Source: an optimization exercise on an open RTL-to-GDS flow (aim: small area, a short achievable clock period and few clock cycles). Production flows keep margins and buffers that such runs may drop.
RTL that was checked went through simulation tests only; none was proved equivalent to the original.
Not every run is shown, and edits may drop behaviour that the tests do not exercise.
Only the layout flow was run in runs 11, 12 and 17; the RTL was not checked for function there.

## flow/flow/run.sh

```bash
#!/bin/bash
# Standard layout, with the ports buffered by buf cells instead of the delay
# buffer that buffer_ports picks by default.
export BUFFER_PORTS_ARGS="-buffer_cell sky130_fd_sc_hd__buf_2"
bash standard.sh > standard.log 2>&1
```

## flow/standard.sh

```bash
#!/bin/bash
# synth_recipe.tcl (not shown) runs the flow's synth.tcl, then flattens the netlist and writes it again
# the make line also repeats each setting of config.mk as NAME=value (left out here)
make -C /OpenROAD-flow-scripts/flow DESIGN_CONFIG=/design/flow/config.mk WORK_HOME=/design/flow/orfs CLKGATE_MAP_FILE= SYNTH_SCRIPT=/design/flow/synth_recipe.tcl "${@:-finish}"
```

## flow/config.mk

```make
export PLATFORM = sky130hd
export DESIGN_NAME = fmultiplier
export DESIGN_NICKNAME = fmultiplier
export VERILOG_FILES = /design/flow/design.v
export SDC_FILE = /design/flow/constraint.sdc
export NUM_CORES = 4
export LEC_CHECK = 0
export ABC_AREA = 1
export CAP_MARGIN = 20
export CORE_MARGIN = 2
export CORE_UTILIZATION = 40
export PLACE_DENSITY = 0.6
export SETUP_SLACK_MARGIN = 4.5
export SLEW_MARGIN = 20
```

## flow/constraint.sdc

```tcl
create_clock -name core_clock -period 10.0 [get_ports {clk}]
set_input_delay 2.0000 -clock core_clock [delete_from_list [all_inputs] [get_ports {clk}]]
set_output_delay 2.0000 -clock core_clock [all_outputs]
set_load 0.01 [all_outputs]
```

## flow/design.v

```verilog
`timescale 1ns / 1ps
module fmultiplier(
    input  wire        clk,
    input  wire        rst,
    input  wire        valid,       
    input  wire [31:0] a,
    input  wire [31:0] b,
    output reg  [31:0] z,
    output reg         out_valid    
);
    function automatic [4:0] msb23(input [22:0] x);
        integer i;
        begin
            msb23 = 5'd0;
            for (i = 0; i < 23; i = i + 1)
                if (x[i]) msb23 = i[4:0];
        end
    endfunction
    function automatic [4:0] tz24(input [23:0] x);
        integer i;
        reg found;
        begin
            tz24 = 5'd24;
            found = 1'b0;
            for (i = 0; i < 24; i = i + 1)
                if (!found && x[i]) begin
                    tz24 = i[4:0];
                    found = 1'b1;
                end
        end
    endfunction
    wire        sa = a[31], sb = b[31];
    wire [7:0]  ea = a[30:23], eb = b[30:23];
    wire [22:0] fa = a[22:0], fb = b[22:0];
    wire a_ez = (ea == 8'h00), b_ez = (eb == 8'h00);
    wire a_eo = (ea == 8'hFF), b_eo = (eb == 8'hFF);
    wire a_fz = (fa == 23'd0), b_fz = (fb == 23'd0);
    wire a_nan  = a_eo & ~a_fz, b_nan  = b_eo & ~b_fz;
    wire a_inf  = a_eo &  a_fz, b_inf  = b_eo &  b_fz;
    wire a_zero = a_ez &  a_fz, b_zero = b_ez &  b_fz;
    wire is_nan  = a_nan | b_nan | (a_inf & b_zero) | (b_inf & a_zero);
    wire is_inf  = a_inf | b_inf;
    wire is_zero = a_zero | b_zero;
    wire [23:0] ma = {~a_ez, fa};
    wire [23:0] mb = {~b_ez, fb};
    wire [7:0]  xa = {ea[7:1], ea[0] | a_ez};
    wire [7:0]  xb = {eb[7:1], eb[0] | b_ez};
    wire [26:0] yb = {2'b00, mb, 1'b0};
    wire [12:0] bn;               
    wire [24:0] bm0, bm1, bm2, bm3, bm4, bm5, bm6, bm7, bm8, bm9, bm10, bm11, bm12;
    wire [24:0] bmx [0:12];
    genvar gi;
    generate
        for (gi = 0; gi < 13; gi = gi + 1) begin : g_booth
            wire d2 = yb[2*gi+2], d1 = yb[2*gi+1], d0 = yb[2*gi];
            wire one = d1 ^ d0;
            wire two = (d2 & ~d1 & ~d0) | (~d2 & d1 & d0);
            assign bn[gi] = d2 & ~(d1 & d0);
            assign bmx[gi] = (({25{one}} & {1'b0, ma}) | ({25{two}} & {ma, 1'b0})) ^ {25{bn[gi]}};
        end
    endgenerate
    assign bm0 = bmx[0];   assign bm1 = bmx[1];   assign bm2 = bmx[2];
    assign bm3 = bmx[3];   assign bm4 = bmx[4];   assign bm5 = bmx[5];
    assign bm6 = bmx[6];   assign bm7 = bmx[7];   assign bm8 = bmx[8];
    assign bm9 = bmx[9];   assign bm10 = bmx[10]; assign bm11 = bmx[11];
    assign bm12 = bmx[12];
    wire hs0 = bn[8] ^ bm0[16];
    wire hc0 = bn[8] & bm0[16];
    wire hs1 = bm0[17] ^ bm1[15];
    wire hc1 = bm0[17] & bm1[15];
    wire fs0 = bn[9] ^ bm0[18] ^ bm1[16];
    wire fc0 = (bn[9] & bm0[18]) | (bn[9] & bm1[16]) | (bm0[18] & bm1[16]);
    wire hs2 = bm2[14] ^ bm3[12];
    wire hc2 = bm2[14] & bm3[12];
    wire fs1 = bm0[19] ^ bm1[17] ^ bm2[15];
    wire fc1 = (bm0[19] & bm1[17]) | (bm0[19] & bm2[15]) | (bm1[17] & bm2[15]);
    wire hs3 = bm3[13] ^ bm4[11];
    wire hc3 = bm3[13] & bm4[11];
    wire fs2 = bn[10] ^ bm0[20] ^ bm1[18];
    wire fc2 = (bn[10] & bm0[20]) | (bn[10] & bm1[18]) | (bm0[20] & bm1[18]);
    wire fs3 = bm2[16] ^ bm3[14] ^ bm4[12];
    wire fc3 = (bm2[16] & bm3[14]) | (bm2[16] & bm4[12]) | (bm3[14] & bm4[12]);
    wire hs4 = bm5[10] ^ bm6[8];
    wire hc4 = bm5[10] & bm6[8];
    wire fs4 = bm0[21] ^ bm1[19] ^ bm2[17];
    wire fc4 = (bm0[21] & bm1[19]) | (bm0[21] & bm2[17]) | (bm1[19] & bm2[17]);
    wire fs5 = bm3[15] ^ bm4[13] ^ bm5[11];
    wire fc5 = (bm3[15] & bm4[13]) | (bm3[15] & bm5[11]) | (bm4[13] & bm5[11]);
    wire hs5 = bm6[9] ^ bm7[7];
    wire hc5 = bm6[9] & bm7[7];
    wire fs6 = bn[11] ^ bm0[22] ^ bm1[20];
    wire fc6 = (bn[11] & bm0[22]) | (bn[11] & bm1[20]) | (bm0[22] & bm1[20]);
    wire fs7 = bm2[18] ^ bm3[16] ^ bm4[14];
    wire fc7 = (bm2[18] & bm3[16]) | (bm2[18] & bm4[14]) | (bm3[16] & bm4[14]);
    wire fs8 = bm5[12] ^ bm6[10] ^ bm7[8];
    wire fc8 = (bm5[12] & bm6[10]) | (bm5[12] & bm7[8]) | (bm6[10] & bm7[8]);
    wire hs6 = bm8[6] ^ bm9[4];
    wire hc6 = bm8[6] & bm9[4];
    wire fs9 = bm0[23] ^ bm1[21] ^ bm2[19];
    wire fc9 = (bm0[23] & bm1[21]) | (bm0[23] & bm2[19]) | (bm1[21] & bm2[19]);
    wire fs10 = bm3[17] ^ bm4[15] ^ bm5[13];
    wire fc10 = (bm3[17] & bm4[15]) | (bm3[17] & bm5[13]) | (bm4[15] & bm5[13]);
    wire fs11 = bm6[11] ^ bm7[9] ^ bm8[7];
    wire fc11 = (bm6[11] & bm7[9]) | (bm6[11] & bm8[7]) | (bm7[9] & bm8[7]);
    wire hs7 = bm9[5] ^ bm10[3];
    wire hc7 = bm9[5] & bm10[3];
    wire fs12 = bm0[24] ^ bm1[22] ^ bm2[20];
    wire fc12 = (bm0[24] & bm1[22]) | (bm0[24] & bm2[20]) | (bm1[22] & bm2[20]);
    wire fs13 = bm3[18] ^ bm4[16] ^ bm5[14];
    wire fc13 = (bm3[18] & bm4[16]) | (bm3[18] & bm5[14]) | (bm4[16] & bm5[14]);
    wire fs14 = bm6[12] ^ bm7[10] ^ bm8[8];
    wire fc14 = (bm6[12] & bm7[10]) | (bm6[12] & bm8[8]) | (bm7[10] & bm8[8]);
    wire fs15 = bm9[6] ^ bm10[4] ^ bm11[2];
    wire fc15 = (bm9[6] & bm10[4]) | (bm9[6] & bm11[2]) | (bm10[4] & bm11[2]);
    wire fs16 = bn[0] ^ bm1[23] ^ bm2[21];
    wire fc16 = (bn[0] & bm1[23]) | (bn[0] & bm2[21]) | (bm1[23] & bm2[21]);
    wire fs17 = bm3[19] ^ bm4[17] ^ bm5[15];
    wire fc17 = (bm3[19] & bm4[17]) | (bm3[19] & bm5[15]) | (bm4[17] & bm5[15]);
    wire fs18 = bm6[13] ^ bm7[11] ^ bm8[9];
    wire fc18 = (bm6[13] & bm7[11]) | (bm6[13] & bm8[9]) | (bm7[11] & bm8[9]);
    wire fs19 = bm9[7] ^ bm10[5] ^ bm11[3];
    wire fc19 = (bm9[7] & bm10[5]) | (bm9[7] & bm11[3]) | (bm10[5] & bm11[3]);
    wire fs20 = bn[0] ^ bm1[24] ^ bm2[22];
    wire fc20 = (bn[0] & bm1[24]) | (bn[0] & bm2[22]) | (bm1[24] & bm2[22]);
    wire fs21 = bm3[20] ^ bm4[18] ^ bm5[16];
    wire fc21 = (bm3[20] & bm4[18]) | (bm3[20] & bm5[16]) | (bm4[18] & bm5[16]);
    wire fs22 = bm6[14] ^ bm7[12] ^ bm8[10];
    wire fc22 = (bm6[14] & bm7[12]) | (bm6[14] & bm8[10]) | (bm7[12] & bm8[10]);
    wire fs23 = bm9[8] ^ bm10[6] ^ bm11[4];
    wire fc23 = (bm9[8] & bm10[6]) | (bm9[8] & bm11[4]) | (bm10[6] & bm11[4]);
    wire fs24 = ~bn[0] ^ ~bn[1] ^ bm2[23];
    wire fc24 = (~bn[0] & ~bn[1]) | (~bn[0] & bm2[23]) | (~bn[1] & bm2[23]);
    wire fs25 = bm3[21] ^ bm4[19] ^ bm5[17];
    wire fc25 = (bm3[21] & bm4[19]) | (bm3[21] & bm5[17]) | (bm4[19] & bm5[17]);
    wire fs26 = bm6[15] ^ bm7[13] ^ bm8[11];
    wire fc26 = (bm6[15] & bm7[13]) | (bm6[15] & bm8[11]) | (bm7[13] & bm8[11]);
    wire fs27 = bm9[9] ^ bm10[7] ^ bm11[5];
    wire fc27 = (bm9[9] & bm10[7]) | (bm9[9] & bm11[5]) | (bm10[7] & bm11[5]);
    wire fs28 = 1'b1 ^ bm2[24] ^ bm3[22];
    wire fc28 = (1'b1 & bm2[24]) | (1'b1 & bm3[22]) | (bm2[24] & bm3[22]);
    wire fs29 = bm4[20] ^ bm5[18] ^ bm6[16];
    wire fc29 = (bm4[20] & bm5[18]) | (bm4[20] & bm6[16]) | (bm5[18] & bm6[16]);
    wire fs30 = bm7[14] ^ bm8[12] ^ bm9[10];
    wire fc30 = (bm7[14] & bm8[12]) | (bm7[14] & bm9[10]) | (bm8[12] & bm9[10]);
    wire hs8 = bm10[8] ^ bm11[6];
    wire hc8 = bm10[8] & bm11[6];
    wire fs31 = ~bn[2] ^ bm3[23] ^ bm4[21];
    wire fc31 = (~bn[2] & bm3[23]) | (~bn[2] & bm4[21]) | (bm3[23] & bm4[21]);
    wire fs32 = bm5[19] ^ bm6[17] ^ bm7[15];
    wire fc32 = (bm5[19] & bm6[17]) | (bm5[19] & bm7[15]) | (bm6[17] & bm7[15]);
    wire fs33 = bm8[13] ^ bm9[11] ^ bm10[9];
    wire fc33 = (bm8[13] & bm9[11]) | (bm8[13] & bm10[9]) | (bm9[11] & bm10[9]);
    wire fs34 = 1'b1 ^ bm3[24] ^ bm4[22];
    wire fc34 = (1'b1 & bm3[24]) | (1'b1 & bm4[22]) | (bm3[24] & bm4[22]);
    wire fs35 = bm5[20] ^ bm6[18] ^ bm7[16];
    wire fc35 = (bm5[20] & bm6[18]) | (bm5[20] & bm7[16]) | (bm6[18] & bm7[16]);
    wire hs9 = bm8[14] ^ bm9[12];
    wire hc9 = bm8[14] & bm9[12];
    wire fs36 = ~bn[3] ^ bm4[23] ^ bm5[21];
    wire fc36 = (~bn[3] & bm4[23]) | (~bn[3] & bm5[21]) | (bm4[23] & bm5[21]);
    wire fs37 = bm6[19] ^ bm7[17] ^ bm8[15];
    wire fc37 = (bm6[19] & bm7[17]) | (bm6[19] & bm8[15]) | (bm7[17] & bm8[15]);
    wire fs38 = 1'b1 ^ bm4[24] ^ bm5[22];
    wire fc38 = (1'b1 & bm4[24]) | (1'b1 & bm5[22]) | (bm4[24] & bm5[22]);
    wire hs10 = bm6[20] ^ bm7[18];
    wire hc10 = bm6[20] & bm7[18];
    wire fs39 = ~bn[4] ^ bm5[23] ^ bm6[21];
    wire fc39 = (~bn[4] & bm5[23]) | (~bn[4] & bm6[21]) | (bm5[23] & bm6[21]);
    wire hs11 = 1'b1 ^ bm5[24];
    wire hc11 = 1'b1 & bm5[24];
    wire hs12 = bn[5] ^ bm0[10];
    wire hc12 = bn[5] & bm0[10];
    wire hs13 = bm0[11] ^ bm1[9];
    wire hc13 = bm0[11] & bm1[9];
    wire fs40 = bn[6] ^ bm0[12] ^ bm1[10];
    wire fc40 = (bn[6] & bm0[12]) | (bn[6] & bm1[10]) | (bm0[12] & bm1[10]);
    wire hs14 = bm2[8] ^ bm3[6];
    wire hc14 = bm2[8] & bm3[6];
    wire fs41 = bm0[13] ^ bm1[11] ^ bm2[9];
    wire fc41 = (bm0[13] & bm1[11]) | (bm0[13] & bm2[9]) | (bm1[11] & bm2[9]);
    wire hs15 = bm3[7] ^ bm4[5];
    wire hc15 = bm3[7] & bm4[5];
    wire fs42 = bn[7] ^ bm0[14] ^ bm1[12];
    wire fc42 = (bn[7] & bm0[14]) | (bn[7] & bm1[12]) | (bm0[14] & bm1[12]);
    wire fs43 = bm2[10] ^ bm3[8] ^ bm4[6];
    wire fc43 = (bm2[10] & bm3[8]) | (bm2[10] & bm4[6]) | (bm3[8] & bm4[6]);
    wire hs16 = bm5[4] ^ bm6[2];
    wire hc16 = bm5[4] & bm6[2];
    wire fs44 = bm0[15] ^ bm1[13] ^ bm2[11];
    wire fc44 = (bm0[15] & bm1[13]) | (bm0[15] & bm2[11]) | (bm1[13] & bm2[11]);
    wire fs45 = bm3[9] ^ bm4[7] ^ bm5[5];
    wire fc45 = (bm3[9] & bm4[7]) | (bm3[9] & bm5[5]) | (bm4[7] & bm5[5]);
    wire hs17 = bm6[3] ^ bm7[1];
    wire hc17 = bm6[3] & bm7[1];
    wire fs46 = bm1[14] ^ bm2[12] ^ bm3[10];
    wire fc46 = (bm1[14] & bm2[12]) | (bm1[14] & bm3[10]) | (bm2[12] & bm3[10]);
    wire fs47 = bm4[8] ^ bm5[6] ^ bm6[4];
    wire fc47 = (bm4[8] & bm5[6]) | (bm4[8] & bm6[4]) | (bm5[6] & bm6[4]);
    wire fs48 = bm7[2] ^ bm8[0] ^ hs0;
    wire fc48 = (bm7[2] & bm8[0]) | (bm7[2] & hs0) | (bm8[0] & hs0);
    wire fs49 = bm2[13] ^ bm3[11] ^ bm4[9];
    wire fc49 = (bm2[13] & bm3[11]) | (bm2[13] & bm4[9]) | (bm3[11] & bm4[9]);
    wire fs50 = bm5[7] ^ bm6[5] ^ bm7[3];
    wire fc50 = (bm5[7] & bm6[5]) | (bm5[7] & bm7[3]) | (bm6[5] & bm7[3]);
    wire fs51 = bm8[1] ^ hc0 ^ hs1;
    wire fc51 = (bm8[1] & hc0) | (bm8[1] & hs1) | (hc0 & hs1);
    wire fs52 = bm4[10] ^ bm5[8] ^ bm6[6];
    wire fc52 = (bm4[10] & bm5[8]) | (bm4[10] & bm6[6]) | (bm5[8] & bm6[6]);
    wire fs53 = bm7[4] ^ bm8[2] ^ bm9[0];
    wire fc53 = (bm7[4] & bm8[2]) | (bm7[4] & bm9[0]) | (bm8[2] & bm9[0]);
    wire fs54 = hc1 ^ hs2 ^ fs0;
    wire fc54 = (hc1 & hs2) | (hc1 & fs0) | (hs2 & fs0);
    wire fs55 = bm5[9] ^ bm6[7] ^ bm7[5];
    wire fc55 = (bm5[9] & bm6[7]) | (bm5[9] & bm7[5]) | (bm6[7] & bm7[5]);
    wire fs56 = bm8[3] ^ bm9[1] ^ hc2;
    wire fc56 = (bm8[3] & bm9[1]) | (bm8[3] & hc2) | (bm9[1] & hc2);
    wire fs57 = hs3 ^ fc0 ^ fs1;
    wire fc57 = (hs3 & fc0) | (hs3 & fs1) | (fc0 & fs1);
    wire fs58 = bm7[6] ^ bm8[4] ^ bm9[2];
    wire fc58 = (bm7[6] & bm8[4]) | (bm7[6] & bm9[2]) | (bm8[4] & bm9[2]);
    wire fs59 = bm10[0] ^ hc3 ^ hs4;
    wire fc59 = (bm10[0] & hc3) | (bm10[0] & hs4) | (hc3 & hs4);
    wire fs60 = fc1 ^ fs2 ^ fs3;
    wire fc60 = (fc1 & fs2) | (fc1 & fs3) | (fs2 & fs3);
    wire fs61 = bm8[5] ^ bm9[3] ^ bm10[1];
    wire fc61 = (bm8[5] & bm9[3]) | (bm8[5] & bm10[1]) | (bm9[3] & bm10[1]);
    wire fs62 = hc4 ^ hs5 ^ fc2;
    wire fc62 = (hc4 & hs5) | (hc4 & fc2) | (hs5 & fc2);
    wire fs63 = fc3 ^ fs4 ^ fs5;
    wire fc63 = (fc3 & fs4) | (fc3 & fs5) | (fs4 & fs5);
    wire fs64 = bm10[2] ^ bm11[0] ^ hc5;
    wire fc64 = (bm10[2] & bm11[0]) | (bm10[2] & hc5) | (bm11[0] & hc5);
    wire fs65 = hs6 ^ fc4 ^ fc5;
    wire fc65 = (hs6 & fc4) | (hs6 & fc5) | (fc4 & fc5);
    wire fs66 = fs6 ^ fs7 ^ fs8;
    wire fc66 = (fs6 & fs7) | (fs6 & fs8) | (fs7 & fs8);
    wire fs67 = bm11[1] ^ hc6 ^ hs7;
    wire fc67 = (bm11[1] & hc6) | (bm11[1] & hs7) | (hc6 & hs7);
    wire fs68 = fc6 ^ fc7 ^ fc8;
    wire fc68 = (fc6 & fc7) | (fc6 & fc8) | (fc7 & fc8);
    wire fs69 = fs9 ^ fs10 ^ fs11;
    wire fc69 = (fs9 & fs10) | (fs9 & fs11) | (fs10 & fs11);
    wire fs70 = bm12[0] ^ hc7 ^ fc9;
    wire fc70 = (bm12[0] & hc7) | (bm12[0] & fc9) | (hc7 & fc9);
    wire fs71 = fc10 ^ fc11 ^ fs12;
    wire fc71 = (fc10 & fc11) | (fc10 & fs12) | (fc11 & fs12);
    wire fs72 = fs13 ^ fs14 ^ fs15;
    wire fc72 = (fs13 & fs14) | (fs13 & fs15) | (fs14 & fs15);
    wire fs73 = bm12[1] ^ fc12 ^ fc13;
    wire fc73 = (bm12[1] & fc12) | (bm12[1] & fc13) | (fc12 & fc13);
    wire fs74 = fc14 ^ fc15 ^ fs16;
    wire fc74 = (fc14 & fc15) | (fc14 & fs16) | (fc15 & fs16);
    wire fs75 = fs17 ^ fs18 ^ fs19;
    wire fc75 = (fs17 & fs18) | (fs17 & fs19) | (fs18 & fs19);
    wire fs76 = bm12[2] ^ fc16 ^ fc17;
    wire fc76 = (bm12[2] & fc16) | (bm12[2] & fc17) | (fc16 & fc17);
    wire fs77 = fc18 ^ fc19 ^ fs20;
    wire fc77 = (fc18 & fc19) | (fc18 & fs20) | (fc19 & fs20);
    wire fs78 = fs21 ^ fs22 ^ fs23;
    wire fc78 = (fs21 & fs22) | (fs21 & fs23) | (fs22 & fs23);
    wire fs79 = bm12[3] ^ fc20 ^ fc21;
    wire fc79 = (bm12[3] & fc20) | (bm12[3] & fc21) | (fc20 & fc21);
    wire fs80 = fc22 ^ fc23 ^ fs24;
    wire fc80 = (fc22 & fc23) | (fc22 & fs24) | (fc23 & fs24);
    wire fs81 = fs25 ^ fs26 ^ fs27;
    wire fc81 = (fs25 & fs26) | (fs25 & fs27) | (fs26 & fs27);
    wire fs82 = bm12[4] ^ hs8 ^ fc24;
    wire fc82 = (bm12[4] & hs8) | (bm12[4] & fc24) | (hs8 & fc24);
    wire fs83 = fc25 ^ fc26 ^ fc27;
    wire fc83 = (fc25 & fc26) | (fc25 & fc27) | (fc26 & fc27);
    wire fs84 = fs28 ^ fs29 ^ fs30;
    wire fc84 = (fs28 & fs29) | (fs28 & fs30) | (fs29 & fs30);
    wire fs85 = bm11[7] ^ bm12[5] ^ hc8;
    wire fc85 = (bm11[7] & bm12[5]) | (bm11[7] & hc8) | (bm12[5] & hc8);
    wire fs86 = fc28 ^ fc29 ^ fc30;
    wire fc86 = (fc28 & fc29) | (fc28 & fc30) | (fc29 & fc30);
    wire fs87 = fs31 ^ fs32 ^ fs33;
    wire fc87 = (fs31 & fs32) | (fs31 & fs33) | (fs32 & fs33);
    wire fs88 = bm10[10] ^ bm11[8] ^ bm12[6];
    wire fc88 = (bm10[10] & bm11[8]) | (bm10[10] & bm12[6]) | (bm11[8] & bm12[6]);
    wire fs89 = hs9 ^ fc31 ^ fc32;
    wire fc89 = (hs9 & fc31) | (hs9 & fc32) | (fc31 & fc32);
    wire fs90 = fc33 ^ fs34 ^ fs35;
    wire fc90 = (fc33 & fs34) | (fc33 & fs35) | (fs34 & fs35);
    wire fs91 = bm9[13] ^ bm10[11] ^ bm11[9];
    wire fc91 = (bm9[13] & bm10[11]) | (bm9[13] & bm11[9]) | (bm10[11] & bm11[9]);
    wire fs92 = bm12[7] ^ hc9 ^ fc34;
    wire fc92 = (bm12[7] & hc9) | (bm12[7] & fc34) | (hc9 & fc34);
    wire fs93 = fc35 ^ fs36 ^ fs37;
    wire fc93 = (fc35 & fs36) | (fc35 & fs37) | (fs36 & fs37);
    wire fs94 = bm8[16] ^ bm9[14] ^ bm10[12];
    wire fc94 = (bm8[16] & bm9[14]) | (bm8[16] & bm10[12]) | (bm9[14] & bm10[12]);
    wire fs95 = bm11[10] ^ bm12[8] ^ hs10;
    wire fc95 = (bm11[10] & bm12[8]) | (bm11[10] & hs10) | (bm12[8] & hs10);
    wire fs96 = fc36 ^ fc37 ^ fs38;
    wire fc96 = (fc36 & fc37) | (fc36 & fs38) | (fc37 & fs38);
    wire fs97 = bm7[19] ^ bm8[17] ^ bm9[15];
    wire fc97 = (bm7[19] & bm8[17]) | (bm7[19] & bm9[15]) | (bm8[17] & bm9[15]);
    wire fs98 = bm10[13] ^ bm11[11] ^ bm12[9];
    wire fc98 = (bm10[13] & bm11[11]) | (bm10[13] & bm12[9]) | (bm11[11] & bm12[9]);
    wire fs99 = hc10 ^ fc38 ^ fs39;
    wire fc99 = (hc10 & fc38) | (hc10 & fs39) | (fc38 & fs39);
    wire fs100 = bm6[22] ^ bm7[20] ^ bm8[18];
    wire fc100 = (bm6[22] & bm7[20]) | (bm6[22] & bm8[18]) | (bm7[20] & bm8[18]);
    wire fs101 = bm9[16] ^ bm10[14] ^ bm11[12];
    wire fc101 = (bm9[16] & bm10[14]) | (bm9[16] & bm11[12]) | (bm10[14] & bm11[12]);
    wire fs102 = bm12[10] ^ hs11 ^ fc39;
    wire fc102 = (bm12[10] & hs11) | (bm12[10] & fc39) | (hs11 & fc39);
    wire fs103 = ~bn[5] ^ bm6[23] ^ bm7[21];
    wire fc103 = (~bn[5] & bm6[23]) | (~bn[5] & bm7[21]) | (bm6[23] & bm7[21]);
    wire fs104 = bm8[19] ^ bm9[17] ^ bm10[15];
    wire fc104 = (bm8[19] & bm9[17]) | (bm8[19] & bm10[15]) | (bm9[17] & bm10[15]);
    wire fs105 = bm11[13] ^ bm12[11] ^ hc11;
    wire fc105 = (bm11[13] & bm12[11]) | (bm11[13] & hc11) | (bm12[11] & hc11);
    wire fs106 = 1'b1 ^ bm6[24] ^ bm7[22];
    wire fc106 = (1'b1 & bm6[24]) | (1'b1 & bm7[22]) | (bm6[24] & bm7[22]);
    wire fs107 = bm8[20] ^ bm9[18] ^ bm10[16];
    wire fc107 = (bm8[20] & bm9[18]) | (bm8[20] & bm10[16]) | (bm9[18] & bm10[16]);
    wire hs18 = bm11[14] ^ bm12[12];
    wire hc18 = bm11[14] & bm12[12];
    wire fs108 = ~bn[6] ^ bm7[23] ^ bm8[21];
    wire fc108 = (~bn[6] & bm7[23]) | (~bn[6] & bm8[21]) | (bm7[23] & bm8[21]);
    wire fs109 = bm9[19] ^ bm10[17] ^ bm11[15];
    wire fc109 = (bm9[19] & bm10[17]) | (bm9[19] & bm11[15]) | (bm10[17] & bm11[15]);
    wire fs110 = 1'b1 ^ bm7[24] ^ bm8[22];
    wire fc110 = (1'b1 & bm7[24]) | (1'b1 & bm8[22]) | (bm7[24] & bm8[22]);
    wire hs19 = bm9[20] ^ bm10[18];
    wire hc19 = bm9[20] & bm10[18];
    wire fs111 = ~bn[7] ^ bm8[23] ^ bm9[21];
    wire fc111 = (~bn[7] & bm8[23]) | (~bn[7] & bm9[21]) | (bm8[23] & bm9[21]);
    wire hs20 = 1'b1 ^ bm8[24];
    wire hc20 = 1'b1 & bm8[24];
    wire hs21 = bn[3] ^ bm0[6];
    wire hc21 = bn[3] & bm0[6];
    wire hs22 = bm0[7] ^ bm1[5];
    wire hc22 = bm0[7] & bm1[5];
    wire fs112 = bn[4] ^ bm0[8] ^ bm1[6];
    wire fc112 = (bn[4] & bm0[8]) | (bn[4] & bm1[6]) | (bm0[8] & bm1[6]);
    wire hs23 = bm2[4] ^ bm3[2];
    wire hc23 = bm2[4] & bm3[2];
    wire fs113 = bm0[9] ^ bm1[7] ^ bm2[5];
    wire fc113 = (bm0[9] & bm1[7]) | (bm0[9] & bm2[5]) | (bm1[7] & bm2[5]);
    wire hs24 = bm3[3] ^ bm4[1];
    wire hc24 = bm3[3] & bm4[1];
    wire fs114 = bm1[8] ^ bm2[6] ^ bm3[4];
    wire fc114 = (bm1[8] & bm2[6]) | (bm1[8] & bm3[4]) | (bm2[6] & bm3[4]);
    wire fs115 = bm4[2] ^ bm5[0] ^ hs12;
    wire fc115 = (bm4[2] & bm5[0]) | (bm4[2] & hs12) | (bm5[0] & hs12);
    wire fs116 = bm2[7] ^ bm3[5] ^ bm4[3];
    wire fc116 = (bm2[7] & bm3[5]) | (bm2[7] & bm4[3]) | (bm3[5] & bm4[3]);
    wire fs117 = bm5[1] ^ hc12 ^ hs13;
    wire fc117 = (bm5[1] & hc12) | (bm5[1] & hs13) | (hc12 & hs13);
    wire fs118 = bm4[4] ^ bm5[2] ^ bm6[0];
    wire fc118 = (bm4[4] & bm5[2]) | (bm4[4] & bm6[0]) | (bm5[2] & bm6[0]);
    wire fs119 = hc13 ^ hs14 ^ fs40;
    wire fc119 = (hc13 & hs14) | (hc13 & fs40) | (hs14 & fs40);
    wire fs120 = bm5[3] ^ bm6[1] ^ hc14;
    wire fc120 = (bm5[3] & bm6[1]) | (bm5[3] & hc14) | (bm6[1] & hc14);
    wire fs121 = hs15 ^ fc40 ^ fs41;
    wire fc121 = (hs15 & fc40) | (hs15 & fs41) | (fc40 & fs41);
    wire fs122 = bm7[0] ^ hc15 ^ hs16;
    wire fc122 = (bm7[0] & hc15) | (bm7[0] & hs16) | (hc15 & hs16);
    wire fs123 = fc41 ^ fs42 ^ fs43;
    wire fc123 = (fc41 & fs42) | (fc41 & fs43) | (fs42 & fs43);
    wire fs124 = hc16 ^ hs17 ^ fc42;
    wire fc124 = (hc16 & hs17) | (hc16 & fc42) | (hs17 & fc42);
    wire fs125 = fc43 ^ fs44 ^ fs45;
    wire fc125 = (fc43 & fs44) | (fc43 & fs45) | (fs44 & fs45);
    wire fs126 = hc17 ^ fc44 ^ fc45;
    wire fc126 = (hc17 & fc44) | (hc17 & fc45) | (fc44 & fc45);
    wire fs127 = fs46 ^ fs47 ^ fs48;
    wire fc127 = (fs46 & fs47) | (fs46 & fs48) | (fs47 & fs48);
    wire fs128 = fc46 ^ fc47 ^ fs49;
    wire fc128 = (fc46 & fc47) | (fc46 & fs49) | (fc47 & fs49);
    wire fs129 = fs50 ^ fc48 ^ fs51;
    wire fc129 = (fs50 & fc48) | (fs50 & fs51) | (fc48 & fs51);
    wire fs130 = fc49 ^ fc50 ^ fs52;
    wire fc130 = (fc49 & fc50) | (fc49 & fs52) | (fc50 & fs52);
    wire fs131 = fs53 ^ fc51 ^ fs54;
    wire fc131 = (fs53 & fc51) | (fs53 & fs54) | (fc51 & fs54);
    wire fs132 = fc52 ^ fc53 ^ fs55;
    wire fc132 = (fc52 & fc53) | (fc52 & fs55) | (fc53 & fs55);
    wire fs133 = fs56 ^ fc54 ^ fs57;
    wire fc133 = (fs56 & fc54) | (fs56 & fs57) | (fc54 & fs57);
    wire fs134 = fc55 ^ fs58 ^ fc56;
    wire fc134 = (fc55 & fs58) | (fc55 & fc56) | (fs58 & fc56);
    wire fs135 = fs59 ^ fc57 ^ fs60;
    wire fc135 = (fs59 & fc57) | (fs59 & fs60) | (fc57 & fs60);
    wire fs136 = fc58 ^ fs61 ^ fc59;
    wire fc136 = (fc58 & fs61) | (fc58 & fc59) | (fs61 & fc59);
    wire fs137 = fc60 ^ fs62 ^ fs63;
    wire fc137 = (fc60 & fs62) | (fc60 & fs63) | (fs62 & fs63);
    wire fs138 = fc61 ^ fs64 ^ fc62;
    wire fc138 = (fc61 & fs64) | (fc61 & fc62) | (fs64 & fc62);
    wire fs139 = fc63 ^ fs65 ^ fs66;
    wire fc139 = (fc63 & fs65) | (fc63 & fs66) | (fs65 & fs66);
    wire fs140 = fc64 ^ fs67 ^ fc65;
    wire fc140 = (fc64 & fs67) | (fc64 & fc65) | (fs67 & fc65);
    wire fs141 = fc66 ^ fs68 ^ fs69;
    wire fc141 = (fc66 & fs68) | (fc66 & fs69) | (fs68 & fs69);
    wire fs142 = fc67 ^ fc68 ^ fc69;
    wire fc142 = (fc67 & fc68) | (fc67 & fc69) | (fc68 & fc69);
    wire fs143 = fs70 ^ fs71 ^ fs72;
    wire fc143 = (fs70 & fs71) | (fs70 & fs72) | (fs71 & fs72);
    wire fs144 = fc70 ^ fc71 ^ fc72;
    wire fc144 = (fc70 & fc71) | (fc70 & fc72) | (fc71 & fc72);
    wire fs145 = fs73 ^ fs74 ^ fs75;
    wire fc145 = (fs73 & fs74) | (fs73 & fs75) | (fs74 & fs75);
    wire fs146 = fc73 ^ fc74 ^ fc75;
    wire fc146 = (fc73 & fc74) | (fc73 & fc75) | (fc74 & fc75);
    wire fs147 = fs76 ^ fs77 ^ fs78;
    wire fc147 = (fs76 & fs77) | (fs76 & fs78) | (fs77 & fs78);
    wire fs148 = fc76 ^ fc77 ^ fc78;
    wire fc148 = (fc76 & fc77) | (fc76 & fc78) | (fc77 & fc78);
    wire fs149 = fs79 ^ fs80 ^ fs81;
    wire fc149 = (fs79 & fs80) | (fs79 & fs81) | (fs80 & fs81);
    wire fs150 = fc79 ^ fc80 ^ fc81;
    wire fc150 = (fc79 & fc80) | (fc79 & fc81) | (fc80 & fc81);
    wire fs151 = fs82 ^ fs83 ^ fs84;
    wire fc151 = (fs82 & fs83) | (fs82 & fs84) | (fs83 & fs84);
    wire fs152 = fs85 ^ fc82 ^ fc83;
    wire fc152 = (fs85 & fc82) | (fs85 & fc83) | (fc82 & fc83);
    wire fs153 = fc84 ^ fs86 ^ fs87;
    wire fc153 = (fc84 & fs86) | (fc84 & fs87) | (fs86 & fs87);
    wire fs154 = fs88 ^ fc85 ^ fc86;
    wire fc154 = (fs88 & fc85) | (fs88 & fc86) | (fc85 & fc86);
    wire fs155 = fc87 ^ fs89 ^ fs90;
    wire fc155 = (fc87 & fs89) | (fc87 & fs90) | (fs89 & fs90);
    wire fs156 = fc88 ^ fs91 ^ fc89;
    wire fc156 = (fc88 & fs91) | (fc88 & fc89) | (fs91 & fc89);
    wire fs157 = fc90 ^ fs92 ^ fs93;
    wire fc157 = (fc90 & fs92) | (fc90 & fs93) | (fs92 & fs93);
    wire fs158 = fc91 ^ fs94 ^ fs95;
    wire fc158 = (fc91 & fs94) | (fc91 & fs95) | (fs94 & fs95);
    wire fs159 = fc92 ^ fc93 ^ fs96;
    wire fc159 = (fc92 & fc93) | (fc92 & fs96) | (fc93 & fs96);
    wire fs160 = fc94 ^ fs97 ^ fs98;
    wire fc160 = (fc94 & fs97) | (fc94 & fs98) | (fs97 & fs98);
    wire fs161 = fc95 ^ fc96 ^ fs99;
    wire fc161 = (fc95 & fc96) | (fc95 & fs99) | (fc96 & fs99);
    wire fs162 = fc97 ^ fc98 ^ fs100;
    wire fc162 = (fc97 & fc98) | (fc97 & fs100) | (fc98 & fs100);
    wire fs163 = fs101 ^ fc99 ^ fs102;
    wire fc163 = (fs101 & fc99) | (fs101 & fs102) | (fc99 & fs102);
    wire fs164 = fc100 ^ fc101 ^ fs103;
    wire fc164 = (fc100 & fc101) | (fc100 & fs103) | (fc101 & fs103);
    wire fs165 = fs104 ^ fs105 ^ fc102;
    wire fc165 = (fs104 & fs105) | (fs104 & fc102) | (fs105 & fc102);
    wire fs166 = hs18 ^ fc103 ^ fc104;
    wire fc166 = (hs18 & fc103) | (hs18 & fc104) | (fc103 & fc104);
    wire fs167 = fs106 ^ fs107 ^ fc105;
    wire fc167 = (fs106 & fs107) | (fs106 & fc105) | (fs107 & fc105);
    wire fs168 = bm12[13] ^ hc18 ^ fc106;
    wire fc168 = (bm12[13] & hc18) | (bm12[13] & fc106) | (hc18 & fc106);
    wire fs169 = fc107 ^ fs108 ^ fs109;
    wire fc169 = (fc107 & fs108) | (fc107 & fs109) | (fs108 & fs109);
    wire fs170 = bm11[16] ^ bm12[14] ^ hs19;
    wire fc170 = (bm11[16] & bm12[14]) | (bm11[16] & hs19) | (bm12[14] & hs19);
    wire fs171 = fc108 ^ fc109 ^ fs110;
    wire fc171 = (fc108 & fc109) | (fc108 & fs110) | (fc109 & fs110);
    wire fs172 = bm10[19] ^ bm11[17] ^ bm12[15];
    wire fc172 = (bm10[19] & bm11[17]) | (bm10[19] & bm12[15]) | (bm11[17] & bm12[15]);
    wire fs173 = hc19 ^ fc110 ^ fs111;
    wire fc173 = (hc19 & fc110) | (hc19 & fs111) | (fc110 & fs111);
    wire fs174 = bm9[22] ^ bm10[20] ^ bm11[18];
    wire fc174 = (bm9[22] & bm10[20]) | (bm9[22] & bm11[18]) | (bm10[20] & bm11[18]);
    wire fs175 = bm12[16] ^ hs20 ^ fc111;
    wire fc175 = (bm12[16] & hs20) | (bm12[16] & fc111) | (hs20 & fc111);
    wire fs176 = ~bn[8] ^ bm9[23] ^ bm10[21];
    wire fc176 = (~bn[8] & bm9[23]) | (~bn[8] & bm10[21]) | (bm9[23] & bm10[21]);
    wire fs177 = bm11[19] ^ bm12[17] ^ hc20;
    wire fc177 = (bm11[19] & bm12[17]) | (bm11[19] & hc20) | (bm12[17] & hc20);
    wire fs178 = 1'b1 ^ bm9[24] ^ bm10[22];
    wire fc178 = (1'b1 & bm9[24]) | (1'b1 & bm10[22]) | (bm9[24] & bm10[22]);
    wire hs25 = bm11[20] ^ bm12[18];
    wire hc25 = bm11[20] & bm12[18];
    wire fs179 = ~bn[9] ^ bm10[23] ^ bm11[21];
    wire fc179 = (~bn[9] & bm10[23]) | (~bn[9] & bm11[21]) | (bm10[23] & bm11[21]);
    wire hs26 = 1'b1 ^ bm10[24];
    wire hc26 = 1'b1 & bm10[24];
    wire hs27 = bn[2] ^ bm0[4];
    wire hc27 = bn[2] & bm0[4];
    wire hs28 = bm0[5] ^ bm1[3];
    wire hc28 = bm0[5] & bm1[3];
    wire fs180 = bm1[4] ^ bm2[2] ^ bm3[0];
    wire fc180 = (bm1[4] & bm2[2]) | (bm1[4] & bm3[0]) | (bm2[2] & bm3[0]);
    wire fs181 = bm2[3] ^ bm3[1] ^ hc21;
    wire fc181 = (bm2[3] & bm3[1]) | (bm2[3] & hc21) | (bm3[1] & hc21);
    wire fs182 = bm4[0] ^ hc22 ^ hs23;
    wire fc182 = (bm4[0] & hc22) | (bm4[0] & hs23) | (hc22 & hs23);
    wire fs183 = hc23 ^ hs24 ^ fc112;
    wire fc183 = (hc23 & hs24) | (hc23 & fc112) | (hs24 & fc112);
    wire fs184 = hc24 ^ fc113 ^ fs114;
    wire fc184 = (hc24 & fc113) | (hc24 & fs114) | (fc113 & fs114);
    wire fs185 = fc114 ^ fs116 ^ fc115;
    wire fc185 = (fc114 & fs116) | (fc114 & fc115) | (fs116 & fc115);
    wire fs186 = fc116 ^ fs118 ^ fc117;
    wire fc186 = (fc116 & fs118) | (fc116 & fc117) | (fs118 & fc117);
    wire fs187 = fc118 ^ fs120 ^ fc119;
    wire fc187 = (fc118 & fs120) | (fc118 & fc119) | (fs120 & fc119);
    wire fs188 = fc120 ^ fs122 ^ fc121;
    wire fc188 = (fc120 & fs122) | (fc120 & fc121) | (fs122 & fc121);
    wire fs189 = fc122 ^ fc123 ^ fs124;
    wire fc189 = (fc122 & fc123) | (fc122 & fs124) | (fc123 & fs124);
    wire fs190 = fc124 ^ fc125 ^ fs126;
    wire fc190 = (fc124 & fc125) | (fc124 & fs126) | (fc125 & fs126);
    wire fs191 = fc126 ^ fs128 ^ fc127;
    wire fc191 = (fc126 & fs128) | (fc126 & fc127) | (fs128 & fc127);
    wire fs192 = fc128 ^ fs130 ^ fc129;
    wire fc192 = (fc128 & fs130) | (fc128 & fc129) | (fs130 & fc129);
    wire fs193 = fc130 ^ fs132 ^ fc131;
    wire fc193 = (fc130 & fs132) | (fc130 & fc131) | (fs132 & fc131);
    wire fs194 = fc132 ^ fs134 ^ fc133;
    wire fc194 = (fc132 & fs134) | (fc132 & fc133) | (fs134 & fc133);
    wire fs195 = fc134 ^ fs136 ^ fc135;
    wire fc195 = (fc134 & fs136) | (fc134 & fc135) | (fs136 & fc135);
    wire fs196 = fc136 ^ fs138 ^ fc137;
    wire fc196 = (fc136 & fs138) | (fc136 & fc137) | (fs138 & fc137);
    wire fs197 = fc138 ^ fs140 ^ fc139;
    wire fc197 = (fc138 & fs140) | (fc138 & fc139) | (fs140 & fc139);
    wire fs198 = fc140 ^ fc141 ^ fs142;
    wire fc198 = (fc140 & fc141) | (fc140 & fs142) | (fc141 & fs142);
    wire fs199 = fc142 ^ fc143 ^ fs144;
    wire fc199 = (fc142 & fc143) | (fc142 & fs144) | (fc143 & fs144);
    wire fs200 = fc144 ^ fc145 ^ fs146;
    wire fc200 = (fc144 & fc145) | (fc144 & fs146) | (fc145 & fs146);
    wire fs201 = fc146 ^ fc147 ^ fs148;
    wire fc201 = (fc146 & fc147) | (fc146 & fs148) | (fc147 & fs148);
    wire fs202 = fc148 ^ fc149 ^ fs150;
    wire fc202 = (fc148 & fc149) | (fc148 & fs150) | (fc149 & fs150);
    wire fs203 = fc150 ^ fs152 ^ fc151;
    wire fc203 = (fc150 & fs152) | (fc150 & fc151) | (fs152 & fc151);
    wire fs204 = fc152 ^ fs154 ^ fc153;
    wire fc204 = (fc152 & fs154) | (fc152 & fc153) | (fs154 & fc153);
    wire fs205 = fc154 ^ fs156 ^ fc155;
    wire fc205 = (fc154 & fs156) | (fc154 & fc155) | (fs156 & fc155);
    wire fs206 = fs158 ^ fc156 ^ fc157;
    wire fc206 = (fs158 & fc156) | (fs158 & fc157) | (fc156 & fc157);
    wire fs207 = fs160 ^ fc158 ^ fc159;
    wire fc207 = (fs160 & fc158) | (fs160 & fc159) | (fc158 & fc159);
    wire fs208 = fc160 ^ fs162 ^ fc161;
    wire fc208 = (fc160 & fs162) | (fc160 & fc161) | (fs162 & fc161);
    wire fs209 = fc162 ^ fs164 ^ fc163;
    wire fc209 = (fc162 & fs164) | (fc162 & fc163) | (fs164 & fc163);
    wire fs210 = fc164 ^ fs166 ^ fs167;
    wire fc210 = (fc164 & fs166) | (fc164 & fs167) | (fs166 & fs167);
    wire fs211 = fc166 ^ fs168 ^ fs169;
    wire fc211 = (fc166 & fs168) | (fc166 & fs169) | (fs168 & fs169);
    wire fs212 = fs170 ^ fc168 ^ fc169;
    wire fc212 = (fs170 & fc168) | (fs170 & fc169) | (fc168 & fc169);
    wire fs213 = fs172 ^ fc170 ^ fc171;
    wire fc213 = (fs172 & fc170) | (fs172 & fc171) | (fc170 & fc171);
    wire fs214 = fc172 ^ fs174 ^ fc173;
    wire fc214 = (fc172 & fs174) | (fc172 & fc173) | (fs174 & fc173);
    wire fs215 = fc174 ^ fs176 ^ fs177;
    wire fc215 = (fc174 & fs176) | (fc174 & fs177) | (fs176 & fs177);
    wire fs216 = hs25 ^ fc176 ^ fs178;
    wire fc216 = (hs25 & fc176) | (hs25 & fs178) | (fc176 & fs178);
    wire fs217 = bm12[19] ^ hc25 ^ fc178;
    wire fc217 = (bm12[19] & hc25) | (bm12[19] & fc178) | (hc25 & fc178);
    wire fs218 = bm11[22] ^ bm12[20] ^ hs26;
    wire fc218 = (bm11[22] & bm12[20]) | (bm11[22] & hs26) | (bm12[20] & hs26);
    wire fs219 = ~bn[10] ^ bm11[23] ^ bm12[21];
    wire fc219 = (~bn[10] & bm11[23]) | (~bn[10] & bm12[21]) | (bm11[23] & bm12[21]);
    wire hs29 = 1'b1 ^ bm11[24];
    wire hc29 = 1'b1 & bm11[24];
    wire hs30 = bn[1] ^ bm0[2];
    wire hc30 = bn[1] & bm0[2];
    wire hs31 = bm0[3] ^ bm1[1];
    wire hc31 = bm0[3] & bm1[1];
    wire fs220 = bm1[2] ^ bm2[0] ^ hs27;
    wire fc220 = (bm1[2] & bm2[0]) | (bm1[2] & hs27) | (bm2[0] & hs27);
    wire fs221 = bm2[1] ^ hc27 ^ hs28;
    wire fc221 = (bm2[1] & hc27) | (bm2[1] & hs28) | (hc27 & hs28);
    wire fs222 = hc28 ^ hs21 ^ fs180;
    wire fc222 = (hc28 & hs21) | (hc28 & fs180) | (hs21 & fs180);
    wire fs223 = hs22 ^ fc180 ^ fs181;
    wire fc223 = (hs22 & fc180) | (hs22 & fs181) | (fc180 & fs181);
    wire fs224 = fs112 ^ fc181 ^ fs182;
    wire fc224 = (fs112 & fc181) | (fs112 & fs182) | (fc181 & fs182);
    wire fs225 = fs113 ^ fc182 ^ fs183;
    wire fc225 = (fs113 & fc182) | (fs113 & fs183) | (fc182 & fs183);
    wire fs226 = fs115 ^ fc183 ^ fs184;
    wire fc226 = (fs115 & fc183) | (fs115 & fs184) | (fc183 & fs184);
    wire fs227 = fs117 ^ fc184 ^ fs185;
    wire fc227 = (fs117 & fc184) | (fs117 & fs185) | (fc184 & fs185);
    wire fs228 = fs119 ^ fc185 ^ fs186;
    wire fc228 = (fs119 & fc185) | (fs119 & fs186) | (fc185 & fs186);
    wire fs229 = fs121 ^ fc186 ^ fs187;
    wire fc229 = (fs121 & fc186) | (fs121 & fs187) | (fc186 & fs187);
    wire fs230 = fs123 ^ fc187 ^ fs188;
    wire fc230 = (fs123 & fc187) | (fs123 & fs188) | (fc187 & fs188);
    wire fs231 = fs125 ^ fc188 ^ fs189;
    wire fc231 = (fs125 & fc188) | (fs125 & fs189) | (fc188 & fs189);
    wire fs232 = fs127 ^ fc189 ^ fs190;
    wire fc232 = (fs127 & fc189) | (fs127 & fs190) | (fc189 & fs190);
    wire fs233 = fs129 ^ fc190 ^ fs191;
    wire fc233 = (fs129 & fc190) | (fs129 & fs191) | (fc190 & fs191);
    wire fs234 = fs131 ^ fc191 ^ fs192;
    wire fc234 = (fs131 & fc191) | (fs131 & fs192) | (fc191 & fs192);
    wire fs235 = fs133 ^ fc192 ^ fs193;
    wire fc235 = (fs133 & fc192) | (fs133 & fs193) | (fc192 & fs193);
    wire fs236 = fs135 ^ fc193 ^ fs194;
    wire fc236 = (fs135 & fc193) | (fs135 & fs194) | (fc193 & fs194);
    wire fs237 = fs137 ^ fc194 ^ fs195;
    wire fc237 = (fs137 & fc194) | (fs137 & fs195) | (fc194 & fs195);
    wire fs238 = fs139 ^ fc195 ^ fs196;
    wire fc238 = (fs139 & fc195) | (fs139 & fs196) | (fc195 & fs196);
    wire fs239 = fs141 ^ fc196 ^ fs197;
    wire fc239 = (fs141 & fc196) | (fs141 & fs197) | (fc196 & fs197);
    wire fs240 = fs143 ^ fc197 ^ fs198;
    wire fc240 = (fs143 & fc197) | (fs143 & fs198) | (fc197 & fs198);
    wire fs241 = fs145 ^ fc198 ^ fs199;
    wire fc241 = (fs145 & fc198) | (fs145 & fs199) | (fc198 & fs199);
    wire fs242 = fs147 ^ fc199 ^ fs200;
    wire fc242 = (fs147 & fc199) | (fs147 & fs200) | (fc199 & fs200);
    wire fs243 = fs149 ^ fc200 ^ fs201;
    wire fc243 = (fs149 & fc200) | (fs149 & fs201) | (fc200 & fs201);
    wire fs244 = fs151 ^ fc201 ^ fs202;
    wire fc244 = (fs151 & fc201) | (fs151 & fs202) | (fc201 & fs202);
    wire fs245 = fs153 ^ fc202 ^ fs203;
    wire fc245 = (fs153 & fc202) | (fs153 & fs203) | (fc202 & fs203);
    wire fs246 = fs155 ^ fc203 ^ fs204;
    wire fc246 = (fs155 & fc203) | (fs155 & fs204) | (fc203 & fs204);
    wire fs247 = fs157 ^ fc204 ^ fs205;
    wire fc247 = (fs157 & fc204) | (fs157 & fs205) | (fc204 & fs205);
    wire fs248 = fs159 ^ fc205 ^ fs206;
    wire fc248 = (fs159 & fc205) | (fs159 & fs206) | (fc205 & fs206);
    wire fs249 = fs161 ^ fc206 ^ fs207;
    wire fc249 = (fs161 & fc206) | (fs161 & fs207) | (fc206 & fs207);
    wire fs250 = fs163 ^ fc207 ^ fs208;
    wire fc250 = (fs163 & fc207) | (fs163 & fs208) | (fc207 & fs208);
    wire fs251 = fs165 ^ fs209 ^ fc208;
    wire fc251 = (fs165 & fs209) | (fs165 & fc208) | (fs209 & fc208);
    wire fs252 = fc165 ^ fs210 ^ fc209;
    wire fc252 = (fc165 & fs210) | (fc165 & fc209) | (fs210 & fc209);
    wire fs253 = fc167 ^ fs211 ^ fc210;
    wire fc253 = (fc167 & fs211) | (fc167 & fc210) | (fs211 & fc210);
    wire fs254 = fs171 ^ fc211 ^ fs212;
    wire fc254 = (fs171 & fc211) | (fs171 & fs212) | (fc211 & fs212);
    wire fs255 = fs173 ^ fc212 ^ fs213;
    wire fc255 = (fs173 & fc212) | (fs173 & fs213) | (fc212 & fs213);
    wire fs256 = fs175 ^ fc213 ^ fs214;
    wire fc256 = (fs175 & fc213) | (fs175 & fs214) | (fc213 & fs214);
    wire fs257 = fc175 ^ fs215 ^ fc214;
    wire fc257 = (fc175 & fs215) | (fc175 & fc214) | (fs215 & fc214);
    wire fs258 = fc177 ^ fs216 ^ fc215;
    wire fc258 = (fc177 & fs216) | (fc177 & fc215) | (fs216 & fc215);
    wire fs259 = fs179 ^ fc216 ^ fs217;
    wire fc259 = (fs179 & fc216) | (fs179 & fs217) | (fc216 & fs217);
    wire fs260 = fc179 ^ fs218 ^ fc217;
    wire fc260 = (fc179 & fs218) | (fc179 & fc217) | (fs218 & fc217);
    wire fs261 = hc26 ^ fs219 ^ fc218;
    wire fc261 = (hc26 & fs219) | (hc26 & fc218) | (fs219 & fc218);
    wire fs262 = bm12[22] ^ hs29 ^ fc219;
    wire fc262 = (bm12[22] & hs29) | (bm12[22] & fc219) | (hs29 & fc219);
    wire fs263 = ~bn[11] ^ bm12[23] ^ hc29;
    wire fc263 = (~bn[11] & bm12[23]) | (~bn[11] & hc29) | (bm12[23] & hc29);
    wire [47:0] s_row = {fs263, fs262, fs261, fc259, fs259, fs258, fs257, fc255, fc254, fs254, fs253, fs252, fc250, fc249, fc248, fc247, fc246, fc245, fc244, fc243, fc242, fc241, fc240, fc239, fc238, fc237, fc236, fc235, fc234, fc233, fc232, fc231, fc230, fc229, fc228, fc227, fc226, fc225, fc224, fc223, fc222, fc221, fc220, hc31, hc30, bm1[0], bm0[1], bn[0]};
    wire [47:0] c_row = {fc262, fc261, fc260, fs260, fc258, fc257, fc256, fs256, fs255, fc253, fc252, fc251, fs251, fs250, fs249, fs248, fs247, fs246, fs245, fs244, fs243, fs242, fs241, fs240, fs239, fs238, fs237, fs236, fs235, fs234, fs233, fs232, fs231, fs230, fs229, fs228, fs227, fs226, fs225, fs224, fs223, fs222, fs221, fs220, hs31, hs30, 1'b0, bm0[0]};
    wire [4:0]  ka  = msb23(fa), kb = msb23(fb);    
    wire [5:0]  tzs = tz24(ma) + tz24(mb);          
    wire [8:0]  xs  = {1'b0, xa} + {1'b0, xb};
    wire signed [10:0] u_nn = $signed({2'b00, xs}) - 11'sd128;
    wire signed [10:0] u_an = $signed({3'b000, xb}) + $signed({6'd0, ka}) - 11'sd150;
    wire signed [10:0] u_bn = $signed({3'b000, xa}) + $signed({6'd0, kb}) - 11'sd150;
    wire signed [10:0] u  = a_ez ? u_an : (b_ez ? u_bn : u_nn);
    wire        nrm = ~u[10];                       
    wire [4:0]  t1  = a_ez ? ka : (b_ez ? kb : 5'd23);    
    wire signed [10:0] t2 = 11'sd151 - $signed({2'b00, xs});    
    wire        t2big = (xs < 9'd88);               
    wire [5:0]  t2c = t2big ? 6'd63 : t2[5:0];
    wire [5:0]  tsh = nrm ? {1'b0, t1} : t2c;       
    wire [7:0]  e_0 = nrm ? u[7:0] : 8'd0;          
    wire        st1 = nrm ? (tzs < {1'b0, t1}) : (t2big | (tzs < t2[5:0]));
    wire        st0 = nrm ? (tzs + 6'd1 < {1'b0, t1}) : (t2big | (tzs + 6'd1 < t2[5:0]));
    wire        ovf_hi = nrm & (u >= 11'sd254);
    wire        ovf_eq = nrm & (u == 11'sd253);
    wire        special = is_nan | is_inf | is_zero;
    wire        slow = ~special & (a_ez | b_ez | u_nn[10]);
    localparam K = 16;
    wire [K:0]  p_lo = {1'b0, s_row[K-1:0]} + {1'b0, c_row[K-1:0]};
    reg [47:K] r_s, r_c;
    reg [K-1:0] r_plo;
    reg        r_cy;
    reg [5:0]  r_tsh;
    reg [7:0]  r_e0;
    reg        r_st1, r_st0, r_ovh, r_ove, r_sz, r_nan, r_inf, r_zero, r_slow;
    reg        r_v1;              
    reg        r_v2;              
    reg [47:22] r_q;              
    wire        hold = r_v1 & r_slow;
    always @(posedge clk) begin
        r_s    <= s_row[47:K];
        r_c    <= c_row[47:K];
        r_plo  <= p_lo[K-1:0];
        r_cy   <= p_lo[K];
        r_tsh  <= tsh;
    end
    always @(posedge clk) begin
        if (!hold) begin
            r_e0   <= e_0;
            r_st1  <= st1;
            r_st0  <= st0;
            r_ovh  <= ovf_hi & ~is_zero;
            r_ove  <= ovf_eq & ~is_zero;
            r_sz   <= sa ^ sb;
            r_nan  <= is_nan;
            r_inf  <= is_inf;
            r_zero <= is_zero;
            r_slow <= slow;
        end
    end
    always @(posedge clk or posedge rst) begin
        if (rst) begin
            r_v1 <= 1'b0;
            r_v2 <= 1'b0;
        end else begin
            r_v1 <= valid;
            r_v2 <= r_v1 & r_slow;
        end
    end
    wire [47:K] p_hi = r_s + r_c + {{(47-K){1'b0}}, r_cy};
    wire [47:0] p = {p_hi, r_plo};
    wire [70:0] x  = {p, 23'd0};
    wire [70:0] qx = x >> r_tsh;
    always @(posedge clk) r_q <= qx[47:22];
    wire [47:22] q = r_v2 ? r_q : p[47:22];
    wire [7:0]  e_1 = r_e0 + 8'd1;
    wire [7:0]  e_2 = r_e0 + 8'd2;
    wire        inc_h = q[23] & (r_st1 | q[24]);
    wire [30:0] pk_h0 = {e_2, q[46:24]};
    wire [30:0] pk_h1 = pk_h0 + 31'd1;
    wire [30:0] pk_h  = inc_h ? pk_h1 : pk_h0;
    wire        inc_l = q[22] & (r_st0 | q[23]);
    wire [30:0] pk_l0 = {(q[46] ? e_1 : r_e0), q[45:23]};
    wire [30:0] pk_l1 = pk_l0 + 31'd1;
    wire [30:0] pk_l  = inc_l ? pk_l1 : pk_l0;
    wire [30:0] pk    = q[47] ? pk_h : pk_l;
    wire        ovf   = r_ovh | (r_ove & q[47]);
    always @(*) out_valid = (r_v1 & ~r_slow) | r_v2;
    always @(*) begin
        if (r_nan)
            z = 32'h7FC0_0000;
        else if (r_inf | ovf)
            z = {r_sz, 8'hFF, 23'd0};
        else if (r_zero)
            z = {r_sz, 31'd0};
        else
            z = {r_sz, pk};
    end
endmodule
```

**Run 1: signal wires on met1**

Supply wires on this layer in grey. Cells faint in the background.
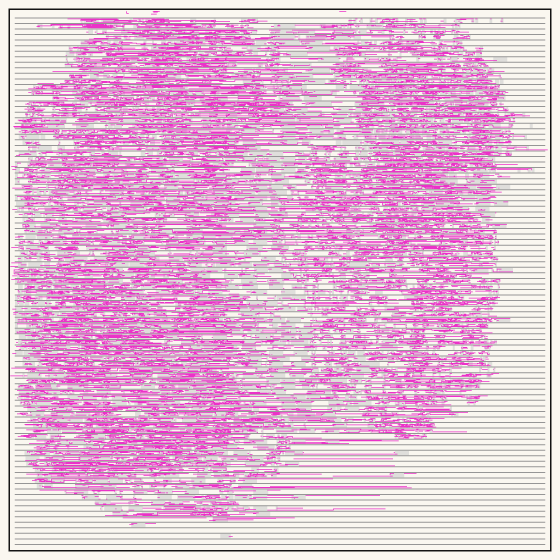
share of all routed wire: 41%
longest straight run: 97.5 µm
met1 Use GR: 0.402
via count: 28.8k
drt total wl: 110000 µm

**Run 1: the metal 2 layer**

Scale bar: 100 µm. Cells faint in the background.
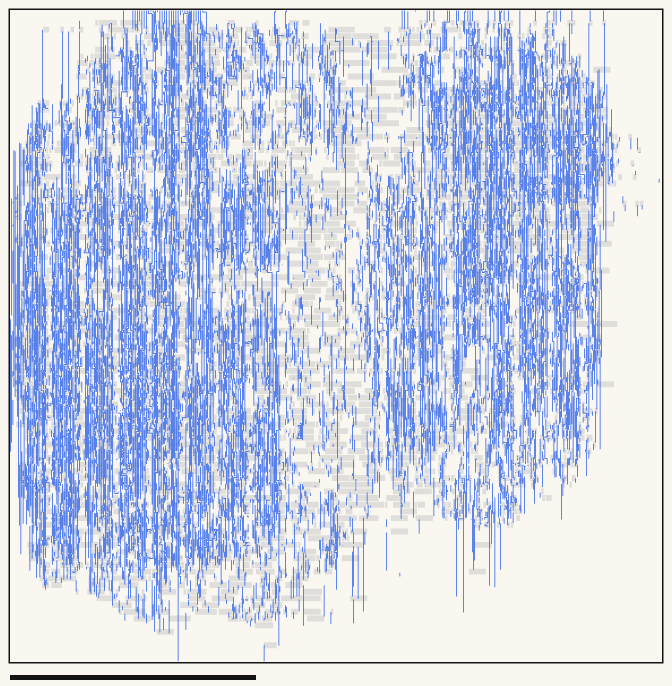
share of all routed wire: 43%
longest straight run: 102 µm
nets with wire on the layer: 3817
main direction: vertical
wire length on this layer: 47.0 mm

**Run 1: M3 wires**

Scale bar: 100 µm.
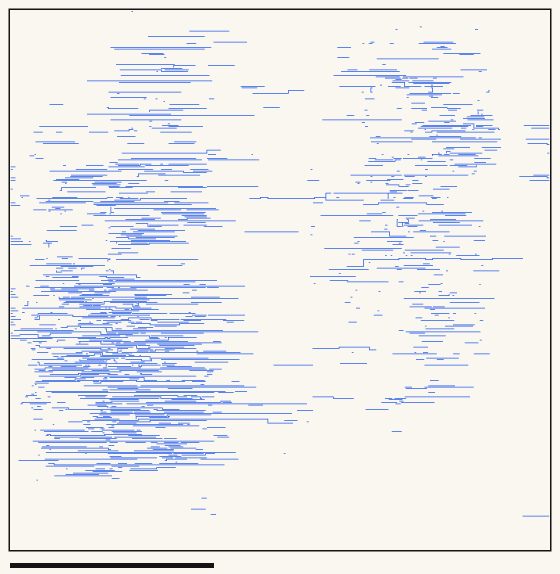
longest straight run: 98.9 µm
nets with wire on the layer: 521
wire length on this layer: 11900 µm
main direction: horizontal

## run 1: metal layers
metal  part of all wire  up-vias  global-route usage  routed length [µm]
met3               0.11      420              0.0610               11900
li1                   -    13200                   -                   -
met4              0.057        2               0.132                6260
met2               0.43     1744               0.455               47000
met1               0.41    13500               0.402               44500
met5             0.0010        -                   0                 110
## run 1: kinds of logic after synthesis
group	count (synthesis)	share of synthesized area
and+or+nand+nor	1533	0.256
buffers and inverters	841	0.117
AOI/OAI and AO/OA	634	0.140
adders and majority gates	423	0.267
xor gates and xnor gates	353	0.114
DFF	132	0.104
muxes	9	0.00335
## run 1: worst reg2reg max path: cells and delay by family (launching register included)
family / cells / cell delay, ns
AO/OA/AOI/OAI: 3 / 0.34
adder cells (fa/ha/maj): 1 / 0.20
buffers and inverters: 27 / 3.21
flip-flops: 1 / 0.33
multiplexers: 1 / 0.24
AND/OR/NAND/NOR: 11 / 1.02
## run 1: synth_stat cells (12+ instances only)
cell,number
a21oi_1,108
clkbuf_1,134
nand2_2,49
nor2_4,24
nand2_1,770
buf_1,41
inv_2,31
edfxtp_1,17
nor2_2,18
or2_2,15
o22ai_1,281
nor3_1,29
ha_1,160
nand3_1,295
o21ai_0,145
a31oi_1,12
xor2_1,333
o21bai_1,12
inv_1,595
nand4_1,34
buf_2,13
xnor2_1,18
clkinv_1,25
nand3_2,14
nor2_1,241
dfxtp_1,113
fa_1,263
## run 1: worst max path at each step
| stage | start | slack, ns | endpoint |
|---|---|---|---|
| final | r_cy | 4.24 | z[8] |
| after global routing | r_c[16] | 4.08 | z[28] |
| after CTS | r_s[16] | 4.21 | z[26] |
| after detailed placement | b[1] | 2.90 | r_st0 |
| after global placement | b[1] | 3.07 | r_st0 |
| after floorplan | b[29] | 4.29 | r_c[25] |
## run 1: cell usage in the layout (no fill, tap or decap), types with 82 or more instances in the layout
cell type	synthesis	layout
buf_2	13	82
buf_4	0	238
ha_1	160	109
a21oi_1	108	87
fa_1	263	229
o21ai_0	145	113
nor2_1	241	182
inv_1	595	524
o22ai_1	281	255
nand3_1	295	252
xor2_1	333	322
dfxtp_1	113	109
nand2_1	770	705
## run 1: layout make-up
type                            count  area [µm²]
Inverter                          652        2650
Antenna cell                        4        10.0
Fill cell                        6464       32800
Clock buffer                       18         429
Timing Repair Buffer              402        3630
Clock inverter                     14         145
Multi-Input combinational cell   2954       23600
Tap cell                          873        1090
Timing Repair inverter              9        67.6
Sequential cell                   132        2830
## run 1: what timing repair did
action	4_1_cts	5_1_grt
pin swaps	153	180
endpoints found under the hold margin	0	0
resized for setup	373	316
buffers inserted	158	77
setup endpoints to repair	111	91
gates cloned	16	10
## run 1: through the flow
stage          std cells   util
2_1_floorplan       3925      -
3_3_place_gp        4761  0.429
3_5_place_dp        4761  0.429
4_1_cts             4967  0.482
5_1_grt             5056  0.513
6_report            5058  0.513
## run 1: registers in the layout, indices dropped and copies added, names as in the netlist
name and cells:
r_plo 16, r_q 26, r_ovh 1, r_st1 1
r_v2 1, r_nan 1, r_s 32, r_sz 1
r_slow 1, r_st0 1, r_ove 1, r_zero 1
r_c 32, r_tsh 6, r_e0 8, r_v1 1
r_cy 1, r_inf 1
==> summary.txt, run 1 <==
Yosys
  – Cell taking the most area after synthesis: fa_1
  – Prevailing post-synth register cell: dfxtp_1
  – Ys Warns: 1
  – Mapped Area: 0.0272 mm²
  – Seq/Total Area, Yosys: 0.104
  – Seq cells post-synth: 132
  – Post-synthesis cell type count: 66
  – Cells after Synth: 3925
  – Synth area leaders: fa_1 19%, xor2_1 11%, nand2_1 11%
  – Async SR Flop Fraction: 0.0152
  – EDFF count, synth: 17
  – Top cell type's share of synthesized area: 0.193
  – Synth Area per Inst: between 6 and 7 µm²

STA
  – Max Slew Vio Count: 0
  – Post-layout min period: about 5.8 ns
  – PnR worst setup slack: between 4 and 5 ns
  – RSZ-0062 raised after global routing: true
  – Slew Limit Headroom: 0.465
  – # setup viols final: 0
  – Final hold violations: 0
  – WHS: just over 0.6 ns
  – Period utilization: 0.576
  – Setup tns final: 0 ns
  – Worst-Margin Slew: about 0.80 ns
  – Fmax achieved: between 0.15 and 0.2 GHz
  – Clock Skew: between 0.01 and 0.015 ns

Status
  – Status: timing/DRC/antenna clean

Final layout
  – Share of cells above drive strength 1: 0.258
  – Fin nets: between 4k and 5k
  – Final Cell Area: approximately 0.034 mm²
  – P&R area growth vs syn: 26.6%

GRT
  – Initial antenna violation count: 3
  – Vias in the first global route: between 20k and 30k
  – Grt ovf: 0
  – First-pass GRT wire length: between 150000 and 200000 µm
  – Gr usage total: 0.296
  – Pin count of the biggest net entering global routing: 56

Critical path
  – Reg-to-Reg End: r_q[36]
  – Crit-path slowest cell: fa_2
  – Crit path cell chain: inv_2, fa_2, inv_2, fa_2, nand2_2, nand2_4, nand3_4, nand2_4, nand2_4, a31oi_4, buf_6, ha_4, nand3_4, nor2_4, nand3_4, buf_4, buf_4, xor2_1, a211oi_2, buf_2
  – Worst path top cell family by delay: buffers and inverters
  – Crit end category: primary output
  – Worst path depth: 20
  – R2R setup slack: approximately 4.6 ns
  – CP Buf/Inv Count: 6
  – Max FO, Critical Path: 3
  – Crit path kind: flop to primary output
  – R2R cell count: 43
  – Worst Path Required: 8.00 ns
  – Startpoint type of the worst setup path: flop
  – Reg-to-reg critical path startpoint: r_cy
  – Slowest stage delay, CP: 0.36 ns
  – Crit path arrival time: 3.76 ns

Floorplanning
  – Cell Rows: 95
  – Num ports: 100
  – Starting Density: 0.405
  – Core area: 0.0673 mm²
  – Die W: around 270 µm
  – Die Span Y: about 270 µm
  – Die area: 0.0702 mm²

CTS
  – Clock root buffer: clkbuf_16
  – Clk sink count: roughly 130
  – Deepest clock path buffer count: 2
  – Worst skew pair latency: 0.45 ns
  – CTS tree: done
  – Clock transition at path regs: roughly 0.07 ns
  – H-tree Lvls: 4
  – TritonCTS buffer count: 17
  – # hold bufs at CTS: 0

Drt
  – Via density: 5.70
  – DRT iter0 DRCs: ~3.4k
  – Routed length per instance: between 20 and 25 µm
  – DRC: 0

Min path
  – Hold endpoint: r_q[22]
  – Min-delay src: r_tsh[5]
  – Worst min-delay path category: flop to flop
  – Worst hold path cell count: 2

Place
  – Area after DPL: 0.0289 mm²
  – DP Wirelength: 75400 µm
  – Routability congestion estimate: 0.956
  – Dpl ws: roughly 2.9 ns
  – I/O Buffers: 99

Flow run
  – Max Cap Violations: 0
Testbench counts for the RTL of run 1, summed over its fixed seeds: cycles 16,137.
==> run 2: changes to the inputs <==
--- a/flow/config.mk
+++ b/flow/config.mk
@@ -11,4 +11,4 @@
 export CORE_UTILIZATION = 40
 export PLACE_DENSITY = 0.6
-export SETUP_SLACK_MARGIN = 4.5
+export SETUP_SLACK_MARGIN = 3.5
 export SLEW_MARGIN = 20
==> summary.txt, run 2 <==
CTS
  – TritonCTS buffer count: 17
  – Clock transition at path regs: ~0.070 ns
  – Worst skew pair latency: around 0.44 ns
  – # hold bufs at CTS: 0
  – CTS tree: done
  – Clock root buffer: clkbuf_16
  – Clk sink count: ~130

Critical path
  – Crit path arrival time: approximately 6.6 ns
  – Crit end category: flop
  – Crit path kind: input pin to flop
  – CP Buf/Inv Count: 8
  – Crit-path slowest cell: fa_1
  – Startpoint type of the worst setup path: input pin
  – Worst path depth: 19
  – Worst path top cell family by delay: adder cells
  – Crit path cell chain: buf_2, inv_1, ha_1, inv_1, nor4_4, buf_4, nand3_1, nand2_1, clkinvlp_4, o22ai_1, xor2_1, fa_1, fa_1, inv_1, fa_1, inv_1, fa_1, inv_1, fa_1
  – Max FO, Critical Path: 26
  – Worst Path Required: just over 10 ns
  – Crit path launch: b[29]

Drt
  – DRT iter0 DRCs: 2870
  – Via count: ~27k
  – Via density: between 5 and 6
  – Drt total wl: 96500 µm
  – DRC: 0

Final layout
  – Register area: about 0.0028 mm²
  – # diodes: 0
  – Share of cells above drive strength 1: 0.101
  – P&R area growth vs syn: 7.36%
  – Most frequent cells in the layout: 768 x nand2_1, 591 x inv_1, 333 x xor2_1
  – Area taken by multi-input logic gates: about 0.021 mm²
  – Filler cell count: about 7.1k
  – Fin nets: 4400
  – Biggest regs: r_c x32, r_s x32, r_q x26
  – Final Cell Area: between 0.02 and 0.03 mm²

Floorplanning
  – Cell Rows: between 90 and 100
  – Die W: about 270 µm
  – Die Span Y: roughly 270 µm
  – Starting Density: 0.405

Yosys
  – Top cell type's share of synthesized area: 0.193
  – EDFF count, synth: 17
  – Most frequent cell after synthesis: nand2_1
  – Seq cells post-synth: between 100 and 150
  – Synth Area per Inst: slightly below 7 µm²
  – Post-synthesis cell type count: 66
  – Async SR Flop Fraction: 0.0152

STA
  – Clock Skew: about 0.016 ns
  – Fmax achieved: 0.159 GHz
  – # setup viols final: 0
  – Slew Limit Headroom: 0.206
  – Period utilization: 0.629
  – Worst-Margin Slew: 1.19 ns
  – Setup tns final: 0 ns
  – RSZ-0062 raised after global routing: false
  – Max Slew Vio Count: 0

GRT
  – Vias in the first global route: around 25k
  – Pin count of the biggest net entering global routing: 56
  – First-pass GRT wire length: between 100000 and 150000 µm

Place
  – Area after DPL: roughly 0.028 mm²
  – DP Wirelength: 74500 µm

Min path
  – Worst min-delay path category: flop to flop
  – Min-delay src: r_tsh[5]
  – Worst hold path cell count: 2

Status
  – Status: timing/DRC/antenna clean
## run 2: cell counts after synthesis
No cell type changed its count.
## run 2: per-layer routing
metal / GRT usage / vias up / share of wire
li1: - / 12600 / -
met1: 0.375 / 12500 / 0.44
met2: 0.415 / 1264 / 0.43
met3: 0.0511 / 194 / 0.090
met4: 0.102 / 0 / 0.041
met5: 0 / - / 0
## run 2: final cells by class
cell class / instances / share of cell area
Multi-Input combinational cell: 2953 / 0.730
Sequential cell: 132 / 0.0965
Inverter: 652 / 0.0840
Tap cell: 873 / 0.0373
Timing Repair Buffer: 153 / 0.0310
Clock buffer: 17 / 0.0145
Clock inverter: 15 / 0.00646
Timing Repair inverter: 1 / 0.000171
## run 2: repair_timing
item,CTS,global route
pin swaps,1,5
hold endpoints to repair,0,0
setup endpoints to repair,8,38
gates cloned,0,2
buffers inserted,0,8
gates resized for setup,3,23
## run 2: final timing paths
| kind | to | slack, ns |
|---|---|---|
| max | r_c[26] | 3.71 |
| min | r_q[22] | 0.65 |
| max reg2reg | r_q[46] | 6.38 |
| min reg2reg | r_q[22] | 0.65 |
| max in group asynchronous | r_v2 | 8.50 |
| min in group asynchronous | r_v1 | 1.39 |
## run 2: kinds of logic (layout without fill, tap and decap cells)
logic type,Yosys count,after routing,share of synthesized area
fa+ha+maj,423,423,0.267
flops,132,132,0.104
simple gates,1533,1533,0.256
xor+xnor,353,353,0.114
compound gates,634,635,0.140
mux,9,9,0.00335
buf+inv,841,838,0.117
## run 2: stage by stage
step | hold slack [ns] | util | cells | setup WS, ns
final | 0.646 | 0.435 | 4796 | 3.71
after detailed placement | 0.636 | 0.423 | 4754 | 2.90
after global placement | 0.643 | 0.423 | 4754 | 2.96
after floorplan | 0.459 | - | 3925 | 3.76
after CTS | 0.657 | 0.432 | 4786 | 3.50
after global routing | 0.673 | 0.435 | 4796 | 3.51
## run 2: worst min-delay path, stage by stage, from the launching register on
cell     delay, ns
dfxtp_1       0.41
nand3_1       0.13
nand2_1       0.06
**Run 2: M3 wires**

Scale bar: 100 µm.
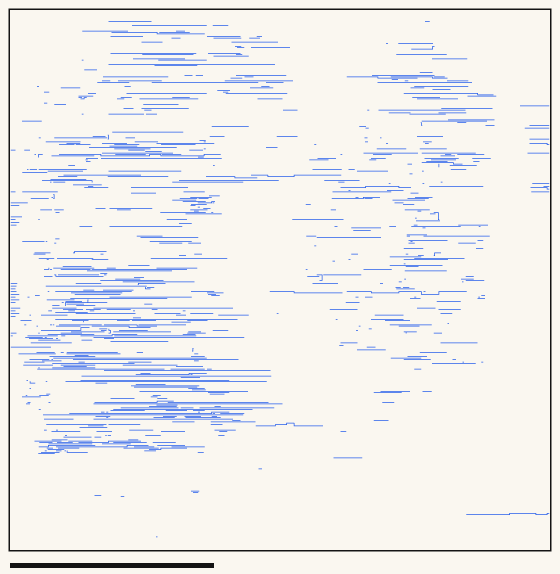
nets with wire on the layer: 394
longest straight run: 98.4 µm

**Run 2: congestion heat map**

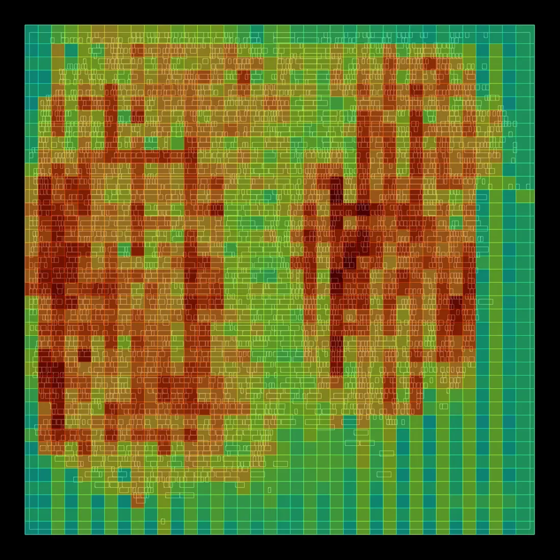
routed length per instance: 20.1 µm
Core Util, Final: 0.435
met1 Use GR: 0.375
gr usage total: 0.270
met2 Track Usage GR: 0.415

==> run 3: changes to the inputs <==
--- a/flow/config.mk
+++ b/flow/config.mk
@@ -11,4 +11,4 @@
 export CORE_UTILIZATION = 40
 export PLACE_DENSITY = 0.6
-export SETUP_SLACK_MARGIN = 3.5
+export SETUP_SLACK_MARGIN = 4.0
 export SLEW_MARGIN = 20
**Run 3: M3 wires**

Scale bar: 100 µm.
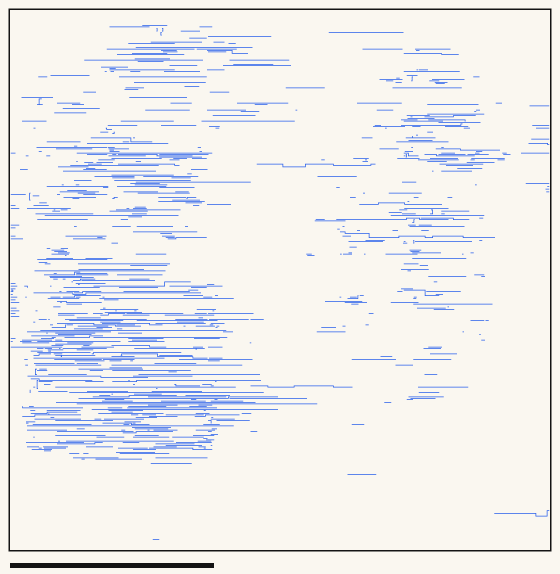
longest straight run: 118 µm
wire length on this layer: 9850 µm
nets with wire on the layer: 421

**Run 3: clock wiring as the flow saved it**

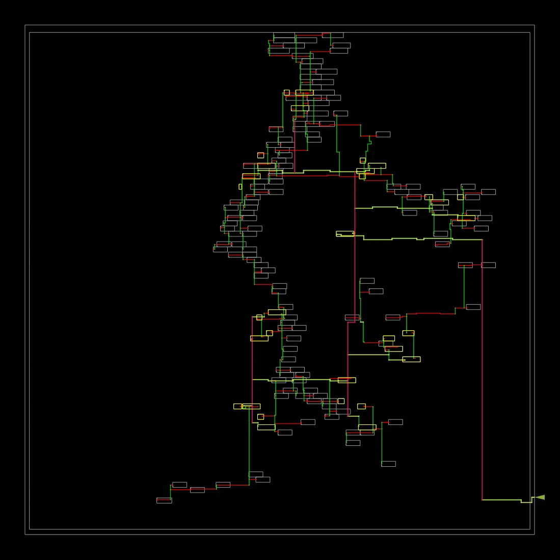
clk sink count: 132
TritonCTS buffer count: 17

==> summary.txt, run 3 <==
GRT
  – Initial antenna violation count: 2
  – Grt ovf: 0
  – Pin count of the biggest net entering global routing: 56
  – First-pass GRT wire length: approximately 150000 µm
  – Gr usage total: 0.278
  – Vias in the first global route: 25.5k
  – Met3 GRT Util: 0.0546
  – Busiest grt layer: met2
  – Met1 Use GR: 0.386
  – Met2 Track Usage GR: 0.423

Place
  – Placed cells: about 4.8k
  – Routability congestion estimate: between 0.9 and 1
  – Dpl ws: 2.95 ns
  – I/O Buffers: between 90 and 100

Final layout
  – Finished Layout Cells: about 4.9k
  – Fin nets: ~4.5k
  – Most frequent cells in the layout: 753 x nand2_1, 577 x inv_1, 332 x xor2_1
  – P&R area growth vs syn: 11.4%
  – Most common cell after layout, fill and taps aside: nand2_1
  – Biggest regs: r_c x32, r_s x32, r_q x26

Critical path
  – Worst Path Required: 10.33 ns
  – Crit path kind: input pin to flop
  – Max FO, Critical Path: 11
  – Crit end category: flop
  – Crit-path slowest cell: clkinvlp_2
  – CP Buf/Inv Count: 5
  – Worst path top cell family by delay: adder cells
  – Reg-to-reg critical path startpoint: r_cy
  – Crit path cell chain: clkbuf_4, ha_2, clkinvlp_2, o22ai_1, xor2_1, fa_1, inv_1, fa_1, fa_1, inv_1, fa_1, inv_1, fa_1
  – Crit path arrival time: roughly 6.3 ns
  – Startpoint type of the worst setup path: input pin
  – Slowest stage delay, CP: about 0.59 ns

STA
  – Clock Skew: 0.0118 ns
  – Worst-Margin Slew: ~1.1 ns
  – Max Slew Vio Count: 0
  – Slew Limit Headroom: 0.281
  – WHS: ~0.64 ns
  – Period utilization: 0.593
  – # setup viols final: 0
  – Final hold violations: 0
  – RSZ-0062 raised after global routing: true
  – Fmax achieved: 0.169 GHz
  – Post-layout min period: approximately 5.9 ns
  – Setup tns final: 0 ns
  – PnR worst setup slack: 4.07 ns

CTS
  – CTS tree: done
  – Worst skew pair latency: 0.45 ns
  – # hold bufs at CTS: 0
  – H-tree Lvls: 4
  – Clock transition at path regs: around 0.070 ns
  – Deepest clock path buffer count: 2

Yosys
  – Async SR Flop Fraction: 0.0152
  – Synth cell count leaders: 770 x nand2_1, 595 x inv_1, 333 x xor2_1
  – Mapped Area: approximately 0.027 mm²
  – Seq/Total Area, Yosys: 0.104
  – Cell taking the most area after synthesis: fa_1
  – Cells after Synth: between 3k and 4k
  – Synth Area per Inst: 6.94 µm²
  – Seq cells post-synth: around 130
  – Synth area leaders: fa_1 19%, xor2_1 11%, nand2_1 11%
  – Post-synthesis cell type count: 66
  – Most frequent cell after synthesis: nand2_1
  – Top cell type's share of synthesized area: 0.193
  – Prevailing post-synth register cell: dfxtp_1
  – EDFF count, synth: 17
  – Ys Warns: 1

Floorplanning
  – Die Span Y: between 200 and 300 µm
  – Starting Density: 0.405
  – Cell Rows: 95
  – Num ports: 100
  – Core area: approximately 0.067 mm²
  – Die W: approximately 270 µm
  – Die area: roughly 0.070 mm²

Status
  – Status: timing/DRC/antenna clean

Min path
  – Min-delay src: r_tsh[5]
  – Worst min-delay path category: flop to flop

Drt
  – Routed length per instance: a little over 20 µm
  – DRC: 0
  – DRT iter0 DRCs: 3205
  – Via count: ~27k
  – Via density: about 5.6
  – Drt total wl: roughly 100000 µm
run 3: cell counts after synthesis:
Identical to the previous run, type by type.
run 3: worst paths after layout:
check	to	slack (ns)	cells after the start
setup / recovery	r_c[25]	4.07	13
hold / removal	r_q[22]	0.64	2
setup reg to reg	r_q[46]	6.58	18
hold reg to reg	r_q[22]	0.64	2
max in group asynchronous	r_v2	8.51	2
min in group asynchronous	r_v1	1.38	2
run 3: cells by family after synthesis:
family                     Yosys count  synth area share
and+or+nand+nor                   1533             0.256
buffers and inverters              841             0.117
AOI/OAI and AO/OA                  634             0.140
adders and majority gates          423             0.267
xor gates and xnor gates           353             0.114
DFF                                132             0.104
muxes                                9           0.00335
run 3: layout make-up:
type / instances / area, µm²
Antenna cell: 1 / 2.50
Tap cell: 873 / 1090
Sequential cell: 132 / 2830
Inverter: 652 / 2530
Multi-Input combinational cell: 2953 / 21800
Fill cell: 7054 / 36900
Timing Repair Buffer: 208 / 1460
Clock buffer: 18 / 429
Timing Repair inverter: 9 / 57.6
Clock inverter: 14 / 141
run 3: worst min-delay path: stages, from the launching register on:
cell	delay, ns
dfxtp_1	0.41
nand3_1	0.12
nand2_1	0.05
run 3: timing repair:
| item | in CTS | in global routing |
|---|---|---|
| gates resized for setup | 55 | 130 |
| gates cloned | 8 | 4 |
| hold endpoints to repair | 0 | 0 |
| setup buffers | 19 | 42 |
| endpoints found under the setup margin | 84 | 67 |
| pin swaps | 8 | 25 |
run 3: metrics by stage:
| step | area (µm²) | utilization |
|---|---|---|
| after floorplan | 27300 | - |
| after global placement | 28500 | 0.423 |
| after detailed placement | 28500 | 0.423 |
| after CTS | 29500 | 0.438 |
| after global routing | 30300 | 0.451 |
| final | 30300 | 0.451 |
run 3: metal layers:
metal / vias to the layer above / routed length (µm)
met5: - / 0
met4: 0 / 3920
met3: 206 / 9850
met2: 1346 / 42800
met1: 12700 / 43000
li1: 12800 / -
==> run 4: changes to the inputs <==
--- a/flow/config.mk
+++ b/flow/config.mk
@@ -11,4 +11,3 @@
 export CORE_UTILIZATION = 40
 export PLACE_DENSITY = 0.6
-export SETUP_SLACK_MARGIN = 4.0
 export SLEW_MARGIN = 20
**Run 4: signal wires on met1**

Supply wires on this layer in grey. Cells faint in the background.
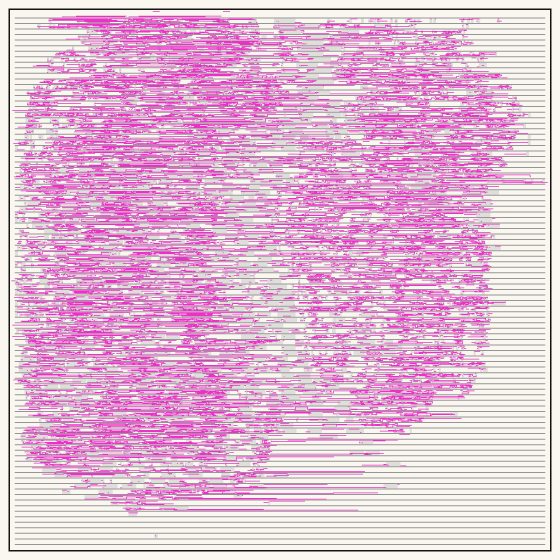
wire length on this layer: 42.7 mm
share of all routed wire: 44%
main direction: horizontal
nets with wire on the layer: 4116

==> summary.txt, run 4 <==
Critical path
  – Crit end category: flop
  – Reg-to-reg critical path startpoint: r_cy
  – Worst Path Required: 10.33 ns
  – R2R setup slack: around 6.3 ns
  – Crit path arrival time: between 7 and 8 ns
  – Max FO, Critical Path: 30
  – Reg-to-Reg End: r_q[46]
  – R2R cell count: 17
  – Startpoint type of the worst setup path: input pin
  – Crit path kind: input pin to flop

CTS
  – Deepest clock path buffer count: 2
  – Clk sink count: between 100 and 150
  – Post-CTS setup buffer count: 0
  – CTS tree: done
  – TritonCTS buffer count: 17
  – Post-cts resize count: 0
  – # hold bufs at CTS: 0
  – Clock transition at path regs: about 0.070 ns
  – H-tree Lvls: 4
  – Clock root buffer: clkbuf_16

Place
  – DP Wirelength: about 75000 µm
  – I/O Buffers: 99
  – Routability congestion estimate: 0.958

Floorplanning
  – Starting Density: 0.405
  – Cell Rows: 95
  – Die Span Y: 265 µm
  – Die W: roughly 270 µm
  – Num ports: 100
  – Die area: roughly 0.070 mm²
  – Core area: between 0.06 and 0.07 mm²

Yosys
  – Synth cell count leaders: 770 x nand2_1, 595 x inv_1, 333 x xor2_1
  – Top cell type's share of synthesized area: 0.193
  – Prevailing post-synth register cell: dfxtp_1
  – Seq/Total Area, Yosys: 0.104
  – Cells after Synth: roughly 3.9k
  – Mapped Area: between 0.02 and 0.03 mm²
  – Synth area leaders: fa_1 19%, xor2_1 11%, nand2_1 11%
  – Most frequent cell after synthesis: nand2_1
  – Ys Warns: 1
  – EDFF count, synth: 17
  – Cell taking the most area after synthesis: fa_1
  – Synth Area per Inst: around 6.9 µm²
  – Async SR Flop Fraction: 0.0152
  – Post-synthesis cell type count: 66
  – Seq cells post-synth: around 130

GRT
  – First-pass GRT wire length: between 100000 and 150000 µm
  – Grt ovf: 0
  – Vias in the first global route: around 25k
  – Gr usage total: 0.270
  – Pin count of the biggest net entering global routing: 56
  – Initial antenna violation count: 1

STA
  – Max Slew Vio Count: 0
  – Period utilization: 0.671
  – WHS: about 0.64 ns
  – Slew Limit Headroom: 0.212
  – Fmax achieved: between 0.1 and 0.15 GHz
  – Post-layout min period: between 6 and 7 ns
  – Final hold violations: 0
  – # setup viols final: 0
  – RSZ-0062 raised after global routing: false
  – Setup tns final: 0 ns
  – Worst-Margin Slew: about 1.2 ns

Min path
  – Hold endpoint: r_q[22]
  – Min-delay src: r_tsh[5]
  – Worst min-delay path category: flop to flop
  – Worst hold path cell count: 2

Drt
  – Drt total wl: ~96000 µm
  – Via density: between 5 and 6
  – Via count: between 20k and 30k
  – Routed length per instance: about 20 µm
  – Final antenna-violating net count: 0
  – DRC: 0
  – DRT iter0 DRCs: 2859
  – First-pass DRT Iterations: 6

Final layout
  – P&R area growth vs syn: 6.75%
  – # diodes: 0
  – Share of cells above drive strength 1: 0.0948
  – Most frequent cells in the layout: 770 x nand2_1, 594 x inv_1, 333 x xor2_1
  – Biggest regs: r_c x32, r_s x32, r_q x26
  – Most common cell after layout, fill and taps aside: nand2_1
  – Fin nets: around 4.4k

Flow run
  – Max Cap Violations: 0

Status
  – Status: timing/DRC/antenna clean
**Run 4: clock wiring as the flow saved it**

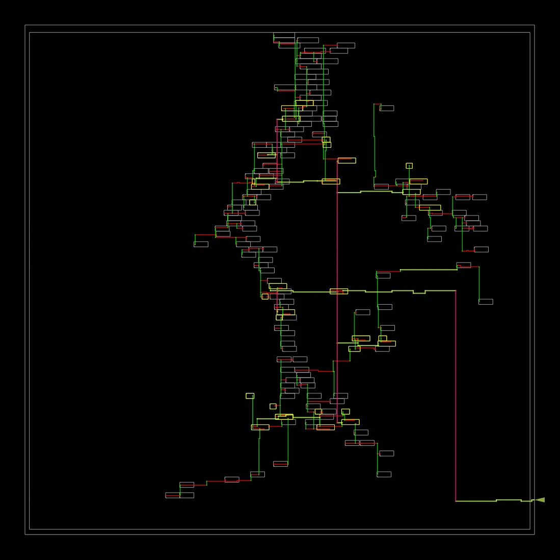
sequential cells: 132
Clock Skew: 0.0177 ns
worst skew pair latency: 0.44 ns

## run 4: cell counts after synthesis
No cell type changed its count.
## run 4: worst max-delay path by stage
| stage | start | endpoint | cells after the start |
|---|---|---|---|
| 5_1_grt | b[1] | r_plo[15] | 19 |
| 3_3_place_gp | b[1] | r_plo[15] | 19 |
| 3_5_place_dp | b[1] | r_plo[15] | 19 |
| 4_1_cts | b[1] | r_plo[15] | 19 |
| 6_report | b[1] | r_plo[15] | 19 |
| 2_1_floorplan | b[1] | r_plo[15] | 17 |
## run 4: metal layers
metal / track usage / vias to the layer above / wire length [µm]
li1: - / 12600 / -
met1: 0.375 / 12500 / 42700
met2: 0.415 / 1220 / 41300
met3: 0.0511 / 193 / 8440
met4: 0.102 / 0 / 3840
met5: 0 / - / 0
## run 4: metrics by stage
| step | setup WS, ns | cell area, µm² | std cells | util |
|---|---|---|---|---|
| 2_1_floorplan | 3.76 | 27200 | 3925 | - |
| 3_3_place_gp | 2.96 | 28500 | 4754 | 0.423 |
| 3_5_place_dp | 2.90 | 28500 | 4754 | 0.423 |
| 4_1_cts | 3.36 | 29100 | 4786 | 0.432 |
| 5_1_grt | 2.94 | 29100 | 4786 | 0.432 |
| 6_report | 3.29 | 29100 | 4786 | 0.432 |
## run 4: cell families (layout without fill, tap and decap cells)
logic type / Yosys count / after routing / share of synthesized area
AO/OA/AOI/OAI: 634 / 634 / 0.140
buffers and inverters: 841 / 829 / 0.117
AND/OR/NAND/NOR: 1533 / 1533 / 0.256
XOR/XNOR: 353 / 353 / 0.114
adder cells (fa/ha/maj): 423 / 423 / 0.267
multiplexers: 9 / 9 / 0.00335
flip-flops: 132 / 132 / 0.104
## run 4: area by class of cell
| type | instances | area [µm²] |
|---|---|---|
| repair buffers | 145 | 841 |
| well taps | 873 | 1090 |
| flip-flops and latches | 132 | 2820 |
| multi-input cells | 2952 | 21300 |
| fillers | 7086 | 38200 |
| inverters | 652 | 2450 |
| clock inverters | 15 | 189 |
| clock buffers | 17 | 425 |
## run 4: worst max-delay path, cell delays in order
cell and delay [ns]:
buf_2 0.61, inv_2 0.24, o21ai_0 0.17, nand2_1 0.58, o22ai_1 0.37, xor2_1 0.14
fa_1 0.54, inv_1 0.05, fa_1 0.40, inv_1 0.08, fa_1 0.41, fa_1 0.50
ha_1 0.36, nand2_1 0.09, nor2_1 0.05, a211oi_1 0.23, nand2_1 0.09, nand2_1 0.06
nand2_1 0.06
==> run 5: changes to the inputs <==
--- a/flow/design.v
+++ b/flow/design.v
@@ -679,5 +679,5 @@
     wire        special = is_nan | is_inf | is_zero;
     wire        slow = ~special & (a_ez | b_ez | u_nn[10]);
-    localparam K = 16;
+    localparam K = 24;
     wire [K:0]  p_lo = {1'b0, s_row[K-1:0]} + {1'b0, c_row[K-1:0]};
     reg [47:K] r_s, r_c;
**Run 5: the metal 2 layer**

Scale bar: 100 µm. Cells faint in the background.
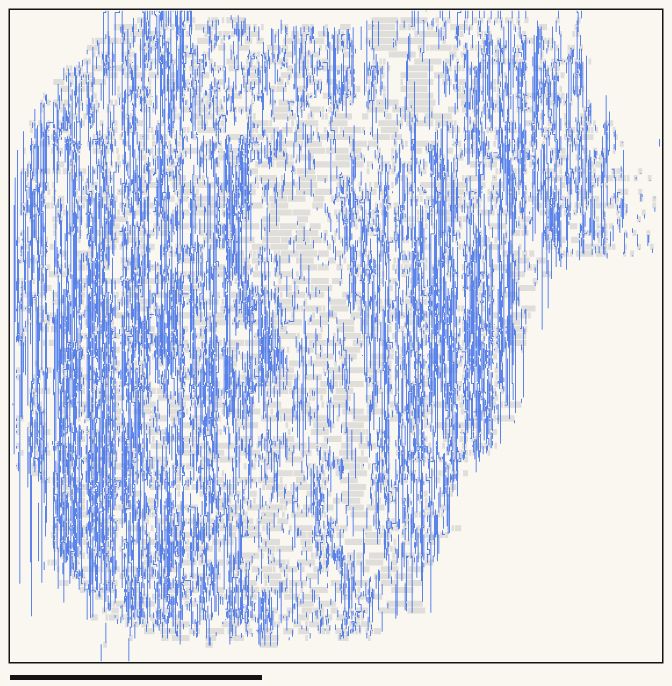
share of all routed wire: 43%
nets with wire on the layer: 3180
main direction: vertical
wire length on this layer: 38.6 mm
via count: 24.7k
drt total wl: 89100 µm
met2 Track Usage GR: 0.413

**Run 5: signal wires on met1**

Supply wires on this layer in grey. Cells faint in the background.
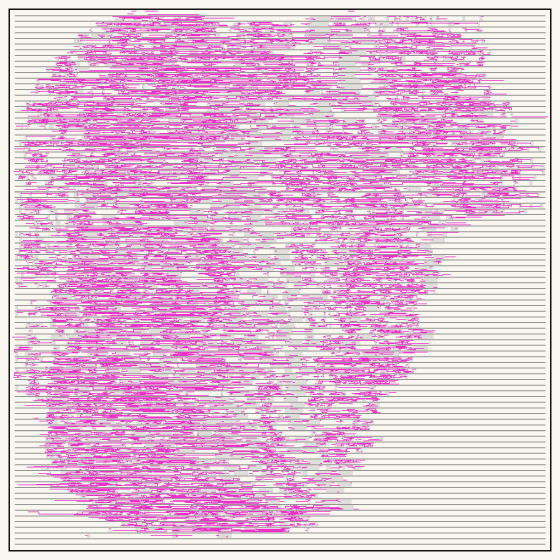
nets with wire on the layer: 3792
wire length on this layer: 38.4 mm

==> summary.txt, run 5 <==
STA
  – Worst-Margin Slew: between 1 and 1.5 ns
  – # setup viols final: 0
  – Fmax achieved: around 0.13 GHz
  – Setup tns final: 0 ns
  – Period utilization: 0.753
  – RSZ-0062 raised after global routing: false
  – PnR worst setup slack: approximately 2.5 ns
  – Max Slew Vio Count: 0
  – Slew Limit Headroom: 0.266
  – Clock Skew: between 0.01 and 0.015 ns
  – Post-layout min period: around 7.5 ns
  – Final hold violations: 0

CTS
  – CTS tree: done
  – H-tree Lvls: 4
  – Worst skew pair latency: about 0.44 ns
  – Clock transition at path regs: approximately 0.06 ns
  – Post-cts resize count: 0
  – Post-CTS setup buffer count: 0
  – # hold bufs at CTS: 0
  – TritonCTS buffer count: 17
  – Clk sink count: about 120
  – Deepest clock path buffer count: 2
  – Clock root buffer: clkbuf_16

Yosys
  – Post-synthesis cell type count: between 60 and 70
  – Ys Warns: 1
  – Synth cell count leaders: 616 x nand2_1, 526 x inv_1, 348 x xor2_1
  – Synth area leaders: fa_1 20%, xor2_1 12%, nand2_1 8.9%
  – Mapped Area: approximately 0.026 mm²
  – Prevailing post-synth register cell: dfxtp_1
  – Cells after Synth: about 3.6k
  – EDFF count, synth: 17
  – Cell taking the most area after synthesis: fa_1
  – Most frequent cell after synthesis: nand2_1
  – Seq/Total Area, Yosys: 0.103
  – Seq cells post-synth: roughly 120
  – Async SR Flop Fraction: 0.0161
  – Synth Area per Inst: approximately 7 µm²
  – Top cell type's share of synthesized area: 0.203

Floorplanning
  – Die W: between 200 and 300 µm
  – Die area: 0.0668 mm²
  – Core area: between 0.06 and 0.07 mm²
  – Die Span Y: 258 µm
  – Num ports: 100
  – Cell Rows: 93
  – Starting Density: 0.403

Critical path
  – Reg-to-Reg End: r_q[39]
  – Worst Path Required: 10.32 ns
  – Crit path cell chain: buf_2, inv_2, o21ai_0, nand2_1, o22ai_1, xor2_1, fa_1, inv_1, fa_1, inv_1, fa_1, fa_1, ha_1, nand3_1, o221ai_1, a21oi_1, nor3_1, nor2_1, o21ai_0, a31oi_1, xor2_1
  – Startpoint type of the worst setup path: input pin
  – Reg-to-reg critical path startpoint: r_s[24]
  – Crit path arrival time: around 7.9 ns
  – Slowest stage delay, CP: ~0.65 ns
  – Crit path kind: input pin to flop
  – Crit end category: flop
  – Max FO, Critical Path: 29
  – Crit-path slowest cell: buf_2
  – Crit path launch: b[1]
  – Most common cell on crit path: fa_1
  – R2R setup slack: 6.55 ns
  – R2R cell count: 23

Flow run
  – Max Cap Violations: 0

Place
  – I/O Buffers: approximately 100
  – Routability congestion estimate: 0.972
  – Dpl ws: 2.11 ns
  – DP Wirelength: between 60000 and 70000 µm

GRT
  – Vias in the first global route: 24.4k
  – First-pass GRT wire length: ~140000 µm
  – Grt ovf: 0
  – Pin count of the biggest net entering global routing: 55
  – Gr usage total: 0.266
  – Initial antenna violation count: 0

Drt
  – DRC: 0
  – Routed length per instance: about 20 µm
  – Via density: 5.52
  – First-pass DRT Iterations: 6
  – Final antenna-violating net count: 0
  – DRT iter0 DRCs: 2250

Min path
  – Hold endpoint: r_q[25]
  – Min-delay src: r_tsh[5]
  – Worst hold path cell count: 1
  – Worst min-delay path category: flop to flop

Final layout
  – Biggest register: r_q
  – Register area: between 0.002 and 0.003 mm²
  – Area taken by multi-input logic gates: 0.0203 mm²
  – # diodes: 0
  – Most common cell after layout, fill and taps aside: nand2_1
  – Most frequent cells in the layout: 616 x nand2_1, 526 x inv_1, 348 x xor2_1
  – Share of cells above drive strength 1: 0.0983
  – P&R area growth vs syn: 7.43%
  – Fin nets: between 4k and 5k
  – Number of flip-flops under the largest register name: 26
  – Filler cell count: 6695

Status
  – Status: timing/DRC/antenna clean
Testbench counts for the RTL of run 5, summed over its fixed seeds: cycles 16,137.
-- run 5: cell count changes after synthesis, sizes merged, moves of 13 or more --
cell	change
nand2	-195
nand3	-96
inv	-64
o21ai	+48
nor2	-31
buf	-14
a21oi	+13
or2	+13
xor2	+13
-- run 5: critical path: cells and delay by family --
| kind | cells | cell delay, ns |
|---|---|---|
| adders and majority gates | 5 | 2.25 |
| AOI/OAI and AO/OA | 6 | 1.27 |
| buffers and inverters | 4 | 1.06 |
| and+or+nand+nor | 4 | 0.91 |
| xor gates and xnor gates | 2 | 0.29 |
-- run 5: logic make-up after synthesis --
logic type | synth area share
AOI/OAI and AO/OA | 0.165
buffers and inverters | 0.113
muxes | 0.00193
and+or+nand+nor | 0.210
xor gates and xnor gates | 0.126
adders and majority gates | 0.281
DFF | 0.103
-- run 5: layout make-up --
cell class,instances,share of cell area
Tap cell,855,0.0385
Timing Repair Buffer,160,0.0343
Sequential cell,124,0.0958
Inverter,584,0.0789
Multi-Input combinational cell,2721,0.731
Clock buffer,17,0.0153
Clock inverter,15,0.00639
-- run 5: layer usage --
layer	wire length [µm]	GRT usage	part of all wire	vias up
met2	38600	0.413	0.43	1148
met4	3620	0.110	0.041	0
met1	38400	0.356	0.43	11600
met5	0	0	0	-
met3	8510	0.0596	0.096	220
li1	-	-	-	11700
-- run 5: worst max path at each step --
stage | slack, ns | cells after the start | to
global placement | 2.13 | 21 | r_plo[22]
global route | 2.07 | 21 | r_plo[22]
finish | 2.47 | 21 | r_plo[22]
floorplan | 2.96 | 22 | r_plo[22]
detailed placement | 2.11 | 18 | r_plo[22]
CTS | 2.56 | 21 | r_plo[22]
-- run 5: metrics by stage --
step                instances  instance area [µm²]  hold WS, ns   util
floorplan                3616                25900        0.418      -
global placement         4444                27200        0.608  0.424
detailed placement       4444                27200        0.616  0.424
CTS                      4476                27800        0.627  0.433
global route             4476                27800        0.627  0.433
finish                   4476                27800        0.618  0.433
## Run 6: files that changed since run 5, shown whole
==> flow/design.v <==
`timescale 1ns / 1ps
module fmultiplier(
    input  wire        clk,
    input  wire        rst,
    input  wire        valid,       
    input  wire [31:0] a,
    input  wire [31:0] b,
    output reg  [31:0] z,
    output reg         out_valid    
);
    function automatic [4:0] msb23(input [22:0] x);
        integer i;
        begin
            msb23 = 5'd0;
            for (i = 0; i < 23; i = i + 1)
                if (x[i]) msb23 = i[4:0];
        end
    endfunction
    function automatic [4:0] tz24(input [23:0] x);
        integer i;
        reg found;
        begin
            tz24 = 5'd24;
            found = 1'b0;
            for (i = 0; i < 24; i = i + 1)
                if (!found && x[i]) begin
                    tz24 = i[4:0];
                    found = 1'b1;
                end
        end
    endfunction
    wire        sa = a[31], sb = b[31];
    wire [7:0]  ea = a[30:23], eb = b[30:23];
    wire [22:0] fa = a[22:0], fb = b[22:0];
    wire a_ez = (ea == 8'h00), b_ez = (eb == 8'h00);
    wire a_eo = (ea == 8'hFF), b_eo = (eb == 8'hFF);
    wire a_fz = (fa == 23'd0), b_fz = (fb == 23'd0);
    wire a_nan  = a_eo & ~a_fz, b_nan  = b_eo & ~b_fz;
    wire a_inf  = a_eo &  a_fz, b_inf  = b_eo &  b_fz;
    wire a_zero = a_ez &  a_fz, b_zero = b_ez &  b_fz;
    wire is_nan  = a_nan | b_nan | (a_inf & b_zero) | (b_inf & a_zero);
    wire is_inf  = a_inf | b_inf;
    wire is_zero = a_zero | b_zero;
    wire [23:0] ma = {~a_ez, fa};
    wire [23:0] mb = {~b_ez, fb};
    wire [7:0]  xa = {ea[7:1], ea[0] | a_ez};
    wire [7:0]  xb = {eb[7:1], eb[0] | b_ez};
    wire [26:0] yb = {2'b00, mb, 1'b0};
    wire [12:0] bn;               
    wire [24:0] bm0, bm1, bm2, bm3, bm4, bm5, bm6, bm7, bm8, bm9, bm10, bm11, bm12;
    wire [24:0] bmx [0:12];
    genvar gi;
    generate
        for (gi = 0; gi < 13; gi = gi + 1) begin : g_booth
            wire d2 = yb[2*gi+2], d1 = yb[2*gi+1], d0 = yb[2*gi];
            wire one = d1 ^ d0;
            wire two = (d2 & ~d1 & ~d0) | (~d2 & d1 & d0);
            assign bn[gi] = d2 & ~(d1 & d0);
            assign bmx[gi] = (({25{one}} & {1'b0, ma}) | ({25{two}} & {ma, 1'b0})) ^ {25{bn[gi]}};
        end
    endgenerate
    assign bm0 = bmx[0];   assign bm1 = bmx[1];   assign bm2 = bmx[2];
    assign bm3 = bmx[3];   assign bm4 = bmx[4];   assign bm5 = bmx[5];
    assign bm6 = bmx[6];   assign bm7 = bmx[7];   assign bm8 = bmx[8];
    assign bm9 = bmx[9];   assign bm10 = bmx[10]; assign bm11 = bmx[11];
    assign bm12 = bmx[12];
    wire hs0, hc0;
    fmul_ha u_ha0 (.a(bn[8]), .b(bm0[16]), .s(hs0), .co(hc0));
    wire hs1, hc1;
    fmul_ha u_ha1 (.a(bm0[17]), .b(bm1[15]), .s(hs1), .co(hc1));
    wire fs0, fc0;
    fmul_fa u_fa0 (.a(bn[9]), .b(bm0[18]), .c(bm1[16]), .s(fs0), .co(fc0));
    wire hs2, hc2;
    fmul_ha u_ha2 (.a(bm2[14]), .b(bm3[12]), .s(hs2), .co(hc2));
    wire fs1, fc1;
    fmul_fa u_fa1 (.a(bm0[19]), .b(bm1[17]), .c(bm2[15]), .s(fs1), .co(fc1));
    wire hs3, hc3;
    fmul_ha u_ha3 (.a(bm3[13]), .b(bm4[11]), .s(hs3), .co(hc3));
    wire fs2, fc2;
    fmul_fa u_fa2 (.a(bn[10]), .b(bm0[20]), .c(bm1[18]), .s(fs2), .co(fc2));
    wire fs3, fc3;
    fmul_fa u_fa3 (.a(bm2[16]), .b(bm3[14]), .c(bm4[12]), .s(fs3), .co(fc3));
    wire hs4, hc4;
    fmul_ha u_ha4 (.a(bm5[10]), .b(bm6[8]), .s(hs4), .co(hc4));
    wire fs4, fc4;
    fmul_fa u_fa4 (.a(bm0[21]), .b(bm1[19]), .c(bm2[17]), .s(fs4), .co(fc4));
    wire fs5, fc5;
    fmul_fa u_fa5 (.a(bm3[15]), .b(bm4[13]), .c(bm5[11]), .s(fs5), .co(fc5));
    wire hs5, hc5;
    fmul_ha u_ha5 (.a(bm6[9]), .b(bm7[7]), .s(hs5), .co(hc5));
    wire fs6, fc6;
    fmul_fa u_fa6 (.a(bn[11]), .b(bm0[22]), .c(bm1[20]), .s(fs6), .co(fc6));
    wire fs7, fc7;
    fmul_fa u_fa7 (.a(bm2[18]), .b(bm3[16]), .c(bm4[14]), .s(fs7), .co(fc7));
    wire fs8, fc8;
    fmul_fa u_fa8 (.a(bm5[12]), .b(bm6[10]), .c(bm7[8]), .s(fs8), .co(fc8));
    wire hs6, hc6;
    fmul_ha u_ha6 (.a(bm8[6]), .b(bm9[4]), .s(hs6), .co(hc6));
    wire fs9, fc9;
    fmul_fa u_fa9 (.a(bm0[23]), .b(bm1[21]), .c(bm2[19]), .s(fs9), .co(fc9));
    wire fs10, fc10;
    fmul_fa u_fa10 (.a(bm3[17]), .b(bm4[15]), .c(bm5[13]), .s(fs10), .co(fc10));
    wire fs11, fc11;
    fmul_fa u_fa11 (.a(bm6[11]), .b(bm7[9]), .c(bm8[7]), .s(fs11), .co(fc11));
    wire hs7, hc7;
    fmul_ha u_ha7 (.a(bm9[5]), .b(bm10[3]), .s(hs7), .co(hc7));
    wire fs12, fc12;
    fmul_fa u_fa12 (.a(bm0[24]), .b(bm1[22]), .c(bm2[20]), .s(fs12), .co(fc12));
    wire fs13, fc13;
    fmul_fa u_fa13 (.a(bm3[18]), .b(bm4[16]), .c(bm5[14]), .s(fs13), .co(fc13));
    wire fs14, fc14;
    fmul_fa u_fa14 (.a(bm6[12]), .b(bm7[10]), .c(bm8[8]), .s(fs14), .co(fc14));
    wire fs15, fc15;
    fmul_fa u_fa15 (.a(bm9[6]), .b(bm10[4]), .c(bm11[2]), .s(fs15), .co(fc15));
    wire fs16, fc16;
    fmul_fa u_fa16 (.a(bn[0]), .b(bm1[23]), .c(bm2[21]), .s(fs16), .co(fc16));
    wire fs17, fc17;
    fmul_fa u_fa17 (.a(bm3[19]), .b(bm4[17]), .c(bm5[15]), .s(fs17), .co(fc17));
    wire fs18, fc18;
    fmul_fa u_fa18 (.a(bm6[13]), .b(bm7[11]), .c(bm8[9]), .s(fs18), .co(fc18));
    wire fs19, fc19;
    fmul_fa u_fa19 (.a(bm9[7]), .b(bm10[5]), .c(bm11[3]), .s(fs19), .co(fc19));
    wire fs20, fc20;
    fmul_fa u_fa20 (.a(bn[0]), .b(bm1[24]), .c(bm2[22]), .s(fs20), .co(fc20));
    wire fs21, fc21;
    fmul_fa u_fa21 (.a(bm3[20]), .b(bm4[18]), .c(bm5[16]), .s(fs21), .co(fc21));
    wire fs22, fc22;
    fmul_fa u_fa22 (.a(bm6[14]), .b(bm7[12]), .c(bm8[10]), .s(fs22), .co(fc22));
    wire fs23, fc23;
    fmul_fa u_fa23 (.a(bm9[8]), .b(bm10[6]), .c(bm11[4]), .s(fs23), .co(fc23));
    wire fs24, fc24;
    fmul_fa u_fa24 (.a(~bn[0]), .b(~bn[1]), .c(bm2[23]), .s(fs24), .co(fc24));
    wire fs25, fc25;
    fmul_fa u_fa25 (.a(bm3[21]), .b(bm4[19]), .c(bm5[17]), .s(fs25), .co(fc25));
    wire fs26, fc26;
    fmul_fa u_fa26 (.a(bm6[15]), .b(bm7[13]), .c(bm8[11]), .s(fs26), .co(fc26));
    wire fs27, fc27;
    fmul_fa u_fa27 (.a(bm9[9]), .b(bm10[7]), .c(bm11[5]), .s(fs27), .co(fc27));
    wire fs28, fc28;
    fmul_fa u_fa28 (.a(1'b1), .b(bm2[24]), .c(bm3[22]), .s(fs28), .co(fc28));
    wire fs29, fc29;
    fmul_fa u_fa29 (.a(bm4[20]), .b(bm5[18]), .c(bm6[16]), .s(fs29), .co(fc29));
    wire fs30, fc30;
    fmul_fa u_fa30 (.a(bm7[14]), .b(bm8[12]), .c(bm9[10]), .s(fs30), .co(fc30));
    wire hs8, hc8;
    fmul_ha u_ha8 (.a(bm10[8]), .b(bm11[6]), .s(hs8), .co(hc8));
    wire fs31, fc31;
    fmul_fa u_fa31 (.a(~bn[2]), .b(bm3[23]), .c(bm4[21]), .s(fs31), .co(fc31));
    wire fs32, fc32;
    fmul_fa u_fa32 (.a(bm5[19]), .b(bm6[17]), .c(bm7[15]), .s(fs32), .co(fc32));
    wire fs33, fc33;
    fmul_fa u_fa33 (.a(bm8[13]), .b(bm9[11]), .c(bm10[9]), .s(fs33), .co(fc33));
    wire fs34, fc34;
    fmul_fa u_fa34 (.a(1'b1), .b(bm3[24]), .c(bm4[22]), .s(fs34), .co(fc34));
    wire fs35, fc35;
    fmul_fa u_fa35 (.a(bm5[20]), .b(bm6[18]), .c(bm7[16]), .s(fs35), .co(fc35));
    wire hs9, hc9;
    fmul_ha u_ha9 (.a(bm8[14]), .b(bm9[12]), .s(hs9), .co(hc9));
    wire fs36, fc36;
    fmul_fa u_fa36 (.a(~bn[3]), .b(bm4[23]), .c(bm5[21]), .s(fs36), .co(fc36));
    wire fs37, fc37;
    fmul_fa u_fa37 (.a(bm6[19]), .b(bm7[17]), .c(bm8[15]), .s(fs37), .co(fc37));
    wire fs38, fc38;
    fmul_fa u_fa38 (.a(1'b1), .b(bm4[24]), .c(bm5[22]), .s(fs38), .co(fc38));
    wire hs10, hc10;
    fmul_ha u_ha10 (.a(bm6[20]), .b(bm7[18]), .s(hs10), .co(hc10));
    wire fs39, fc39;
    fmul_fa u_fa39 (.a(~bn[4]), .b(bm5[23]), .c(bm6[21]), .s(fs39), .co(fc39));
    wire hs11, hc11;
    fmul_ha u_ha11 (.a(1'b1), .b(bm5[24]), .s(hs11), .co(hc11));
    wire hs12, hc12;
    fmul_ha u_ha12 (.a(bn[5]), .b(bm0[10]), .s(hs12), .co(hc12));
    wire hs13, hc13;
    fmul_ha u_ha13 (.a(bm0[11]), .b(bm1[9]), .s(hs13), .co(hc13));
    wire fs40, fc40;
    fmul_fa u_fa40 (.a(bn[6]), .b(bm0[12]), .c(bm1[10]), .s(fs40), .co(fc40));
    wire hs14, hc14;
    fmul_ha u_ha14 (.a(bm2[8]), .b(bm3[6]), .s(hs14), .co(hc14));
    wire fs41, fc41;
    fmul_fa u_fa41 (.a(bm0[13]), .b(bm1[11]), .c(bm2[9]), .s(fs41), .co(fc41));
    wire hs15, hc15;
    fmul_ha u_ha15 (.a(bm3[7]), .b(bm4[5]), .s(hs15), .co(hc15));
    wire fs42, fc42;
    fmul_fa u_fa42 (.a(bn[7]), .b(bm0[14]), .c(bm1[12]), .s(fs42), .co(fc42));
    wire fs43, fc43;
    fmul_fa u_fa43 (.a(bm2[10]), .b(bm3[8]), .c(bm4[6]), .s(fs43), .co(fc43));
    wire hs16, hc16;
    fmul_ha u_ha16 (.a(bm5[4]), .b(bm6[2]), .s(hs16), .co(hc16));
    wire fs44, fc44;
    fmul_fa u_fa44 (.a(bm0[15]), .b(bm1[13]), .c(bm2[11]), .s(fs44), .co(fc44));
    wire fs45, fc45;
    fmul_fa u_fa45 (.a(bm3[9]), .b(bm4[7]), .c(bm5[5]), .s(fs45), .co(fc45));
    wire hs17, hc17;
    fmul_ha u_ha17 (.a(bm6[3]), .b(bm7[1]), .s(hs17), .co(hc17));
    wire fs46, fc46;
    fmul_fa u_fa46 (.a(bm1[14]), .b(bm2[12]), .c(bm3[10]), .s(fs46), .co(fc46));
    wire fs47, fc47;
    fmul_fa u_fa47 (.a(bm4[8]), .b(bm5[6]), .c(bm6[4]), .s(fs47), .co(fc47));
    wire fs48, fc48;
    fmul_fa u_fa48 (.a(bm7[2]), .b(bm8[0]), .c(hs0), .s(fs48), .co(fc48));
    wire fs49, fc49;
    fmul_fa u_fa49 (.a(bm2[13]), .b(bm3[11]), .c(bm4[9]), .s(fs49), .co(fc49));
    wire fs50, fc50;
    fmul_fa u_fa50 (.a(bm5[7]), .b(bm6[5]), .c(bm7[3]), .s(fs50), .co(fc50));
    wire fs51, fc51;
    fmul_fa u_fa51 (.a(bm8[1]), .b(hc0), .c(hs1), .s(fs51), .co(fc51));
    wire fs52, fc52;
    fmul_fa u_fa52 (.a(bm4[10]), .b(bm5[8]), .c(bm6[6]), .s(fs52), .co(fc52));
    wire fs53, fc53;
    fmul_fa u_fa53 (.a(bm7[4]), .b(bm8[2]), .c(bm9[0]), .s(fs53), .co(fc53));
    wire fs54, fc54;
    fmul_fa u_fa54 (.a(hc1), .b(hs2), .c(fs0), .s(fs54), .co(fc54));
    wire fs55, fc55;
    fmul_fa u_fa55 (.a(bm5[9]), .b(bm6[7]), .c(bm7[5]), .s(fs55), .co(fc55));
    wire fs56, fc56;
    fmul_fa u_fa56 (.a(bm8[3]), .b(bm9[1]), .c(hc2), .s(fs56), .co(fc56));
    wire fs57, fc57;
    fmul_fa u_fa57 (.a(hs3), .b(fc0), .c(fs1), .s(fs57), .co(fc57));
    wire fs58, fc58;
    fmul_fa u_fa58 (.a(bm7[6]), .b(bm8[4]), .c(bm9[2]), .s(fs58), .co(fc58));
    wire fs59, fc59;
    fmul_fa u_fa59 (.a(bm10[0]), .b(hc3), .c(hs4), .s(fs59), .co(fc59));
    wire fs60, fc60;
    fmul_fa u_fa60 (.a(fc1), .b(fs2), .c(fs3), .s(fs60), .co(fc60));
    wire fs61, fc61;
    fmul_fa u_fa61 (.a(bm8[5]), .b(bm9[3]), .c(bm10[1]), .s(fs61), .co(fc61));
    wire fs62, fc62;
    fmul_fa u_fa62 (.a(hc4), .b(hs5), .c(fc2), .s(fs62), .co(fc62));
    wire fs63, fc63;
    fmul_fa u_fa63 (.a(fc3), .b(fs4), .c(fs5), .s(fs63), .co(fc63));
    wire fs64, fc64;
    fmul_fa u_fa64 (.a(bm10[2]), .b(bm11[0]), .c(hc5), .s(fs64), .co(fc64));
    wire fs65, fc65;
    fmul_fa u_fa65 (.a(hs6), .b(fc4), .c(fc5), .s(fs65), .co(fc65));
    wire fs66, fc66;
    fmul_fa u_fa66 (.a(fs6), .b(fs7), .c(fs8), .s(fs66), .co(fc66));
    wire fs67, fc67;
    fmul_fa u_fa67 (.a(bm11[1]), .b(hc6), .c(hs7), .s(fs67), .co(fc67));
    wire fs68, fc68;
    fmul_fa u_fa68 (.a(fc6), .b(fc7), .c(fc8), .s(fs68), .co(fc68));
    wire fs69, fc69;
    fmul_fa u_fa69 (.a(fs9), .b(fs10), .c(fs11), .s(fs69), .co(fc69));
    wire fs70, fc70;
    fmul_fa u_fa70 (.a(bm12[0]), .b(hc7), .c(fc9), .s(fs70), .co(fc70));
    wire fs71, fc71;
    fmul_fa u_fa71 (.a(fc10), .b(fc11), .c(fs12), .s(fs71), .co(fc71));
    wire fs72, fc72;
    fmul_fa u_fa72 (.a(fs13), .b(fs14), .c(fs15), .s(fs72), .co(fc72));
    wire fs73, fc73;
    fmul_fa u_fa73 (.a(bm12[1]), .b(fc12), .c(fc13), .s(fs73), .co(fc73));
    wire fs74, fc74;
    fmul_fa u_fa74 (.a(fc14), .b(fc15), .c(fs16), .s(fs74), .co(fc74));
    wire fs75, fc75;
    fmul_fa u_fa75 (.a(fs17), .b(fs18), .c(fs19), .s(fs75), .co(fc75));
    wire fs76, fc76;
    fmul_fa u_fa76 (.a(bm12[2]), .b(fc16), .c(fc17), .s(fs76), .co(fc76));
    wire fs77, fc77;
    fmul_fa u_fa77 (.a(fc18), .b(fc19), .c(fs20), .s(fs77), .co(fc77));
    wire fs78, fc78;
    fmul_fa u_fa78 (.a(fs21), .b(fs22), .c(fs23), .s(fs78), .co(fc78));
    wire fs79, fc79;
    fmul_fa u_fa79 (.a(bm12[3]), .b(fc20), .c(fc21), .s(fs79), .co(fc79));
    wire fs80, fc80;
    fmul_fa u_fa80 (.a(fc22), .b(fc23), .c(fs24), .s(fs80), .co(fc80));
    wire fs81, fc81;
    fmul_fa u_fa81 (.a(fs25), .b(fs26), .c(fs27), .s(fs81), .co(fc81));
    wire fs82, fc82;
    fmul_fa u_fa82 (.a(bm12[4]), .b(hs8), .c(fc24), .s(fs82), .co(fc82));
    wire fs83, fc83;
    fmul_fa u_fa83 (.a(fc25), .b(fc26), .c(fc27), .s(fs83), .co(fc83));
    wire fs84, fc84;
    fmul_fa u_fa84 (.a(fs28), .b(fs29), .c(fs30), .s(fs84), .co(fc84));
    wire fs85, fc85;
    fmul_fa u_fa85 (.a(bm11[7]), .b(bm12[5]), .c(hc8), .s(fs85), .co(fc85));
    wire fs86, fc86;
    fmul_fa u_fa86 (.a(fc28), .b(fc29), .c(fc30), .s(fs86), .co(fc86));
    wire fs87, fc87;
    fmul_fa u_fa87 (.a(fs31), .b(fs32), .c(fs33), .s(fs87), .co(fc87));
    wire fs88, fc88;
    fmul_fa u_fa88 (.a(bm10[10]), .b(bm11[8]), .c(bm12[6]), .s(fs88), .co(fc88));
    wire fs89, fc89;
    fmul_fa u_fa89 (.a(hs9), .b(fc31), .c(fc32), .s(fs89), .co(fc89));
    wire fs90, fc90;
    fmul_fa u_fa90 (.a(fc33), .b(fs34), .c(fs35), .s(fs90), .co(fc90));
    wire fs91, fc91;
    fmul_fa u_fa91 (.a(bm9[13]), .b(bm10[11]), .c(bm11[9]), .s(fs91), .co(fc91));
    wire fs92, fc92;
    fmul_fa u_fa92 (.a(bm12[7]), .b(hc9), .c(fc34), .s(fs92), .co(fc92));
    wire fs93, fc93;
    fmul_fa u_fa93 (.a(fc35), .b(fs36), .c(fs37), .s(fs93), .co(fc93));
    wire fs94, fc94;
    fmul_fa u_fa94 (.a(bm8[16]), .b(bm9[14]), .c(bm10[12]), .s(fs94), .co(fc94));
    wire fs95, fc95;
    fmul_fa u_fa95 (.a(bm11[10]), .b(bm12[8]), .c(hs10), .s(fs95), .co(fc95));
    wire fs96, fc96;
    fmul_fa u_fa96 (.a(fc36), .b(fc37), .c(fs38), .s(fs96), .co(fc96));
    wire fs97, fc97;
    fmul_fa u_fa97 (.a(bm7[19]), .b(bm8[17]), .c(bm9[15]), .s(fs97), .co(fc97));
    wire fs98, fc98;
    fmul_fa u_fa98 (.a(bm10[13]), .b(bm11[11]), .c(bm12[9]), .s(fs98), .co(fc98));
    wire fs99, fc99;
    fmul_fa u_fa99 (.a(hc10), .b(fc38), .c(fs39), .s(fs99), .co(fc99));
    wire fs100, fc100;
    fmul_fa u_fa100 (.a(bm6[22]), .b(bm7[20]), .c(bm8[18]), .s(fs100), .co(fc100));
    wire fs101, fc101;
    fmul_fa u_fa101 (.a(bm9[16]), .b(bm10[14]), .c(bm11[12]), .s(fs101), .co(fc101));
    wire fs102, fc102;
    fmul_fa u_fa102 (.a(bm12[10]), .b(hs11), .c(fc39), .s(fs102), .co(fc102));
    wire fs103, fc103;
    fmul_fa u_fa103 (.a(~bn[5]), .b(bm6[23]), .c(bm7[21]), .s(fs103), .co(fc103));
    wire fs104, fc104;
    fmul_fa u_fa104 (.a(bm8[19]), .b(bm9[17]), .c(bm10[15]), .s(fs104), .co(fc104));
    wire fs105, fc105;
    fmul_fa u_fa105 (.a(bm11[13]), .b(bm12[11]), .c(hc11), .s(fs105), .co(fc105));
    wire fs106, fc106;
    fmul_fa u_fa106 (.a(1'b1), .b(bm6[24]), .c(bm7[22]), .s(fs106), .co(fc106));
    wire fs107, fc107;
    fmul_fa u_fa107 (.a(bm8[20]), .b(bm9[18]), .c(bm10[16]), .s(fs107), .co(fc107));
    wire hs18, hc18;
    fmul_ha u_ha18 (.a(bm11[14]), .b(bm12[12]), .s(hs18), .co(hc18));
    wire fs108, fc108;
    fmul_fa u_fa108 (.a(~bn[6]), .b(bm7[23]), .c(bm8[21]), .s(fs108), .co(fc108));
    wire fs109, fc109;
    fmul_fa u_fa109 (.a(bm9[19]), .b(bm10[17]), .c(bm11[15]), .s(fs109), .co(fc109));
    wire fs110, fc110;
    fmul_fa u_fa110 (.a(1'b1), .b(bm7[24]), .c(bm8[22]), .s(fs110), .co(fc110));
    wire hs19, hc19;
    fmul_ha u_ha19 (.a(bm9[20]), .b(bm10[18]), .s(hs19), .co(hc19));
    wire fs111, fc111;
    fmul_fa u_fa111 (.a(~bn[7]), .b(bm8[23]), .c(bm9[21]), .s(fs111), .co(fc111));
    wire hs20, hc20;
    fmul_ha u_ha20 (.a(1'b1), .b(bm8[24]), .s(hs20), .co(hc20));
    wire hs21, hc21;
    fmul_ha u_ha21 (.a(bn[3]), .b(bm0[6]), .s(hs21), .co(hc21));
    wire hs22, hc22;
    fmul_ha u_ha22 (.a(bm0[7]), .b(bm1[5]), .s(hs22), .co(hc22));
    wire fs112, fc112;
    fmul_fa u_fa112 (.a(bn[4]), .b(bm0[8]), .c(bm1[6]), .s(fs112), .co(fc112));
    wire hs23, hc23;
    fmul_ha u_ha23 (.a(bm2[4]), .b(bm3[2]), .s(hs23), .co(hc23));
    wire fs113, fc113;
    fmul_fa u_fa113 (.a(bm0[9]), .b(bm1[7]), .c(bm2[5]), .s(fs113), .co(fc113));
    wire hs24, hc24;
    fmul_ha u_ha24 (.a(bm3[3]), .b(bm4[1]), .s(hs24), .co(hc24));
    wire fs114, fc114;
    fmul_fa u_fa114 (.a(bm1[8]), .b(bm2[6]), .c(bm3[4]), .s(fs114), .co(fc114));
    wire fs115, fc115;
    fmul_fa u_fa115 (.a(bm4[2]), .b(bm5[0]), .c(hs12), .s(fs115), .co(fc115));
    wire fs116, fc116;
    fmul_fa u_fa116 (.a(bm2[7]), .b(bm3[5]), .c(bm4[3]), .s(fs116), .co(fc116));
    wire fs117, fc117;
    fmul_fa u_fa117 (.a(bm5[1]), .b(hc12), .c(hs13), .s(fs117), .co(fc117));
    wire fs118, fc118;
    fmul_fa u_fa118 (.a(bm4[4]), .b(bm5[2]), .c(bm6[0]), .s(fs118), .co(fc118));
    wire fs119, fc119;
    fmul_fa u_fa119 (.a(hc13), .b(hs14), .c(fs40), .s(fs119), .co(fc119));
    wire fs120, fc120;
    fmul_fa u_fa120 (.a(bm5[3]), .b(bm6[1]), .c(hc14), .s(fs120), .co(fc120));
    wire fs121, fc121;
    fmul_fa u_fa121 (.a(hs15), .b(fc40), .c(fs41), .s(fs121), .co(fc121));
    wire fs122, fc122;
    fmul_fa u_fa122 (.a(bm7[0]), .b(hc15), .c(hs16), .s(fs122), .co(fc122));
    wire fs123, fc123;
    fmul_fa u_fa123 (.a(fc41), .b(fs42), .c(fs43), .s(fs123), .co(fc123));
    wire fs124, fc124;
    fmul_fa u_fa124 (.a(hc16), .b(hs17), .c(fc42), .s(fs124), .co(fc124));
    wire fs125, fc125;
    fmul_fa u_fa125 (.a(fc43), .b(fs44), .c(fs45), .s(fs125), .co(fc125));
    wire fs126, fc126;
    fmul_fa u_fa126 (.a(hc17), .b(fc44), .c(fc45), .s(fs126), .co(fc126));
    wire fs127, fc127;
    fmul_fa u_fa127 (.a(fs46), .b(fs47), .c(fs48), .s(fs127), .co(fc127));
    wire fs128, fc128;
    fmul_fa u_fa128 (.a(fc46), .b(fc47), .c(fs49), .s(fs128), .co(fc128));
    wire fs129, fc129;
    fmul_fa u_fa129 (.a(fs50), .b(fc48), .c(fs51), .s(fs129), .co(fc129));
    wire fs130, fc130;
    fmul_fa u_fa130 (.a(fc49), .b(fc50), .c(fs52), .s(fs130), .co(fc130));
    wire fs131, fc131;
    fmul_fa u_fa131 (.a(fs53), .b(fc51), .c(fs54), .s(fs131), .co(fc131));
    wire fs132, fc132;
    fmul_fa u_fa132 (.a(fc52), .b(fc53), .c(fs55), .s(fs132), .co(fc132));
    wire fs133, fc133;
    fmul_fa u_fa133 (.a(fs56), .b(fc54), .c(fs57), .s(fs133), .co(fc133));
    wire fs134, fc134;
    fmul_fa u_fa134 (.a(fc55), .b(fs58), .c(fc56), .s(fs134), .co(fc134));
    wire fs135, fc135;
    fmul_fa u_fa135 (.a(fs59), .b(fc57), .c(fs60), .s(fs135), .co(fc135));
    wire fs136, fc136;
    fmul_fa u_fa136 (.a(fc58), .b(fs61), .c(fc59), .s(fs136), .co(fc136));
    wire fs137, fc137;
    fmul_fa u_fa137 (.a(fc60), .b(fs62), .c(fs63), .s(fs137), .co(fc137));
    wire fs138, fc138;
    fmul_fa u_fa138 (.a(fc61), .b(fs64), .c(fc62), .s(fs138), .co(fc138));
    wire fs139, fc139;
    fmul_fa u_fa139 (.a(fc63), .b(fs65), .c(fs66), .s(fs139), .co(fc139));
    wire fs140, fc140;
    fmul_fa u_fa140 (.a(fc64), .b(fs67), .c(fc65), .s(fs140), .co(fc140));
    wire fs141, fc141;
    fmul_fa u_fa141 (.a(fc66), .b(fs68), .c(fs69), .s(fs141), .co(fc141));
    wire fs142, fc142;
    fmul_fa u_fa142 (.a(fc67), .b(fc68), .c(fc69), .s(fs142), .co(fc142));
    wire fs143, fc143;
    fmul_fa u_fa143 (.a(fs70), .b(fs71), .c(fs72), .s(fs143), .co(fc143));
    wire fs144, fc144;
    fmul_fa u_fa144 (.a(fc70), .b(fc71), .c(fc72), .s(fs144), .co(fc144));
    wire fs145, fc145;
    fmul_fa u_fa145 (.a(fs73), .b(fs74), .c(fs75), .s(fs145), .co(fc145));
    wire fs146, fc146;
    fmul_fa u_fa146 (.a(fc73), .b(fc74), .c(fc75), .s(fs146), .co(fc146));
    wire fs147, fc147;
    fmul_fa u_fa147 (.a(fs76), .b(fs77), .c(fs78), .s(fs147), .co(fc147));
    wire fs148, fc148;
    fmul_fa u_fa148 (.a(fc76), .b(fc77), .c(fc78), .s(fs148), .co(fc148));
    wire fs149, fc149;
    fmul_fa u_fa149 (.a(fs79), .b(fs80), .c(fs81), .s(fs149), .co(fc149));
    wire fs150, fc150;
    fmul_fa u_fa150 (.a(fc79), .b(fc80), .c(fc81), .s(fs150), .co(fc150));
    wire fs151, fc151;
    fmul_fa u_fa151 (.a(fs82), .b(fs83), .c(fs84), .s(fs151), .co(fc151));
    wire fs152, fc152;
    fmul_fa u_fa152 (.a(fs85), .b(fc82), .c(fc83), .s(fs152), .co(fc152));
    wire fs153, fc153;
    fmul_fa u_fa153 (.a(fc84), .b(fs86), .c(fs87), .s(fs153), .co(fc153));
    wire fs154, fc154;
    fmul_fa u_fa154 (.a(fs88), .b(fc85), .c(fc86), .s(fs154), .co(fc154));
    wire fs155, fc155;
    fmul_fa u_fa155 (.a(fc87), .b(fs89), .c(fs90), .s(fs155), .co(fc155));
    wire fs156, fc156;
    fmul_fa u_fa156 (.a(fc88), .b(fs91), .c(fc89), .s(fs156), .co(fc156));
    wire fs157, fc157;
    fmul_fa u_fa157 (.a(fc90), .b(fs92), .c(fs93), .s(fs157), .co(fc157));
    wire fs158, fc158;
    fmul_fa u_fa158 (.a(fc91), .b(fs94), .c(fs95), .s(fs158), .co(fc158));
    wire fs159, fc159;
    fmul_fa u_fa159 (.a(fc92), .b(fc93), .c(fs96), .s(fs159), .co(fc159));
    wire fs160, fc160;
    fmul_fa u_fa160 (.a(fc94), .b(fs97), .c(fs98), .s(fs160), .co(fc160));
    wire fs161, fc161;
    fmul_fa u_fa161 (.a(fc95), .b(fc96), .c(fs99), .s(fs161), .co(fc161));
    wire fs162, fc162;
    fmul_fa u_fa162 (.a(fc97), .b(fc98), .c(fs100), .s(fs162), .co(fc162));
    wire fs163, fc163;
    fmul_fa u_fa163 (.a(fs101), .b(fc99), .c(fs102), .s(fs163), .co(fc163));
    wire fs164, fc164;
    fmul_fa u_fa164 (.a(fc100), .b(fc101), .c(fs103), .s(fs164), .co(fc164));
    wire fs165, fc165;
    fmul_fa u_fa165 (.a(fs104), .b(fs105), .c(fc102), .s(fs165), .co(fc165));
    wire fs166, fc166;
    fmul_fa u_fa166 (.a(hs18), .b(fc103), .c(fc104), .s(fs166), .co(fc166));
    wire fs167, fc167;
    fmul_fa u_fa167 (.a(fs106), .b(fs107), .c(fc105), .s(fs167), .co(fc167));
    wire fs168, fc168;
    fmul_fa u_fa168 (.a(bm12[13]), .b(hc18), .c(fc106), .s(fs168), .co(fc168));
    wire fs169, fc169;
    fmul_fa u_fa169 (.a(fc107), .b(fs108), .c(fs109), .s(fs169), .co(fc169));
    wire fs170, fc170;
    fmul_fa u_fa170 (.a(bm11[16]), .b(bm12[14]), .c(hs19), .s(fs170), .co(fc170));
    wire fs171, fc171;
    fmul_fa u_fa171 (.a(fc108), .b(fc109), .c(fs110), .s(fs171), .co(fc171));
    wire fs172, fc172;
    fmul_fa u_fa172 (.a(bm10[19]), .b(bm11[17]), .c(bm12[15]), .s(fs172), .co(fc172));
    wire fs173, fc173;
    fmul_fa u_fa173 (.a(hc19), .b(fc110), .c(fs111), .s(fs173), .co(fc173));
    wire fs174, fc174;
    fmul_fa u_fa174 (.a(bm9[22]), .b(bm10[20]), .c(bm11[18]), .s(fs174), .co(fc174));
    wire fs175, fc175;
    fmul_fa u_fa175 (.a(bm12[16]), .b(hs20), .c(fc111), .s(fs175), .co(fc175));
    wire fs176, fc176;
    fmul_fa u_fa176 (.a(~bn[8]), .b(bm9[23]), .c(bm10[21]), .s(fs176), .co(fc176));
    wire fs177, fc177;
    fmul_fa u_fa177 (.a(bm11[19]), .b(bm12[17]), .c(hc20), .s(fs177), .co(fc177));
    wire fs178, fc178;
    fmul_fa u_fa178 (.a(1'b1), .b(bm9[24]), .c(bm10[22]), .s(fs178), .co(fc178));
    wire hs25, hc25;
    fmul_ha u_ha25 (.a(bm11[20]), .b(bm12[18]), .s(hs25), .co(hc25));
    wire fs179, fc179;
    fmul_fa u_fa179 (.a(~bn[9]), .b(bm10[23]), .c(bm11[21]), .s(fs179), .co(fc179));
    wire hs26, hc26;
    fmul_ha u_ha26 (.a(1'b1), .b(bm10[24]), .s(hs26), .co(hc26));
    wire hs27, hc27;
    fmul_ha u_ha27 (.a(bn[2]), .b(bm0[4]), .s(hs27), .co(hc27));
    wire hs28, hc28;
    fmul_ha u_ha28 (.a(bm0[5]), .b(bm1[3]), .s(hs28), .co(hc28));
    wire fs180, fc180;
    fmul_fa u_fa180 (.a(bm1[4]), .b(bm2[2]), .c(bm3[0]), .s(fs180), .co(fc180));
    wire fs181, fc181;
    fmul_fa u_fa181 (.a(bm2[3]), .b(bm3[1]), .c(hc21), .s(fs181), .co(fc181));
    wire fs182, fc182;
    fmul_fa u_fa182 (.a(bm4[0]), .b(hc22), .c(hs23), .s(fs182), .co(fc182));
    wire fs183, fc183;
    fmul_fa u_fa183 (.a(hc23), .b(hs24), .c(fc112), .s(fs183), .co(fc183));
    wire fs184, fc184;
    fmul_fa u_fa184 (.a(hc24), .b(fc113), .c(fs114), .s(fs184), .co(fc184));
    wire fs185, fc185;
    fmul_fa u_fa185 (.a(fc114), .b(fs116), .c(fc115), .s(fs185), .co(fc185));
    wire fs186, fc186;
    fmul_fa u_fa186 (.a(fc116), .b(fs118), .c(fc117), .s(fs186), .co(fc186));
    wire fs187, fc187;
    fmul_fa u_fa187 (.a(fc118), .b(fs120), .c(fc119), .s(fs187), .co(fc187));
    wire fs188, fc188;
    fmul_fa u_fa188 (.a(fc120), .b(fs122), .c(fc121), .s(fs188), .co(fc188));
    wire fs189, fc189;
    fmul_fa u_fa189 (.a(fc122), .b(fc123), .c(fs124), .s(fs189), .co(fc189));
    wire fs190, fc190;
    fmul_fa u_fa190 (.a(fc124), .b(fc125), .c(fs126), .s(fs190), .co(fc190));
    wire fs191, fc191;
    fmul_fa u_fa191 (.a(fc126), .b(fs128), .c(fc127), .s(fs191), .co(fc191));
    wire fs192, fc192;
    fmul_fa u_fa192 (.a(fc128), .b(fs130), .c(fc129), .s(fs192), .co(fc192));
    wire fs193, fc193;
    fmul_fa u_fa193 (.a(fc130), .b(fs132), .c(fc131), .s(fs193), .co(fc193));
    wire fs194, fc194;
    fmul_fa u_fa194 (.a(fc132), .b(fs134), .c(fc133), .s(fs194), .co(fc194));
    wire fs195, fc195;
    fmul_fa u_fa195 (.a(fc134), .b(fs136), .c(fc135), .s(fs195), .co(fc195));
    wire fs196, fc196;
    fmul_fa u_fa196 (.a(fc136), .b(fs138), .c(fc137), .s(fs196), .co(fc196));
    wire fs197, fc197;
    fmul_fa u_fa197 (.a(fc138), .b(fs140), .c(fc139), .s(fs197), .co(fc197));
    wire fs198, fc198;
    fmul_fa u_fa198 (.a(fc140), .b(fc141), .c(fs142), .s(fs198), .co(fc198));
    wire fs199, fc199;
    fmul_fa u_fa199 (.a(fc142), .b(fc143), .c(fs144), .s(fs199), .co(fc199));
    wire fs200, fc200;
    fmul_fa u_fa200 (.a(fc144), .b(fc145), .c(fs146), .s(fs200), .co(fc200));
    wire fs201, fc201;
    fmul_fa u_fa201 (.a(fc146), .b(fc147), .c(fs148), .s(fs201), .co(fc201));
    wire fs202, fc202;
    fmul_fa u_fa202 (.a(fc148), .b(fc149), .c(fs150), .s(fs202), .co(fc202));
    wire fs203, fc203;
    fmul_fa u_fa203 (.a(fc150), .b(fs152), .c(fc151), .s(fs203), .co(fc203));
    wire fs204, fc204;
    fmul_fa u_fa204 (.a(fc152), .b(fs154), .c(fc153), .s(fs204), .co(fc204));
    wire fs205, fc205;
    fmul_fa u_fa205 (.a(fc154), .b(fs156), .c(fc155), .s(fs205), .co(fc205));
    wire fs206, fc206;
    fmul_fa u_fa206 (.a(fs158), .b(fc156), .c(fc157), .s(fs206), .co(fc206));
    wire fs207, fc207;
    fmul_fa u_fa207 (.a(fs160), .b(fc158), .c(fc159), .s(fs207), .co(fc207));
    wire fs208, fc208;
    fmul_fa u_fa208 (.a(fc160), .b(fs162), .c(fc161), .s(fs208), .co(fc208));
    wire fs209, fc209;
    fmul_fa u_fa209 (.a(fc162), .b(fs164), .c(fc163), .s(fs209), .co(fc209));
    wire fs210, fc210;
    fmul_fa u_fa210 (.a(fc164), .b(fs166), .c(fs167), .s(fs210), .co(fc210));
    wire fs211, fc211;
    fmul_fa u_fa211 (.a(fc166), .b(fs168), .c(fs169), .s(fs211), .co(fc211));
    wire fs212, fc212;
    fmul_fa u_fa212 (.a(fs170), .b(fc168), .c(fc169), .s(fs212), .co(fc212));
    wire fs213, fc213;
    fmul_fa u_fa213 (.a(fs172), .b(fc170), .c(fc171), .s(fs213), .co(fc213));
    wire fs214, fc214;
    fmul_fa u_fa214 (.a(fc172), .b(fs174), .c(fc173), .s(fs214), .co(fc214));
    wire fs215, fc215;
    fmul_fa u_fa215 (.a(fc174), .b(fs176), .c(fs177), .s(fs215), .co(fc215));
    wire fs216, fc216;
    fmul_fa u_fa216 (.a(hs25), .b(fc176), .c(fs178), .s(fs216), .co(fc216));
    wire fs217, fc217;
    fmul_fa u_fa217 (.a(bm12[19]), .b(hc25), .c(fc178), .s(fs217), .co(fc217));
    wire fs218, fc218;
    fmul_fa u_fa218 (.a(bm11[22]), .b(bm12[20]), .c(hs26), .s(fs218), .co(fc218));
    wire fs219, fc219;
    fmul_fa u_fa219 (.a(~bn[10]), .b(bm11[23]), .c(bm12[21]), .s(fs219), .co(fc219));
    wire hs29, hc29;
    fmul_ha u_ha29 (.a(1'b1), .b(bm11[24]), .s(hs29), .co(hc29));
    wire hs30, hc30;
    fmul_ha u_ha30 (.a(bn[1]), .b(bm0[2]), .s(hs30), .co(hc30));
    wire hs31, hc31;
    fmul_ha u_ha31 (.a(bm0[3]), .b(bm1[1]), .s(hs31), .co(hc31));
    wire fs220, fc220;
    fmul_fa u_fa220 (.a(bm1[2]), .b(bm2[0]), .c(hs27), .s(fs220), .co(fc220));
    wire fs221, fc221;
    fmul_fa u_fa221 (.a(bm2[1]), .b(hc27), .c(hs28), .s(fs221), .co(fc221));
    wire fs222, fc222;
    fmul_fa u_fa222 (.a(hc28), .b(hs21), .c(fs180), .s(fs222), .co(fc222));
    wire fs223, fc223;
    fmul_fa u_fa223 (.a(hs22), .b(fc180), .c(fs181), .s(fs223), .co(fc223));
    wire fs224, fc224;
    fmul_fa u_fa224 (.a(fs112), .b(fc181), .c(fs182), .s(fs224), .co(fc224));
    wire fs225, fc225;
    fmul_fa u_fa225 (.a(fs113), .b(fc182), .c(fs183), .s(fs225), .co(fc225));
    wire fs226, fc226;
    fmul_fa u_fa226 (.a(fs115), .b(fc183), .c(fs184), .s(fs226), .co(fc226));
    wire fs227, fc227;
    fmul_fa u_fa227 (.a(fs117), .b(fc184), .c(fs185), .s(fs227), .co(fc227));
    wire fs228, fc228;
    fmul_fa u_fa228 (.a(fs119), .b(fc185), .c(fs186), .s(fs228), .co(fc228));
    wire fs229, fc229;
    fmul_fa u_fa229 (.a(fs121), .b(fc186), .c(fs187), .s(fs229), .co(fc229));
    wire fs230, fc230;
    fmul_fa u_fa230 (.a(fs123), .b(fc187), .c(fs188), .s(fs230), .co(fc230));
    wire fs231, fc231;
    fmul_fa u_fa231 (.a(fs125), .b(fc188), .c(fs189), .s(fs231), .co(fc231));
    wire fs232, fc232;
    fmul_fa u_fa232 (.a(fs127), .b(fc189), .c(fs190), .s(fs232), .co(fc232));
    wire fs233, fc233;
    fmul_fa u_fa233 (.a(fs129), .b(fc190), .c(fs191), .s(fs233), .co(fc233));
    wire fs234, fc234;
    fmul_fa u_fa234 (.a(fs131), .b(fc191), .c(fs192), .s(fs234), .co(fc234));
    wire fs235, fc235;
    fmul_fa u_fa235 (.a(fs133), .b(fc192), .c(fs193), .s(fs235), .co(fc235));
    wire fs236, fc236;
    fmul_fa u_fa236 (.a(fs135), .b(fc193), .c(fs194), .s(fs236), .co(fc236));
    wire fs237, fc237;
    fmul_fa u_fa237 (.a(fs137), .b(fc194), .c(fs195), .s(fs237), .co(fc237));
    wire fs238, fc238;
    fmul_fa u_fa238 (.a(fs139), .b(fc195), .c(fs196), .s(fs238), .co(fc238));
    wire fs239, fc239;
    fmul_fa u_fa239 (.a(fs141), .b(fc196), .c(fs197), .s(fs239), .co(fc239));
    wire fs240, fc240;
    fmul_fa u_fa240 (.a(fs143), .b(fc197), .c(fs198), .s(fs240), .co(fc240));
    wire fs241, fc241;
    fmul_fa u_fa241 (.a(fs145), .b(fc198), .c(fs199), .s(fs241), .co(fc241));
    wire fs242, fc242;
    fmul_fa u_fa242 (.a(fs147), .b(fc199), .c(fs200), .s(fs242), .co(fc242));
    wire fs243, fc243;
    fmul_fa u_fa243 (.a(fs149), .b(fc200), .c(fs201), .s(fs243), .co(fc243));
    wire fs244, fc244;
    fmul_fa u_fa244 (.a(fs151), .b(fc201), .c(fs202), .s(fs244), .co(fc244));
    wire fs245, fc245;
    fmul_fa u_fa245 (.a(fs153), .b(fc202), .c(fs203), .s(fs245), .co(fc245));
    wire fs246, fc246;
    fmul_fa u_fa246 (.a(fs155), .b(fc203), .c(fs204), .s(fs246), .co(fc246));
    wire fs247, fc247;
    fmul_fa u_fa247 (.a(fs157), .b(fc204), .c(fs205), .s(fs247), .co(fc247));
    wire fs248, fc248;
    fmul_fa u_fa248 (.a(fs159), .b(fc205), .c(fs206), .s(fs248), .co(fc248));
    wire fs249, fc249;
    fmul_fa u_fa249 (.a(fs161), .b(fc206), .c(fs207), .s(fs249), .co(fc249));
    wire fs250, fc250;
    fmul_fa u_fa250 (.a(fs163), .b(fc207), .c(fs208), .s(fs250), .co(fc250));
    wire fs251, fc251;
    fmul_fa u_fa251 (.a(fs165), .b(fs209), .c(fc208), .s(fs251), .co(fc251));
    wire fs252, fc252;
    fmul_fa u_fa252 (.a(fc165), .b(fs210), .c(fc209), .s(fs252), .co(fc252));
    wire fs253, fc253;
    fmul_fa u_fa253 (.a(fc167), .b(fs211), .c(fc210), .s(fs253), .co(fc253));
    wire fs254, fc254;
    fmul_fa u_fa254 (.a(fs171), .b(fc211), .c(fs212), .s(fs254), .co(fc254));
    wire fs255, fc255;
    fmul_fa u_fa255 (.a(fs173), .b(fc212), .c(fs213), .s(fs255), .co(fc255));
    wire fs256, fc256;
    fmul_fa u_fa256 (.a(fs175), .b(fc213), .c(fs214), .s(fs256), .co(fc256));
    wire fs257, fc257;
    fmul_fa u_fa257 (.a(fc175), .b(fs215), .c(fc214), .s(fs257), .co(fc257));
    wire fs258, fc258;
    fmul_fa u_fa258 (.a(fc177), .b(fs216), .c(fc215), .s(fs258), .co(fc258));
    wire fs259, fc259;
    fmul_fa u_fa259 (.a(fs179), .b(fc216), .c(fs217), .s(fs259), .co(fc259));
    wire fs260, fc260;
    fmul_fa u_fa260 (.a(fc179), .b(fs218), .c(fc217), .s(fs260), .co(fc260));
    wire fs261, fc261;
    fmul_fa u_fa261 (.a(hc26), .b(fs219), .c(fc218), .s(fs261), .co(fc261));
    wire fs262, fc262;
    fmul_fa u_fa262 (.a(bm12[22]), .b(hs29), .c(fc219), .s(fs262), .co(fc262));
    wire fs263, fc263;
    fmul_fa u_fa263 (.a(~bn[11]), .b(bm12[23]), .c(hc29), .s(fs263), .co(fc263));
    wire [47:0] s_row = {fs263, fs262, fs261, fc259, fs259, fs258, fs257, fc255, fc254, fs254, fs253, fs252, fc250, fc249, fc248, fc247, fc246, fc245, fc244, fc243, fc242, fc241, fc240, fc239, fc238, fc237, fc236, fc235, fc234, fc233, fc232, fc231, fc230, fc229, fc228, fc227, fc226, fc225, fc224, fc223, fc222, fc221, fc220, hc31, hc30, bm1[0], bm0[1], bn[0]};
    wire [47:0] c_row = {fc262, fc261, fc260, fs260, fc258, fc257, fc256, fs256, fs255, fc253, fc252, fc251, fs251, fs250, fs249, fs248, fs247, fs246, fs245, fs244, fs243, fs242, fs241, fs240, fs239, fs238, fs237, fs236, fs235, fs234, fs233, fs232, fs231, fs230, fs229, fs228, fs227, fs226, fs225, fs224, fs223, fs222, fs221, fs220, hs31, hs30, 1'b0, bm0[0]};
    wire [4:0]  ka  = msb23(fa), kb = msb23(fb);    
    wire [5:0]  tzs = tz24(ma) + tz24(mb);          
    wire [8:0]  xs  = {1'b0, xa} + {1'b0, xb};
    wire signed [10:0] u_nn = $signed({2'b00, xs}) - 11'sd128;
    wire signed [10:0] u_an = $signed({3'b000, xb}) + $signed({6'd0, ka}) - 11'sd150;
    wire signed [10:0] u_bn = $signed({3'b000, xa}) + $signed({6'd0, kb}) - 11'sd150;
    wire signed [10:0] u  = a_ez ? u_an : (b_ez ? u_bn : u_nn);
    wire        nrm = ~u[10];                       
    wire [4:0]  t1  = a_ez ? ka : (b_ez ? kb : 5'd23);    
    wire signed [10:0] t2 = 11'sd151 - $signed({2'b00, xs});    
    wire        t2big = (xs < 9'd88);               
    wire [5:0]  t2c = t2big ? 6'd63 : t2[5:0];
    wire [5:0]  tsh = nrm ? {1'b0, t1} : t2c;       
    wire [7:0]  e_0 = nrm ? u[7:0] : 8'd0;          
    wire        st1 = nrm ? (tzs < {1'b0, t1}) : (t2big | (tzs < t2[5:0]));
    wire        st0 = nrm ? (tzs + 6'd1 < {1'b0, t1}) : (t2big | (tzs + 6'd1 < t2[5:0]));
    wire        ovf_hi = nrm & (u >= 11'sd254);
    wire        ovf_eq = nrm & (u == 11'sd253);
    wire        special = is_nan | is_inf | is_zero;
    wire        slow = ~special & (a_ez | b_ez | u_nn[10]);
    localparam K = 16;
    wire [K:0]  p_lo = {1'b0, s_row[K-1:0]} + {1'b0, c_row[K-1:0]};
    reg [47:K] r_s, r_c;
    reg [K-1:0] r_plo;
    reg        r_cy;
    reg [5:0]  r_tsh;
    reg [7:0]  r_e0;
    reg        r_st1, r_st0, r_ovh, r_ove, r_sz, r_nan, r_inf, r_zero, r_slow;
    reg        r_v1;              
    reg        r_v2;              
    reg [47:22] r_q;              
    wire        hold = r_v1 & r_slow;
    always @(posedge clk) begin
        r_s    <= s_row[47:K];
        r_c    <= c_row[47:K];
        r_plo  <= p_lo[K-1:0];
        r_cy   <= p_lo[K];
        r_tsh  <= tsh;
    end
    always @(posedge clk) begin
        if (!hold) begin
            r_e0   <= e_0;
            r_st1  <= st1;
            r_st0  <= st0;
            r_ovh  <= ovf_hi & ~is_zero;
            r_ove  <= ovf_eq & ~is_zero;
            r_sz   <= sa ^ sb;
            r_nan  <= is_nan;
            r_inf  <= is_inf;
            r_zero <= is_zero;
            r_slow <= slow;
        end
    end
    always @(posedge clk or posedge rst) begin
        if (rst) begin
            r_v1 <= 1'b0;
            r_v2 <= 1'b0;
        end else begin
            r_v1 <= valid;
            r_v2 <= r_v1 & r_slow;
        end
    end
    wire [47:K] p_hi = r_s + r_c + {{(47-K){1'b0}}, r_cy};
    wire [47:0] p = {p_hi, r_plo};
    wire [70:0] x  = {p, 23'd0};
    wire [70:0] qx = x >> r_tsh;
    always @(posedge clk) r_q <= qx[47:22];
    wire [47:22] q = r_v2 ? r_q : p[47:22];
    wire [7:0]  e_1 = r_e0 + 8'd1;
    wire [7:0]  e_2 = r_e0 + 8'd2;
    wire        inc_h = q[23] & (r_st1 | q[24]);
    wire [30:0] pk_h0 = {e_2, q[46:24]};
    wire [30:0] pk_h1 = pk_h0 + 31'd1;
    wire [30:0] pk_h  = inc_h ? pk_h1 : pk_h0;
    wire        inc_l = q[22] & (r_st0 | q[23]);
    wire [30:0] pk_l0 = {(q[46] ? e_1 : r_e0), q[45:23]};
    wire [30:0] pk_l1 = pk_l0 + 31'd1;
    wire [30:0] pk_l  = inc_l ? pk_l1 : pk_l0;
    wire [30:0] pk    = q[47] ? pk_h : pk_l;
    wire        ovf   = r_ovh | (r_ove & q[47]);
    always @(*) out_valid = (r_v1 & ~r_slow) | r_v2;
    always @(*) begin
        if (r_nan)
            z = 32'h7FC0_0000;
        else if (r_inf | ovf)
            z = {r_sz, 8'hFF, 23'd0};
        else if (r_zero)
            z = {r_sz, 31'd0};
        else
            z = {r_sz, pk};
    end
endmodule
module fmul_fa(input wire a, input wire b, input wire c, output wire s, output wire co);
    assign s  = a ^ b ^ c;
    assign co = (a & b) | (a & c) | (b & c);
endmodule
module fmul_ha(input wire a, input wire b, output wire s, output wire co);
    assign s  = a ^ b;
    assign co = a & b;
endmodule
==> flow/config.mk <==
export PLATFORM = sky130hd
export DESIGN_NAME = fmultiplier
export DESIGN_NICKNAME = fmultiplier
export VERILOG_FILES = /design/flow/design.v
export SDC_FILE = /design/flow/constraint.sdc
export NUM_CORES = 4
export LEC_CHECK = 0
export ABC_AREA = 1
export CAP_MARGIN = 20
export CORE_MARGIN = 2
export CORE_UTILIZATION = 40
export PLACE_DENSITY = 0.6
export SETUP_SLACK_MARGIN = 4.0
export SLEW_MARGIN = 20
export SYNTH_HIERARCHICAL = 1
**Run 6: congestion heat map**

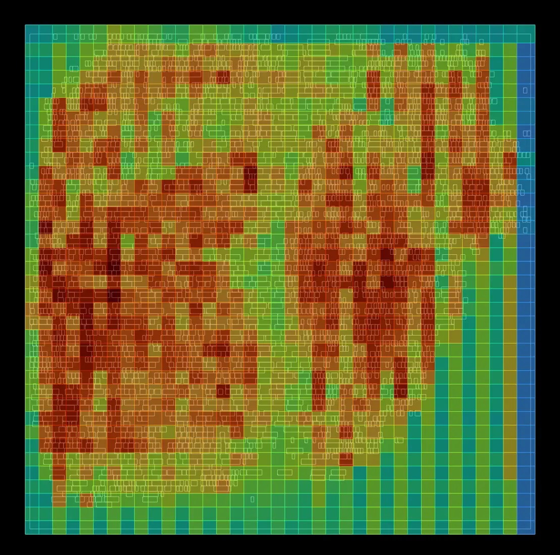
busiest grt layer: met2
Core Util, Final: 0.457

==> summary.txt, run 6 <==
Status
  – Status: timing/DRC/antenna clean

Drt
  – Final antenna-violating net count: 0
  – Via density: ~5.7
  – First-pass DRT Iterations: 6
  – DRC: 0
  – Routed length per instance: about 21 µm
  – DRT iter0 DRCs: between 2k and 3k

Yosys
  – Synth cell count leaders: 664 x nand2_1, 337 x xor2_1, 323 x inv_1
  – Synth area leaders: fa_1 21%, xor2_1 11%, nand2_1 9.7%
  – Seq/Total Area, Yosys: 0.110
  – Most frequent cell after synthesis: nand2_1
  – Post-synthesis cell type count: 63
  – Mapped Area: 0.0257 mm²
  – Ys Warns: 7
  – Prevailing post-synth register cell: dfxtp_1
  – Seq cells post-synth: 132
  – Async SR Flop Fraction: 0.0152
  – Cells after Synth: roughly 3.6k
  – Top cell type's share of synthesized area: 0.210
  – Synth Area per Inst: about 7.2 µm²
  – EDFF count, synth: 17
  – Cell taking the most area after synthesis: fa_1

STA
  – # setup viols final: 0
  – Final hold violations: 0
  – Setup tns final: 0 ns
  – RSZ-0062 raised after global routing: true
  – Clock Skew: 0.0156 ns
  – Period utilization: 0.600
  – Slew Limit Headroom: 0.255
  – Post-layout min period: around 6 ns
  – Worst-Margin Slew: about 1.1 ns
  – Max Slew Vio Count: 0
  – Fmax achieved: 0.167 GHz

Final layout
  – Fin nets: approximately 4.1k
  – Area taken by multi-input logic gates: 0.0215 mm²
  – Biggest regs: r_c x32, r_s x32, r_q x26
  – P&R area growth vs syn: 12.6%
  – Filler cell count: 6535
  – Most frequent cells in the layout: 639 x nand2_1, 336 x xor2_1, 301 x inv_1
  – Register area: roughly 0.0028 mm²
  – Share of cells above drive strength 1: 0.148
  – Finished Layout Cells: 4493
  – Most common cell after layout, fill and taps aside: nand2_1

CTS
  – Clock root buffer: clkbuf_16
  – CTS tree: done
  – Clk sink count: approximately 130
  – TritonCTS buffer count: 17
  – Clock transition at path regs: 0.07 ns
  – Worst skew pair latency: 0.46 ns
  – # hold bufs at CTS: 0
  – Deepest clock path buffer count: 2
  – H-tree Lvls: 4

Place
  – Routability congestion estimate: 0.963
  – I/O Buffers: 99
  – DP Wirelength: ~69000 µm
  – Placed cells: 4385

GRT
  – Pin count of the biggest net entering global routing: 55
  – Grt ovf: 0
  – First-pass GRT wire length: ~140000 µm
  – Gr usage total: 0.277
  – Initial antenna violation count: 3
  – Vias in the first global route: about 25k

Critical path
  – Crit path cell chain: buf_2, ha_1, clkinvlp_2, o22ai_1, xor2_1, fa_1, fa_1, fa_1, fa_1, fa_1
  – R2R setup slack: 6.60 ns
  – Most common cell on crit path: fa_1
  – Reg-to-Reg End: r_q[41]
  – Startpoint type of the worst setup path: input pin
  – Slowest stage delay, CP: 0.67 ns
  – Reg-to-reg critical path startpoint: r_cy
  – R2R cell count: 22
  – Crit path kind: input pin to flop
  – Crit path arrival time: roughly 6.3 ns
  – Max FO, Critical Path: 11
  – Crit-path slowest cell: clkinvlp_2
  – Worst path top cell family by delay: adder cells
  – CP Buf/Inv Count: 2
  – Crit end category: flop
  – Worst Path Required: 10.31 ns

Floorplanning
  – Die Span Y: roughly 260 µm
  – Cell Rows: between 90 and 100
  – Num ports: 100
  – Core area: around 0.063 mm²
  – Die area: between 0.06 and 0.07 mm²
  – Die W: ~260 µm
  – Starting Density: 0.406

Min path
  – Hold endpoint: r_q[23]
  – Worst min-delay path category: flop to flop
  – Min-delay src: r_tsh[5]
  – Worst hold path cell count: 1

Flow run
  – Max Cap Violations: 0
Testbench counts for the RTL of run 6, summed over its fixed seeds: cycles 16,137.
**Run 6: M3 wires**

Scale bar: 100 µm.
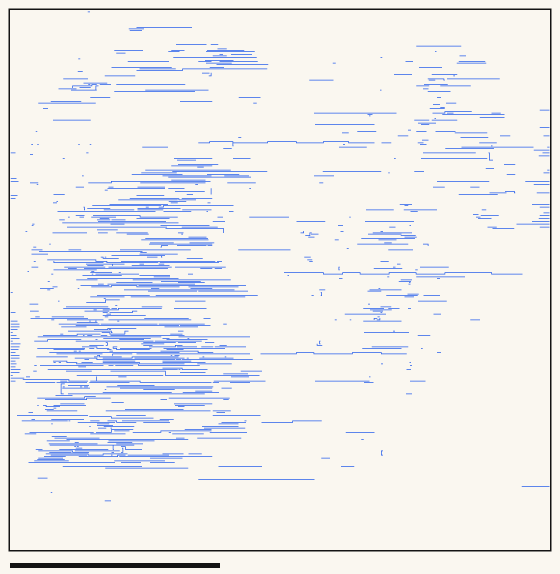
wire length on this layer: 9070 µm
main direction: horizontal
longest straight run: 64.9 µm
via count: 25.6k
met3 GRT Util: 0.0505
drt total wl: 95700 µm

==> run 6: repair_timing <==
item                       in CTS  in global routing
setup endpoints to repair      72                 66
resized for setup              55                172
cloned                          0                 11
pin swaps                      11                 47
setup buffers                  21                 40
==> run 6: cell type report <==
type	count	share of cell area
Timing Repair inverter	8	0.00173
Multi-Input combinational cell	2893	0.744
Antenna cell	2	0.000173
Clock buffer	17	0.0147
Sequential cell	132	0.0976
Clock inverter	15	0.00540
Timing Repair Buffer	209	0.0492
Tap cell	846	0.0366
Inverter	371	0.0502
==> run 6: modules after synthesis, one instance, submodules excluded <==
module,times used,area [µm²]
fmul_fa,264,20.0
fmultiplier,1,20000
fmul_ha,32,12.5
==> run 6: how the worst max path moves through the flow <==
stage / startpoint / end / depth (start not counted) / slack, ns
5_1_grt: r_s[16] / z[30] / 27 / 3.88
6_report: b[3] / r_c[28] / 10 / 4.00
3_5_place_dp: a[2] / r_st0 / 37 / 2.85
2_1_floorplan: b[1] / r_cy / 13 / 4.05
4_1_cts: r_cy / z[20] / 21 / 3.95
3_3_place_gp: a[2] / r_st0 / 37 / 2.89
==> run 6: kinds of logic after synthesis <==
kind of cell,share of synthesized area
muxes,0.00394
and+or+nand+nor,0.236
buffers and inverters,0.0826
AOI/OAI and AO/OA,0.160
DFF,0.110
other,0.000146
adders and majority gates,0.287
xor gates and xnor gates,0.121
==> run 6: metrics by stage <==
step                setup WS, ns  cell area, µm²  hold slack [ns]  utilization
CTS                         3.95           27900            0.758        0.441
global route                3.88           28900            0.798        0.457
finish                      4.00           28900            0.754        0.457
floorplan                   4.05           25800            0.490            -
global placement            2.89           27000            0.750        0.426
detailed placement          2.85           27000            0.750        0.426
==> run 6: routing by layer <==
| layer | global-route usage | part of all wire | up-vias |
|---|---|---|---|
| met5 | 0 | 0 | - |
| met4 | 0.115 | 0.045 | 0 |
| met3 | 0.0505 | 0.095 | 251 |
| met2 | 0.434 | 0.44 | 1319 |
| met1 | 0.377 | 0.43 | 12100 |
| li1 | - | - | 12000 |
==> run 7: changes to the inputs <==
--- a/flow/config.mk
+++ b/flow/config.mk
@@ -14,2 +14,3 @@
 export SLEW_MARGIN = 20
 export SYNTH_HIERARCHICAL = 1
+export TNS_END_PERCENT = 100
**Run 7: signal wires on met1**

Supply wires on this layer in grey. Cells faint in the background.
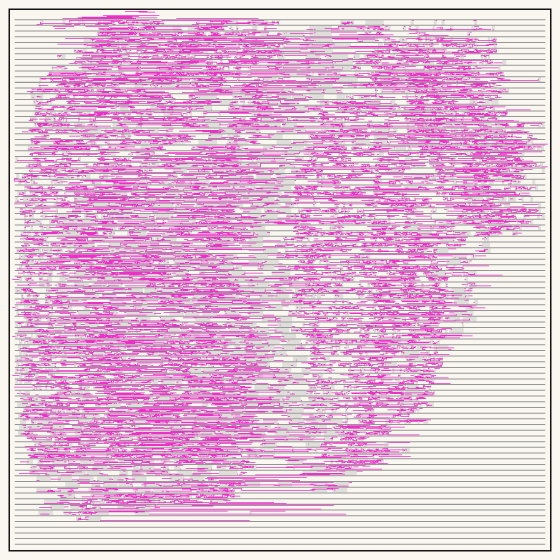
longest straight run: 93.8 µm
nets with wire on the layer: 3833
main direction: horizontal
share of all routed wire: 43%

==> summary.txt, run 7 <==
GRT
  – Gr usage total: 0.277
  – Initial antenna violation count: 3
  – Vias in the first global route: 24.6k
  – Pin count of the biggest net entering global routing: 55
  – First-pass GRT wire length: 143000 µm
  – Grt ovf: 0

Yosys
  – Synth Area per Inst: 7.20 µm²
  – Mapped Area: 0.0257 mm²
  – Async SR Flop Fraction: 0.0152
  – Cell taking the most area after synthesis: fa_1
  – Synth area leaders: fa_1 21%, xor2_1 11%, nand2_1 9.7%
  – Synth cell count leaders: 664 x nand2_1, 337 x xor2_1, 323 x inv_1
  – Seq cells post-synth: ~130
  – Prevailing post-synth register cell: dfxtp_1
  – Top cell type's share of synthesized area: 0.210
  – Cells after Synth: around 3.6k
  – Most frequent cell after synthesis: nand2_1
  – Seq/Total Area, Yosys: 0.110
  – Post-synthesis cell type count: 63
  – Ys Warns: 7
  – EDFF count, synth: 17

Drt
  – DRT iter0 DRCs: about 2.7k
  – M1 WL: approximately 41000 µm
  – Top routing layer in use: met4
  – Via count: 25.6k
  – Routed length per instance: 21.3 µm
  – DR WL met3: approximately 9100 µm
  – Routed wl met2: approximately 42000 µm
  – Via density: 5.71
  – Final antenna-violating net count: 0
  – DRC: 0
  – First-pass DRT Iterations: 6
  – Drt total wl: 95700 µm

Critical path
  – Startpoint type of the worst setup path: input pin
  – Crit path arrival time: around 6.3 ns
  – Reg-to-reg critical path startpoint: r_cy
  – Reg-to-Reg End: r_q[41]
  – Crit path kind: input pin to flop
  – Max FO, Critical Path: 11
  – Worst Path Required: 10.31 ns
  – R2R cell count: 22
  – R2R setup slack: approximately 6.6 ns
  – Crit path launch: b[3]
  – Crit end category: flop

Min path
  – Worst min-delay path category: flop to flop
  – Worst hold path cell count: 1
  – Min-delay src: r_tsh[5]
  – Hold endpoint: r_q[23]

Final layout
  – Most frequent cells in the layout: 639 x nand2_1, 336 x xor2_1, 301 x inv_1
  – Share of cells above drive strength 1: 0.148
  – Fin nets: approximately 4.1k
  – Biggest regs: r_c x32, r_s x32, r_q x26
  – Most common cell after layout, fill and taps aside: nand2_1
  – P&R area growth vs syn: 12.6%

STA
  – Worst-Margin Slew: 1.12 ns
  – Final hold violations: 0
  – Fmax achieved: between 0.15 and 0.2 GHz
  – # setup viols final: 0
  – RSZ-0062 raised after global routing: true
  – Post-layout min period: roughly 6.0 ns
  – Period utilization: 0.600
  – Setup tns final: 0 ns
  – Slew Limit Headroom: 0.255
  – Max Slew Vio Count: 0

Floorplanning
  – Die area: about 0.066 mm²
  – Cell Rows: 92
  – Starting Density: 0.406
  – Die W: 258 µm
  – Die Span Y: approximately 260 µm
  – Core area: 0.0633 mm²
  – Num ports: 100

Flow run
  – Max Cap Violations: 0

CTS
  – CTS tree: done
  – Clock root buffer: clkbuf_16
  – Clk sink count: 132
  – Deepest clock path buffer count: 2
  – H-tree Lvls: 4
  – TritonCTS buffer count: 17
  – Clock transition at path regs: around 0.070 ns

Place
  – I/O Buffers: 99
  – DP Wirelength: just under 70000 µm
  – Routability congestion estimate: 0.963

Status
  – Status: timing/DRC/antenna clean
**Run 7: clock distribution**

Scale bar: 100 µm.
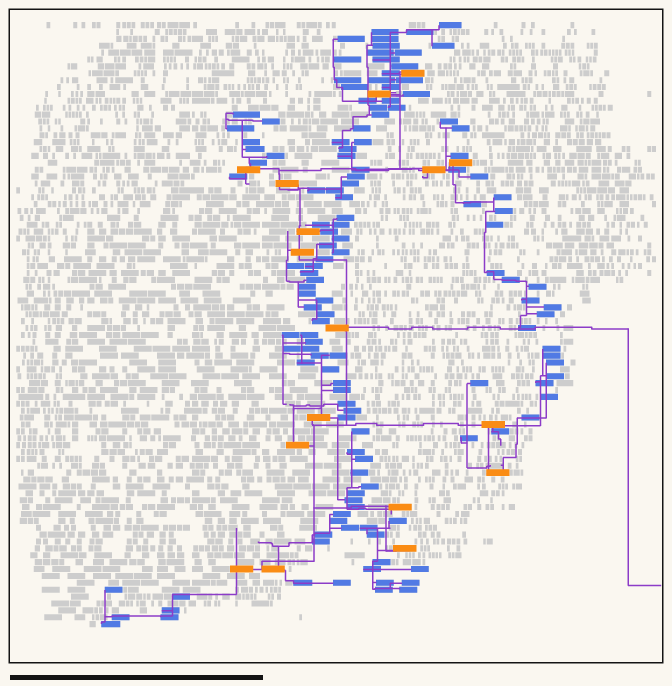
legend:
  clock-net drivers:
    colour: orange
    count: 17
  flip-flops:
    colour: blue
    count: 132
  clock wires:
    colour: purple
    length: 2190 µm
routed clock nets: 18
Clock Skew: 0.0156 ns
worst skew pair latency: 0.46 ns

==> run 7: cell counts in the layout (fill, tap and decap cells not counted) <==
No cell type changed its count.
==> run 7: Yosys stat by module, one instance, submodules excluded <==
module	flip-flops and latches	copies in the design	cells inside
fmul_fa	0	264	1
fmultiplier	132	1	3276
fmul_ha	0	32	1
==> run 7: layer usage <==
layer  GRT usage  vias up
li1            -    12000
met1       0.377    12100
met2       0.434     1319
met3      0.0505      251
met4       0.115        0
met5           0        -
==> run 7: stage by stage <==
stage / cells / setup WS (ns) / utilization / instance area (µm²) / hold slack, ns
finish: 4493 / 4.00 / 0.457 / 28900 / 0.754
floorplan: 3581 / 4.05 / - / 25800 / 0.490
global route: 4493 / 3.88 / 0.457 / 28900 / 0.798
global placement: 4385 / 2.89 / 0.426 / 27000 / 0.750
detailed placement: 4385 / 2.85 / 0.426 / 27000 / 0.750
CTS: 4438 / 3.95 / 0.441 / 27900 / 0.758
==> run 7: what timing repair did <==
| item | in CTS | in global routing |
|---|---|---|
| cloned | 0 | 11 |
| pin swaps | 11 | 47 |
| resized for setup | 55 | 172 |
| hold buffers | 0 | 0 |
| setup buffers | 21 | 40 |
| setup endpoints to repair | 72 | 66 |
==> run 7: worst max path at each step <==
stage | slack, ns | endpoint
CTS | 3.95 | z[20]
global route | 3.88 | z[30]
floorplan | 4.05 | r_cy
detailed placement | 2.85 | r_st0
finish | 4.00 | r_c[28]
global placement | 2.89 | r_st0
==> run 7: layout make-up <==
| class | instances | area (µm²) |
|---|---|---|
| Inverter | 371 | 1450 |
| Timing Repair Buffer | 209 | 1420 |
| Sequential cell | 132 | 2830 |
| Clock inverter | 15 | 156 |
| Multi-Input combinational cell | 2893 | 21500 |
| Fill cell | 6535 | 34400 |
| Tap cell | 846 | 1060 |
| Timing Repair inverter | 8 | 50.0 |
| Clock buffer | 17 | 425 |
| Antenna cell | 2 | 5.00 |
==> run 7: kinds of logic (layout without fill, tap and decap cells) <==
logic type               count (synthesis)  count (layout)  share of synthesized area
AO/OA/AOI/OAI                          696             696                      0.160
adder cells (fa/ha/maj)                428             428                      0.287
AND/OR/NAND/NOR                       1392            1394                      0.236
multiplexers                            10              10                    0.00394
flip-flops                             132             132                      0.110
XOR/XNOR                               355             355                      0.121
other                                    1              12                   0.000146
buffers and inverters                  558             620                     0.0826
==> run 7: critical path: stages <==
cell and delay [ns]:
buf_2 0.16, ha_1 0.47, clkinvlp_2 0.67, o22ai_1 0.43, xor2_1 0.20, fa_1 0.45
fa_1 0.43, fa_1 0.45, fa_1 0.57, fa_1 0.48
==> run 8: changes to the inputs <==
--- a/flow/config.mk
+++ b/flow/config.mk
@@ -11,6 +11,5 @@
 export CORE_UTILIZATION = 40
 export PLACE_DENSITY = 0.6
-export SETUP_SLACK_MARGIN = 4.0
+export SETUP_SLACK_MARGIN = 3.5
 export SLEW_MARGIN = 20
 export SYNTH_HIERARCHICAL = 1
-export TNS_END_PERCENT = 100
**Run 8: clock wiring as the flow saved it**

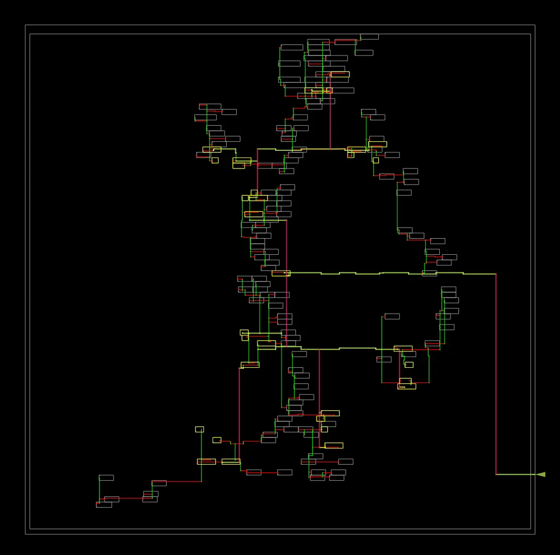
final-layout clock buffer total: 17
Clock Skew: 0.0161 ns

**Run 8: signal wires on met1**

Supply wires on this layer in grey. Cells faint in the background.
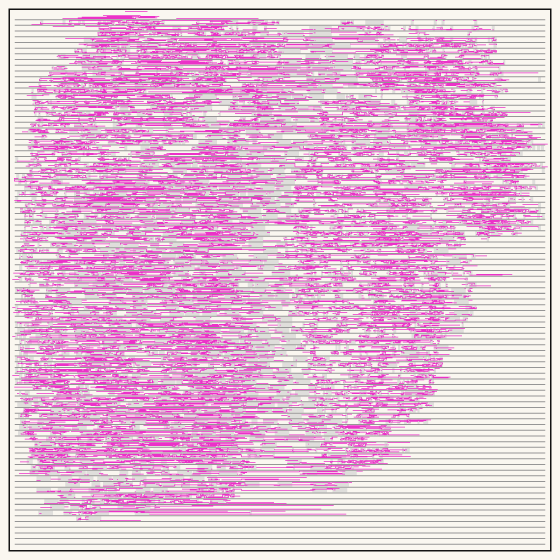
share of all routed wire: 43%
wire length on this layer: 40.3 mm
nets with wire on the layer: 3786
met1 Use GR: 0.377
via count: 25.1k
drt total wl: 92800 µm

==> summary.txt, run 8 <==
GRT
  – Pin count of the biggest net entering global routing: 55
  – Gr usage total: 0.276
  – Vias in the first global route: between 20k and 25k
  – Grt ovf: 0
  – Initial antenna violation count: 3
  – First-pass GRT wire length: around 140000 µm

Critical path
  – Crit path arrival time: roughly 4.3 ns
  – Crit path cell chain: inv_1, fa_1, inv_2, fa_2, nand2_1, o21ai_2, nand2_1, nand2_2, nand2_1, nand3_2, o21ai_4, inv_2, ha_2, inv_1, nor2_1, inv_2, a21oi_4, nand2_4, nor2_2, a21oi_1, o21ai_0, o21ai_0, nor2_1, buf_2
  – Crit-path slowest cell: fa_1
  – Worst Path Required: about 8 ns
  – Crit end category: primary output
  – Max FO, Critical Path: 5
  – Startpoint type of the worst setup path: flop
  – Crit path kind: flop to primary output
  – Slowest stage delay, CP: 0.39 ns

Floorplanning
  – Num ports: 100
  – Die W: 258 µm
  – Die Span Y: roughly 260 µm
  – Die area: approximately 0.066 mm²
  – Cell Rows: just over 90
  – Core area: roughly 0.063 mm²
  – Starting Density: 0.406

STA
  – RSZ-0062 raised after global routing: true
  – Max Slew Vio Count: 0
  – # setup viols final: 0
  – Worst-Margin Slew: roughly 1.2 ns
  – PnR worst setup slack: 3.75 ns
  – Post-layout min period: roughly 6.2 ns
  – Fmax achieved: between 0.15 and 0.2 GHz
  – Setup tns final: 0 ns
  – Period utilization: 0.625
  – Slew Limit Headroom: 0.222
  – Final hold violations: 0

Yosys
  – Post-synthesis cell type count: between 60 and 70
  – Mapped Area: around 0.026 mm²
  – Prevailing post-synth register cell: dfxtp_1
  – Synth cell count leaders: 664 x nand2_1, 337 x xor2_1, 323 x inv_1
  – Async SR Flop Fraction: 0.0152
  – Synth area leaders: fa_1 21%, xor2_1 11%, nand2_1 9.7%
  – Seq/Total Area, Yosys: 0.110
  – Most frequent cell after synthesis: nand2_1
  – Cells after Synth: between 3k and 4k
  – EDFF count, synth: 17
  – Top cell type's share of synthesized area: 0.210
  – Cell taking the most area after synthesis: fa_1
  – Ys Warns: 7
  – Synth Area per Inst: 7.20 µm²
  – Seq cells post-synth: roughly 130

Final layout
  – Most common cell after layout, fill and taps aside: nand2_1
  – Most frequent cells in the layout: 662 x nand2_1, 337 x xor2_1, 319 x inv_1
  – P&R area growth vs syn: 8.56%
  – Share of cells above drive strength 1: 0.106
  – Filler cell count: around 6.6k
  – Area taken by multi-input logic gates: around 0.021 mm²
  – Biggest regs: r_c x32, r_s x32, r_q x26
  – Fin nets: between 4k and 5k
  – Register area: approximately 0.0028 mm²

Min path
  – Worst min-delay path category: flop to flop

Place
  – DP Wirelength: ~69000 µm
  – Dpl ws: about 2.8 ns
  – I/O Buffers: 99
  – Routability congestion estimate: approximately 0.96

Drt
  – DRT iter0 DRCs: between 2k and 3k
  – Routed length per instance: 20.9 µm
  – DRC: 0
  – Via density: 5.66
  – First-pass DRT Iterations: 6
  – Final antenna-violating net count: 0

CTS
  – TritonCTS buffer count: 17
  – Clock transition at path regs: ~0.07 ns
  – Clock root buffer: clkbuf_16
  – Clk sink count: about 130
  – CTS tree: done
  – Worst skew pair latency: 0.46 ns
  – H-tree Lvls: 4
  – Deepest clock path buffer count: 2
  – # hold bufs at CTS: 0

Status
  – Status: timing/DRC/antenna clean

Flow run
  – Max Cap Violations: 0
## run 8: cell count changes in the layout (fill, tap and decap cells not counted), moves of 9 or more
cell | previous run | this run
nand2_1 | 639 | 662
o21ai_1 | 28 | 19
nor2_4 | 42 | 20
nand3_1 | 256 | 267
o21ai_0 | 159 | 171
nand2_2 | 43 | 24
inv_1 | 301 | 319
buf_4 | 100 | 61
nor2_1 | 241 | 264
## run 8: kinds of logic after synthesis
kind of cell               synth area share
AOI/OAI and AO/OA                     0.160
xor gates and xnor gates              0.121
adders and majority gates             0.287
buffers and inverters                0.0826
DFF                                   0.110
muxes                               0.00394
other                              0.000146
and+or+nand+nor                       0.236
## run 8: final timing paths
kind,from,endpoint,slack [ns],depth (start not counted)
max in group asynchronous,rst,r_v1,8.51,2
min in group asynchronous,rst,r_v2,1.38,2
hold / removal,r_tsh[5],r_q[23],0.76,1
setup reg to reg,r_cy,r_q[41],6.45,22
hold reg to reg,r_tsh[5],r_q[23],0.76,1
setup / recovery,r_cy,z[10],3.75,24
## run 8: layout make-up
cell class,instances,area share
multi-input combinational,2891,0.753
sequential,132,0.101
inverter,371,0.0509
tap,846,0.0379
timing repair buffer,162,0.0359
clock buffer,17,0.0152
clock inverter,15,0.00560
timing repair inverter,3,0.000538
antenna,2,0.000179
## run 8: what timing repair did
action | 4_1_cts | 5_1_grt
pin swaps | 0 | 5
resized for setup | 9 | 36
setup endpoints to repair | 23 | 49
gates cloned | 0 | 3
setup buffers | 3 | 12
## run 8: stage by stage
stage	std cells	util	hold WS [ns]	instance area [µm²]
4_1_cts	4420	0.436	0.758	27600
3_3_place_gp	4385	0.426	0.750	27000
5_1_grt	4439	0.441	0.798	27900
3_5_place_dp	4385	0.426	0.750	27000
2_1_floorplan	3581	-	0.490	25800
6_report	4439	0.441	0.763	27900
## run 8: critical path, delay by kind of cell (launching register included)
family | cells | cell delay [ns]
AOI/OAI and AO/OA | 6 | 0.96
adders and majority gates | 3 | 0.82
buffers and inverters | 6 | 0.55
DFF | 1 | 0.35
and+or+nand+nor | 9 | 1.10
## run 8: routing by layer
metal  GRT usage  wire length (µm)
met1       0.377             40300
met2       0.431             41000
met3      0.0485              7800
met4       0.117              3720
met5           0                 0
## run 8: per-module statistics from Yosys, one instance, submodules excluded
| module | cells inside | area, µm² |
|---|---|---|
| fmul_fa | 1 | 20.0 |
| fmultiplier | 3276 | 20000 |
| fmul_ha | 1 | 12.5 |
==> run 9: changes to the inputs <==
--- a/flow/design.v
+++ b/flow/design.v
@@ -673,6 +673,4 @@
     wire [5:0]  tsh = nrm ? {1'b0, t1} : t2c;       
     wire [7:0]  e_0 = nrm ? u[7:0] : 8'd0;          
-    wire        st1 = nrm ? (tzs < {1'b0, t1}) : (t2big | (tzs < t2[5:0]));
-    wire        st0 = nrm ? (tzs + 6'd1 < {1'b0, t1}) : (t2big | (tzs + 6'd1 < t2[5:0]));
     wire        ovf_hi = nrm & (u >= 11'sd254);
     wire        ovf_eq = nrm & (u == 11'sd253);
@@ -685,6 +683,7 @@
     reg        r_cy;
     reg [5:0]  r_tsh;
+    reg [5:0]  r_tzs;
     reg [7:0]  r_e0;
-    reg        r_st1, r_st0, r_ovh, r_ove, r_sz, r_nan, r_inf, r_zero, r_slow;
+    reg        r_ovh, r_ove, r_sz, r_nan, r_inf, r_zero, r_slow;
     reg        r_v1;              
     reg        r_v2;              
@@ -696,11 +695,10 @@
         r_plo  <= p_lo[K-1:0];
         r_cy   <= p_lo[K];
-        r_tsh  <= tsh;
     end
     always @(posedge clk) begin
         if (!hold) begin
             r_e0   <= e_0;
-            r_st1  <= st1;
-            r_st0  <= st0;
+            r_tsh  <= tsh;
+            r_tzs  <= tzs;
             r_ovh  <= ovf_hi & ~is_zero;
             r_ove  <= ovf_eq & ~is_zero;
@@ -729,9 +727,11 @@
     wire [7:0]  e_1 = r_e0 + 8'd1;
     wire [7:0]  e_2 = r_e0 + 8'd2;
-    wire        inc_h = q[23] & (r_st1 | q[24]);
+    wire        st1 = (r_tzs < r_tsh);
+    wire        st0 = (r_tzs + 6'd1 < r_tsh);
+    wire        inc_h = q[23] & (st1 | q[24]);
     wire [30:0] pk_h0 = {e_2, q[46:24]};
     wire [30:0] pk_h1 = pk_h0 + 31'd1;
     wire [30:0] pk_h  = inc_h ? pk_h1 : pk_h0;
-    wire        inc_l = q[22] & (r_st0 | q[23]);
+    wire        inc_l = q[22] & (st0 | q[23]);
     wire [30:0] pk_l0 = {(q[46] ? e_1 : r_e0), q[45:23]};
     wire [30:0] pk_l1 = pk_l0 + 31'd1;
--- a/flow/config.mk
+++ b/flow/config.mk
@@ -9,7 +9,7 @@
 export CAP_MARGIN = 20
 export CORE_MARGIN = 2
-export CORE_UTILIZATION = 40
-export PLACE_DENSITY = 0.6
-export SETUP_SLACK_MARGIN = 3.5
+export CORE_UTILIZATION = 55
+export PLACE_DENSITY = 0.7
+export SETUP_SLACK_MARGIN = 4.0
 export SLEW_MARGIN = 20
 export SYNTH_HIERARCHICAL = 1
==> summary.txt, run 9 <==
Critical path
  – Max FO, Critical Path: 11
  – Crit path kind: input pin to flop
  – Startpoint type of the worst setup path: input pin
  – R2R setup slack: about 6.5 ns
  – Crit path cell chain: buf_2, inv_1, nor2_1, inv_1, o21ai_1, clkinvlp_2, o22ai_1, xor2_1, fa_1, fa_1, fa_1, fa_1
  – Crit end category: flop
  – Reg-to-Reg End: r_q[38]
  – Timing endpoint of the critical path: r_c[22]
  – Reg-to-reg critical path startpoint: r_cy
  – Worst Path Required: roughly 10 ns
  – Crit-path slowest cell: clkinvlp_2
  – Crit path arrival time: 6.29 ns
  – Slowest stage delay, CP: 0.71 ns
  – R2R cell count: 19
  – Most common cell on crit path: fa_1
  – Crit path launch: b[19]

Yosys
  – Top cell type's share of synthesized area: 0.207
  – Cells after Synth: around 3.7k
  – Synth Area per Inst: 7.14 µm²
  – Seq/Total Area, Yosys: 0.115
  – Post-synthesis cell type count: 60
  – Prevailing post-synth register cell: dfxtp_1
  – Most frequent cell after synthesis: nand2_1
  – Cell taking the most area after synthesis: fa_1
  – Mapped Area: 0.0262 mm²
  – EDFF count, synth: 27
  – Synth cell count leaders: 740 x nand2_1, 370 x inv_1, 331 x xor2_1
  – Seq cells post-synth: about 140
  – Ys Warns: 7
  – Synth area leaders: fa_1 21%, xor2_1 11%, nand2_1 11%
  – Async SR Flop Fraction: 0.0147

Place
  – Placed cells: 4233
  – Dpl ws: ~2.6 ns
  – I/O Buffers: approximately 100
  – Area after DPL: 0.0271 mm²
  – DP Wirelength: 73400 µm
  – Routability congestion estimate: approximately 1

STA
  – Period utilization: 0.597
  – Max Slew Vio Count: 0
  – PnR worst setup slack: between 4 and 5 ns
  – Worst-Margin Slew: between 1 and 1.5 ns
  – Fmax achieved: roughly 0.17 GHz
  – Setup tns final: 0 ns
  – Clock Skew: approximately 0.020 ns
  – Final hold violations: 0
  – Slew Limit Headroom: 0.222
  – Post-layout min period: approximately 6 ns
  – # setup viols final: 0
  – RSZ-0062 raised after global routing: true

Drt
  – First-pass DRT Iterations: 8
  – DRC: 0
  – DRT iter0 DRCs: approximately 3.2k
  – Final antenna-violating net count: 0
  – Via density: roughly 6.3

CTS
  – Clock transition at path regs: 0.06 ns
  – TritonCTS buffer count: 17
  – Clock root buffer: clkbuf_16
  – Deepest clock path buffer count: 2
  – CTS tree: done
  – Clk sink count: about 140
  – # hold bufs at CTS: 0
  – Worst skew pair latency: 0.46 ns
  – H-tree Lvls: 4

Floorplanning
  – Num ports: 100
  – Die Span Y: 222 µm
  – Cell Rows: between 70 and 80
  – Core area: approximately 0.047 mm²
  – Die W: between 200 and 250 µm
  – Starting Density: 0.559
  – Die area: a little under 0.05 mm²

Final layout
  – Most frequent cells in the layout: 708 x nand2_1, 355 x inv_1, 331 x xor2_1
  – Finished Layout Cells: ~4.4k
  – Filler cell count: between 4k and 5k
  – Share of cells above drive strength 1: 0.143
  – Final Cell Area: a little under 0.03 mm²
  – P&R area growth vs syn: 10.9%
  – Biggest regs: r_c x32, r_s x32, r_q x26
  – Most common cell after layout, fill and taps aside: nand2_1
  – Fin nets: 4218
  – Core Util, Final: 0.620

GRT
  – Initial antenna violation count: 5
  – Pin count of the biggest net entering global routing: 54
  – Grt ovf: 0
  – Vias in the first global route: between 20k and 30k
  – First-pass GRT wire length: 149000 µm

Status
  – Status: timing/DRC/antenna clean

Min path
  – Worst min-delay path category: flop to flop

Flow run
  – Max Cap Violations: 0
Testbench counts for the RTL of run 9, summed over its fixed seeds: cycles 16,137.
-- run 9: cell types whose count changed after synthesis, moves of 17 or more --
cell,previous run,this run
nand2_1,664,740
nand3_1,268,327
inv_1,323,370
o21ai_0,171,142
nor2_1,285,260
a21oi_1,127,103
o211ai_1,7,25
nor3_1,32,15
-- run 9: logic make-up (layout without fill, tap and decap cells) --
| family | count (synthesis) | count (layout) | synth area share |
|---|---|---|---|
| adder cells (fa/ha/maj) | 420 | 420 | 0.278 |
| AND/OR/NAND/NOR | 1515 | 1518 | 0.257 |
| flip-flops | 136 | 136 | 0.115 |
| buffers and inverters | 614 | 683 | 0.0892 |
| XOR/XNOR | 354 | 354 | 0.119 |
| AO/OA/AOI/OAI | 615 | 615 | 0.139 |
| other | 1 | 11 | 0.000143 |
| multiplexers | 8 | 8 | 0.00306 |
-- run 9: repair_timing --
item | 4_1_cts | 5_1_grt
gates resized for setup | 39 | 148
setup buffers | 8 | 62
gates cloned | 1 | 14
setup endpoints to repair | 80 | 71
pin swaps | 9 | 32
-- run 9: final cells by class --
cell class                 count  area [µm²]  area share
timing repair inverter        10        62.6     0.00216
tap                          607         759      0.0262
clock buffer                  18         450      0.0155
timing repair buffer         214        1490      0.0513
clock inverter                14         134     0.00462
sequential                   136        3010       0.104
multi-input combinational   2925       21400       0.739
inverter                     427        1680      0.0578
antenna                        1        2.50   0.0000863
-- run 9: through the flow --
step	hold WS, ns
6_report	0.710
5_1_grt	0.683
4_1_cts	0.862
3_5_place_dp	0.869
3_3_place_gp	0.861
2_1_floorplan	0.459
-- run 9: per-layer routing --
metal,global-route usage,share of wire,vias up
met5,0,0.000099,-
met4,0.166,0.060,2
met3,0.0933,0.12,410
met2,0.617,0.44,1810
met1,0.520,0.39,12900
li1,-,-,12200
-- run 9: per-module statistics from Yosys, one instance, submodules excluded --
module	area, µm²	times used
fmultiplier	20500	1
fmul_fa	20.0	264
fmul_ha	12.5	32
-- run 9: worst max-delay path: cells and delay by family --
family,cells,cell delay [ns]
buffers and inverters,4,1.11
adders and majority gates,4,1.98
and+or+nand+nor,1,0.16
xor gates and xnor gates,1,0.22
AOI/OAI and AO/OA,2,0.81
-- run 9: worst min path at each step --
stage | from | end | slack (ns) | cells past startpoint
finish | r_tsh[5] | r_q[47] | 0.71 | 2
global route | r_tsh[5] | r_q[47] | 0.68 | 2
CTS | r_tsh[4] | r_q[44] | 0.86 | 2
detailed placement | r_tsh[5] | r_q[22] | 0.87 | 2
global placement | r_plo[1] | r_q[23] | 0.86 | 5
floorplan | r_tsh[5] | r_q[47] | 0.46 | 1
**Run 9: congestion heat map**

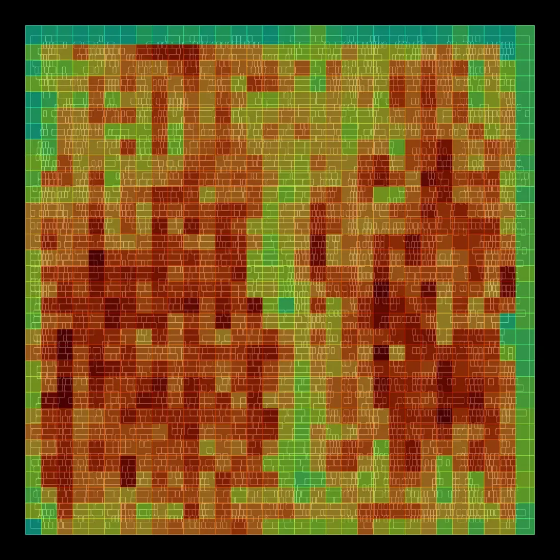
met3 GRT Util: 0.0933
gr usage total: 0.393
routed length per instance: 23.2 µm
met2 Track Usage GR: 0.617

**Run 9: the metal 2 layer**

Scale bar: 50 µm. Cells faint in the background.
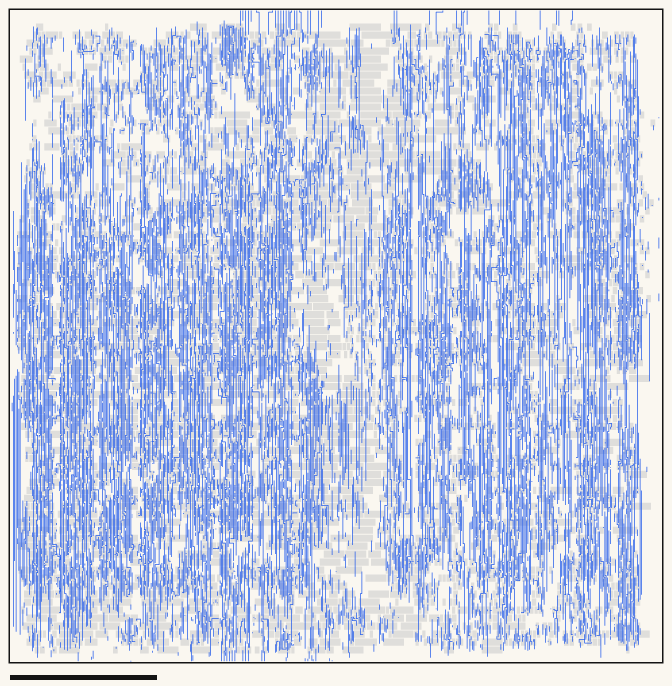
main direction: vertical
longest straight run: 99.6 µm
share of all routed wire: 44%
wire length on this layer: 44.2 mm
nets with wire on the layer: 3539
via count: 27.3k
drt total wl: 101000 µm

**Run 9: M3 wires**

Scale bar: 50 µm.
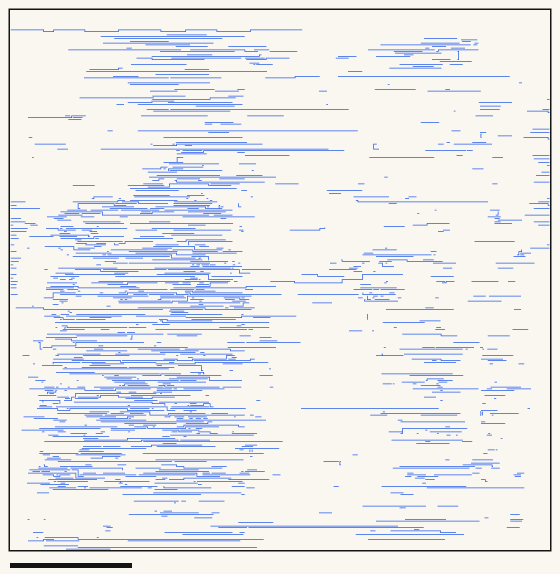

==> run 10: changes to the inputs <==
--- a/flow/config.mk
+++ b/flow/config.mk
@@ -9,6 +9,6 @@
 export CAP_MARGIN = 20
 export CORE_MARGIN = 2
-export CORE_UTILIZATION = 55
-export PLACE_DENSITY = 0.7
+export CORE_UTILIZATION = 40
+export PLACE_DENSITY = 0.6
 export SETUP_SLACK_MARGIN = 4.0
 export SLEW_MARGIN = 20
**Run 10: M3 wires**

Scale bar: 100 µm.
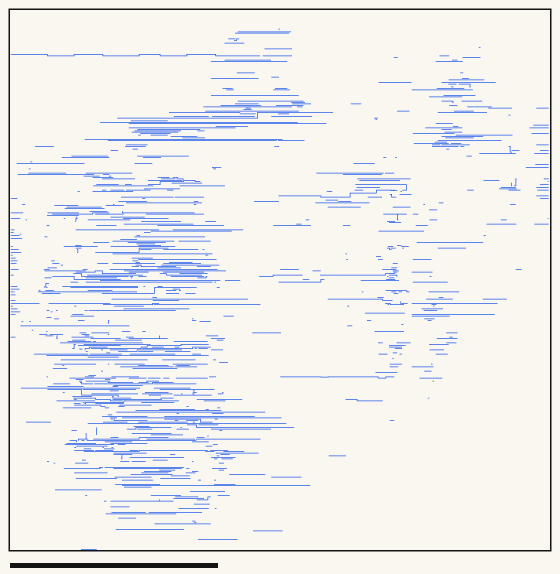
main direction: horizontal
longest straight run: 95.2 µm
wire length on this layer: 9190 µm
met3 GRT Util: 0.0587
drt total wl: 97500 µm
via count: 26.1k

**Run 10: clock wiring as the flow saved it**

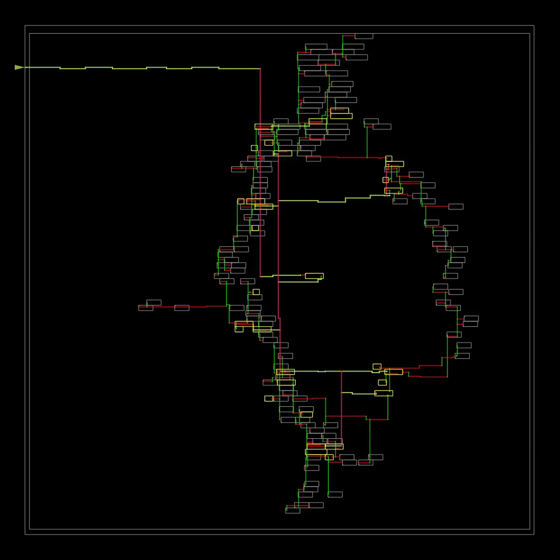
sequential cells: 136
clk sink count: 136

==> summary.txt, run 10 <==
Final layout
  – Fin nets: 4211
  – Most common cell after layout, fill and taps aside: nand2_1
  – Share of cells above drive strength 1: 0.136
  – P&R area growth vs syn: 11.9%
  – Most frequent cells in the layout: 712 x nand2_1, 357 x inv_1, 330 x xor2_1
  – Biggest regs: r_c x32, r_s x32, r_q x26

STA
  – Setup tns final: 0 ns
  – Clock Skew: 0.0176 ns
  – Period utilization: 0.595
  – Worst-Margin Slew: between 1 and 1.5 ns
  – Max Slew Vio Count: 0
  – # setup viols final: 0
  – Fmax achieved: approximately 0.17 GHz
  – WHS: 0.807 ns
  – Slew Limit Headroom: 0.210
  – RSZ-0062 raised after global routing: true
  – Post-layout min period: roughly 6 ns
  – Final hold violations: 0

Drt
  – Routed wl met2: between 40000 and 50000 µm
  – DRC: 0
  – DRT iter0 DRCs: around 2.8k
  – M1 WL: around 41000 µm
  – Final antenna-violating net count: 0
  – Via density: 5.68
  – First-pass DRT Iterations: 6
  – Top routing layer in use: met5
  – DR WL met3: ~9000 µm
  – Routed length per instance: 21.2 µm

Yosys
  – Seq cells post-synth: roughly 140
  – EDFF count, synth: 27
  – Prevailing post-synth register cell: dfxtp_1
  – Cell taking the most area after synthesis: fa_1
  – Synth Area per Inst: roughly 7 µm²
  – Ys Warns: 7
  – Cells after Synth: about 3.7k
  – Post-synthesis cell type count: 60
  – Synth cell count leaders: 740 x nand2_1, 370 x inv_1, 331 x xor2_1
  – Seq/Total Area, Yosys: 0.115
  – Mapped Area: 0.0262 mm²
  – Synth area leaders: fa_1 21%, xor2_1 11%, nand2_1 11%
  – Top cell type's share of synthesized area: 0.207
  – Async SR Flop Fraction: 0.0147
  – Most frequent cell after synthesis: nand2_1

GRT
  – First-pass GRT wire length: ~150000 µm
  – Gr usage total: 0.281
  – Grt ovf: 0
  – Vias in the first global route: between 20k and 25k
  – Initial antenna violation count: 4
  – Pin count of the biggest net entering global routing: between 50 and 60

Floorplanning
  – Core area: around 0.065 mm²
  – Die area: roughly 0.067 mm²
  – Die W: 260 µm
  – Die Span Y: between 200 and 300 µm
  – Num ports: 100
  – Cell Rows: 93
  – Starting Density: 0.405

CTS
  – H-tree Lvls: 4
  – Deepest clock path buffer count: 2
  – CTS tree: done
  – TritonCTS buffer count: 17
  – Worst skew pair latency: between 0.4 and 0.5 ns
  – Clock transition at path regs: roughly 0.07 ns
  – Clock root buffer: clkbuf_16

Critical path
  – CP Buf/Inv Count: 2
  – Crit end category: flop
  – Slowest stage delay, CP: about 0.67 ns
  – Crit path launch: b[11]
  – Startpoint type of the worst setup path: input pin
  – Crit path arrival time: 6.27 ns
  – Crit path kind: input pin to flop
  – Most common cell on crit path: fa_1
  – Max FO, Critical Path: 11
  – Reg-to-reg critical path startpoint: r_s[16]
  – Crit-path slowest cell: clkinvlp_2
  – Crit path cell chain: buf_2, ha_1, clkinvlp_2, o22ai_1, xor2_1, fa_1, fa_1, fa_1, fa_1, fa_1
  – Worst Path Required: 10.32 ns
  – Worst path top cell family by delay: adder cells

Place
  – DP Wirelength: roughly 72000 µm
  – Routability congestion estimate: 0.956
  – I/O Buffers: between 90 and 100

Min path
  – Min-delay src: r_tsh[5]
  – Worst min-delay path category: flop to flop

Flow run
  – Max Cap Violations: 0

Status
  – Status: timing/DRC/antenna clean
[run 10: cell counts after synthesis]
Identical to the previous run, type by type.
[run 10: path summary, 6_finish.rpt]
kind                       endpoint  slack (ns)  cells after the start
max                         r_c[34]        4.05                     10
min                         r_q[47]        0.81                      1
max reg2reg                 r_q[38]        6.80                     19
min reg2reg                 r_q[47]        0.81                      1
max in group asynchronous      r_v1        8.46                      2
min in group asynchronous      r_v2        1.40                      2
[run 10: Yosys stat by module, one instance, submodules excluded]
module / copies in the design / area (µm²) / cells / flops+latches
fmultiplier: 1 / 20500 / 3367 / 136
fmul_ha: 32 / 12.5 / 1 / 0
fmul_fa: 264 / 20.0 / 1 / 0
[run 10: timing repair]
action	4_1_cts	5_1_grt
cloned	1	12
hold buffers	0	0
setup buffers	10	42
endpoints found under the setup margin	56	72
gates resized for setup	41	131
pin swaps	9	29
[run 10: area by class of cell]
| cell class | instances | area [µm²] |
|---|---|---|
| timing repair buffer | 209 | 1440 |
| timing repair inverter | 8 | 52.6 |
| inverter | 427 | 1660 |
| clock buffer | 17 | 425 |
| tap | 855 | 1070 |
| sequential | 136 | 3000 |
| fill | 6636 | 35300 |
| antenna | 1 | 2.50 |
| multi-input combinational | 2925 | 21400 |
| clock inverter | 15 | 195 |
[run 10: kinds of logic (layout without fill, tap and decap cells)]
kind of cell,Yosys count,after routing,synth area share
AO/OA/AOI/OAI,615,615,0.139
XOR/XNOR,354,354,0.119
AND/OR/NAND/NOR,1515,1518,0.257
adder cells (fa/ha/maj),420,420,0.278
flip-flops,136,136,0.115
buffers and inverters,614,676,0.0892
other,1,11,0.000143
multiplexers,8,8,0.00306
[run 10: routing by layer]
layer,global-route usage,vias to the layer above
met5,0,-
met4,0.102,2
met3,0.0587,257
met2,0.445,1331
met1,0.376,12300
li1,-,12200
[run 10: through the flow]
| step | area, µm² | setup WS, ns | cells | util |
|---|---|---|---|---|
| floorplan | 26200 | 4.00 | 3672 | - |
| CTS | 28300 | 3.96 | 4538 | 0.439 |
| global placement | 27500 | 2.75 | 4495 | 0.426 |
| detailed placement | 27500 | 2.67 | 4495 | 0.426 |
| global route | 29300 | 3.95 | 4592 | 0.453 |
| finish | 29300 | 4.05 | 4593 | 0.453 |
==> run 11: changes to the inputs <==
--- a/flow/design.v
+++ b/flow/design.v
@@ -677,5 +677,5 @@
     wire        special = is_nan | is_inf | is_zero;
     wire        slow = ~special & (a_ez | b_ez | u_nn[10]);
-    localparam K = 16;
+    localparam K = 12;
     wire [K:0]  p_lo = {1'b0, s_row[K-1:0]} + {1'b0, c_row[K-1:0]};
     reg [47:K] r_s, r_c;
**Run 11: signal wires on met1**

Supply wires on this layer in grey. Cells faint in the background.
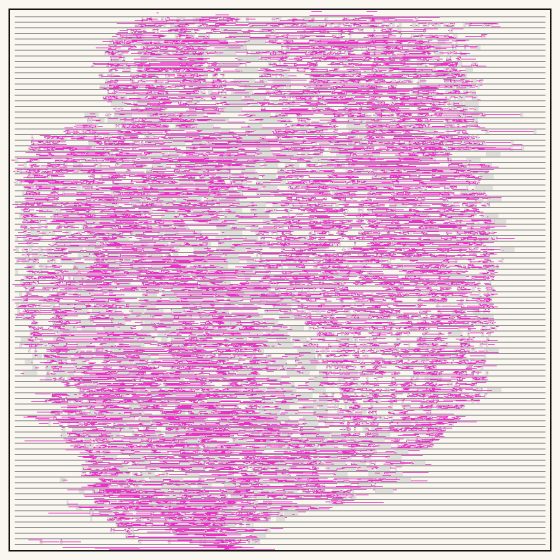
share of all routed wire: 43%
main direction: horizontal
nets with wire on the layer: 3961
drt total wl: 99400 µm
via count: 26.3k
met1 Use GR: 0.388

**Run 11: M3 wires**

Scale bar: 100 µm.
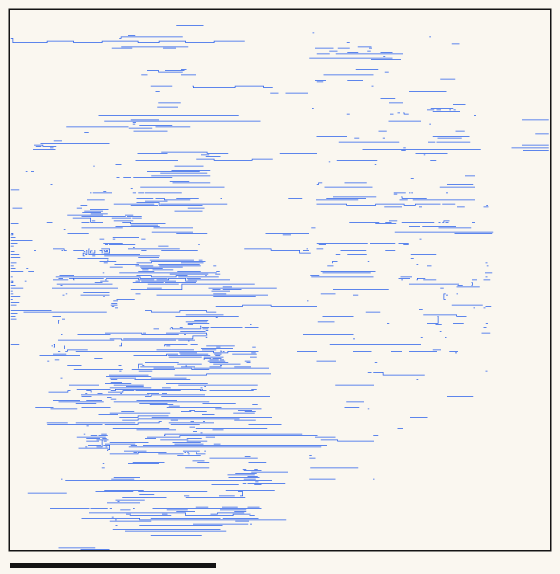
share of all routed wire: 8.5%
wire length on this layer: 8450 µm
nets with wire on the layer: 371
longest straight run: 99.8 µm
met3 GRT Util: 0.0614

==> summary.txt, run 11 <==
Floorplanning
  – Die W: between 200 and 300 µm
  – Starting Density: 0.404
  – Cell Rows: 94
  – Core area: roughly 0.066 mm²
  – Die Span Y: around 260 µm
  – Num ports: 100
  – Die area: between 0.06 and 0.07 mm²

Yosys
  – Post-synthesis cell type count: between 60 and 70
  – Cell taking the most area after synthesis: fa_1
  – Mapped Area: around 0.027 mm²
  – Ys Warns: 7
  – EDFF count, synth: 27
  – Cells after Synth: approximately 3.7k
  – Synth area leaders: fa_1 20%, nand2_1 11%, xor2_1 11%
  – Synth cell count leaders: 807 x nand2_1, 355 x inv_1, 331 x xor2_1
  – Most frequent cell after synthesis: nand2_1
  – Synth Area per Inst: 7.13 µm²
  – Seq cells post-synth: 140
  – Top cell type's share of synthesized area: 0.204
  – Seq/Total Area, Yosys: 0.116
  – Async SR Flop Fraction: 0.0143
  – Prevailing post-synth register cell: dfxtp_1

Final layout
  – Biggest regs: r_c x36, r_s x36, r_q x26
  – Area taken by multi-input logic gates: about 0.022 mm²
  – Register area: slightly above 0.003 mm²
  – Fin nets: around 4.3k
  – Most frequent cells in the layout: 777 x nand2_1, 348 x inv_1, 331 x xor2_1
  – Share of cells above drive strength 1: 0.140
  – P&R area growth vs syn: 11.5%
  – Final Cell Area: 0.0296 mm²
  – Most common cell after layout, fill and taps aside: nand2_1
  – Filler cell count: 6712

Status
  – Status: timing/DRC/antenna clean

STA
  – Fmax achieved: 0.170 GHz
  – Setup tns final: 0 ns
  – Final hold violations: 0
  – Max Slew Vio Count: 0
  – Period utilization: 0.587
  – Worst-Margin Slew: approximately 1.2 ns
  – RSZ-0062 raised after global routing: true
  – Clock Skew: approximately 0.013 ns
  – WHS: ~0.61 ns
  – Slew Limit Headroom: 0.213
  – # setup viols final: 0
  – Post-layout min period: around 5.9 ns

Critical path
  – Max FO, Critical Path: 23
  – Timing endpoint of the critical path: r_c[28]
  – Reg-to-reg critical path startpoint: r_cy
  – Crit path arrival time: ~6.2 ns
  – Crit path launch: b[13]
  – Worst Path Required: between 10 and 15 ns
  – Reg-to-Reg End: r_q[24]
  – Crit path kind: input pin to flop
  – Startpoint type of the worst setup path: input pin
  – Crit end category: flop
  – R2R cell count: 15
  – R2R setup slack: between 6 and 7 ns

CTS
  – TritonCTS buffer count: 17
  – Deepest clock path buffer count: 2
  – H-tree Lvls: 4
  – Clock root buffer: clkbuf_16
  – # hold bufs at CTS: 0
  – Worst skew pair latency: ~0.48 ns
  – Clock transition at path regs: about 0.07 ns
  – Clk sink count: 140
  – CTS tree: done

Place
  – DP Wirelength: about 74000 µm
  – I/O Buffers: 99
  – Routability congestion estimate: ~0.95
  – Area after DPL: 0.0279 mm²

Min path
  – Worst min-delay path category: flop to flop

Drt
  – First-pass DRT Iterations: 5
  – Via density: approximately 5.7
  – Routed length per instance: approximately 21 µm
  – DRC: 0
  – Final antenna-violating net count: 0
  – DRT iter0 DRCs: ~2.8k

GRT
  – Grt ovf: 0
  – Initial antenna violation count: 6
  – Vias in the first global route: around 25k
  – First-pass GRT wire length: approximately 150000 µm
  – Gr usage total: 0.288
  – Pin count of the biggest net entering global routing: between 50 and 60

Flow run
  – Max Cap Violations: 0
[run 11: cell types whose count changed after synthesis, moves of 5 or more]
cell / change
clkbuf_1: +5
o211ai_1: -10
nand3_1: -33
inv_2: +9
nand2_2: +10
o21ai_1: +5
o21ai_0: +15
or2_2: -5
nand2_1: +67
inv_1: -15
nor2_4: +10
[run 11: final cells by class]
cell class,instances,share of cell area
Antenna cell,2,0.000169
Clock buffer,17,0.0144
Clock inverter,15,0.00609
Inverter,420,0.0546
Multi-Input combinational cell,2984,0.736
Sequential cell,140,0.104
Tap cell,864,0.0365
Timing Repair Buffer,205,0.0484
[run 11: worst min path at each step]
stage	cells after the start	endpoint	slack, ns	start
floorplan	3	r_q[22]	0.52	r_tsh[5]
global placement	2	r_v2	0.56	r_v1
detailed placement	2	r_v2	0.56	r_v1
CTS	2	r_v2	0.60	r_v1
global route	2	r_v2	0.64	r_v1
finish	2	r_v2	0.61	r_v1
[run 11: per-module statistics from Yosys, one instance, submodules excluded]
| module | flip-flops and latches | times used | cells | area (µm²) |
|---|---|---|---|---|
| fmultiplier | 140 | 1 | 3427 | 20900 |
| fmul_fa | 0 | 264 | 1 | 20.0 |
| fmul_ha | 0 | 32 | 1 | 12.5 |
[run 11: timing repair]
item,in CTS,in global routing
setup endpoints to repair,54,48
gates cloned,0,3
gates resized for setup,46,131
pin swaps,19,51
setup buffers,13,35
[run 11: critical path: stages]
cell and delay [ns]:
buf_2 0.14, ha_1 0.41, inv_1 0.84, o22ai_1 0.22, xor2_1 0.22, fa_1 0.48
fa_1 0.52, fa_1 0.42, fa_1 0.54, fa_1 0.41
[run 11: cell families after synthesis]
group	synth area share
other cells	0.000141
buf+inv	0.0871
fa+ha+maj	0.274
flops	0.116
mux	0.00302
xor+xnor	0.117
compound gates	0.139
simple gates	0.264
[run 11: metrics by stage]
| step | setup slack [ns] | util | cells |
|---|---|---|---|
| after floorplan | 4.00 | - | 3732 |
| after global routing | 3.94 | 0.450 | 4647 |
| after global placement | 3.01 | 0.425 | 4562 |
| final | 4.13 | 0.450 | 4647 |
| after CTS | 4.00 | 0.438 | 4607 |
| after detailed placement | 2.91 | 0.425 | 4562 |
[run 11: layer usage]
metal / track usage / share of wire / up-vias
met4: 0.140 / 0.055 / 0
met3: 0.0614 / 0.085 / 271
li1: - / - / 12300
met2: 0.439 / 0.43 / 1307
met1: 0.388 / 0.43 / 12400
met5: 0 / 0 / -
**Run 11: clock distribution**

Scale bar: 100 µm.
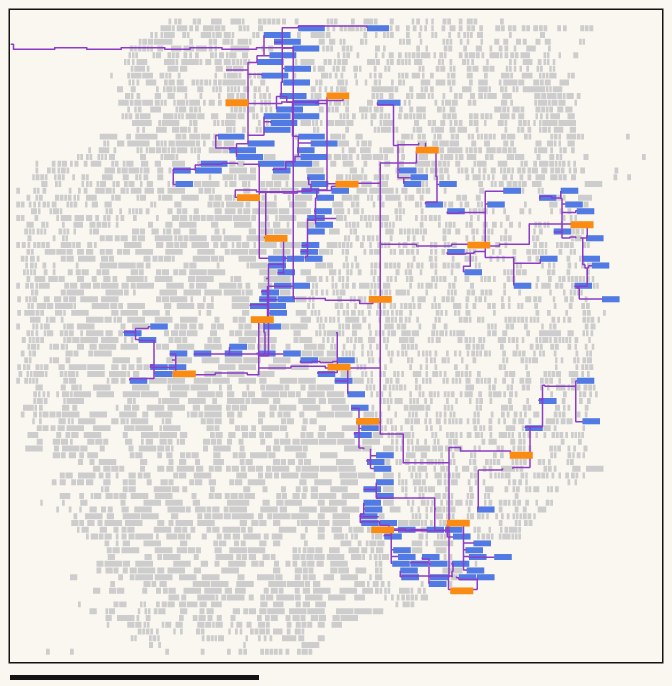

==> run 12: changes to the inputs <==
--- a/flow/design.v
+++ b/flow/design.v
@@ -55,6 +55,6 @@
             wire d2 = yb[2*gi+2], d1 = yb[2*gi+1], d0 = yb[2*gi];
             wire one = d1 ^ d0;
-            wire two = (d2 & ~d1 & ~d0) | (~d2 & d1 & d0);
-            assign bn[gi] = d2 & ~(d1 & d0);
+            wire two = ~one & (d2 ^ d1);
+            assign bn[gi] = d2;
             assign bmx[gi] = (({25{one}} & {1'b0, ma}) | ({25{two}} & {ma, 1'b0})) ^ {25{bn[gi]}};
         end
@@ -677,5 +677,5 @@
     wire        special = is_nan | is_inf | is_zero;
     wire        slow = ~special & (a_ez | b_ez | u_nn[10]);
-    localparam K = 12;
+    localparam K = 16;
     wire [K:0]  p_lo = {1'b0, s_row[K-1:0]} + {1'b0, c_row[K-1:0]};
     reg [47:K] r_s, r_c;
**Run 12: clock distribution**

Scale bar: 100 µm.
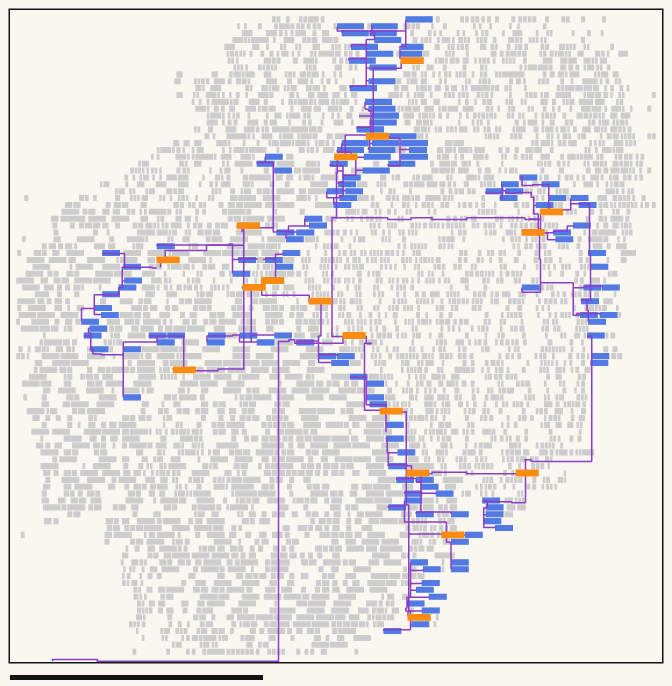
legend:
  clock-net drivers:
    colour: orange
    count: 17
  clock wires:
    colour: purple
    length: 2180 µm
  flip-flops:
    colour: blue
    count: 136
flops lie: spread over the die
routed clock nets: 18
worst skew pair latency: 0.47 ns
Clock Skew: 0.0177 ns

==> summary.txt, run 12 <==
STA
  – Fmax achieved: 0.169 GHz
  – Max Slew Vio Count: 0
  – Post-layout min period: about 5.9 ns
  – Slew Limit Headroom: 0.232
  – Period utilization: 0.591
  – Setup tns final: 0 ns
  – Final hold violations: 0
  – # setup viols final: 0

Yosys
  – Seq/Total Area, Yosys: 0.116
  – Synth Area per Inst: roughly 7.1 µm²
  – Post-synthesis cell type count: 59
  – Compound-gate portion of the synthesized area: 0.138
  – Main combinational cell family by area after synthesis: adder cells
  – Xor/xnor share of the synthesized area: 0.122
  – Most frequent cell after synthesis: nand2_1
  – EDFF count, synth: 27
  – Top cell type's share of synthesized area: 0.209
  – Mux cell area share after synthesis: 0.00504
  – Post-synthesis adder-cell area fraction: 0.282
  – Cells after Synth: approximately 3.6k
  – Synth cell count leaders: 807 x nand2_1, 342 x inv_1, 341 x xor2_1
  – Mapped Area: around 0.026 mm²

Final layout
  – Most common cell after layout, fill and taps aside: nand2_1
  – Biggest regs: r_c x32, r_s x32, r_q x26
  – Final Cell Area: slightly below 0.03 mm²
  – Filler cell count: 6501
  – Share of cells above drive strength 1: 0.121
  – Finished Layout Cells: 4528
  – Fin nets: a little over 4k
  – Register area: about 0.0030 mm²
  – Area taken by multi-input logic gates: roughly 0.021 mm²
  – Most frequent cells in the layout: 775 x nand2_1, 340 x xor2_1, 334 x inv_1

Floorplanning
  – Starting Density: 0.403
  – Die Span Y: around 260 µm
  – Cell Rows: 93
  – Die W: 258 µm

Drt
  – Final antenna-violating net count: 0
  – Via count: roughly 26k
  – DRT iter0 DRCs: about 2.7k
  – Via density: ~5.7

Place
  – Area after DPL: ~0.027 mm²
  – I/O Buffers: 99
  – DP Wirelength: around 72000 µm
  – Routability congestion estimate: 1.00
  – Placed cells: ~4.4k

GRT
  – Initial antenna violation count: 2
  – Met1 Use GR: 0.383
  – Met2 Track Usage GR: 0.448
  – First-pass GRT wire length: about 150000 µm
  – Gr usage total: 0.286
  – Vias in the first global route: between 20k and 25k
  – Busiest grt layer: met2
  – Grt ovf: 0

Critical path
  – Max FO, Critical Path: 16
  – Crit path arrival time: 6.25 ns
  – Crit end category: flop
  – Worst path top cell family by delay: adder cells
  – Crit-path slowest cell: fa_1
  – Worst Path Required: 10.34 ns
  – Slowest stage delay, CP: a little over 0.5 ns
  – Crit path kind: input pin to flop

Status
  – Status: timing/DRC/antenna clean

CTS
  – TritonCTS buffer count: 17
  – H-tree Lvls: 4
  – Clk sink count: 136
  – # hold bufs at CTS: 0
  – Deepest clock path buffer count: 2
  – CTS tree: done
  – Clock transition at path regs: about 0.060 ns

Min path
  – Worst min-delay path category: flop to flop

Flow run
  – Max Cap Violations: 0
**Run 12: M3 wires**

Scale bar: 100 µm.
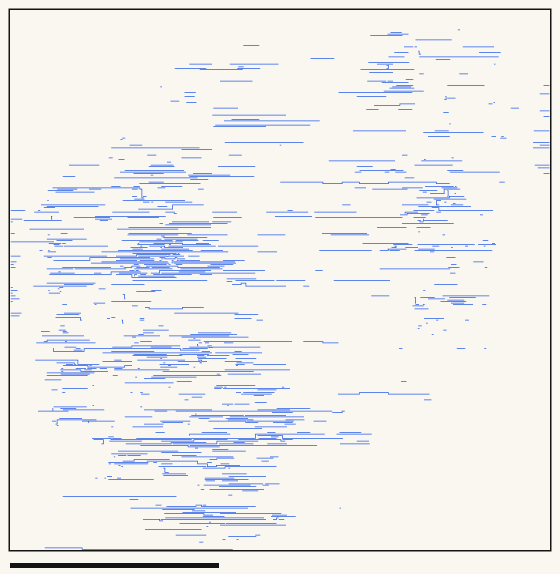
share of all routed wire: 8.7%
nets with wire on the layer: 360
met3 GRT Util: 0.0487
drt total wl: 96400 µm

run 12: cell types whose count changed after synthesis, moves of 11 or more:
cell / before / now
o21ai_0: 157 / 138
nand2_2: 41 / 15
nor2_2: 33 / 19
o21ai_1: 15 / 4
clkbuf_1: 141 / 153
inv_2: 38 / 10
inv_1: 355 / 342
nor2_4: 19 / 8
run 12: worst reg2reg max path: cells and delay by family (launching register included):
family	cells	cell delay, ns
adder cells (fa/ha/maj)	1	0.40
AO/OA/AOI/OAI	2	0.51
flip-flops	1	0.30
buffers and inverters	1	0.04
AND/OR/NAND/NOR	15	1.86
run 12: timing repair:
item                                    4_1_cts  5_1_grt
gates resized for setup                      59      152
endpoints found under the setup margin       95       66
pin swaps                                     6       27
cloned                                        0        6
buffers inserted                              5       35
run 12: modules after synthesis, one instance, submodules excluded:
module,times used,cells
fmul_fa,264,1
fmul_ha,32,1
fmultiplier,1,3322
run 12: final cells by class:
class,count,area share
well taps,855,0.0369
clock inverters,13,0.00471
multi-input cells,2914,0.733
repair buffers,212,0.0554
clock buffers,19,0.0153
inverters,377,0.0504
repair inverters,1,0.000173
flip-flops and latches,136,0.104
diodes,1,0.0000864
run 12: stage by stage:
step	util	hold WS, ns	worst slack, ns
4_1_cts	0.437	0.797	3.97
3_5_place_dp	0.424	0.790	2.60
5_1_grt	0.452	0.870	3.96
3_3_place_gp	0.424	0.822	2.62
6_report	0.452	0.829	4.09
2_1_floorplan	-	0.572	4.02
run 12: cell families (layout without fill, tap and decap cells):
kind of cell,count (synthesis),in the layout
and+or+nand+nor,1510,1510
AOI/OAI and AO/OA,602,602
buffers and inverters,577,622
adders and majority gates,420,420
xor gates and xnor gates,359,359
DFF,136,136
muxes,13,13
other,1,11
run 12: routing by layer:
layer / share of wire / vias up
li1: - / 12000
met1: 0.42 / 12200
met2: 0.44 / 1283
met3: 0.087 / 263
met4: 0.055 / 2
met5: 0.00013 / -
run 12: path summary, 6_finish.rpt:
kind | from | end | slack, ns | depth (start not counted)
max | b[9] | r_plo[15] | 4.09 | 17
min | r_tsh[4] | r_q[47] | 0.83 | 2
max reg2reg | r_s[24] | r_q[44] | 6.83 | 19
min reg2reg | r_tsh[4] | r_q[47] | 0.83 | 2
max in group asynchronous | rst | r_v2 | 8.52 | 2
min in group asynchronous | rst | r_v1 | 1.37 | 2
==> run 13: changes to the inputs <==
--- a/flow/design.v
+++ b/flow/design.v
@@ -676,5 +676,6 @@
     wire        ovf_eq = nrm & (u == 11'sd253);
     wire        special = is_nan | is_inf | is_zero;
-    wire        slow = ~special & (a_ez | b_ez | u_nn[10]);
+    wire        uf = (xs < 9'd103);                 
+    wire        slow = ~special & ~uf & (a_ez | b_ez | u_nn[10]);
     localparam K = 16;
     wire [K:0]  p_lo = {1'b0, s_row[K-1:0]} + {1'b0, c_row[K-1:0]};
@@ -706,5 +707,5 @@
             r_nan  <= is_nan;
             r_inf  <= is_inf;
-            r_zero <= is_zero;
+            r_zero <= is_zero | uf;
             r_slow <= slow;
         end
--- a/flow/config.mk
+++ b/flow/config.mk
@@ -11,5 +11,5 @@
 export CORE_UTILIZATION = 40
 export PLACE_DENSITY = 0.6
-export SETUP_SLACK_MARGIN = 4.0
+export SETUP_SLACK_MARGIN = 3.7
 export SLEW_MARGIN = 20
 export SYNTH_HIERARCHICAL = 1
**Run 13: clock distribution**

Scale bar: 100 µm.
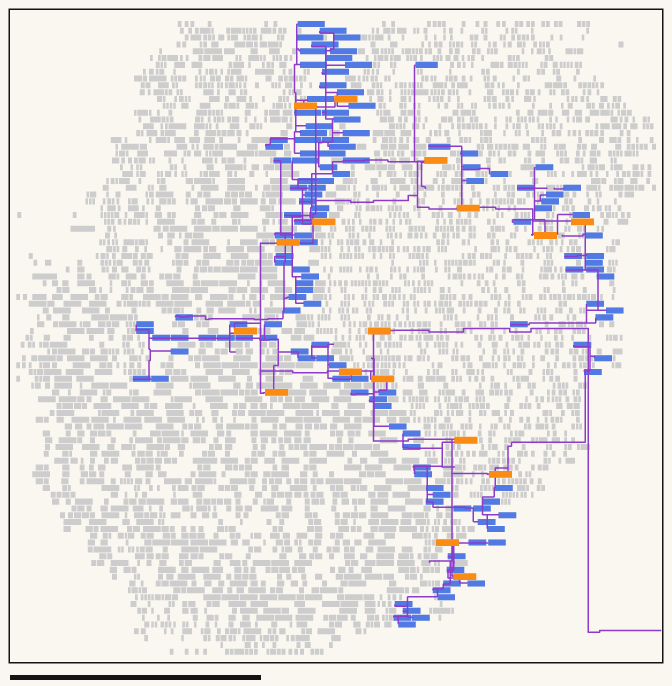
legend:
  clock-net drivers:
    colour: orange
    count: 17
  clock wires:
    colour: purple
    length: 2260 µm
  flip-flops:
    colour: blue
    count: 136
routed clock nets: 18

==> summary.txt, run 13 <==
Place
  – Dpl ws: between 2 and 3 ns
  – Placed cells: roughly 4.5k
  – DP Wirelength: 73500 µm
  – Routability congestion estimate: about 0.99
  – I/O Buffers: 99

Critical path
  – Crit end category: flop
  – Crit path arrival time: 6.57 ns
  – Crit-path slowest cell: fa_1
  – Startpoint type of the worst setup path: input pin
  – R2R setup slack: 6.62 ns
  – Reg-to-reg critical path startpoint: r_s[16]
  – Crit path cell chain: clkbuf_4, inv_1, ha_1, nand2_1, buf_4, o22ai_1, xor2_1, ha_1, fa_1, fa_1, fa_1, ha_1, nand2_1, nor2_1, a211oi_1, o21ai_0, xor2_1
  – Reg-to-Reg End: r_q[46]
  – Worst Path Required: 10.34 ns
  – R2R cell count: 21
  – Max FO, Critical Path: 24
  – Slowest stage delay, CP: approximately 0.53 ns
  – Crit path kind: input pin to flop

Yosys
  – Post-synthesis cell type count: 67
  – Synth cell count leaders: 796 x nand2_1, 347 x inv_1, 342 x xor2_1
  – Seq cells post-synth: between 100 and 150
  – Cells after Synth: ~3.7k
  – Synth Area per Inst: between 7 and 8 µm²
  – Mapped Area: ~0.026 mm²
  – Most frequent cell after synthesis: nand2_1
  – EDFF count, synth: 27
  – Seq/Total Area, Yosys: 0.115
  – Async SR Flop Fraction: 0.0147
  – Cell taking the most area after synthesis: fa_1
  – Prevailing post-synth register cell: dfxtp_1
  – Top cell type's share of synthesized area: 0.206
  – Synth area leaders: fa_1 21%, xor2_1 11%, nand2_1 11%
  – Ys Warns: 7

CTS
  – H-tree Lvls: 4
  – Clk sink count: between 100 and 150
  – Clock root buffer: clkbuf_16
  – TritonCTS buffer count: 17
  – Clock transition at path regs: about 0.080 ns
  – Deepest clock path buffer count: 2
  – CTS tree: done

GRT
  – Pin count of the biggest net entering global routing: 60
  – Grt ovf: 0
  – Vias in the first global route: roughly 25k
  – Initial antenna violation count: 1
  – First-pass GRT wire length: approximately 150000 µm
  – Gr usage total: 0.292

Min path
  – Worst hold path cell count: 2
  – Worst min-delay path category: flop to flop
  – Min-delay src: r_v1
  – Hold endpoint: r_v2

Floorplanning
  – Starting Density: 0.406
  – Die Span Y: roughly 260 µm
  – Die area: between 0.06 and 0.07 mm²
  – Num ports: 100
  – Die W: 260 µm
  – Cell Rows: 93
  – Core area: 0.0646 mm²

Drt
  – Via density: 5.71
  – DRT iter0 DRCs: 2861
  – Routed length per instance: approximately 22 µm
  – DRC: 0
  – Via count: between 20k and 30k
  – Final antenna-violating net count: 0
  – First-pass DRT Iterations: 6
  – Drt total wl: between 90000 and 100000 µm

Final layout
  – Biggest regs: r_c x32, r_s x32, r_q x26
  – Filler cell count: between 6k and 7k
  – P&R area growth vs syn: 8.98%
  – Fin nets: 4160
  – Finished Layout Cells: roughly 4.5k
  – Share of cells above drive strength 1: 0.102
  – Most frequent cells in the layout: 786 x nand2_1, 344 x inv_1, 342 x xor2_1
  – Most common cell after layout, fill and taps aside: nand2_1

Flow run
  – Max Cap Violations: 0

STA
  – Setup tns final: 0 ns
  – Max Slew Vio Count: 0
  – RSZ-0062 raised after global routing: true
  – PnR worst setup slack: 3.76 ns
  – Final hold violations: 0
  – # setup viols final: 0
  – Slew Limit Headroom: 0.276
  – Fmax achieved: around 0.16 GHz
  – Worst-Margin Slew: between 1 and 1.5 ns
  – Period utilization: 0.624
  – Post-layout min period: a little over 6 ns

Status
  – Status: timing/DRC/antenna clean
Testbench counts for the RTL of run 13, summed over its fixed seeds: cycles 16,082.
**Run 13: clock wiring as the flow saved it**

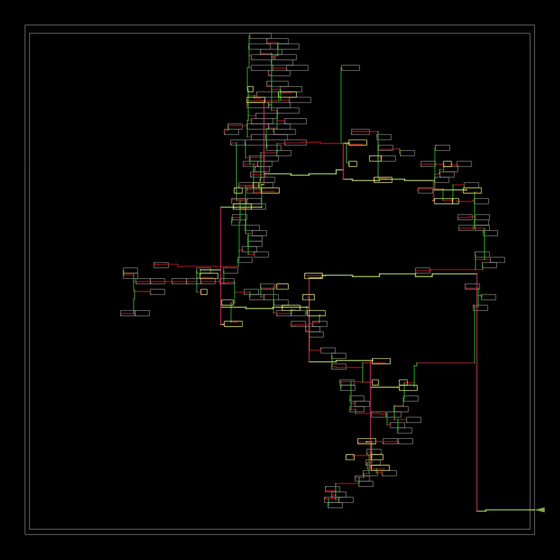
Clock Skew: 0.0176 ns
worst skew pair latency: 0.46 ns

run 13: cell families (layout without fill, tap and decap cells):
kind of cell / count (synthesis) / count (layout) / synth area share
simple gates: 1518 / 1518 / 0.254
compound gates: 619 / 620 / 0.141
other cells: 1 / 11 / 0.000143
xor+xnor: 362 / 362 / 0.121
flops: 136 / 136 / 0.115
buf+inv: 596 / 607 / 0.0866
fa+ha+maj: 422 / 422 / 0.279
mux: 9 / 9 / 0.00344
run 13: per-layer routing:
layer,routed length (µm),part of all wire,GRT usage
met1,41800,0.42,0.393
met2,42600,0.43,0.443
met3,9130,0.092,0.0551
met4,5620,0.057,0.150
met5,0,0,0
run 13: layout make-up:
| class | instances | area, µm² | area share |
|---|---|---|---|
| Inverter | 393 | 1500 | 0.0525 |
| Tap cell | 855 | 1070 | 0.0375 |
| Sequential cell | 136 | 3000 | 0.105 |
| Clock buffer | 17 | 425 | 0.0149 |
| Timing Repair Buffer | 181 | 1210 | 0.0423 |
| Timing Repair inverter | 1 | 5.00 | 0.000175 |
| Clock inverter | 15 | 179 | 0.00627 |
| Multi-Input combinational cell | 2941 | 21200 | 0.741 |
| Antenna cell | 1 | 2.50 | 0.0000877 |
run 13: how the worst max path moves through the flow:
stage               startpoint   endpoint  slack, ns
floorplan                 b[3]  r_plo[15]       3.76
global placement          a[1]   r_tsh[1]       2.65
detailed placement        a[1]   r_tsh[1]       2.52
CTS                    r_s[16]      z[28]       3.70
global route           r_s[16]      z[28]       3.61
finish                   b[11]  r_plo[15]       3.76
run 13: per-module statistics from Yosys (local to each module, per instance):
module,cell area [µm²],cells inside
fmultiplier,20500,3367
fmul_fa,20.0,1
fmul_ha,12.5,1
run 13: metrics by stage:
| step | util | instance area [µm²] | hold slack, ns |
|---|---|---|---|
| 4_1_cts | 0.437 | 28300 | 0.607 |
| 5_1_grt | 0.442 | 28500 | 0.630 |
| 3_3_place_gp | 0.427 | 27600 | 0.566 |
| 6_report | 0.442 | 28500 | 0.609 |
| 2_1_floorplan | - | 26200 | 0.609 |
| 3_5_place_dp | 0.427 | 27600 | 0.570 |
run 13: repair_timing:
action,4_1_cts,5_1_grt
setup endpoints to repair,59,63
gates resized for setup,17,52
hold buffers,0,0
cloned,2,0
buffers inserted,3,12
pin swaps,3,5
run 13: worst max-delay path: cells and delay by family:
family	cells	cell delay, ns
xor gates and xnor gates	2	0.31
and+or+nand+nor	3	0.26
AOI/OAI and AO/OA	3	0.44
buffers and inverters	3	0.96
adders and majority gates	6	2.57
==> run 14: changes to the inputs <==
--- a/flow/config.mk
+++ b/flow/config.mk
@@ -11,5 +11,5 @@
 export CORE_UTILIZATION = 40
 export PLACE_DENSITY = 0.6
-export SETUP_SLACK_MARGIN = 3.7
+export SETUP_SLACK_MARGIN = 4.3
 export SLEW_MARGIN = 20
 export SYNTH_HIERARCHICAL = 1
==> summary.txt, run 14 <==
Status
  – Status: timing/DRC/antenna clean

STA
  – Period utilization: 0.573
  – Post-layout min period: about 5.7 ns
  – RSZ-0062 raised after global routing: true
  – # setup viols final: 0
  – Final hold violations: 0
  – WHS: approximately 0.60 ns
  – Slew Limit Headroom: 0.338
  – Worst-Margin Slew: between 0.9 and 1 ns
  – Max Slew Vio Count: 0
  – Setup tns final: 0 ns
  – Fmax achieved: between 0.15 and 0.2 GHz

GRT
  – Pin count of the biggest net entering global routing: 60
  – First-pass GRT wire length: about 150000 µm
  – Grt ovf: 0
  – Initial antenna violation count: 1
  – Vias in the first global route: between 20k and 30k

Yosys
  – Main combinational cell family by area after synthesis: adder cells
  – Synth cell count leaders: 796 x nand2_1, 347 x inv_1, 342 x xor2_1
  – Cells after Synth: between 3k and 4k
  – Post-synthesis cell type count: 67
  – Prevailing post-synth register cell: dfxtp_1
  – Compound-gate portion of the synthesized area: 0.141
  – Top cell type's share of synthesized area: 0.206
  – Synth Area per Inst: just over 7 µm²
  – Seq/Total Area, Yosys: 0.115
  – Async SR Flop Fraction: 0.0147
  – Cell taking the most area after synthesis: fa_1
  – Mux cell area share after synthesis: 0.00344
  – Seq cells post-synth: 136
  – Simple-Gate Fraction of Synth Area: 0.254
  – Most frequent cell after synthesis: nand2_1
  – Post-synthesis adder-cell area fraction: 0.279
  – Xor/xnor share of the synthesized area: 0.121
  – EDFF count, synth: 27
  – Ys Warns: 7
  – Synth area leaders: fa_1 21%, xor2_1 11%, nand2_1 11%
  – Mapped Area: ~0.026 mm²

Critical path
  – Worst path depth: 22
  – Worst Path Required: roughly 8 ns
  – Crit-path slowest cell: fa_2
  – R2R cell count: 17
  – Crit path arrival time: approximately 3.7 ns
  – Slowest stage delay, CP: approximately 0.39 ns
  – Reg-to-reg critical path startpoint: r_cy
  – Crit path cell chain: inv_2, fa_2, inv_4, fa_2, nand2_4, nand2_4, nand3_4, nand3b_1, nand3_4, nand2_4, ha_4, inv_4, nor2_4, buf_4, nand4_1, buf_4, inv_1, nand2_2, o21ai_2, nand2_1, nor2_1, buf_2
  – Crit path launch: r_cy
  – Reg-to-Reg End: r_q[29]
  – R2R setup slack: ~7 ns
  – Crit end category: primary output
  – Startpoint type of the worst setup path: flop
  – Timing endpoint of the critical path: z[19]
  – Crit path kind: flop to primary output
  – Max FO, Critical Path: 5
  – CP Buf/Inv Count: 7
  – Worst path top cell family by delay: simple AND/OR/NAND/NOR gates
  – Most common cell on crit path: nand2_4

CTS
  – Clock root buffer: clkbuf_16
  – Clk sink count: 136
  – Worst skew pair latency: 0.46 ns
  – Clock transition at path regs: roughly 0.070 ns
  – # hold bufs at CTS: 0
  – CTS tree: done
  – Deepest clock path buffer count: 2
  – TritonCTS buffer count: 17
  – H-tree Lvls: 4

Final layout
  – Fin nets: 4329
  – P&R area growth vs syn: 22.5%
  – Most common cell after layout, fill and taps aside: nand2_1
  – Share of cells above drive strength 1: 0.206
  – Biggest regs: r_c x32, r_s x32, r_q x26
  – Core Util, Final: 0.497
  – Most frequent cells in the layout: 724 x nand2_1, 339 x xor2_1, 324 x inv_1

Drt
  – DRT iter0 DRCs: between 3k and 4k
  – Drt total wl: around 110000 µm
  – First-pass DRT Iterations: 6
  – Routed length per instance: 22.6 µm
  – DRC: 0
  – Via density: between 5 and 6
  – Final antenna-violating net count: 0
  – Via count: between 20k and 30k

Floorplanning
  – Die W: around 260 µm
  – Core area: 0.0646 mm²
  – Cell Rows: between 90 and 100
  – Die Span Y: 260 µm
  – Starting Density: 0.406
  – Num ports: 100
  – Die area: 0.0675 mm²

Place
  – I/O Buffers: approximately 100
  – Routability congestion estimate: approximately 0.97
  – DP Wirelength: 72500 µm

Flow run
  – Max Cap Violations: 0

Min path
  – Worst min-delay path category: flop to flop
  – Worst hold path cell count: 2
  – Min-delay src: r_v1
-- run 14: Yosys stat by module (local to each module, per instance) --
| module | cell area [µm²] | times used | flip-flops and latches |
|---|---|---|---|
| fmul_ha | 12.5 | 32 | 0 |
| fmultiplier | 20500 | 1 | 136 |
| fmul_fa | 20.0 | 264 | 0 |
-- run 14: repair_timing --
| action | in CTS | in global routing |
|---|---|---|
| pin swaps | 51 | 112 |
| setup buffers | 41 | 119 |
| setup endpoints to repair | 109 | 77 |
| cloned | 9 | 17 |
| gates resized for setup | 197 | 313 |
-- run 14: per-stage QoR --
step	cell area, µm²	instances	setup slack (ns)
floorplan	26300	3672	4.26
global placement	27600	4490	2.44
detailed placement	27600	4490	2.35
CTS	29400	4572	4.27
global route	32100	4708	4.09
finish	32100	4709	4.27
-- run 14: worst reg2reg max path, delay by kind of cell, from the launching register on --
family          cells  cell delay, ns
buf+inv             2            0.12
flops               1            0.33
simple gates        8            0.81
compound gates      5            1.17
fa+ha+maj           2            0.62
-- run 14: logic make-up after synthesis --
logic type,count (synthesis)
buf+inv,596
simple gates,1518
compound gates,619
flops,136
xor+xnor,362
other cells,1
fa+ha+maj,422
mux,9
-- run 14: layout make-up --
class / instances / area [µm²]
Timing Repair inverter: 3 / 22.5
Antenna cell: 1 / 2.50
Clock buffer: 17 / 425
Clock inverter: 15 / 159
Fill cell: 6294 / 32500
Sequential cell: 136 / 3020
Inverter: 393 / 1560
Multi-Input combinational cell: 2942 / 22700
Tap cell: 855 / 1070
Timing Repair Buffer: 347 / 3160
-- run 14: metal layers --
layer	global-route usage	up-vias	share of wire
met4	0.165	0	0.066
li1	-	12400	-
met5	0	-	0
met3	0.0554	388	0.10
met1	0.393	13000	0.41
met2	0.441	1612	0.43
-- run 14: worst min path at each step --
stage | slack, ns | to
detailed placement | 0.57 | r_v2
global route | 0.61 | r_v2
floorplan | 0.61 | r_q[23]
global placement | 0.57 | r_v2
CTS | 0.59 | r_v2
finish | 0.60 | r_v2
**Run 14: congestion heat map**

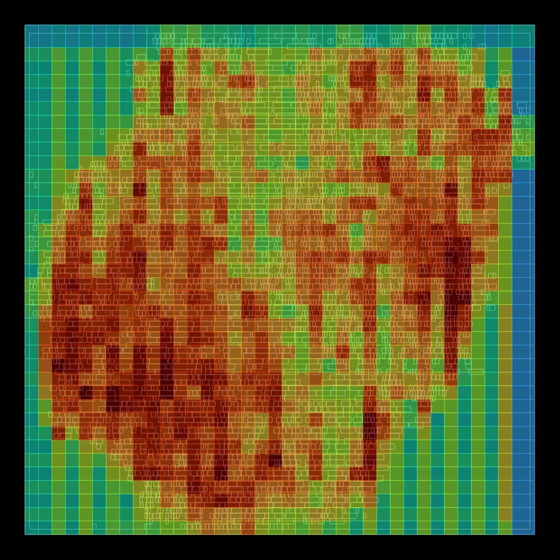
gr usage total: 0.293
met1 Use GR: 0.393
met2 Track Usage GR: 0.441

**Run 14: clock distribution**

Scale bar: 100 µm.
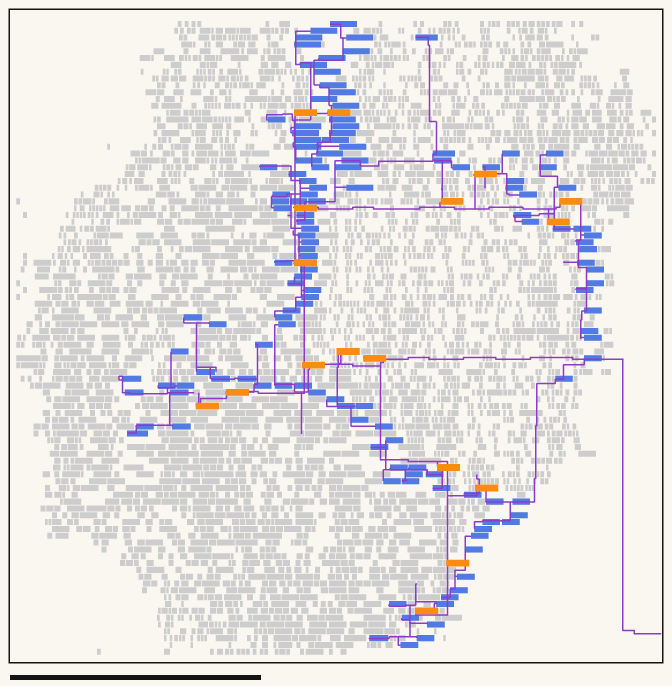
legend:
  clock wires:
    colour: purple
    length: 2150 µm
  flip-flops:
    colour: blue
    count: 136
  clock-net drivers:
    colour: orange
    count: 17
routed clock nets: 18
Clock Skew: 0.0180 ns

**Run 14: M3 wires**

Scale bar: 100 µm.
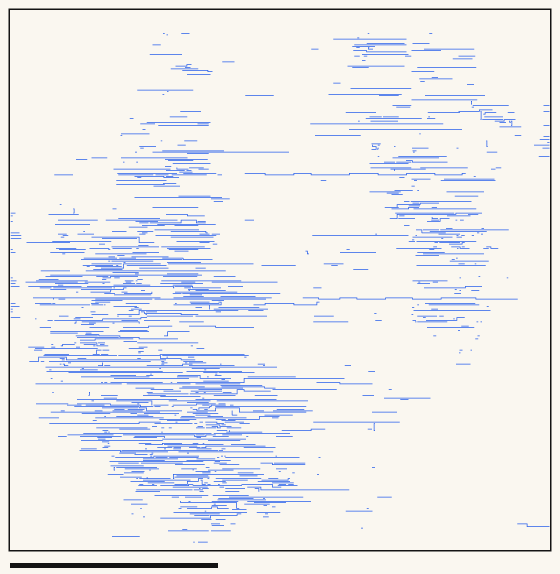

==> run 15: changes to the inputs <==
--- a/flow/config.mk
+++ b/flow/config.mk
@@ -11,5 +11,5 @@
 export CORE_UTILIZATION = 40
 export PLACE_DENSITY = 0.6
-export SETUP_SLACK_MARGIN = 4.3
+export SETUP_SLACK_MARGIN = 4.0
 export SLEW_MARGIN = 20
 export SYNTH_HIERARCHICAL = 1
**Run 15: M3 wires**

Scale bar: 100 µm.
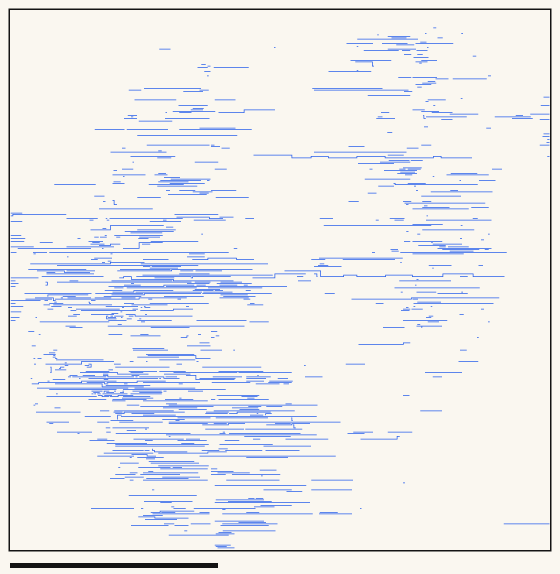
share of all routed wire: 9.6%
main direction: horizontal
nets with wire on the layer: 385

==> summary.txt, run 15 <==
Yosys
  – Prevailing post-synth register cell: dfxtp_1
  – Synth area leaders: fa_1 21%, xor2_1 11%, nand2_1 11%
  – Cells after Synth: around 3.7k
  – Synth Area per Inst: between 7 and 8 µm²
  – Async SR Flop Fraction: 0.0147
  – Synth cell count leaders: 796 x nand2_1, 347 x inv_1, 342 x xor2_1
  – Post-synthesis cell type count: 67
  – Seq/Total Area, Yosys: 0.115
  – Mapped Area: about 0.026 mm²
  – Cell taking the most area after synthesis: fa_1
  – Seq cells post-synth: about 140
  – Ys Warns: 7
  – Most frequent cell after synthesis: nand2_1
  – Top cell type's share of synthesized area: 0.206
  – EDFF count, synth: 27

Final layout
  – Fin nets: ~4.2k
  – Register area: roughly 0.003 mm²
  – Final Cell Area: between 0.02 and 0.03 mm²
  – Biggest regs: r_c x32, r_s x32, r_q x26
  – P&R area growth vs syn: 12.4%
  – Core Util, Final: 0.456
  – Most common cell after layout, fill and taps aside: nand2_1
  – Area taken by multi-input logic gates: 0.0215 mm²
  – Most frequent cells in the layout: 763 x nand2_1, 342 x xor2_1, 340 x inv_1
  – Share of cells above drive strength 1: 0.133
  – Filler cell count: 6634
  – # diodes: 0

Critical path
  – Crit path arrival time: 6.17 ns
  – Startpoint type of the worst setup path: input pin
  – R2R setup slack: slightly below 7 ns
  – Worst Path Required: 10.26 ns
  – R2R cell count: 21
  – Reg-to-reg critical path startpoint: r_s[16]
  – Max FO, Critical Path: 4
  – Crit path kind: input pin to flop
  – Reg-to-Reg End: r_q[46]
  – Crit end category: flop

CTS
  – # hold bufs at CTS: 0
  – CTS tree: done
  – Worst skew pair latency: roughly 0.48 ns
  – Clk sink count: 136
  – Clock transition at path regs: 0.07 ns
  – Clock root buffer: clkbuf_16
  – H-tree Lvls: 4
  – Deepest clock path buffer count: 2
  – TritonCTS buffer count: 17

STA
  – Slew Limit Headroom: 0.369
  – Max Slew Vio Count: 0
  – Period utilization: 0.591
  – Setup tns final: 0 ns
  – Worst-Margin Slew: 0.941 ns
  – # setup viols final: 0
  – RSZ-0062 raised after global routing: true
  – Clock Skew: 0.0206 ns
  – Post-layout min period: 5.91 ns
  – Fmax achieved: between 0.15 and 0.2 GHz
  – Final hold violations: 0

Min path
  – Worst hold path cell count: 2
  – Worst min-delay path category: flop to flop
  – Hold endpoint: r_v2
  – Min-delay src: r_v1

Place
  – Area after DPL: ~0.028 mm²
  – I/O Buffers: 99
  – Routability congestion estimate: 1.01
  – DP Wirelength: 72600 µm

Status
  – Status: timing/DRC/antenna clean

Drt
  – Final antenna-violating net count: 0
  – Via density: about 5.7
  – DRC: 0
  – DRT iter0 DRCs: 3016
  – Routed length per instance: 21.7 µm
  – First-pass DRT Iterations: 6

GRT
  – First-pass GRT wire length: ~150000 µm
  – Initial antenna violation count: 4
  – Grt ovf: 0
  – Gr usage total: 0.290
  – Vias in the first global route: about 25k
  – Pin count of the biggest net entering global routing: 60

Floorplanning
  – Num ports: 100
  – Cell Rows: 93
  – Starting Density: 0.406
  – Die W: ~260 µm
  – Die Span Y: 260 µm
  – Die area: about 0.068 mm²
  – Core area: approximately 0.065 mm²

Flow run
  – Max Cap Violations: 0
**Run 15: signal wires on met1**

Supply wires on this layer in grey. Cells faint in the background.
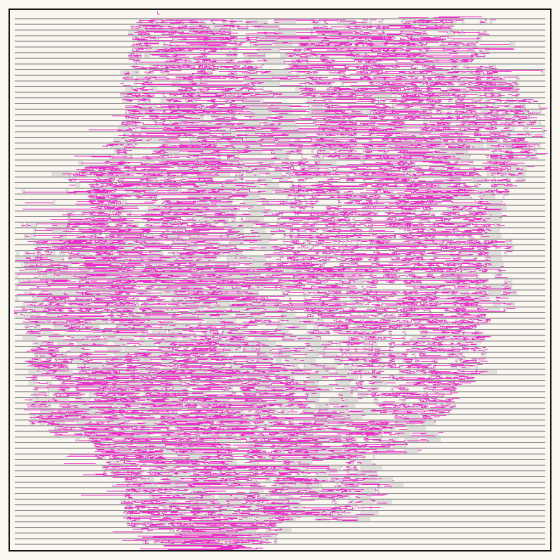
main direction: horizontal
nets with wire on the layer: 3893
longest straight run: 73.6 µm
drt total wl: 99500 µm
met1 Use GR: 0.389
via count: 26.2k

## run 15: cell counts after synthesis
Identical to the previous run, type by type.
## run 15: stage by stage
| step | instances | setup WS (ns) | hold WS, ns |
|---|---|---|---|
| 2_1_floorplan | 3672 | 4.00 | 0.609 |
| 3_3_place_gp | 4494 | 3.04 | 0.550 |
| 3_5_place_dp | 4494 | 2.97 | 0.536 |
| 4_1_cts | 4533 | 3.94 | 0.568 |
| 5_1_grt | 4580 | 3.95 | 0.604 |
| 6_report | 4580 | 4.09 | 0.554 |
## run 15: how the worst max path moves through the flow
stage                       start   endpoint  slack (ns)  cells after the start
after floorplan             b[11]  r_plo[15]        4.00                     17
after global placement       b[3]   r_tsh[1]        3.04                     28
after detailed placement     b[3]   r_tsh[1]        2.97                     28
after CTS                 r_s[16]      z[28]        3.94                     26
after global routing      r_s[16]      z[23]        3.95                     23
final                        a[1]   r_tzs[4]        4.09                     17
## run 15: final cells by class
class | count | share of cell area
repair buffers | 223 | 0.0606
inverters | 393 | 0.0513
well taps | 855 | 0.0363
clock inverters | 14 | 0.00557
clock buffers | 18 | 0.0146
multi-input cells | 2941 | 0.729
flip-flops and latches | 136 | 0.102
## run 15: per-module statistics from Yosys, one instance, submodules excluded
module,copies in the design,flip-flops and latches,area (µm²),cells inside
fmul_fa,264,0,20.0,1
fmultiplier,1,136,20500,3367
fmul_ha,32,0,12.5,1
## run 15: logic make-up after synthesis
| kind of cell | after synthesis | synth area share |
|---|---|---|
| and+or+nand+nor | 1518 | 0.254 |
| AOI/OAI and AO/OA | 619 | 0.141 |
| buffers and inverters | 596 | 0.0866 |
| adders and majority gates | 422 | 0.279 |
| xor gates and xnor gates | 362 | 0.121 |
| DFF | 136 | 0.115 |
| muxes | 9 | 0.00344 |
| other | 1 | 0.000143 |
## run 15: what timing repair did
action / in CTS / in global routing
setup buffers: 6 / 40
pin swaps: 6 / 25
resized for setup: 55 / 151
setup endpoints to repair: 83 / 76
cloned: 1 / 7
## run 15: per-layer routing
metal  vias to the layer above  global-route usage  part of all wire
li1                      12200                   -                 -
met1                     12400               0.389              0.42
met2                      1390               0.434              0.43
met3                       292              0.0642             0.096
met4                         2               0.155             0.056
met5                         -                   0           0.00013
## run 15: critical path, stage by stage
cell and delay, ns:
buf_2 0.16, nor2_1 0.43, inv_1 0.08, nor2_1 0.14, nand4_1 0.08, nor2_1 0.41, inv_1 0.13, nor2_1 0.28
nand2_1 0.22, o31ai_1 0.70, nor3_1 0.13, o211ai_1 0.18, ha_1 0.19, inv_1 0.06, fa_1 0.40, o21ai_0 0.24
xor2_1 0.33
==> run 16: changes to the inputs <==
--- a/flow/config.mk
+++ b/flow/config.mk
@@ -6,5 +6,5 @@
 export NUM_CORES = 4
 export LEC_CHECK = 0
-export ABC_AREA = 1
+export ABC_AREA = 0
 export CAP_MARGIN = 20
 export CORE_MARGIN = 2
**Run 16: clock distribution**

Scale bar: 100 µm.
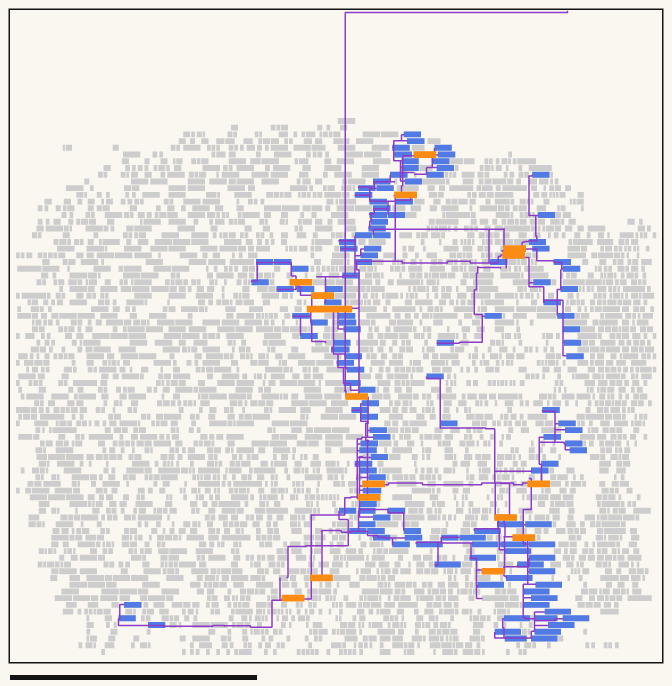
legend:
  clock wires:
    colour: purple
    length: 2180 µm
  flip-flops:
    colour: blue
    count: 136
  clock-net drivers:
    colour: orange
    count: 17
routed clock nets: 18
Clock Skew: 0.0171 ns
worst skew pair latency: 0.45 ns

==> summary.txt, run 16 <==
Status
  – Status: timing/DRC/antenna clean

Yosys
  – Post-synthesis cell type count: 107
  – Prevailing post-synth register cell: dfxtp_1
  – EDFF count, synth: 27
  – Most frequent cell after synthesis: xnor2_1
  – Post-synthesis adder-cell area fraction: 0.273
  – Synth cell count leaders: 338 x xnor2_1, 332 x a21oi_1, 295 x nor2_1
  – Seq/Total Area, Yosys: 0.111
  – Seq cells post-synth: around 140
  – Mux cell area share after synthesis: 0.0553
  – Async SR Flop Fraction: 0.0147
  – Synth area leaders: fa_1 20%, xnor2_1 11%, dfxtp_1 7.9%
  – Ys Warns: 7
  – Xor/xnor share of the synthesized area: 0.132
  – Main combinational cell family by area after synthesis: adder cells
  – Top cell type's share of synthesized area: 0.200
  – Compound-gate portion of the synthesized area: 0.205
  – Mapped Area: around 0.027 mm²
  – Cells after Synth: 3280
  – Synth Area per Inst: roughly 8.2 µm²
  – Cell taking the most area after synthesis: fa_1
  – Simple-Gate Fraction of Synth Area: 0.167

CTS
  – TritonCTS buffer count: 17
  – Deepest clock path buffer count: 2
  – Clock transition at path regs: 0.06 ns
  – CTS tree: done
  – Clock root buffer: clkbuf_16
  – Clk sink count: around 140
  – H-tree Lvls: 4

Final layout
  – P&R area growth vs syn: 17.5%
  – Most frequent cells in the layout: 325 x xnor2_1, 305 x a21oi_1, 272 x nor2_1
  – Share of cells above drive strength 1: 0.195
  – Fin nets: roughly 3.8k
  – Most common cell after layout, fill and taps aside: xnor2_1
  – Finished Layout Cells: between 4k and 5k
  – Biggest regs: r_c x32, r_s x32, r_q x26
  – Core Util, Final: 0.473
  – Filler cell count: ~6.5k

Flow run
  – Max Cap Violations: 0

Critical path
  – Startpoint type of the worst setup path: flop
  – Crit end category: primary output
  – Max FO, Critical Path: 7
  – Crit path kind: flop to primary output
  – Worst Path Required: around 8.0 ns
  – Crit path arrival time: ~4.4 ns

Place
  – Routability congestion estimate: 0.942
  – DP Wirelength: ~73000 µm
  – I/O Buffers: between 90 and 100
  – Placed cells: just over 4k

GRT
  – Pin count of the biggest net entering global routing: 54
  – First-pass GRT wire length: between 150000 and 200000 µm
  – Grt ovf: 0
  – Initial antenna violation count: 3
  – Vias in the first global route: 24.7k

Drt
  – First-pass DRT Iterations: 8
  – Final antenna-violating net count: 0
  – DRC: 0
  – DRT iter0 DRCs: roughly 3.2k
  – Via density: between 6 and 7
  – Routed length per instance: 25.1 µm
  – Via count: between 20k and 30k

STA
  – RSZ-0062 raised after global routing: true
  – Slew Limit Headroom: 0.309
  – Final hold violations: 0
  – # setup viols final: 0
  – Post-layout min period: 6.38 ns
  – Setup tns final: 0 ns
  – Max Slew Vio Count: 0
  – Worst-Margin Slew: 1.03 ns
  – Fmax achieved: ~0.16 GHz
  – Period utilization: 0.638

Floorplanning
  – Die W: about 260 µm
  – Cell Rows: 95
  – Die Span Y: roughly 260 µm
  – Starting Density: 0.403
  – Die area: just under 0.07 mm²
  – Num ports: 100

Min path
  – Worst min-delay path category: flop to flop
**Run 16: the metal 2 layer**

Scale bar: 100 µm. Cells faint in the background.
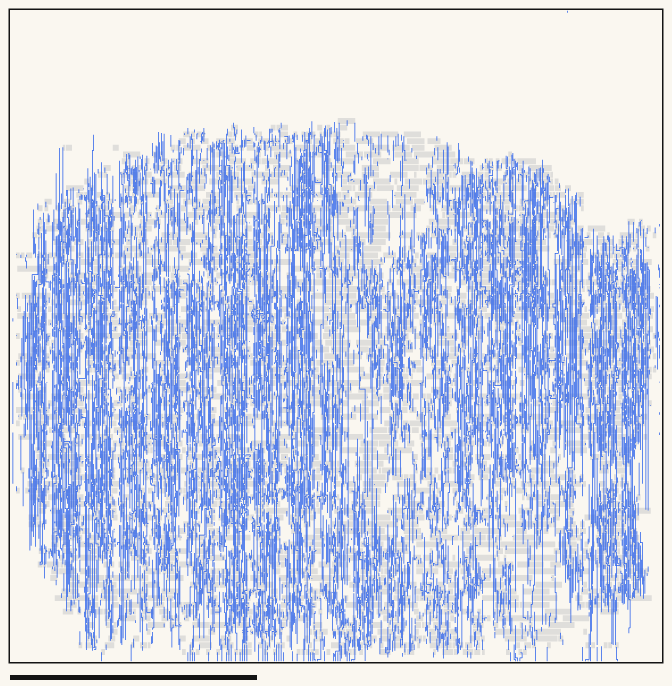
main direction: vertical
wire length on this layer: 46.7 mm
nets with wire on the layer: 3041
share of all routed wire: 44%
met2 Track Usage GR: 0.456
drt total wl: 106000 µm

## run 16: cell count changes after synthesis, sizes merged, moves of 125 or more
| cell | change |
|---|---|
| a21oi | +229 |
| and3 | +125 |
| inv | -271 |
| nand2 | -649 |
| nand3 | -224 |
| o22ai | -262 |
| xnor2 | +318 |
| xor2 | -274 |
## run 16: final timing paths
check                          from  endpoint  slack (ns)  cells past startpoint
hold / removal             r_tsh[4]   r_q[45]        0.88                      3
hold reg to reg            r_tsh[4]   r_q[45]        0.88                      3
max in group asynchronous       rst      r_v2        8.47                      2
setup reg to reg               r_cy   r_q[39]        5.67                     16
setup / recovery               r_cy     z[22]        3.62                     21
min in group asynchronous       rst      r_v1        1.40                      2
## run 16: cell type report
| cell class | count | area (µm²) | share of cell area |
|---|---|---|---|
| clock inverter | 15 | 163 | 0.00513 |
| clock buffer | 17 | 425 | 0.0134 |
| sequential | 136 | 3010 | 0.0948 |
| tap | 873 | 1090 | 0.0344 |
| inverter | 103 | 442 | 0.0139 |
| antenna | 1 | 2.50 | 0.0000789 |
| timing repair buffer | 301 | 2420 | 0.0762 |
| multi-input combinational | 2770 | 24200 | 0.762 |
## run 16: what timing repair did
action                                  in CTS  in global routing
resized for setup                          197                166
pin swaps                                   60                 85
hold buffers                                 0                  0
endpoints found under the setup margin      91                 72
endpoints found under the hold margin        0                  0
cloned                                       5                  5
setup buffers                               69                 68
## run 16: cell families (layout without fill, tap and decap cells)
| group | after synthesis | after routing |
|---|---|---|
| DFF | 136 | 136 |
| buffers and inverters | 390 | 436 |
| and+or+nand+nor | 920 | 923 |
| xor gates and xnor gates | 406 | 409 |
| adders and majority gates | 430 | 430 |
| AOI/OAI and AO/OA | 883 | 884 |
| muxes | 114 | 114 |
| other | 1 | 11 |
## run 16: modules after synthesis (local to each module, per instance)
module       cells inside  flops+latches
fmultiplier          2984            136
fmul_fa                 1              0
fmul_ha                 1              0
## run 16: per-layer routing
layer | global-route usage | wire [µm]
met5 | 0 | 27
met4 | 0.139 | 5320
met3 | 0.0618 | 10600
met2 | 0.456 | 46700
met1 | 0.393 | 43000
## run 16: critical path, stage by stage, from the launching register on
cell       delay, ns
dfxtp_1         0.30
inv_2           0.05
fa_2            0.21
inv_2           0.04
fa_2            0.38
a211oi_4        0.29
o21ai_4         0.14
a221oi_4        0.33
buf_12          0.17
buf_6           0.10
a2111oi_4       0.07
a211oi_2        0.25
xor2_2          0.17
a21oi_4         0.24
nand4_1         0.14
buf_6           0.16
buf_4           0.13
nor2_2          0.11
xor2_1          0.15
nor4_1          0.07
a211o_1         0.29
buf_2           0.14
## run 16: through the flow
step	setup WS [ns]	hold WS [ns]	instance area [µm²]
2_1_floorplan	4.01	0.705	27100
3_3_place_gp	2.62	0.851	28200
3_5_place_dp	2.57	0.849	28200
4_1_cts	3.58	0.862	30400
5_1_grt	3.41	0.906	31700
6_report	3.62	0.876	31700
**Run 16: M3 wires**

Scale bar: 100 µm.
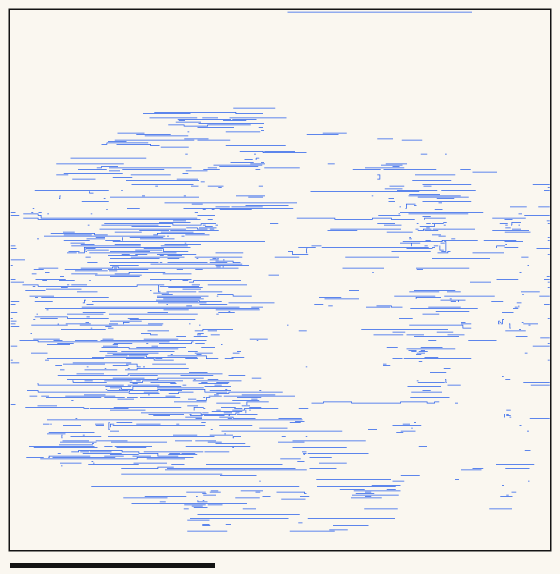

==> run 17: changes to the inputs <==
--- a/flow/design.v
+++ b/flow/design.v
@@ -720,5 +720,6 @@
         end
     end
-    wire [47:K] p_hi = r_s + r_c + {{(47-K){1'b0}}, r_cy};
+    wire [48:K] p_hc = {r_s, 1'b1} + {r_c, r_cy};
+    wire [47:K] p_hi = p_hc[48:K+1];
     wire [47:0] p = {p_hi, r_plo};
     wire [70:0] x  = {p, 23'd0};
--- a/flow/config.mk
+++ b/flow/config.mk
@@ -6,5 +6,5 @@
 export NUM_CORES = 4
 export LEC_CHECK = 0
-export ABC_AREA = 0
+export ABC_AREA = 1
 export CAP_MARGIN = 20
 export CORE_MARGIN = 2
**Run 17: M3 wires**

Scale bar: 100 µm.
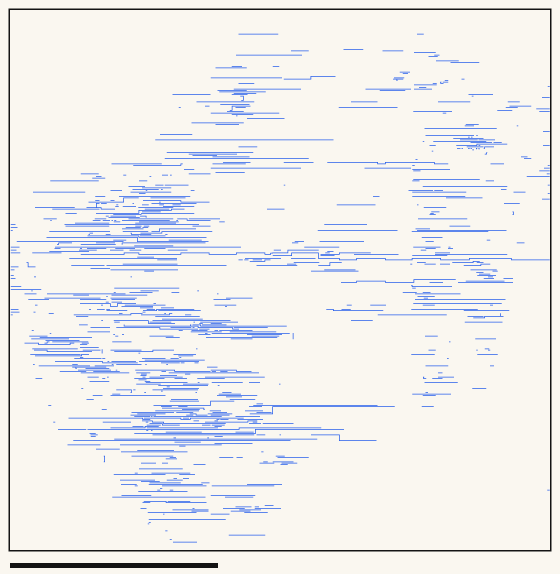
nets with wire on the layer: 407
main direction: horizontal
drt total wl: 98600 µm
met3 GRT Util: 0.0563
via count: 26.3k

==> summary.txt, run 17 <==
Status
  – Status: timing/DRC/antenna clean

CTS
  – Worst skew pair latency: 0.48 ns
  – Clock root buffer: clkbuf_16
  – Deepest clock path buffer count: 2
  – # hold bufs at CTS: 0
  – CTS tree: done
  – Clk sink count: about 140

STA
  – Max Slew Vio Count: 0
  – # setup viols final: 0
  – WHS: roughly 0.85 ns
  – Clock Skew: ~0.015 ns
  – Fmax achieved: 0.169 GHz
  – Slew Limit Headroom: 0.317

Place
  – DP Wirelength: approximately 73000 µm
  – Placed cells: around 4.5k

Yosys
  – Xor/xnor share of the synthesized area: 0.118
  – Synth Area per Inst: 7.09 µm²
  – Seq/Total Area, Yosys: 0.114
  – Synth cell count leaders: 829 x nand2_1, 364 x inv_1, 336 x xor2_1
  – Async SR Flop Fraction: 0.0147
  – Mux cell area share after synthesis: 0.00153
  – Seq cells post-synth: between 100 and 150
  – Cells after Synth: about 3.7k
  – Post-synthesis cell type count: 63
  – Post-synthesis adder-cell area fraction: 0.278
  – EDFF count, synth: 27
  – Simple-Gate Fraction of Synth Area: 0.258

Flow run
  – Max Cap Violations: 0

Critical path
  – Worst Path Required: roughly 10 ns
  – Max FO, Critical Path: 30
  – Startpoint type of the worst setup path: input pin
  – Worst path top cell family by delay: adder cells
  – R2R cell count: 20
  – Crit path arrival time: between 6 and 7 ns

Floorplanning
  – Core area: 0.0647 mm²
  – Die area: between 0.06 and 0.07 mm²
  – Die Span Y: approximately 260 µm
  – Cell Rows: just over 90

Final layout
  – Fin nets: approximately 4.2k
  – # diodes: 0
  – Register area: 0.00301 mm²
  – Share of cells above drive strength 1: 0.124
  – Final Cell Area: around 0.029 mm²

Drt
  – Via density: about 5.7
  – First-pass DRT Iterations: 6
  – Routed length per instance: around 21 µm
  – DRT iter0 DRCs: 2874

GRT
  – Gr usage total: 0.289
  – Pin count of the biggest net entering global routing: 57
  – Initial antenna violation count: 0

Min path
  – Worst min-delay path category: flop to flop
**Run 17: signal wires on met1**

Supply wires on this layer in grey. Cells faint in the background.
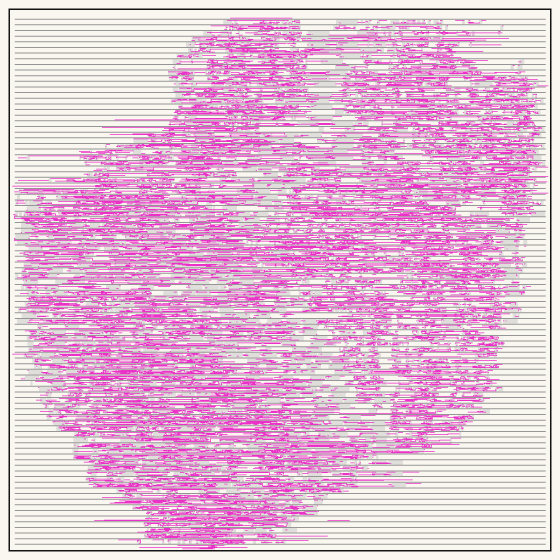
main direction: horizontal
longest straight run: 65.3 µm
share of all routed wire: 42%

==> run 17: cell families after synthesis <==
logic type      count (synthesis)
buf+inv                       600
compound gates                634
fa+ha+maj                     422
simple gates                 1552
flops                         136
mux                             4
other cells                     1
xor+xnor                      354
==> run 17: routing by layer <==
layer	GRT usage	up-vias	wire, µm	part of all wire
met5	0	-	0	0
met4	0.151	0	5310	0.054
met3	0.0563	238	9020	0.092
met2	0.442	1335	42800	0.43
met1	0.385	12500	41400	0.42
li1	-	12300	-	-
==> run 17: metrics by stage <==
step                utilization  worst slack, ns
finish                    0.455             4.08
global route              0.455             3.95
CTS                       0.441             4.01
detailed placement        0.425             2.39
global placement          0.425             2.46
floorplan                     -             4.02
==> run 17: final timing paths <==
kind | slack, ns | endpoint | startpoint
setup / recovery | 4.08 | r_plo[15] | b[13]
hold / removal | 0.85 | r_q[22] | r_tsh[5]
setup reg to reg | 7.00 | r_q[37] | r_cy
hold reg to reg | 0.85 | r_q[22] | r_tsh[5]
max in group asynchronous | 8.54 | r_v2 | rst
min in group asynchronous | 1.35 | r_v1 | rst
==> run 17: worst reg2reg max path, delay by kind of cell (launching register included) <==
kind                       cells  cell delay (ns)
and+or+nand+nor               15             1.49
AOI/OAI and AO/OA              2             0.49
DFF                            1             0.39
adders and majority gates      1             0.36
buffers and inverters          2             0.15
==> run 17: what timing repair did <==
item | in CTS | in global routing
buffers inserted | 21 | 30
endpoints found under the setup margin | 102 | 83
pin swaps | 2 | 19
cloned | 4 | 7
gates resized for setup | 60 | 132
==> run 17: area by class of cell <==
type / instances / share of cell area
Timing Repair inverter: 4 / 0.000936
Inverter: 398 / 0.0527
Clock buffer: 17 / 0.0145
Sequential cell: 136 / 0.102
Timing Repair Buffer: 209 / 0.0524
Tap cell: 855 / 0.0364
Clock inverter: 15 / 0.00604
Multi-Input combinational cell: 2979 / 0.735

==> screenshots <==
M3 wires.
Scale bar: 100 µm.
panel A
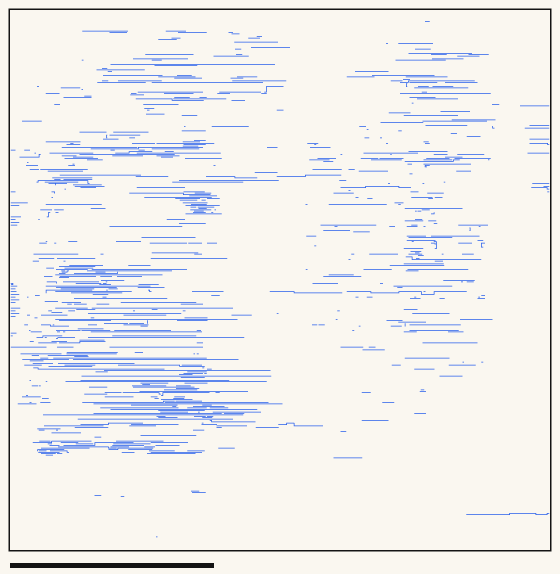
panel B
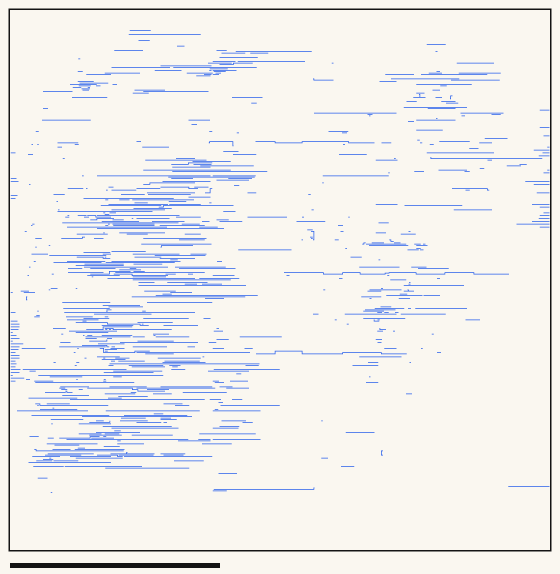
panel C
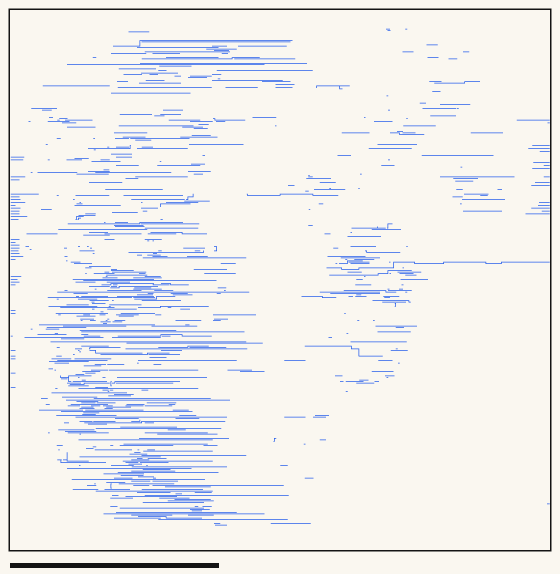
panel D
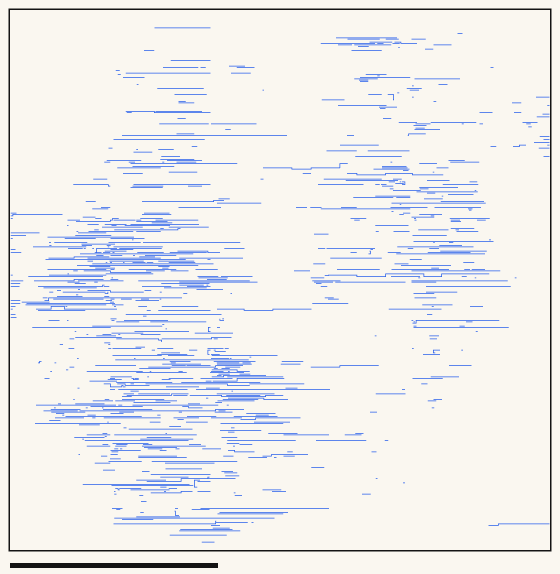
Panel C is run 5.
Panel A is run 4.
Panel B is run 8.
Panel D is run 13.


==> notes/layouts.md <==
Pictures saved along the way, in no particular order.

Clock distribution.
(a)
Scale bar: 100 µm.
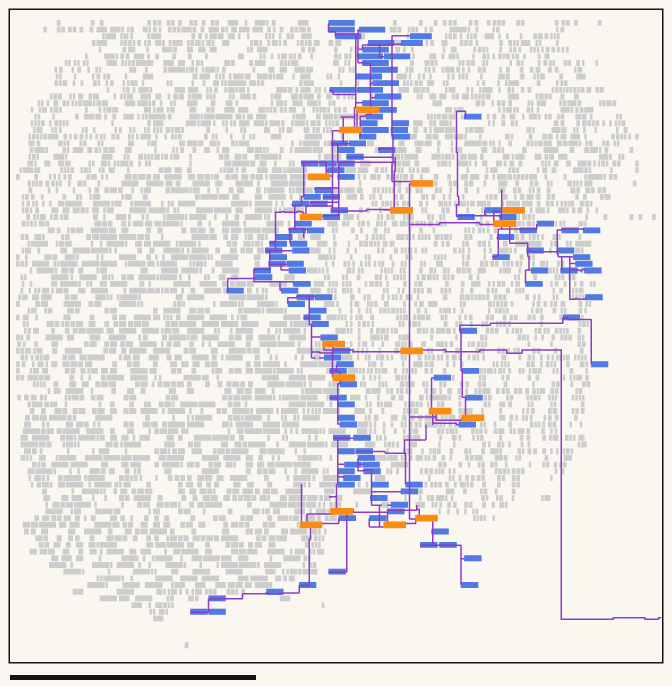
(b)
Scale bar: 100 µm.
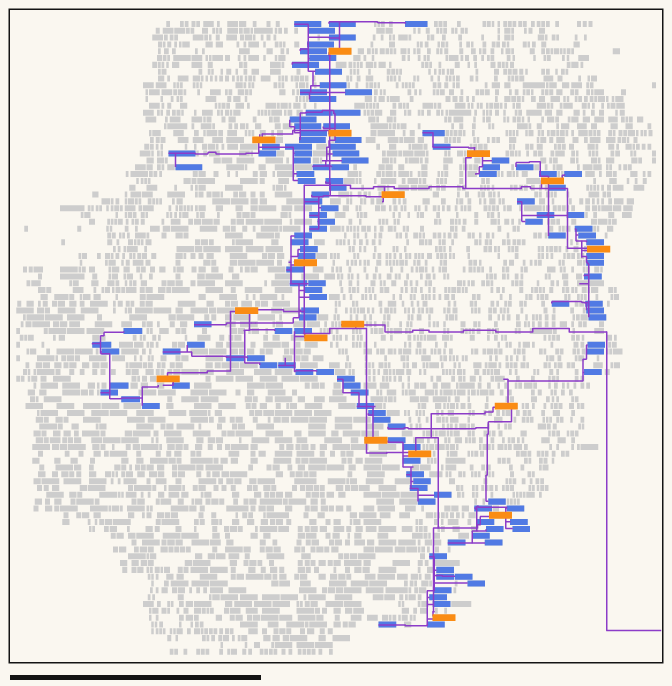
(c)
Scale bar: 50 µm.
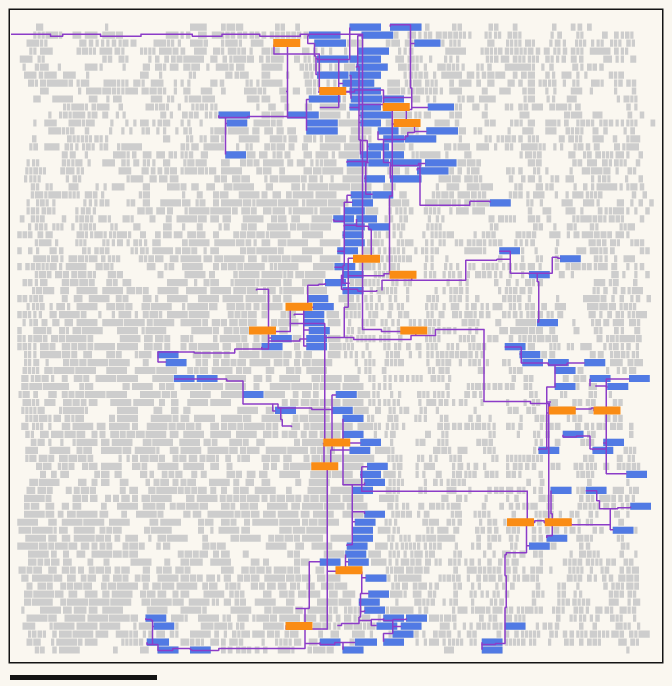
run 15: (b)
run 9: (c)
run 4: (a)

Key to (a):
legend:
  clock wires:
    colour: purple
    length: 2150 µm
  clock-net drivers:
    colour: orange
    count: 17
  flip-flops:
    colour: blue
    count: 132
routed clock nets: 18

## static timing again, ports no longer ideal
The results above use ideal ports. As a check the final layouts listed here were re-extracted and re-timed, cells and wires unchanged. Step 1: set_driving_cell puts a clkbuf_16 on clk and a buf_2 on each other input, an assumption about the parent block. Step 2 adds t to the input delays and takes it off the output delays; t is the mean of the earliest and latest rising clock arrival at the registers after step 1. Input paths then give back, and output paths get back, about the clock's delay inside the block. Slacks: no drivers / after step 1 / after step 2; pairs: no drivers / after step 1.
run	shift t [ns]	slack for setup (ns)	hold WS [ns]
run 1	0.504	4.238 / 4.179 / 3.936	0.612 / 0.612 / 0.612
run 2	0.492	3.705 / 3.695 / 3.247	0.646 / 0.646 / 0.646
run 3	0.508	4.065 / 4.104 / 3.596	0.637 / 0.637 / 0.637
run 4	0.494	3.294 / 3.307 / 2.813	0.645 / 0.645 / 0.645
run 5	0.488	2.467 / 2.496 / 2.008	0.618 / 0.618 / 0.618
run 6	0.514	3.997 / 4.001 / 3.525	0.754 / 0.754 / 0.754
run 7	0.514	3.997 / 4.001 / 3.525	0.754 / 0.754 / 0.754
run 8	0.513	3.754 / 3.695 / 3.287	0.763 / 0.763 / 0.763
run 9	0.517	4.033 / 4.030 / 3.513	0.710 / 0.710 / 0.710
run 10	0.504	4.053 / 4.094 / 3.590	0.807 / 0.807 / 0.807
run 11	0.542	4.131 / 4.085 / 3.608	0.612 / 0.612 / 0.612
run 12	0.527	4.092 / 4.111 / 3.584	0.829 / 0.829 / 0.829
run 13	0.514	3.765 / 3.767 / 3.283	0.609 / 0.609 / 0.609
run 14	0.512	4.270 / 4.210 / 3.836	0.600 / 0.600 / 0.600
run 15	0.534	4.086 / 4.073 / 3.595	0.554 / 0.554 / 0.554
run 16	0.499	3.617 / 3.560 / 3.529	0.876 / 0.876 / 0.876
run 17	0.538	4.080 / 4.091 / 3.568	0.855 / 0.855 / 0.855
After both steps every run listed still meets setup and hold. The setup slack of run 11, which loses most, moves by -0.046 ns with the drivers and by -0.523 ns with both steps.
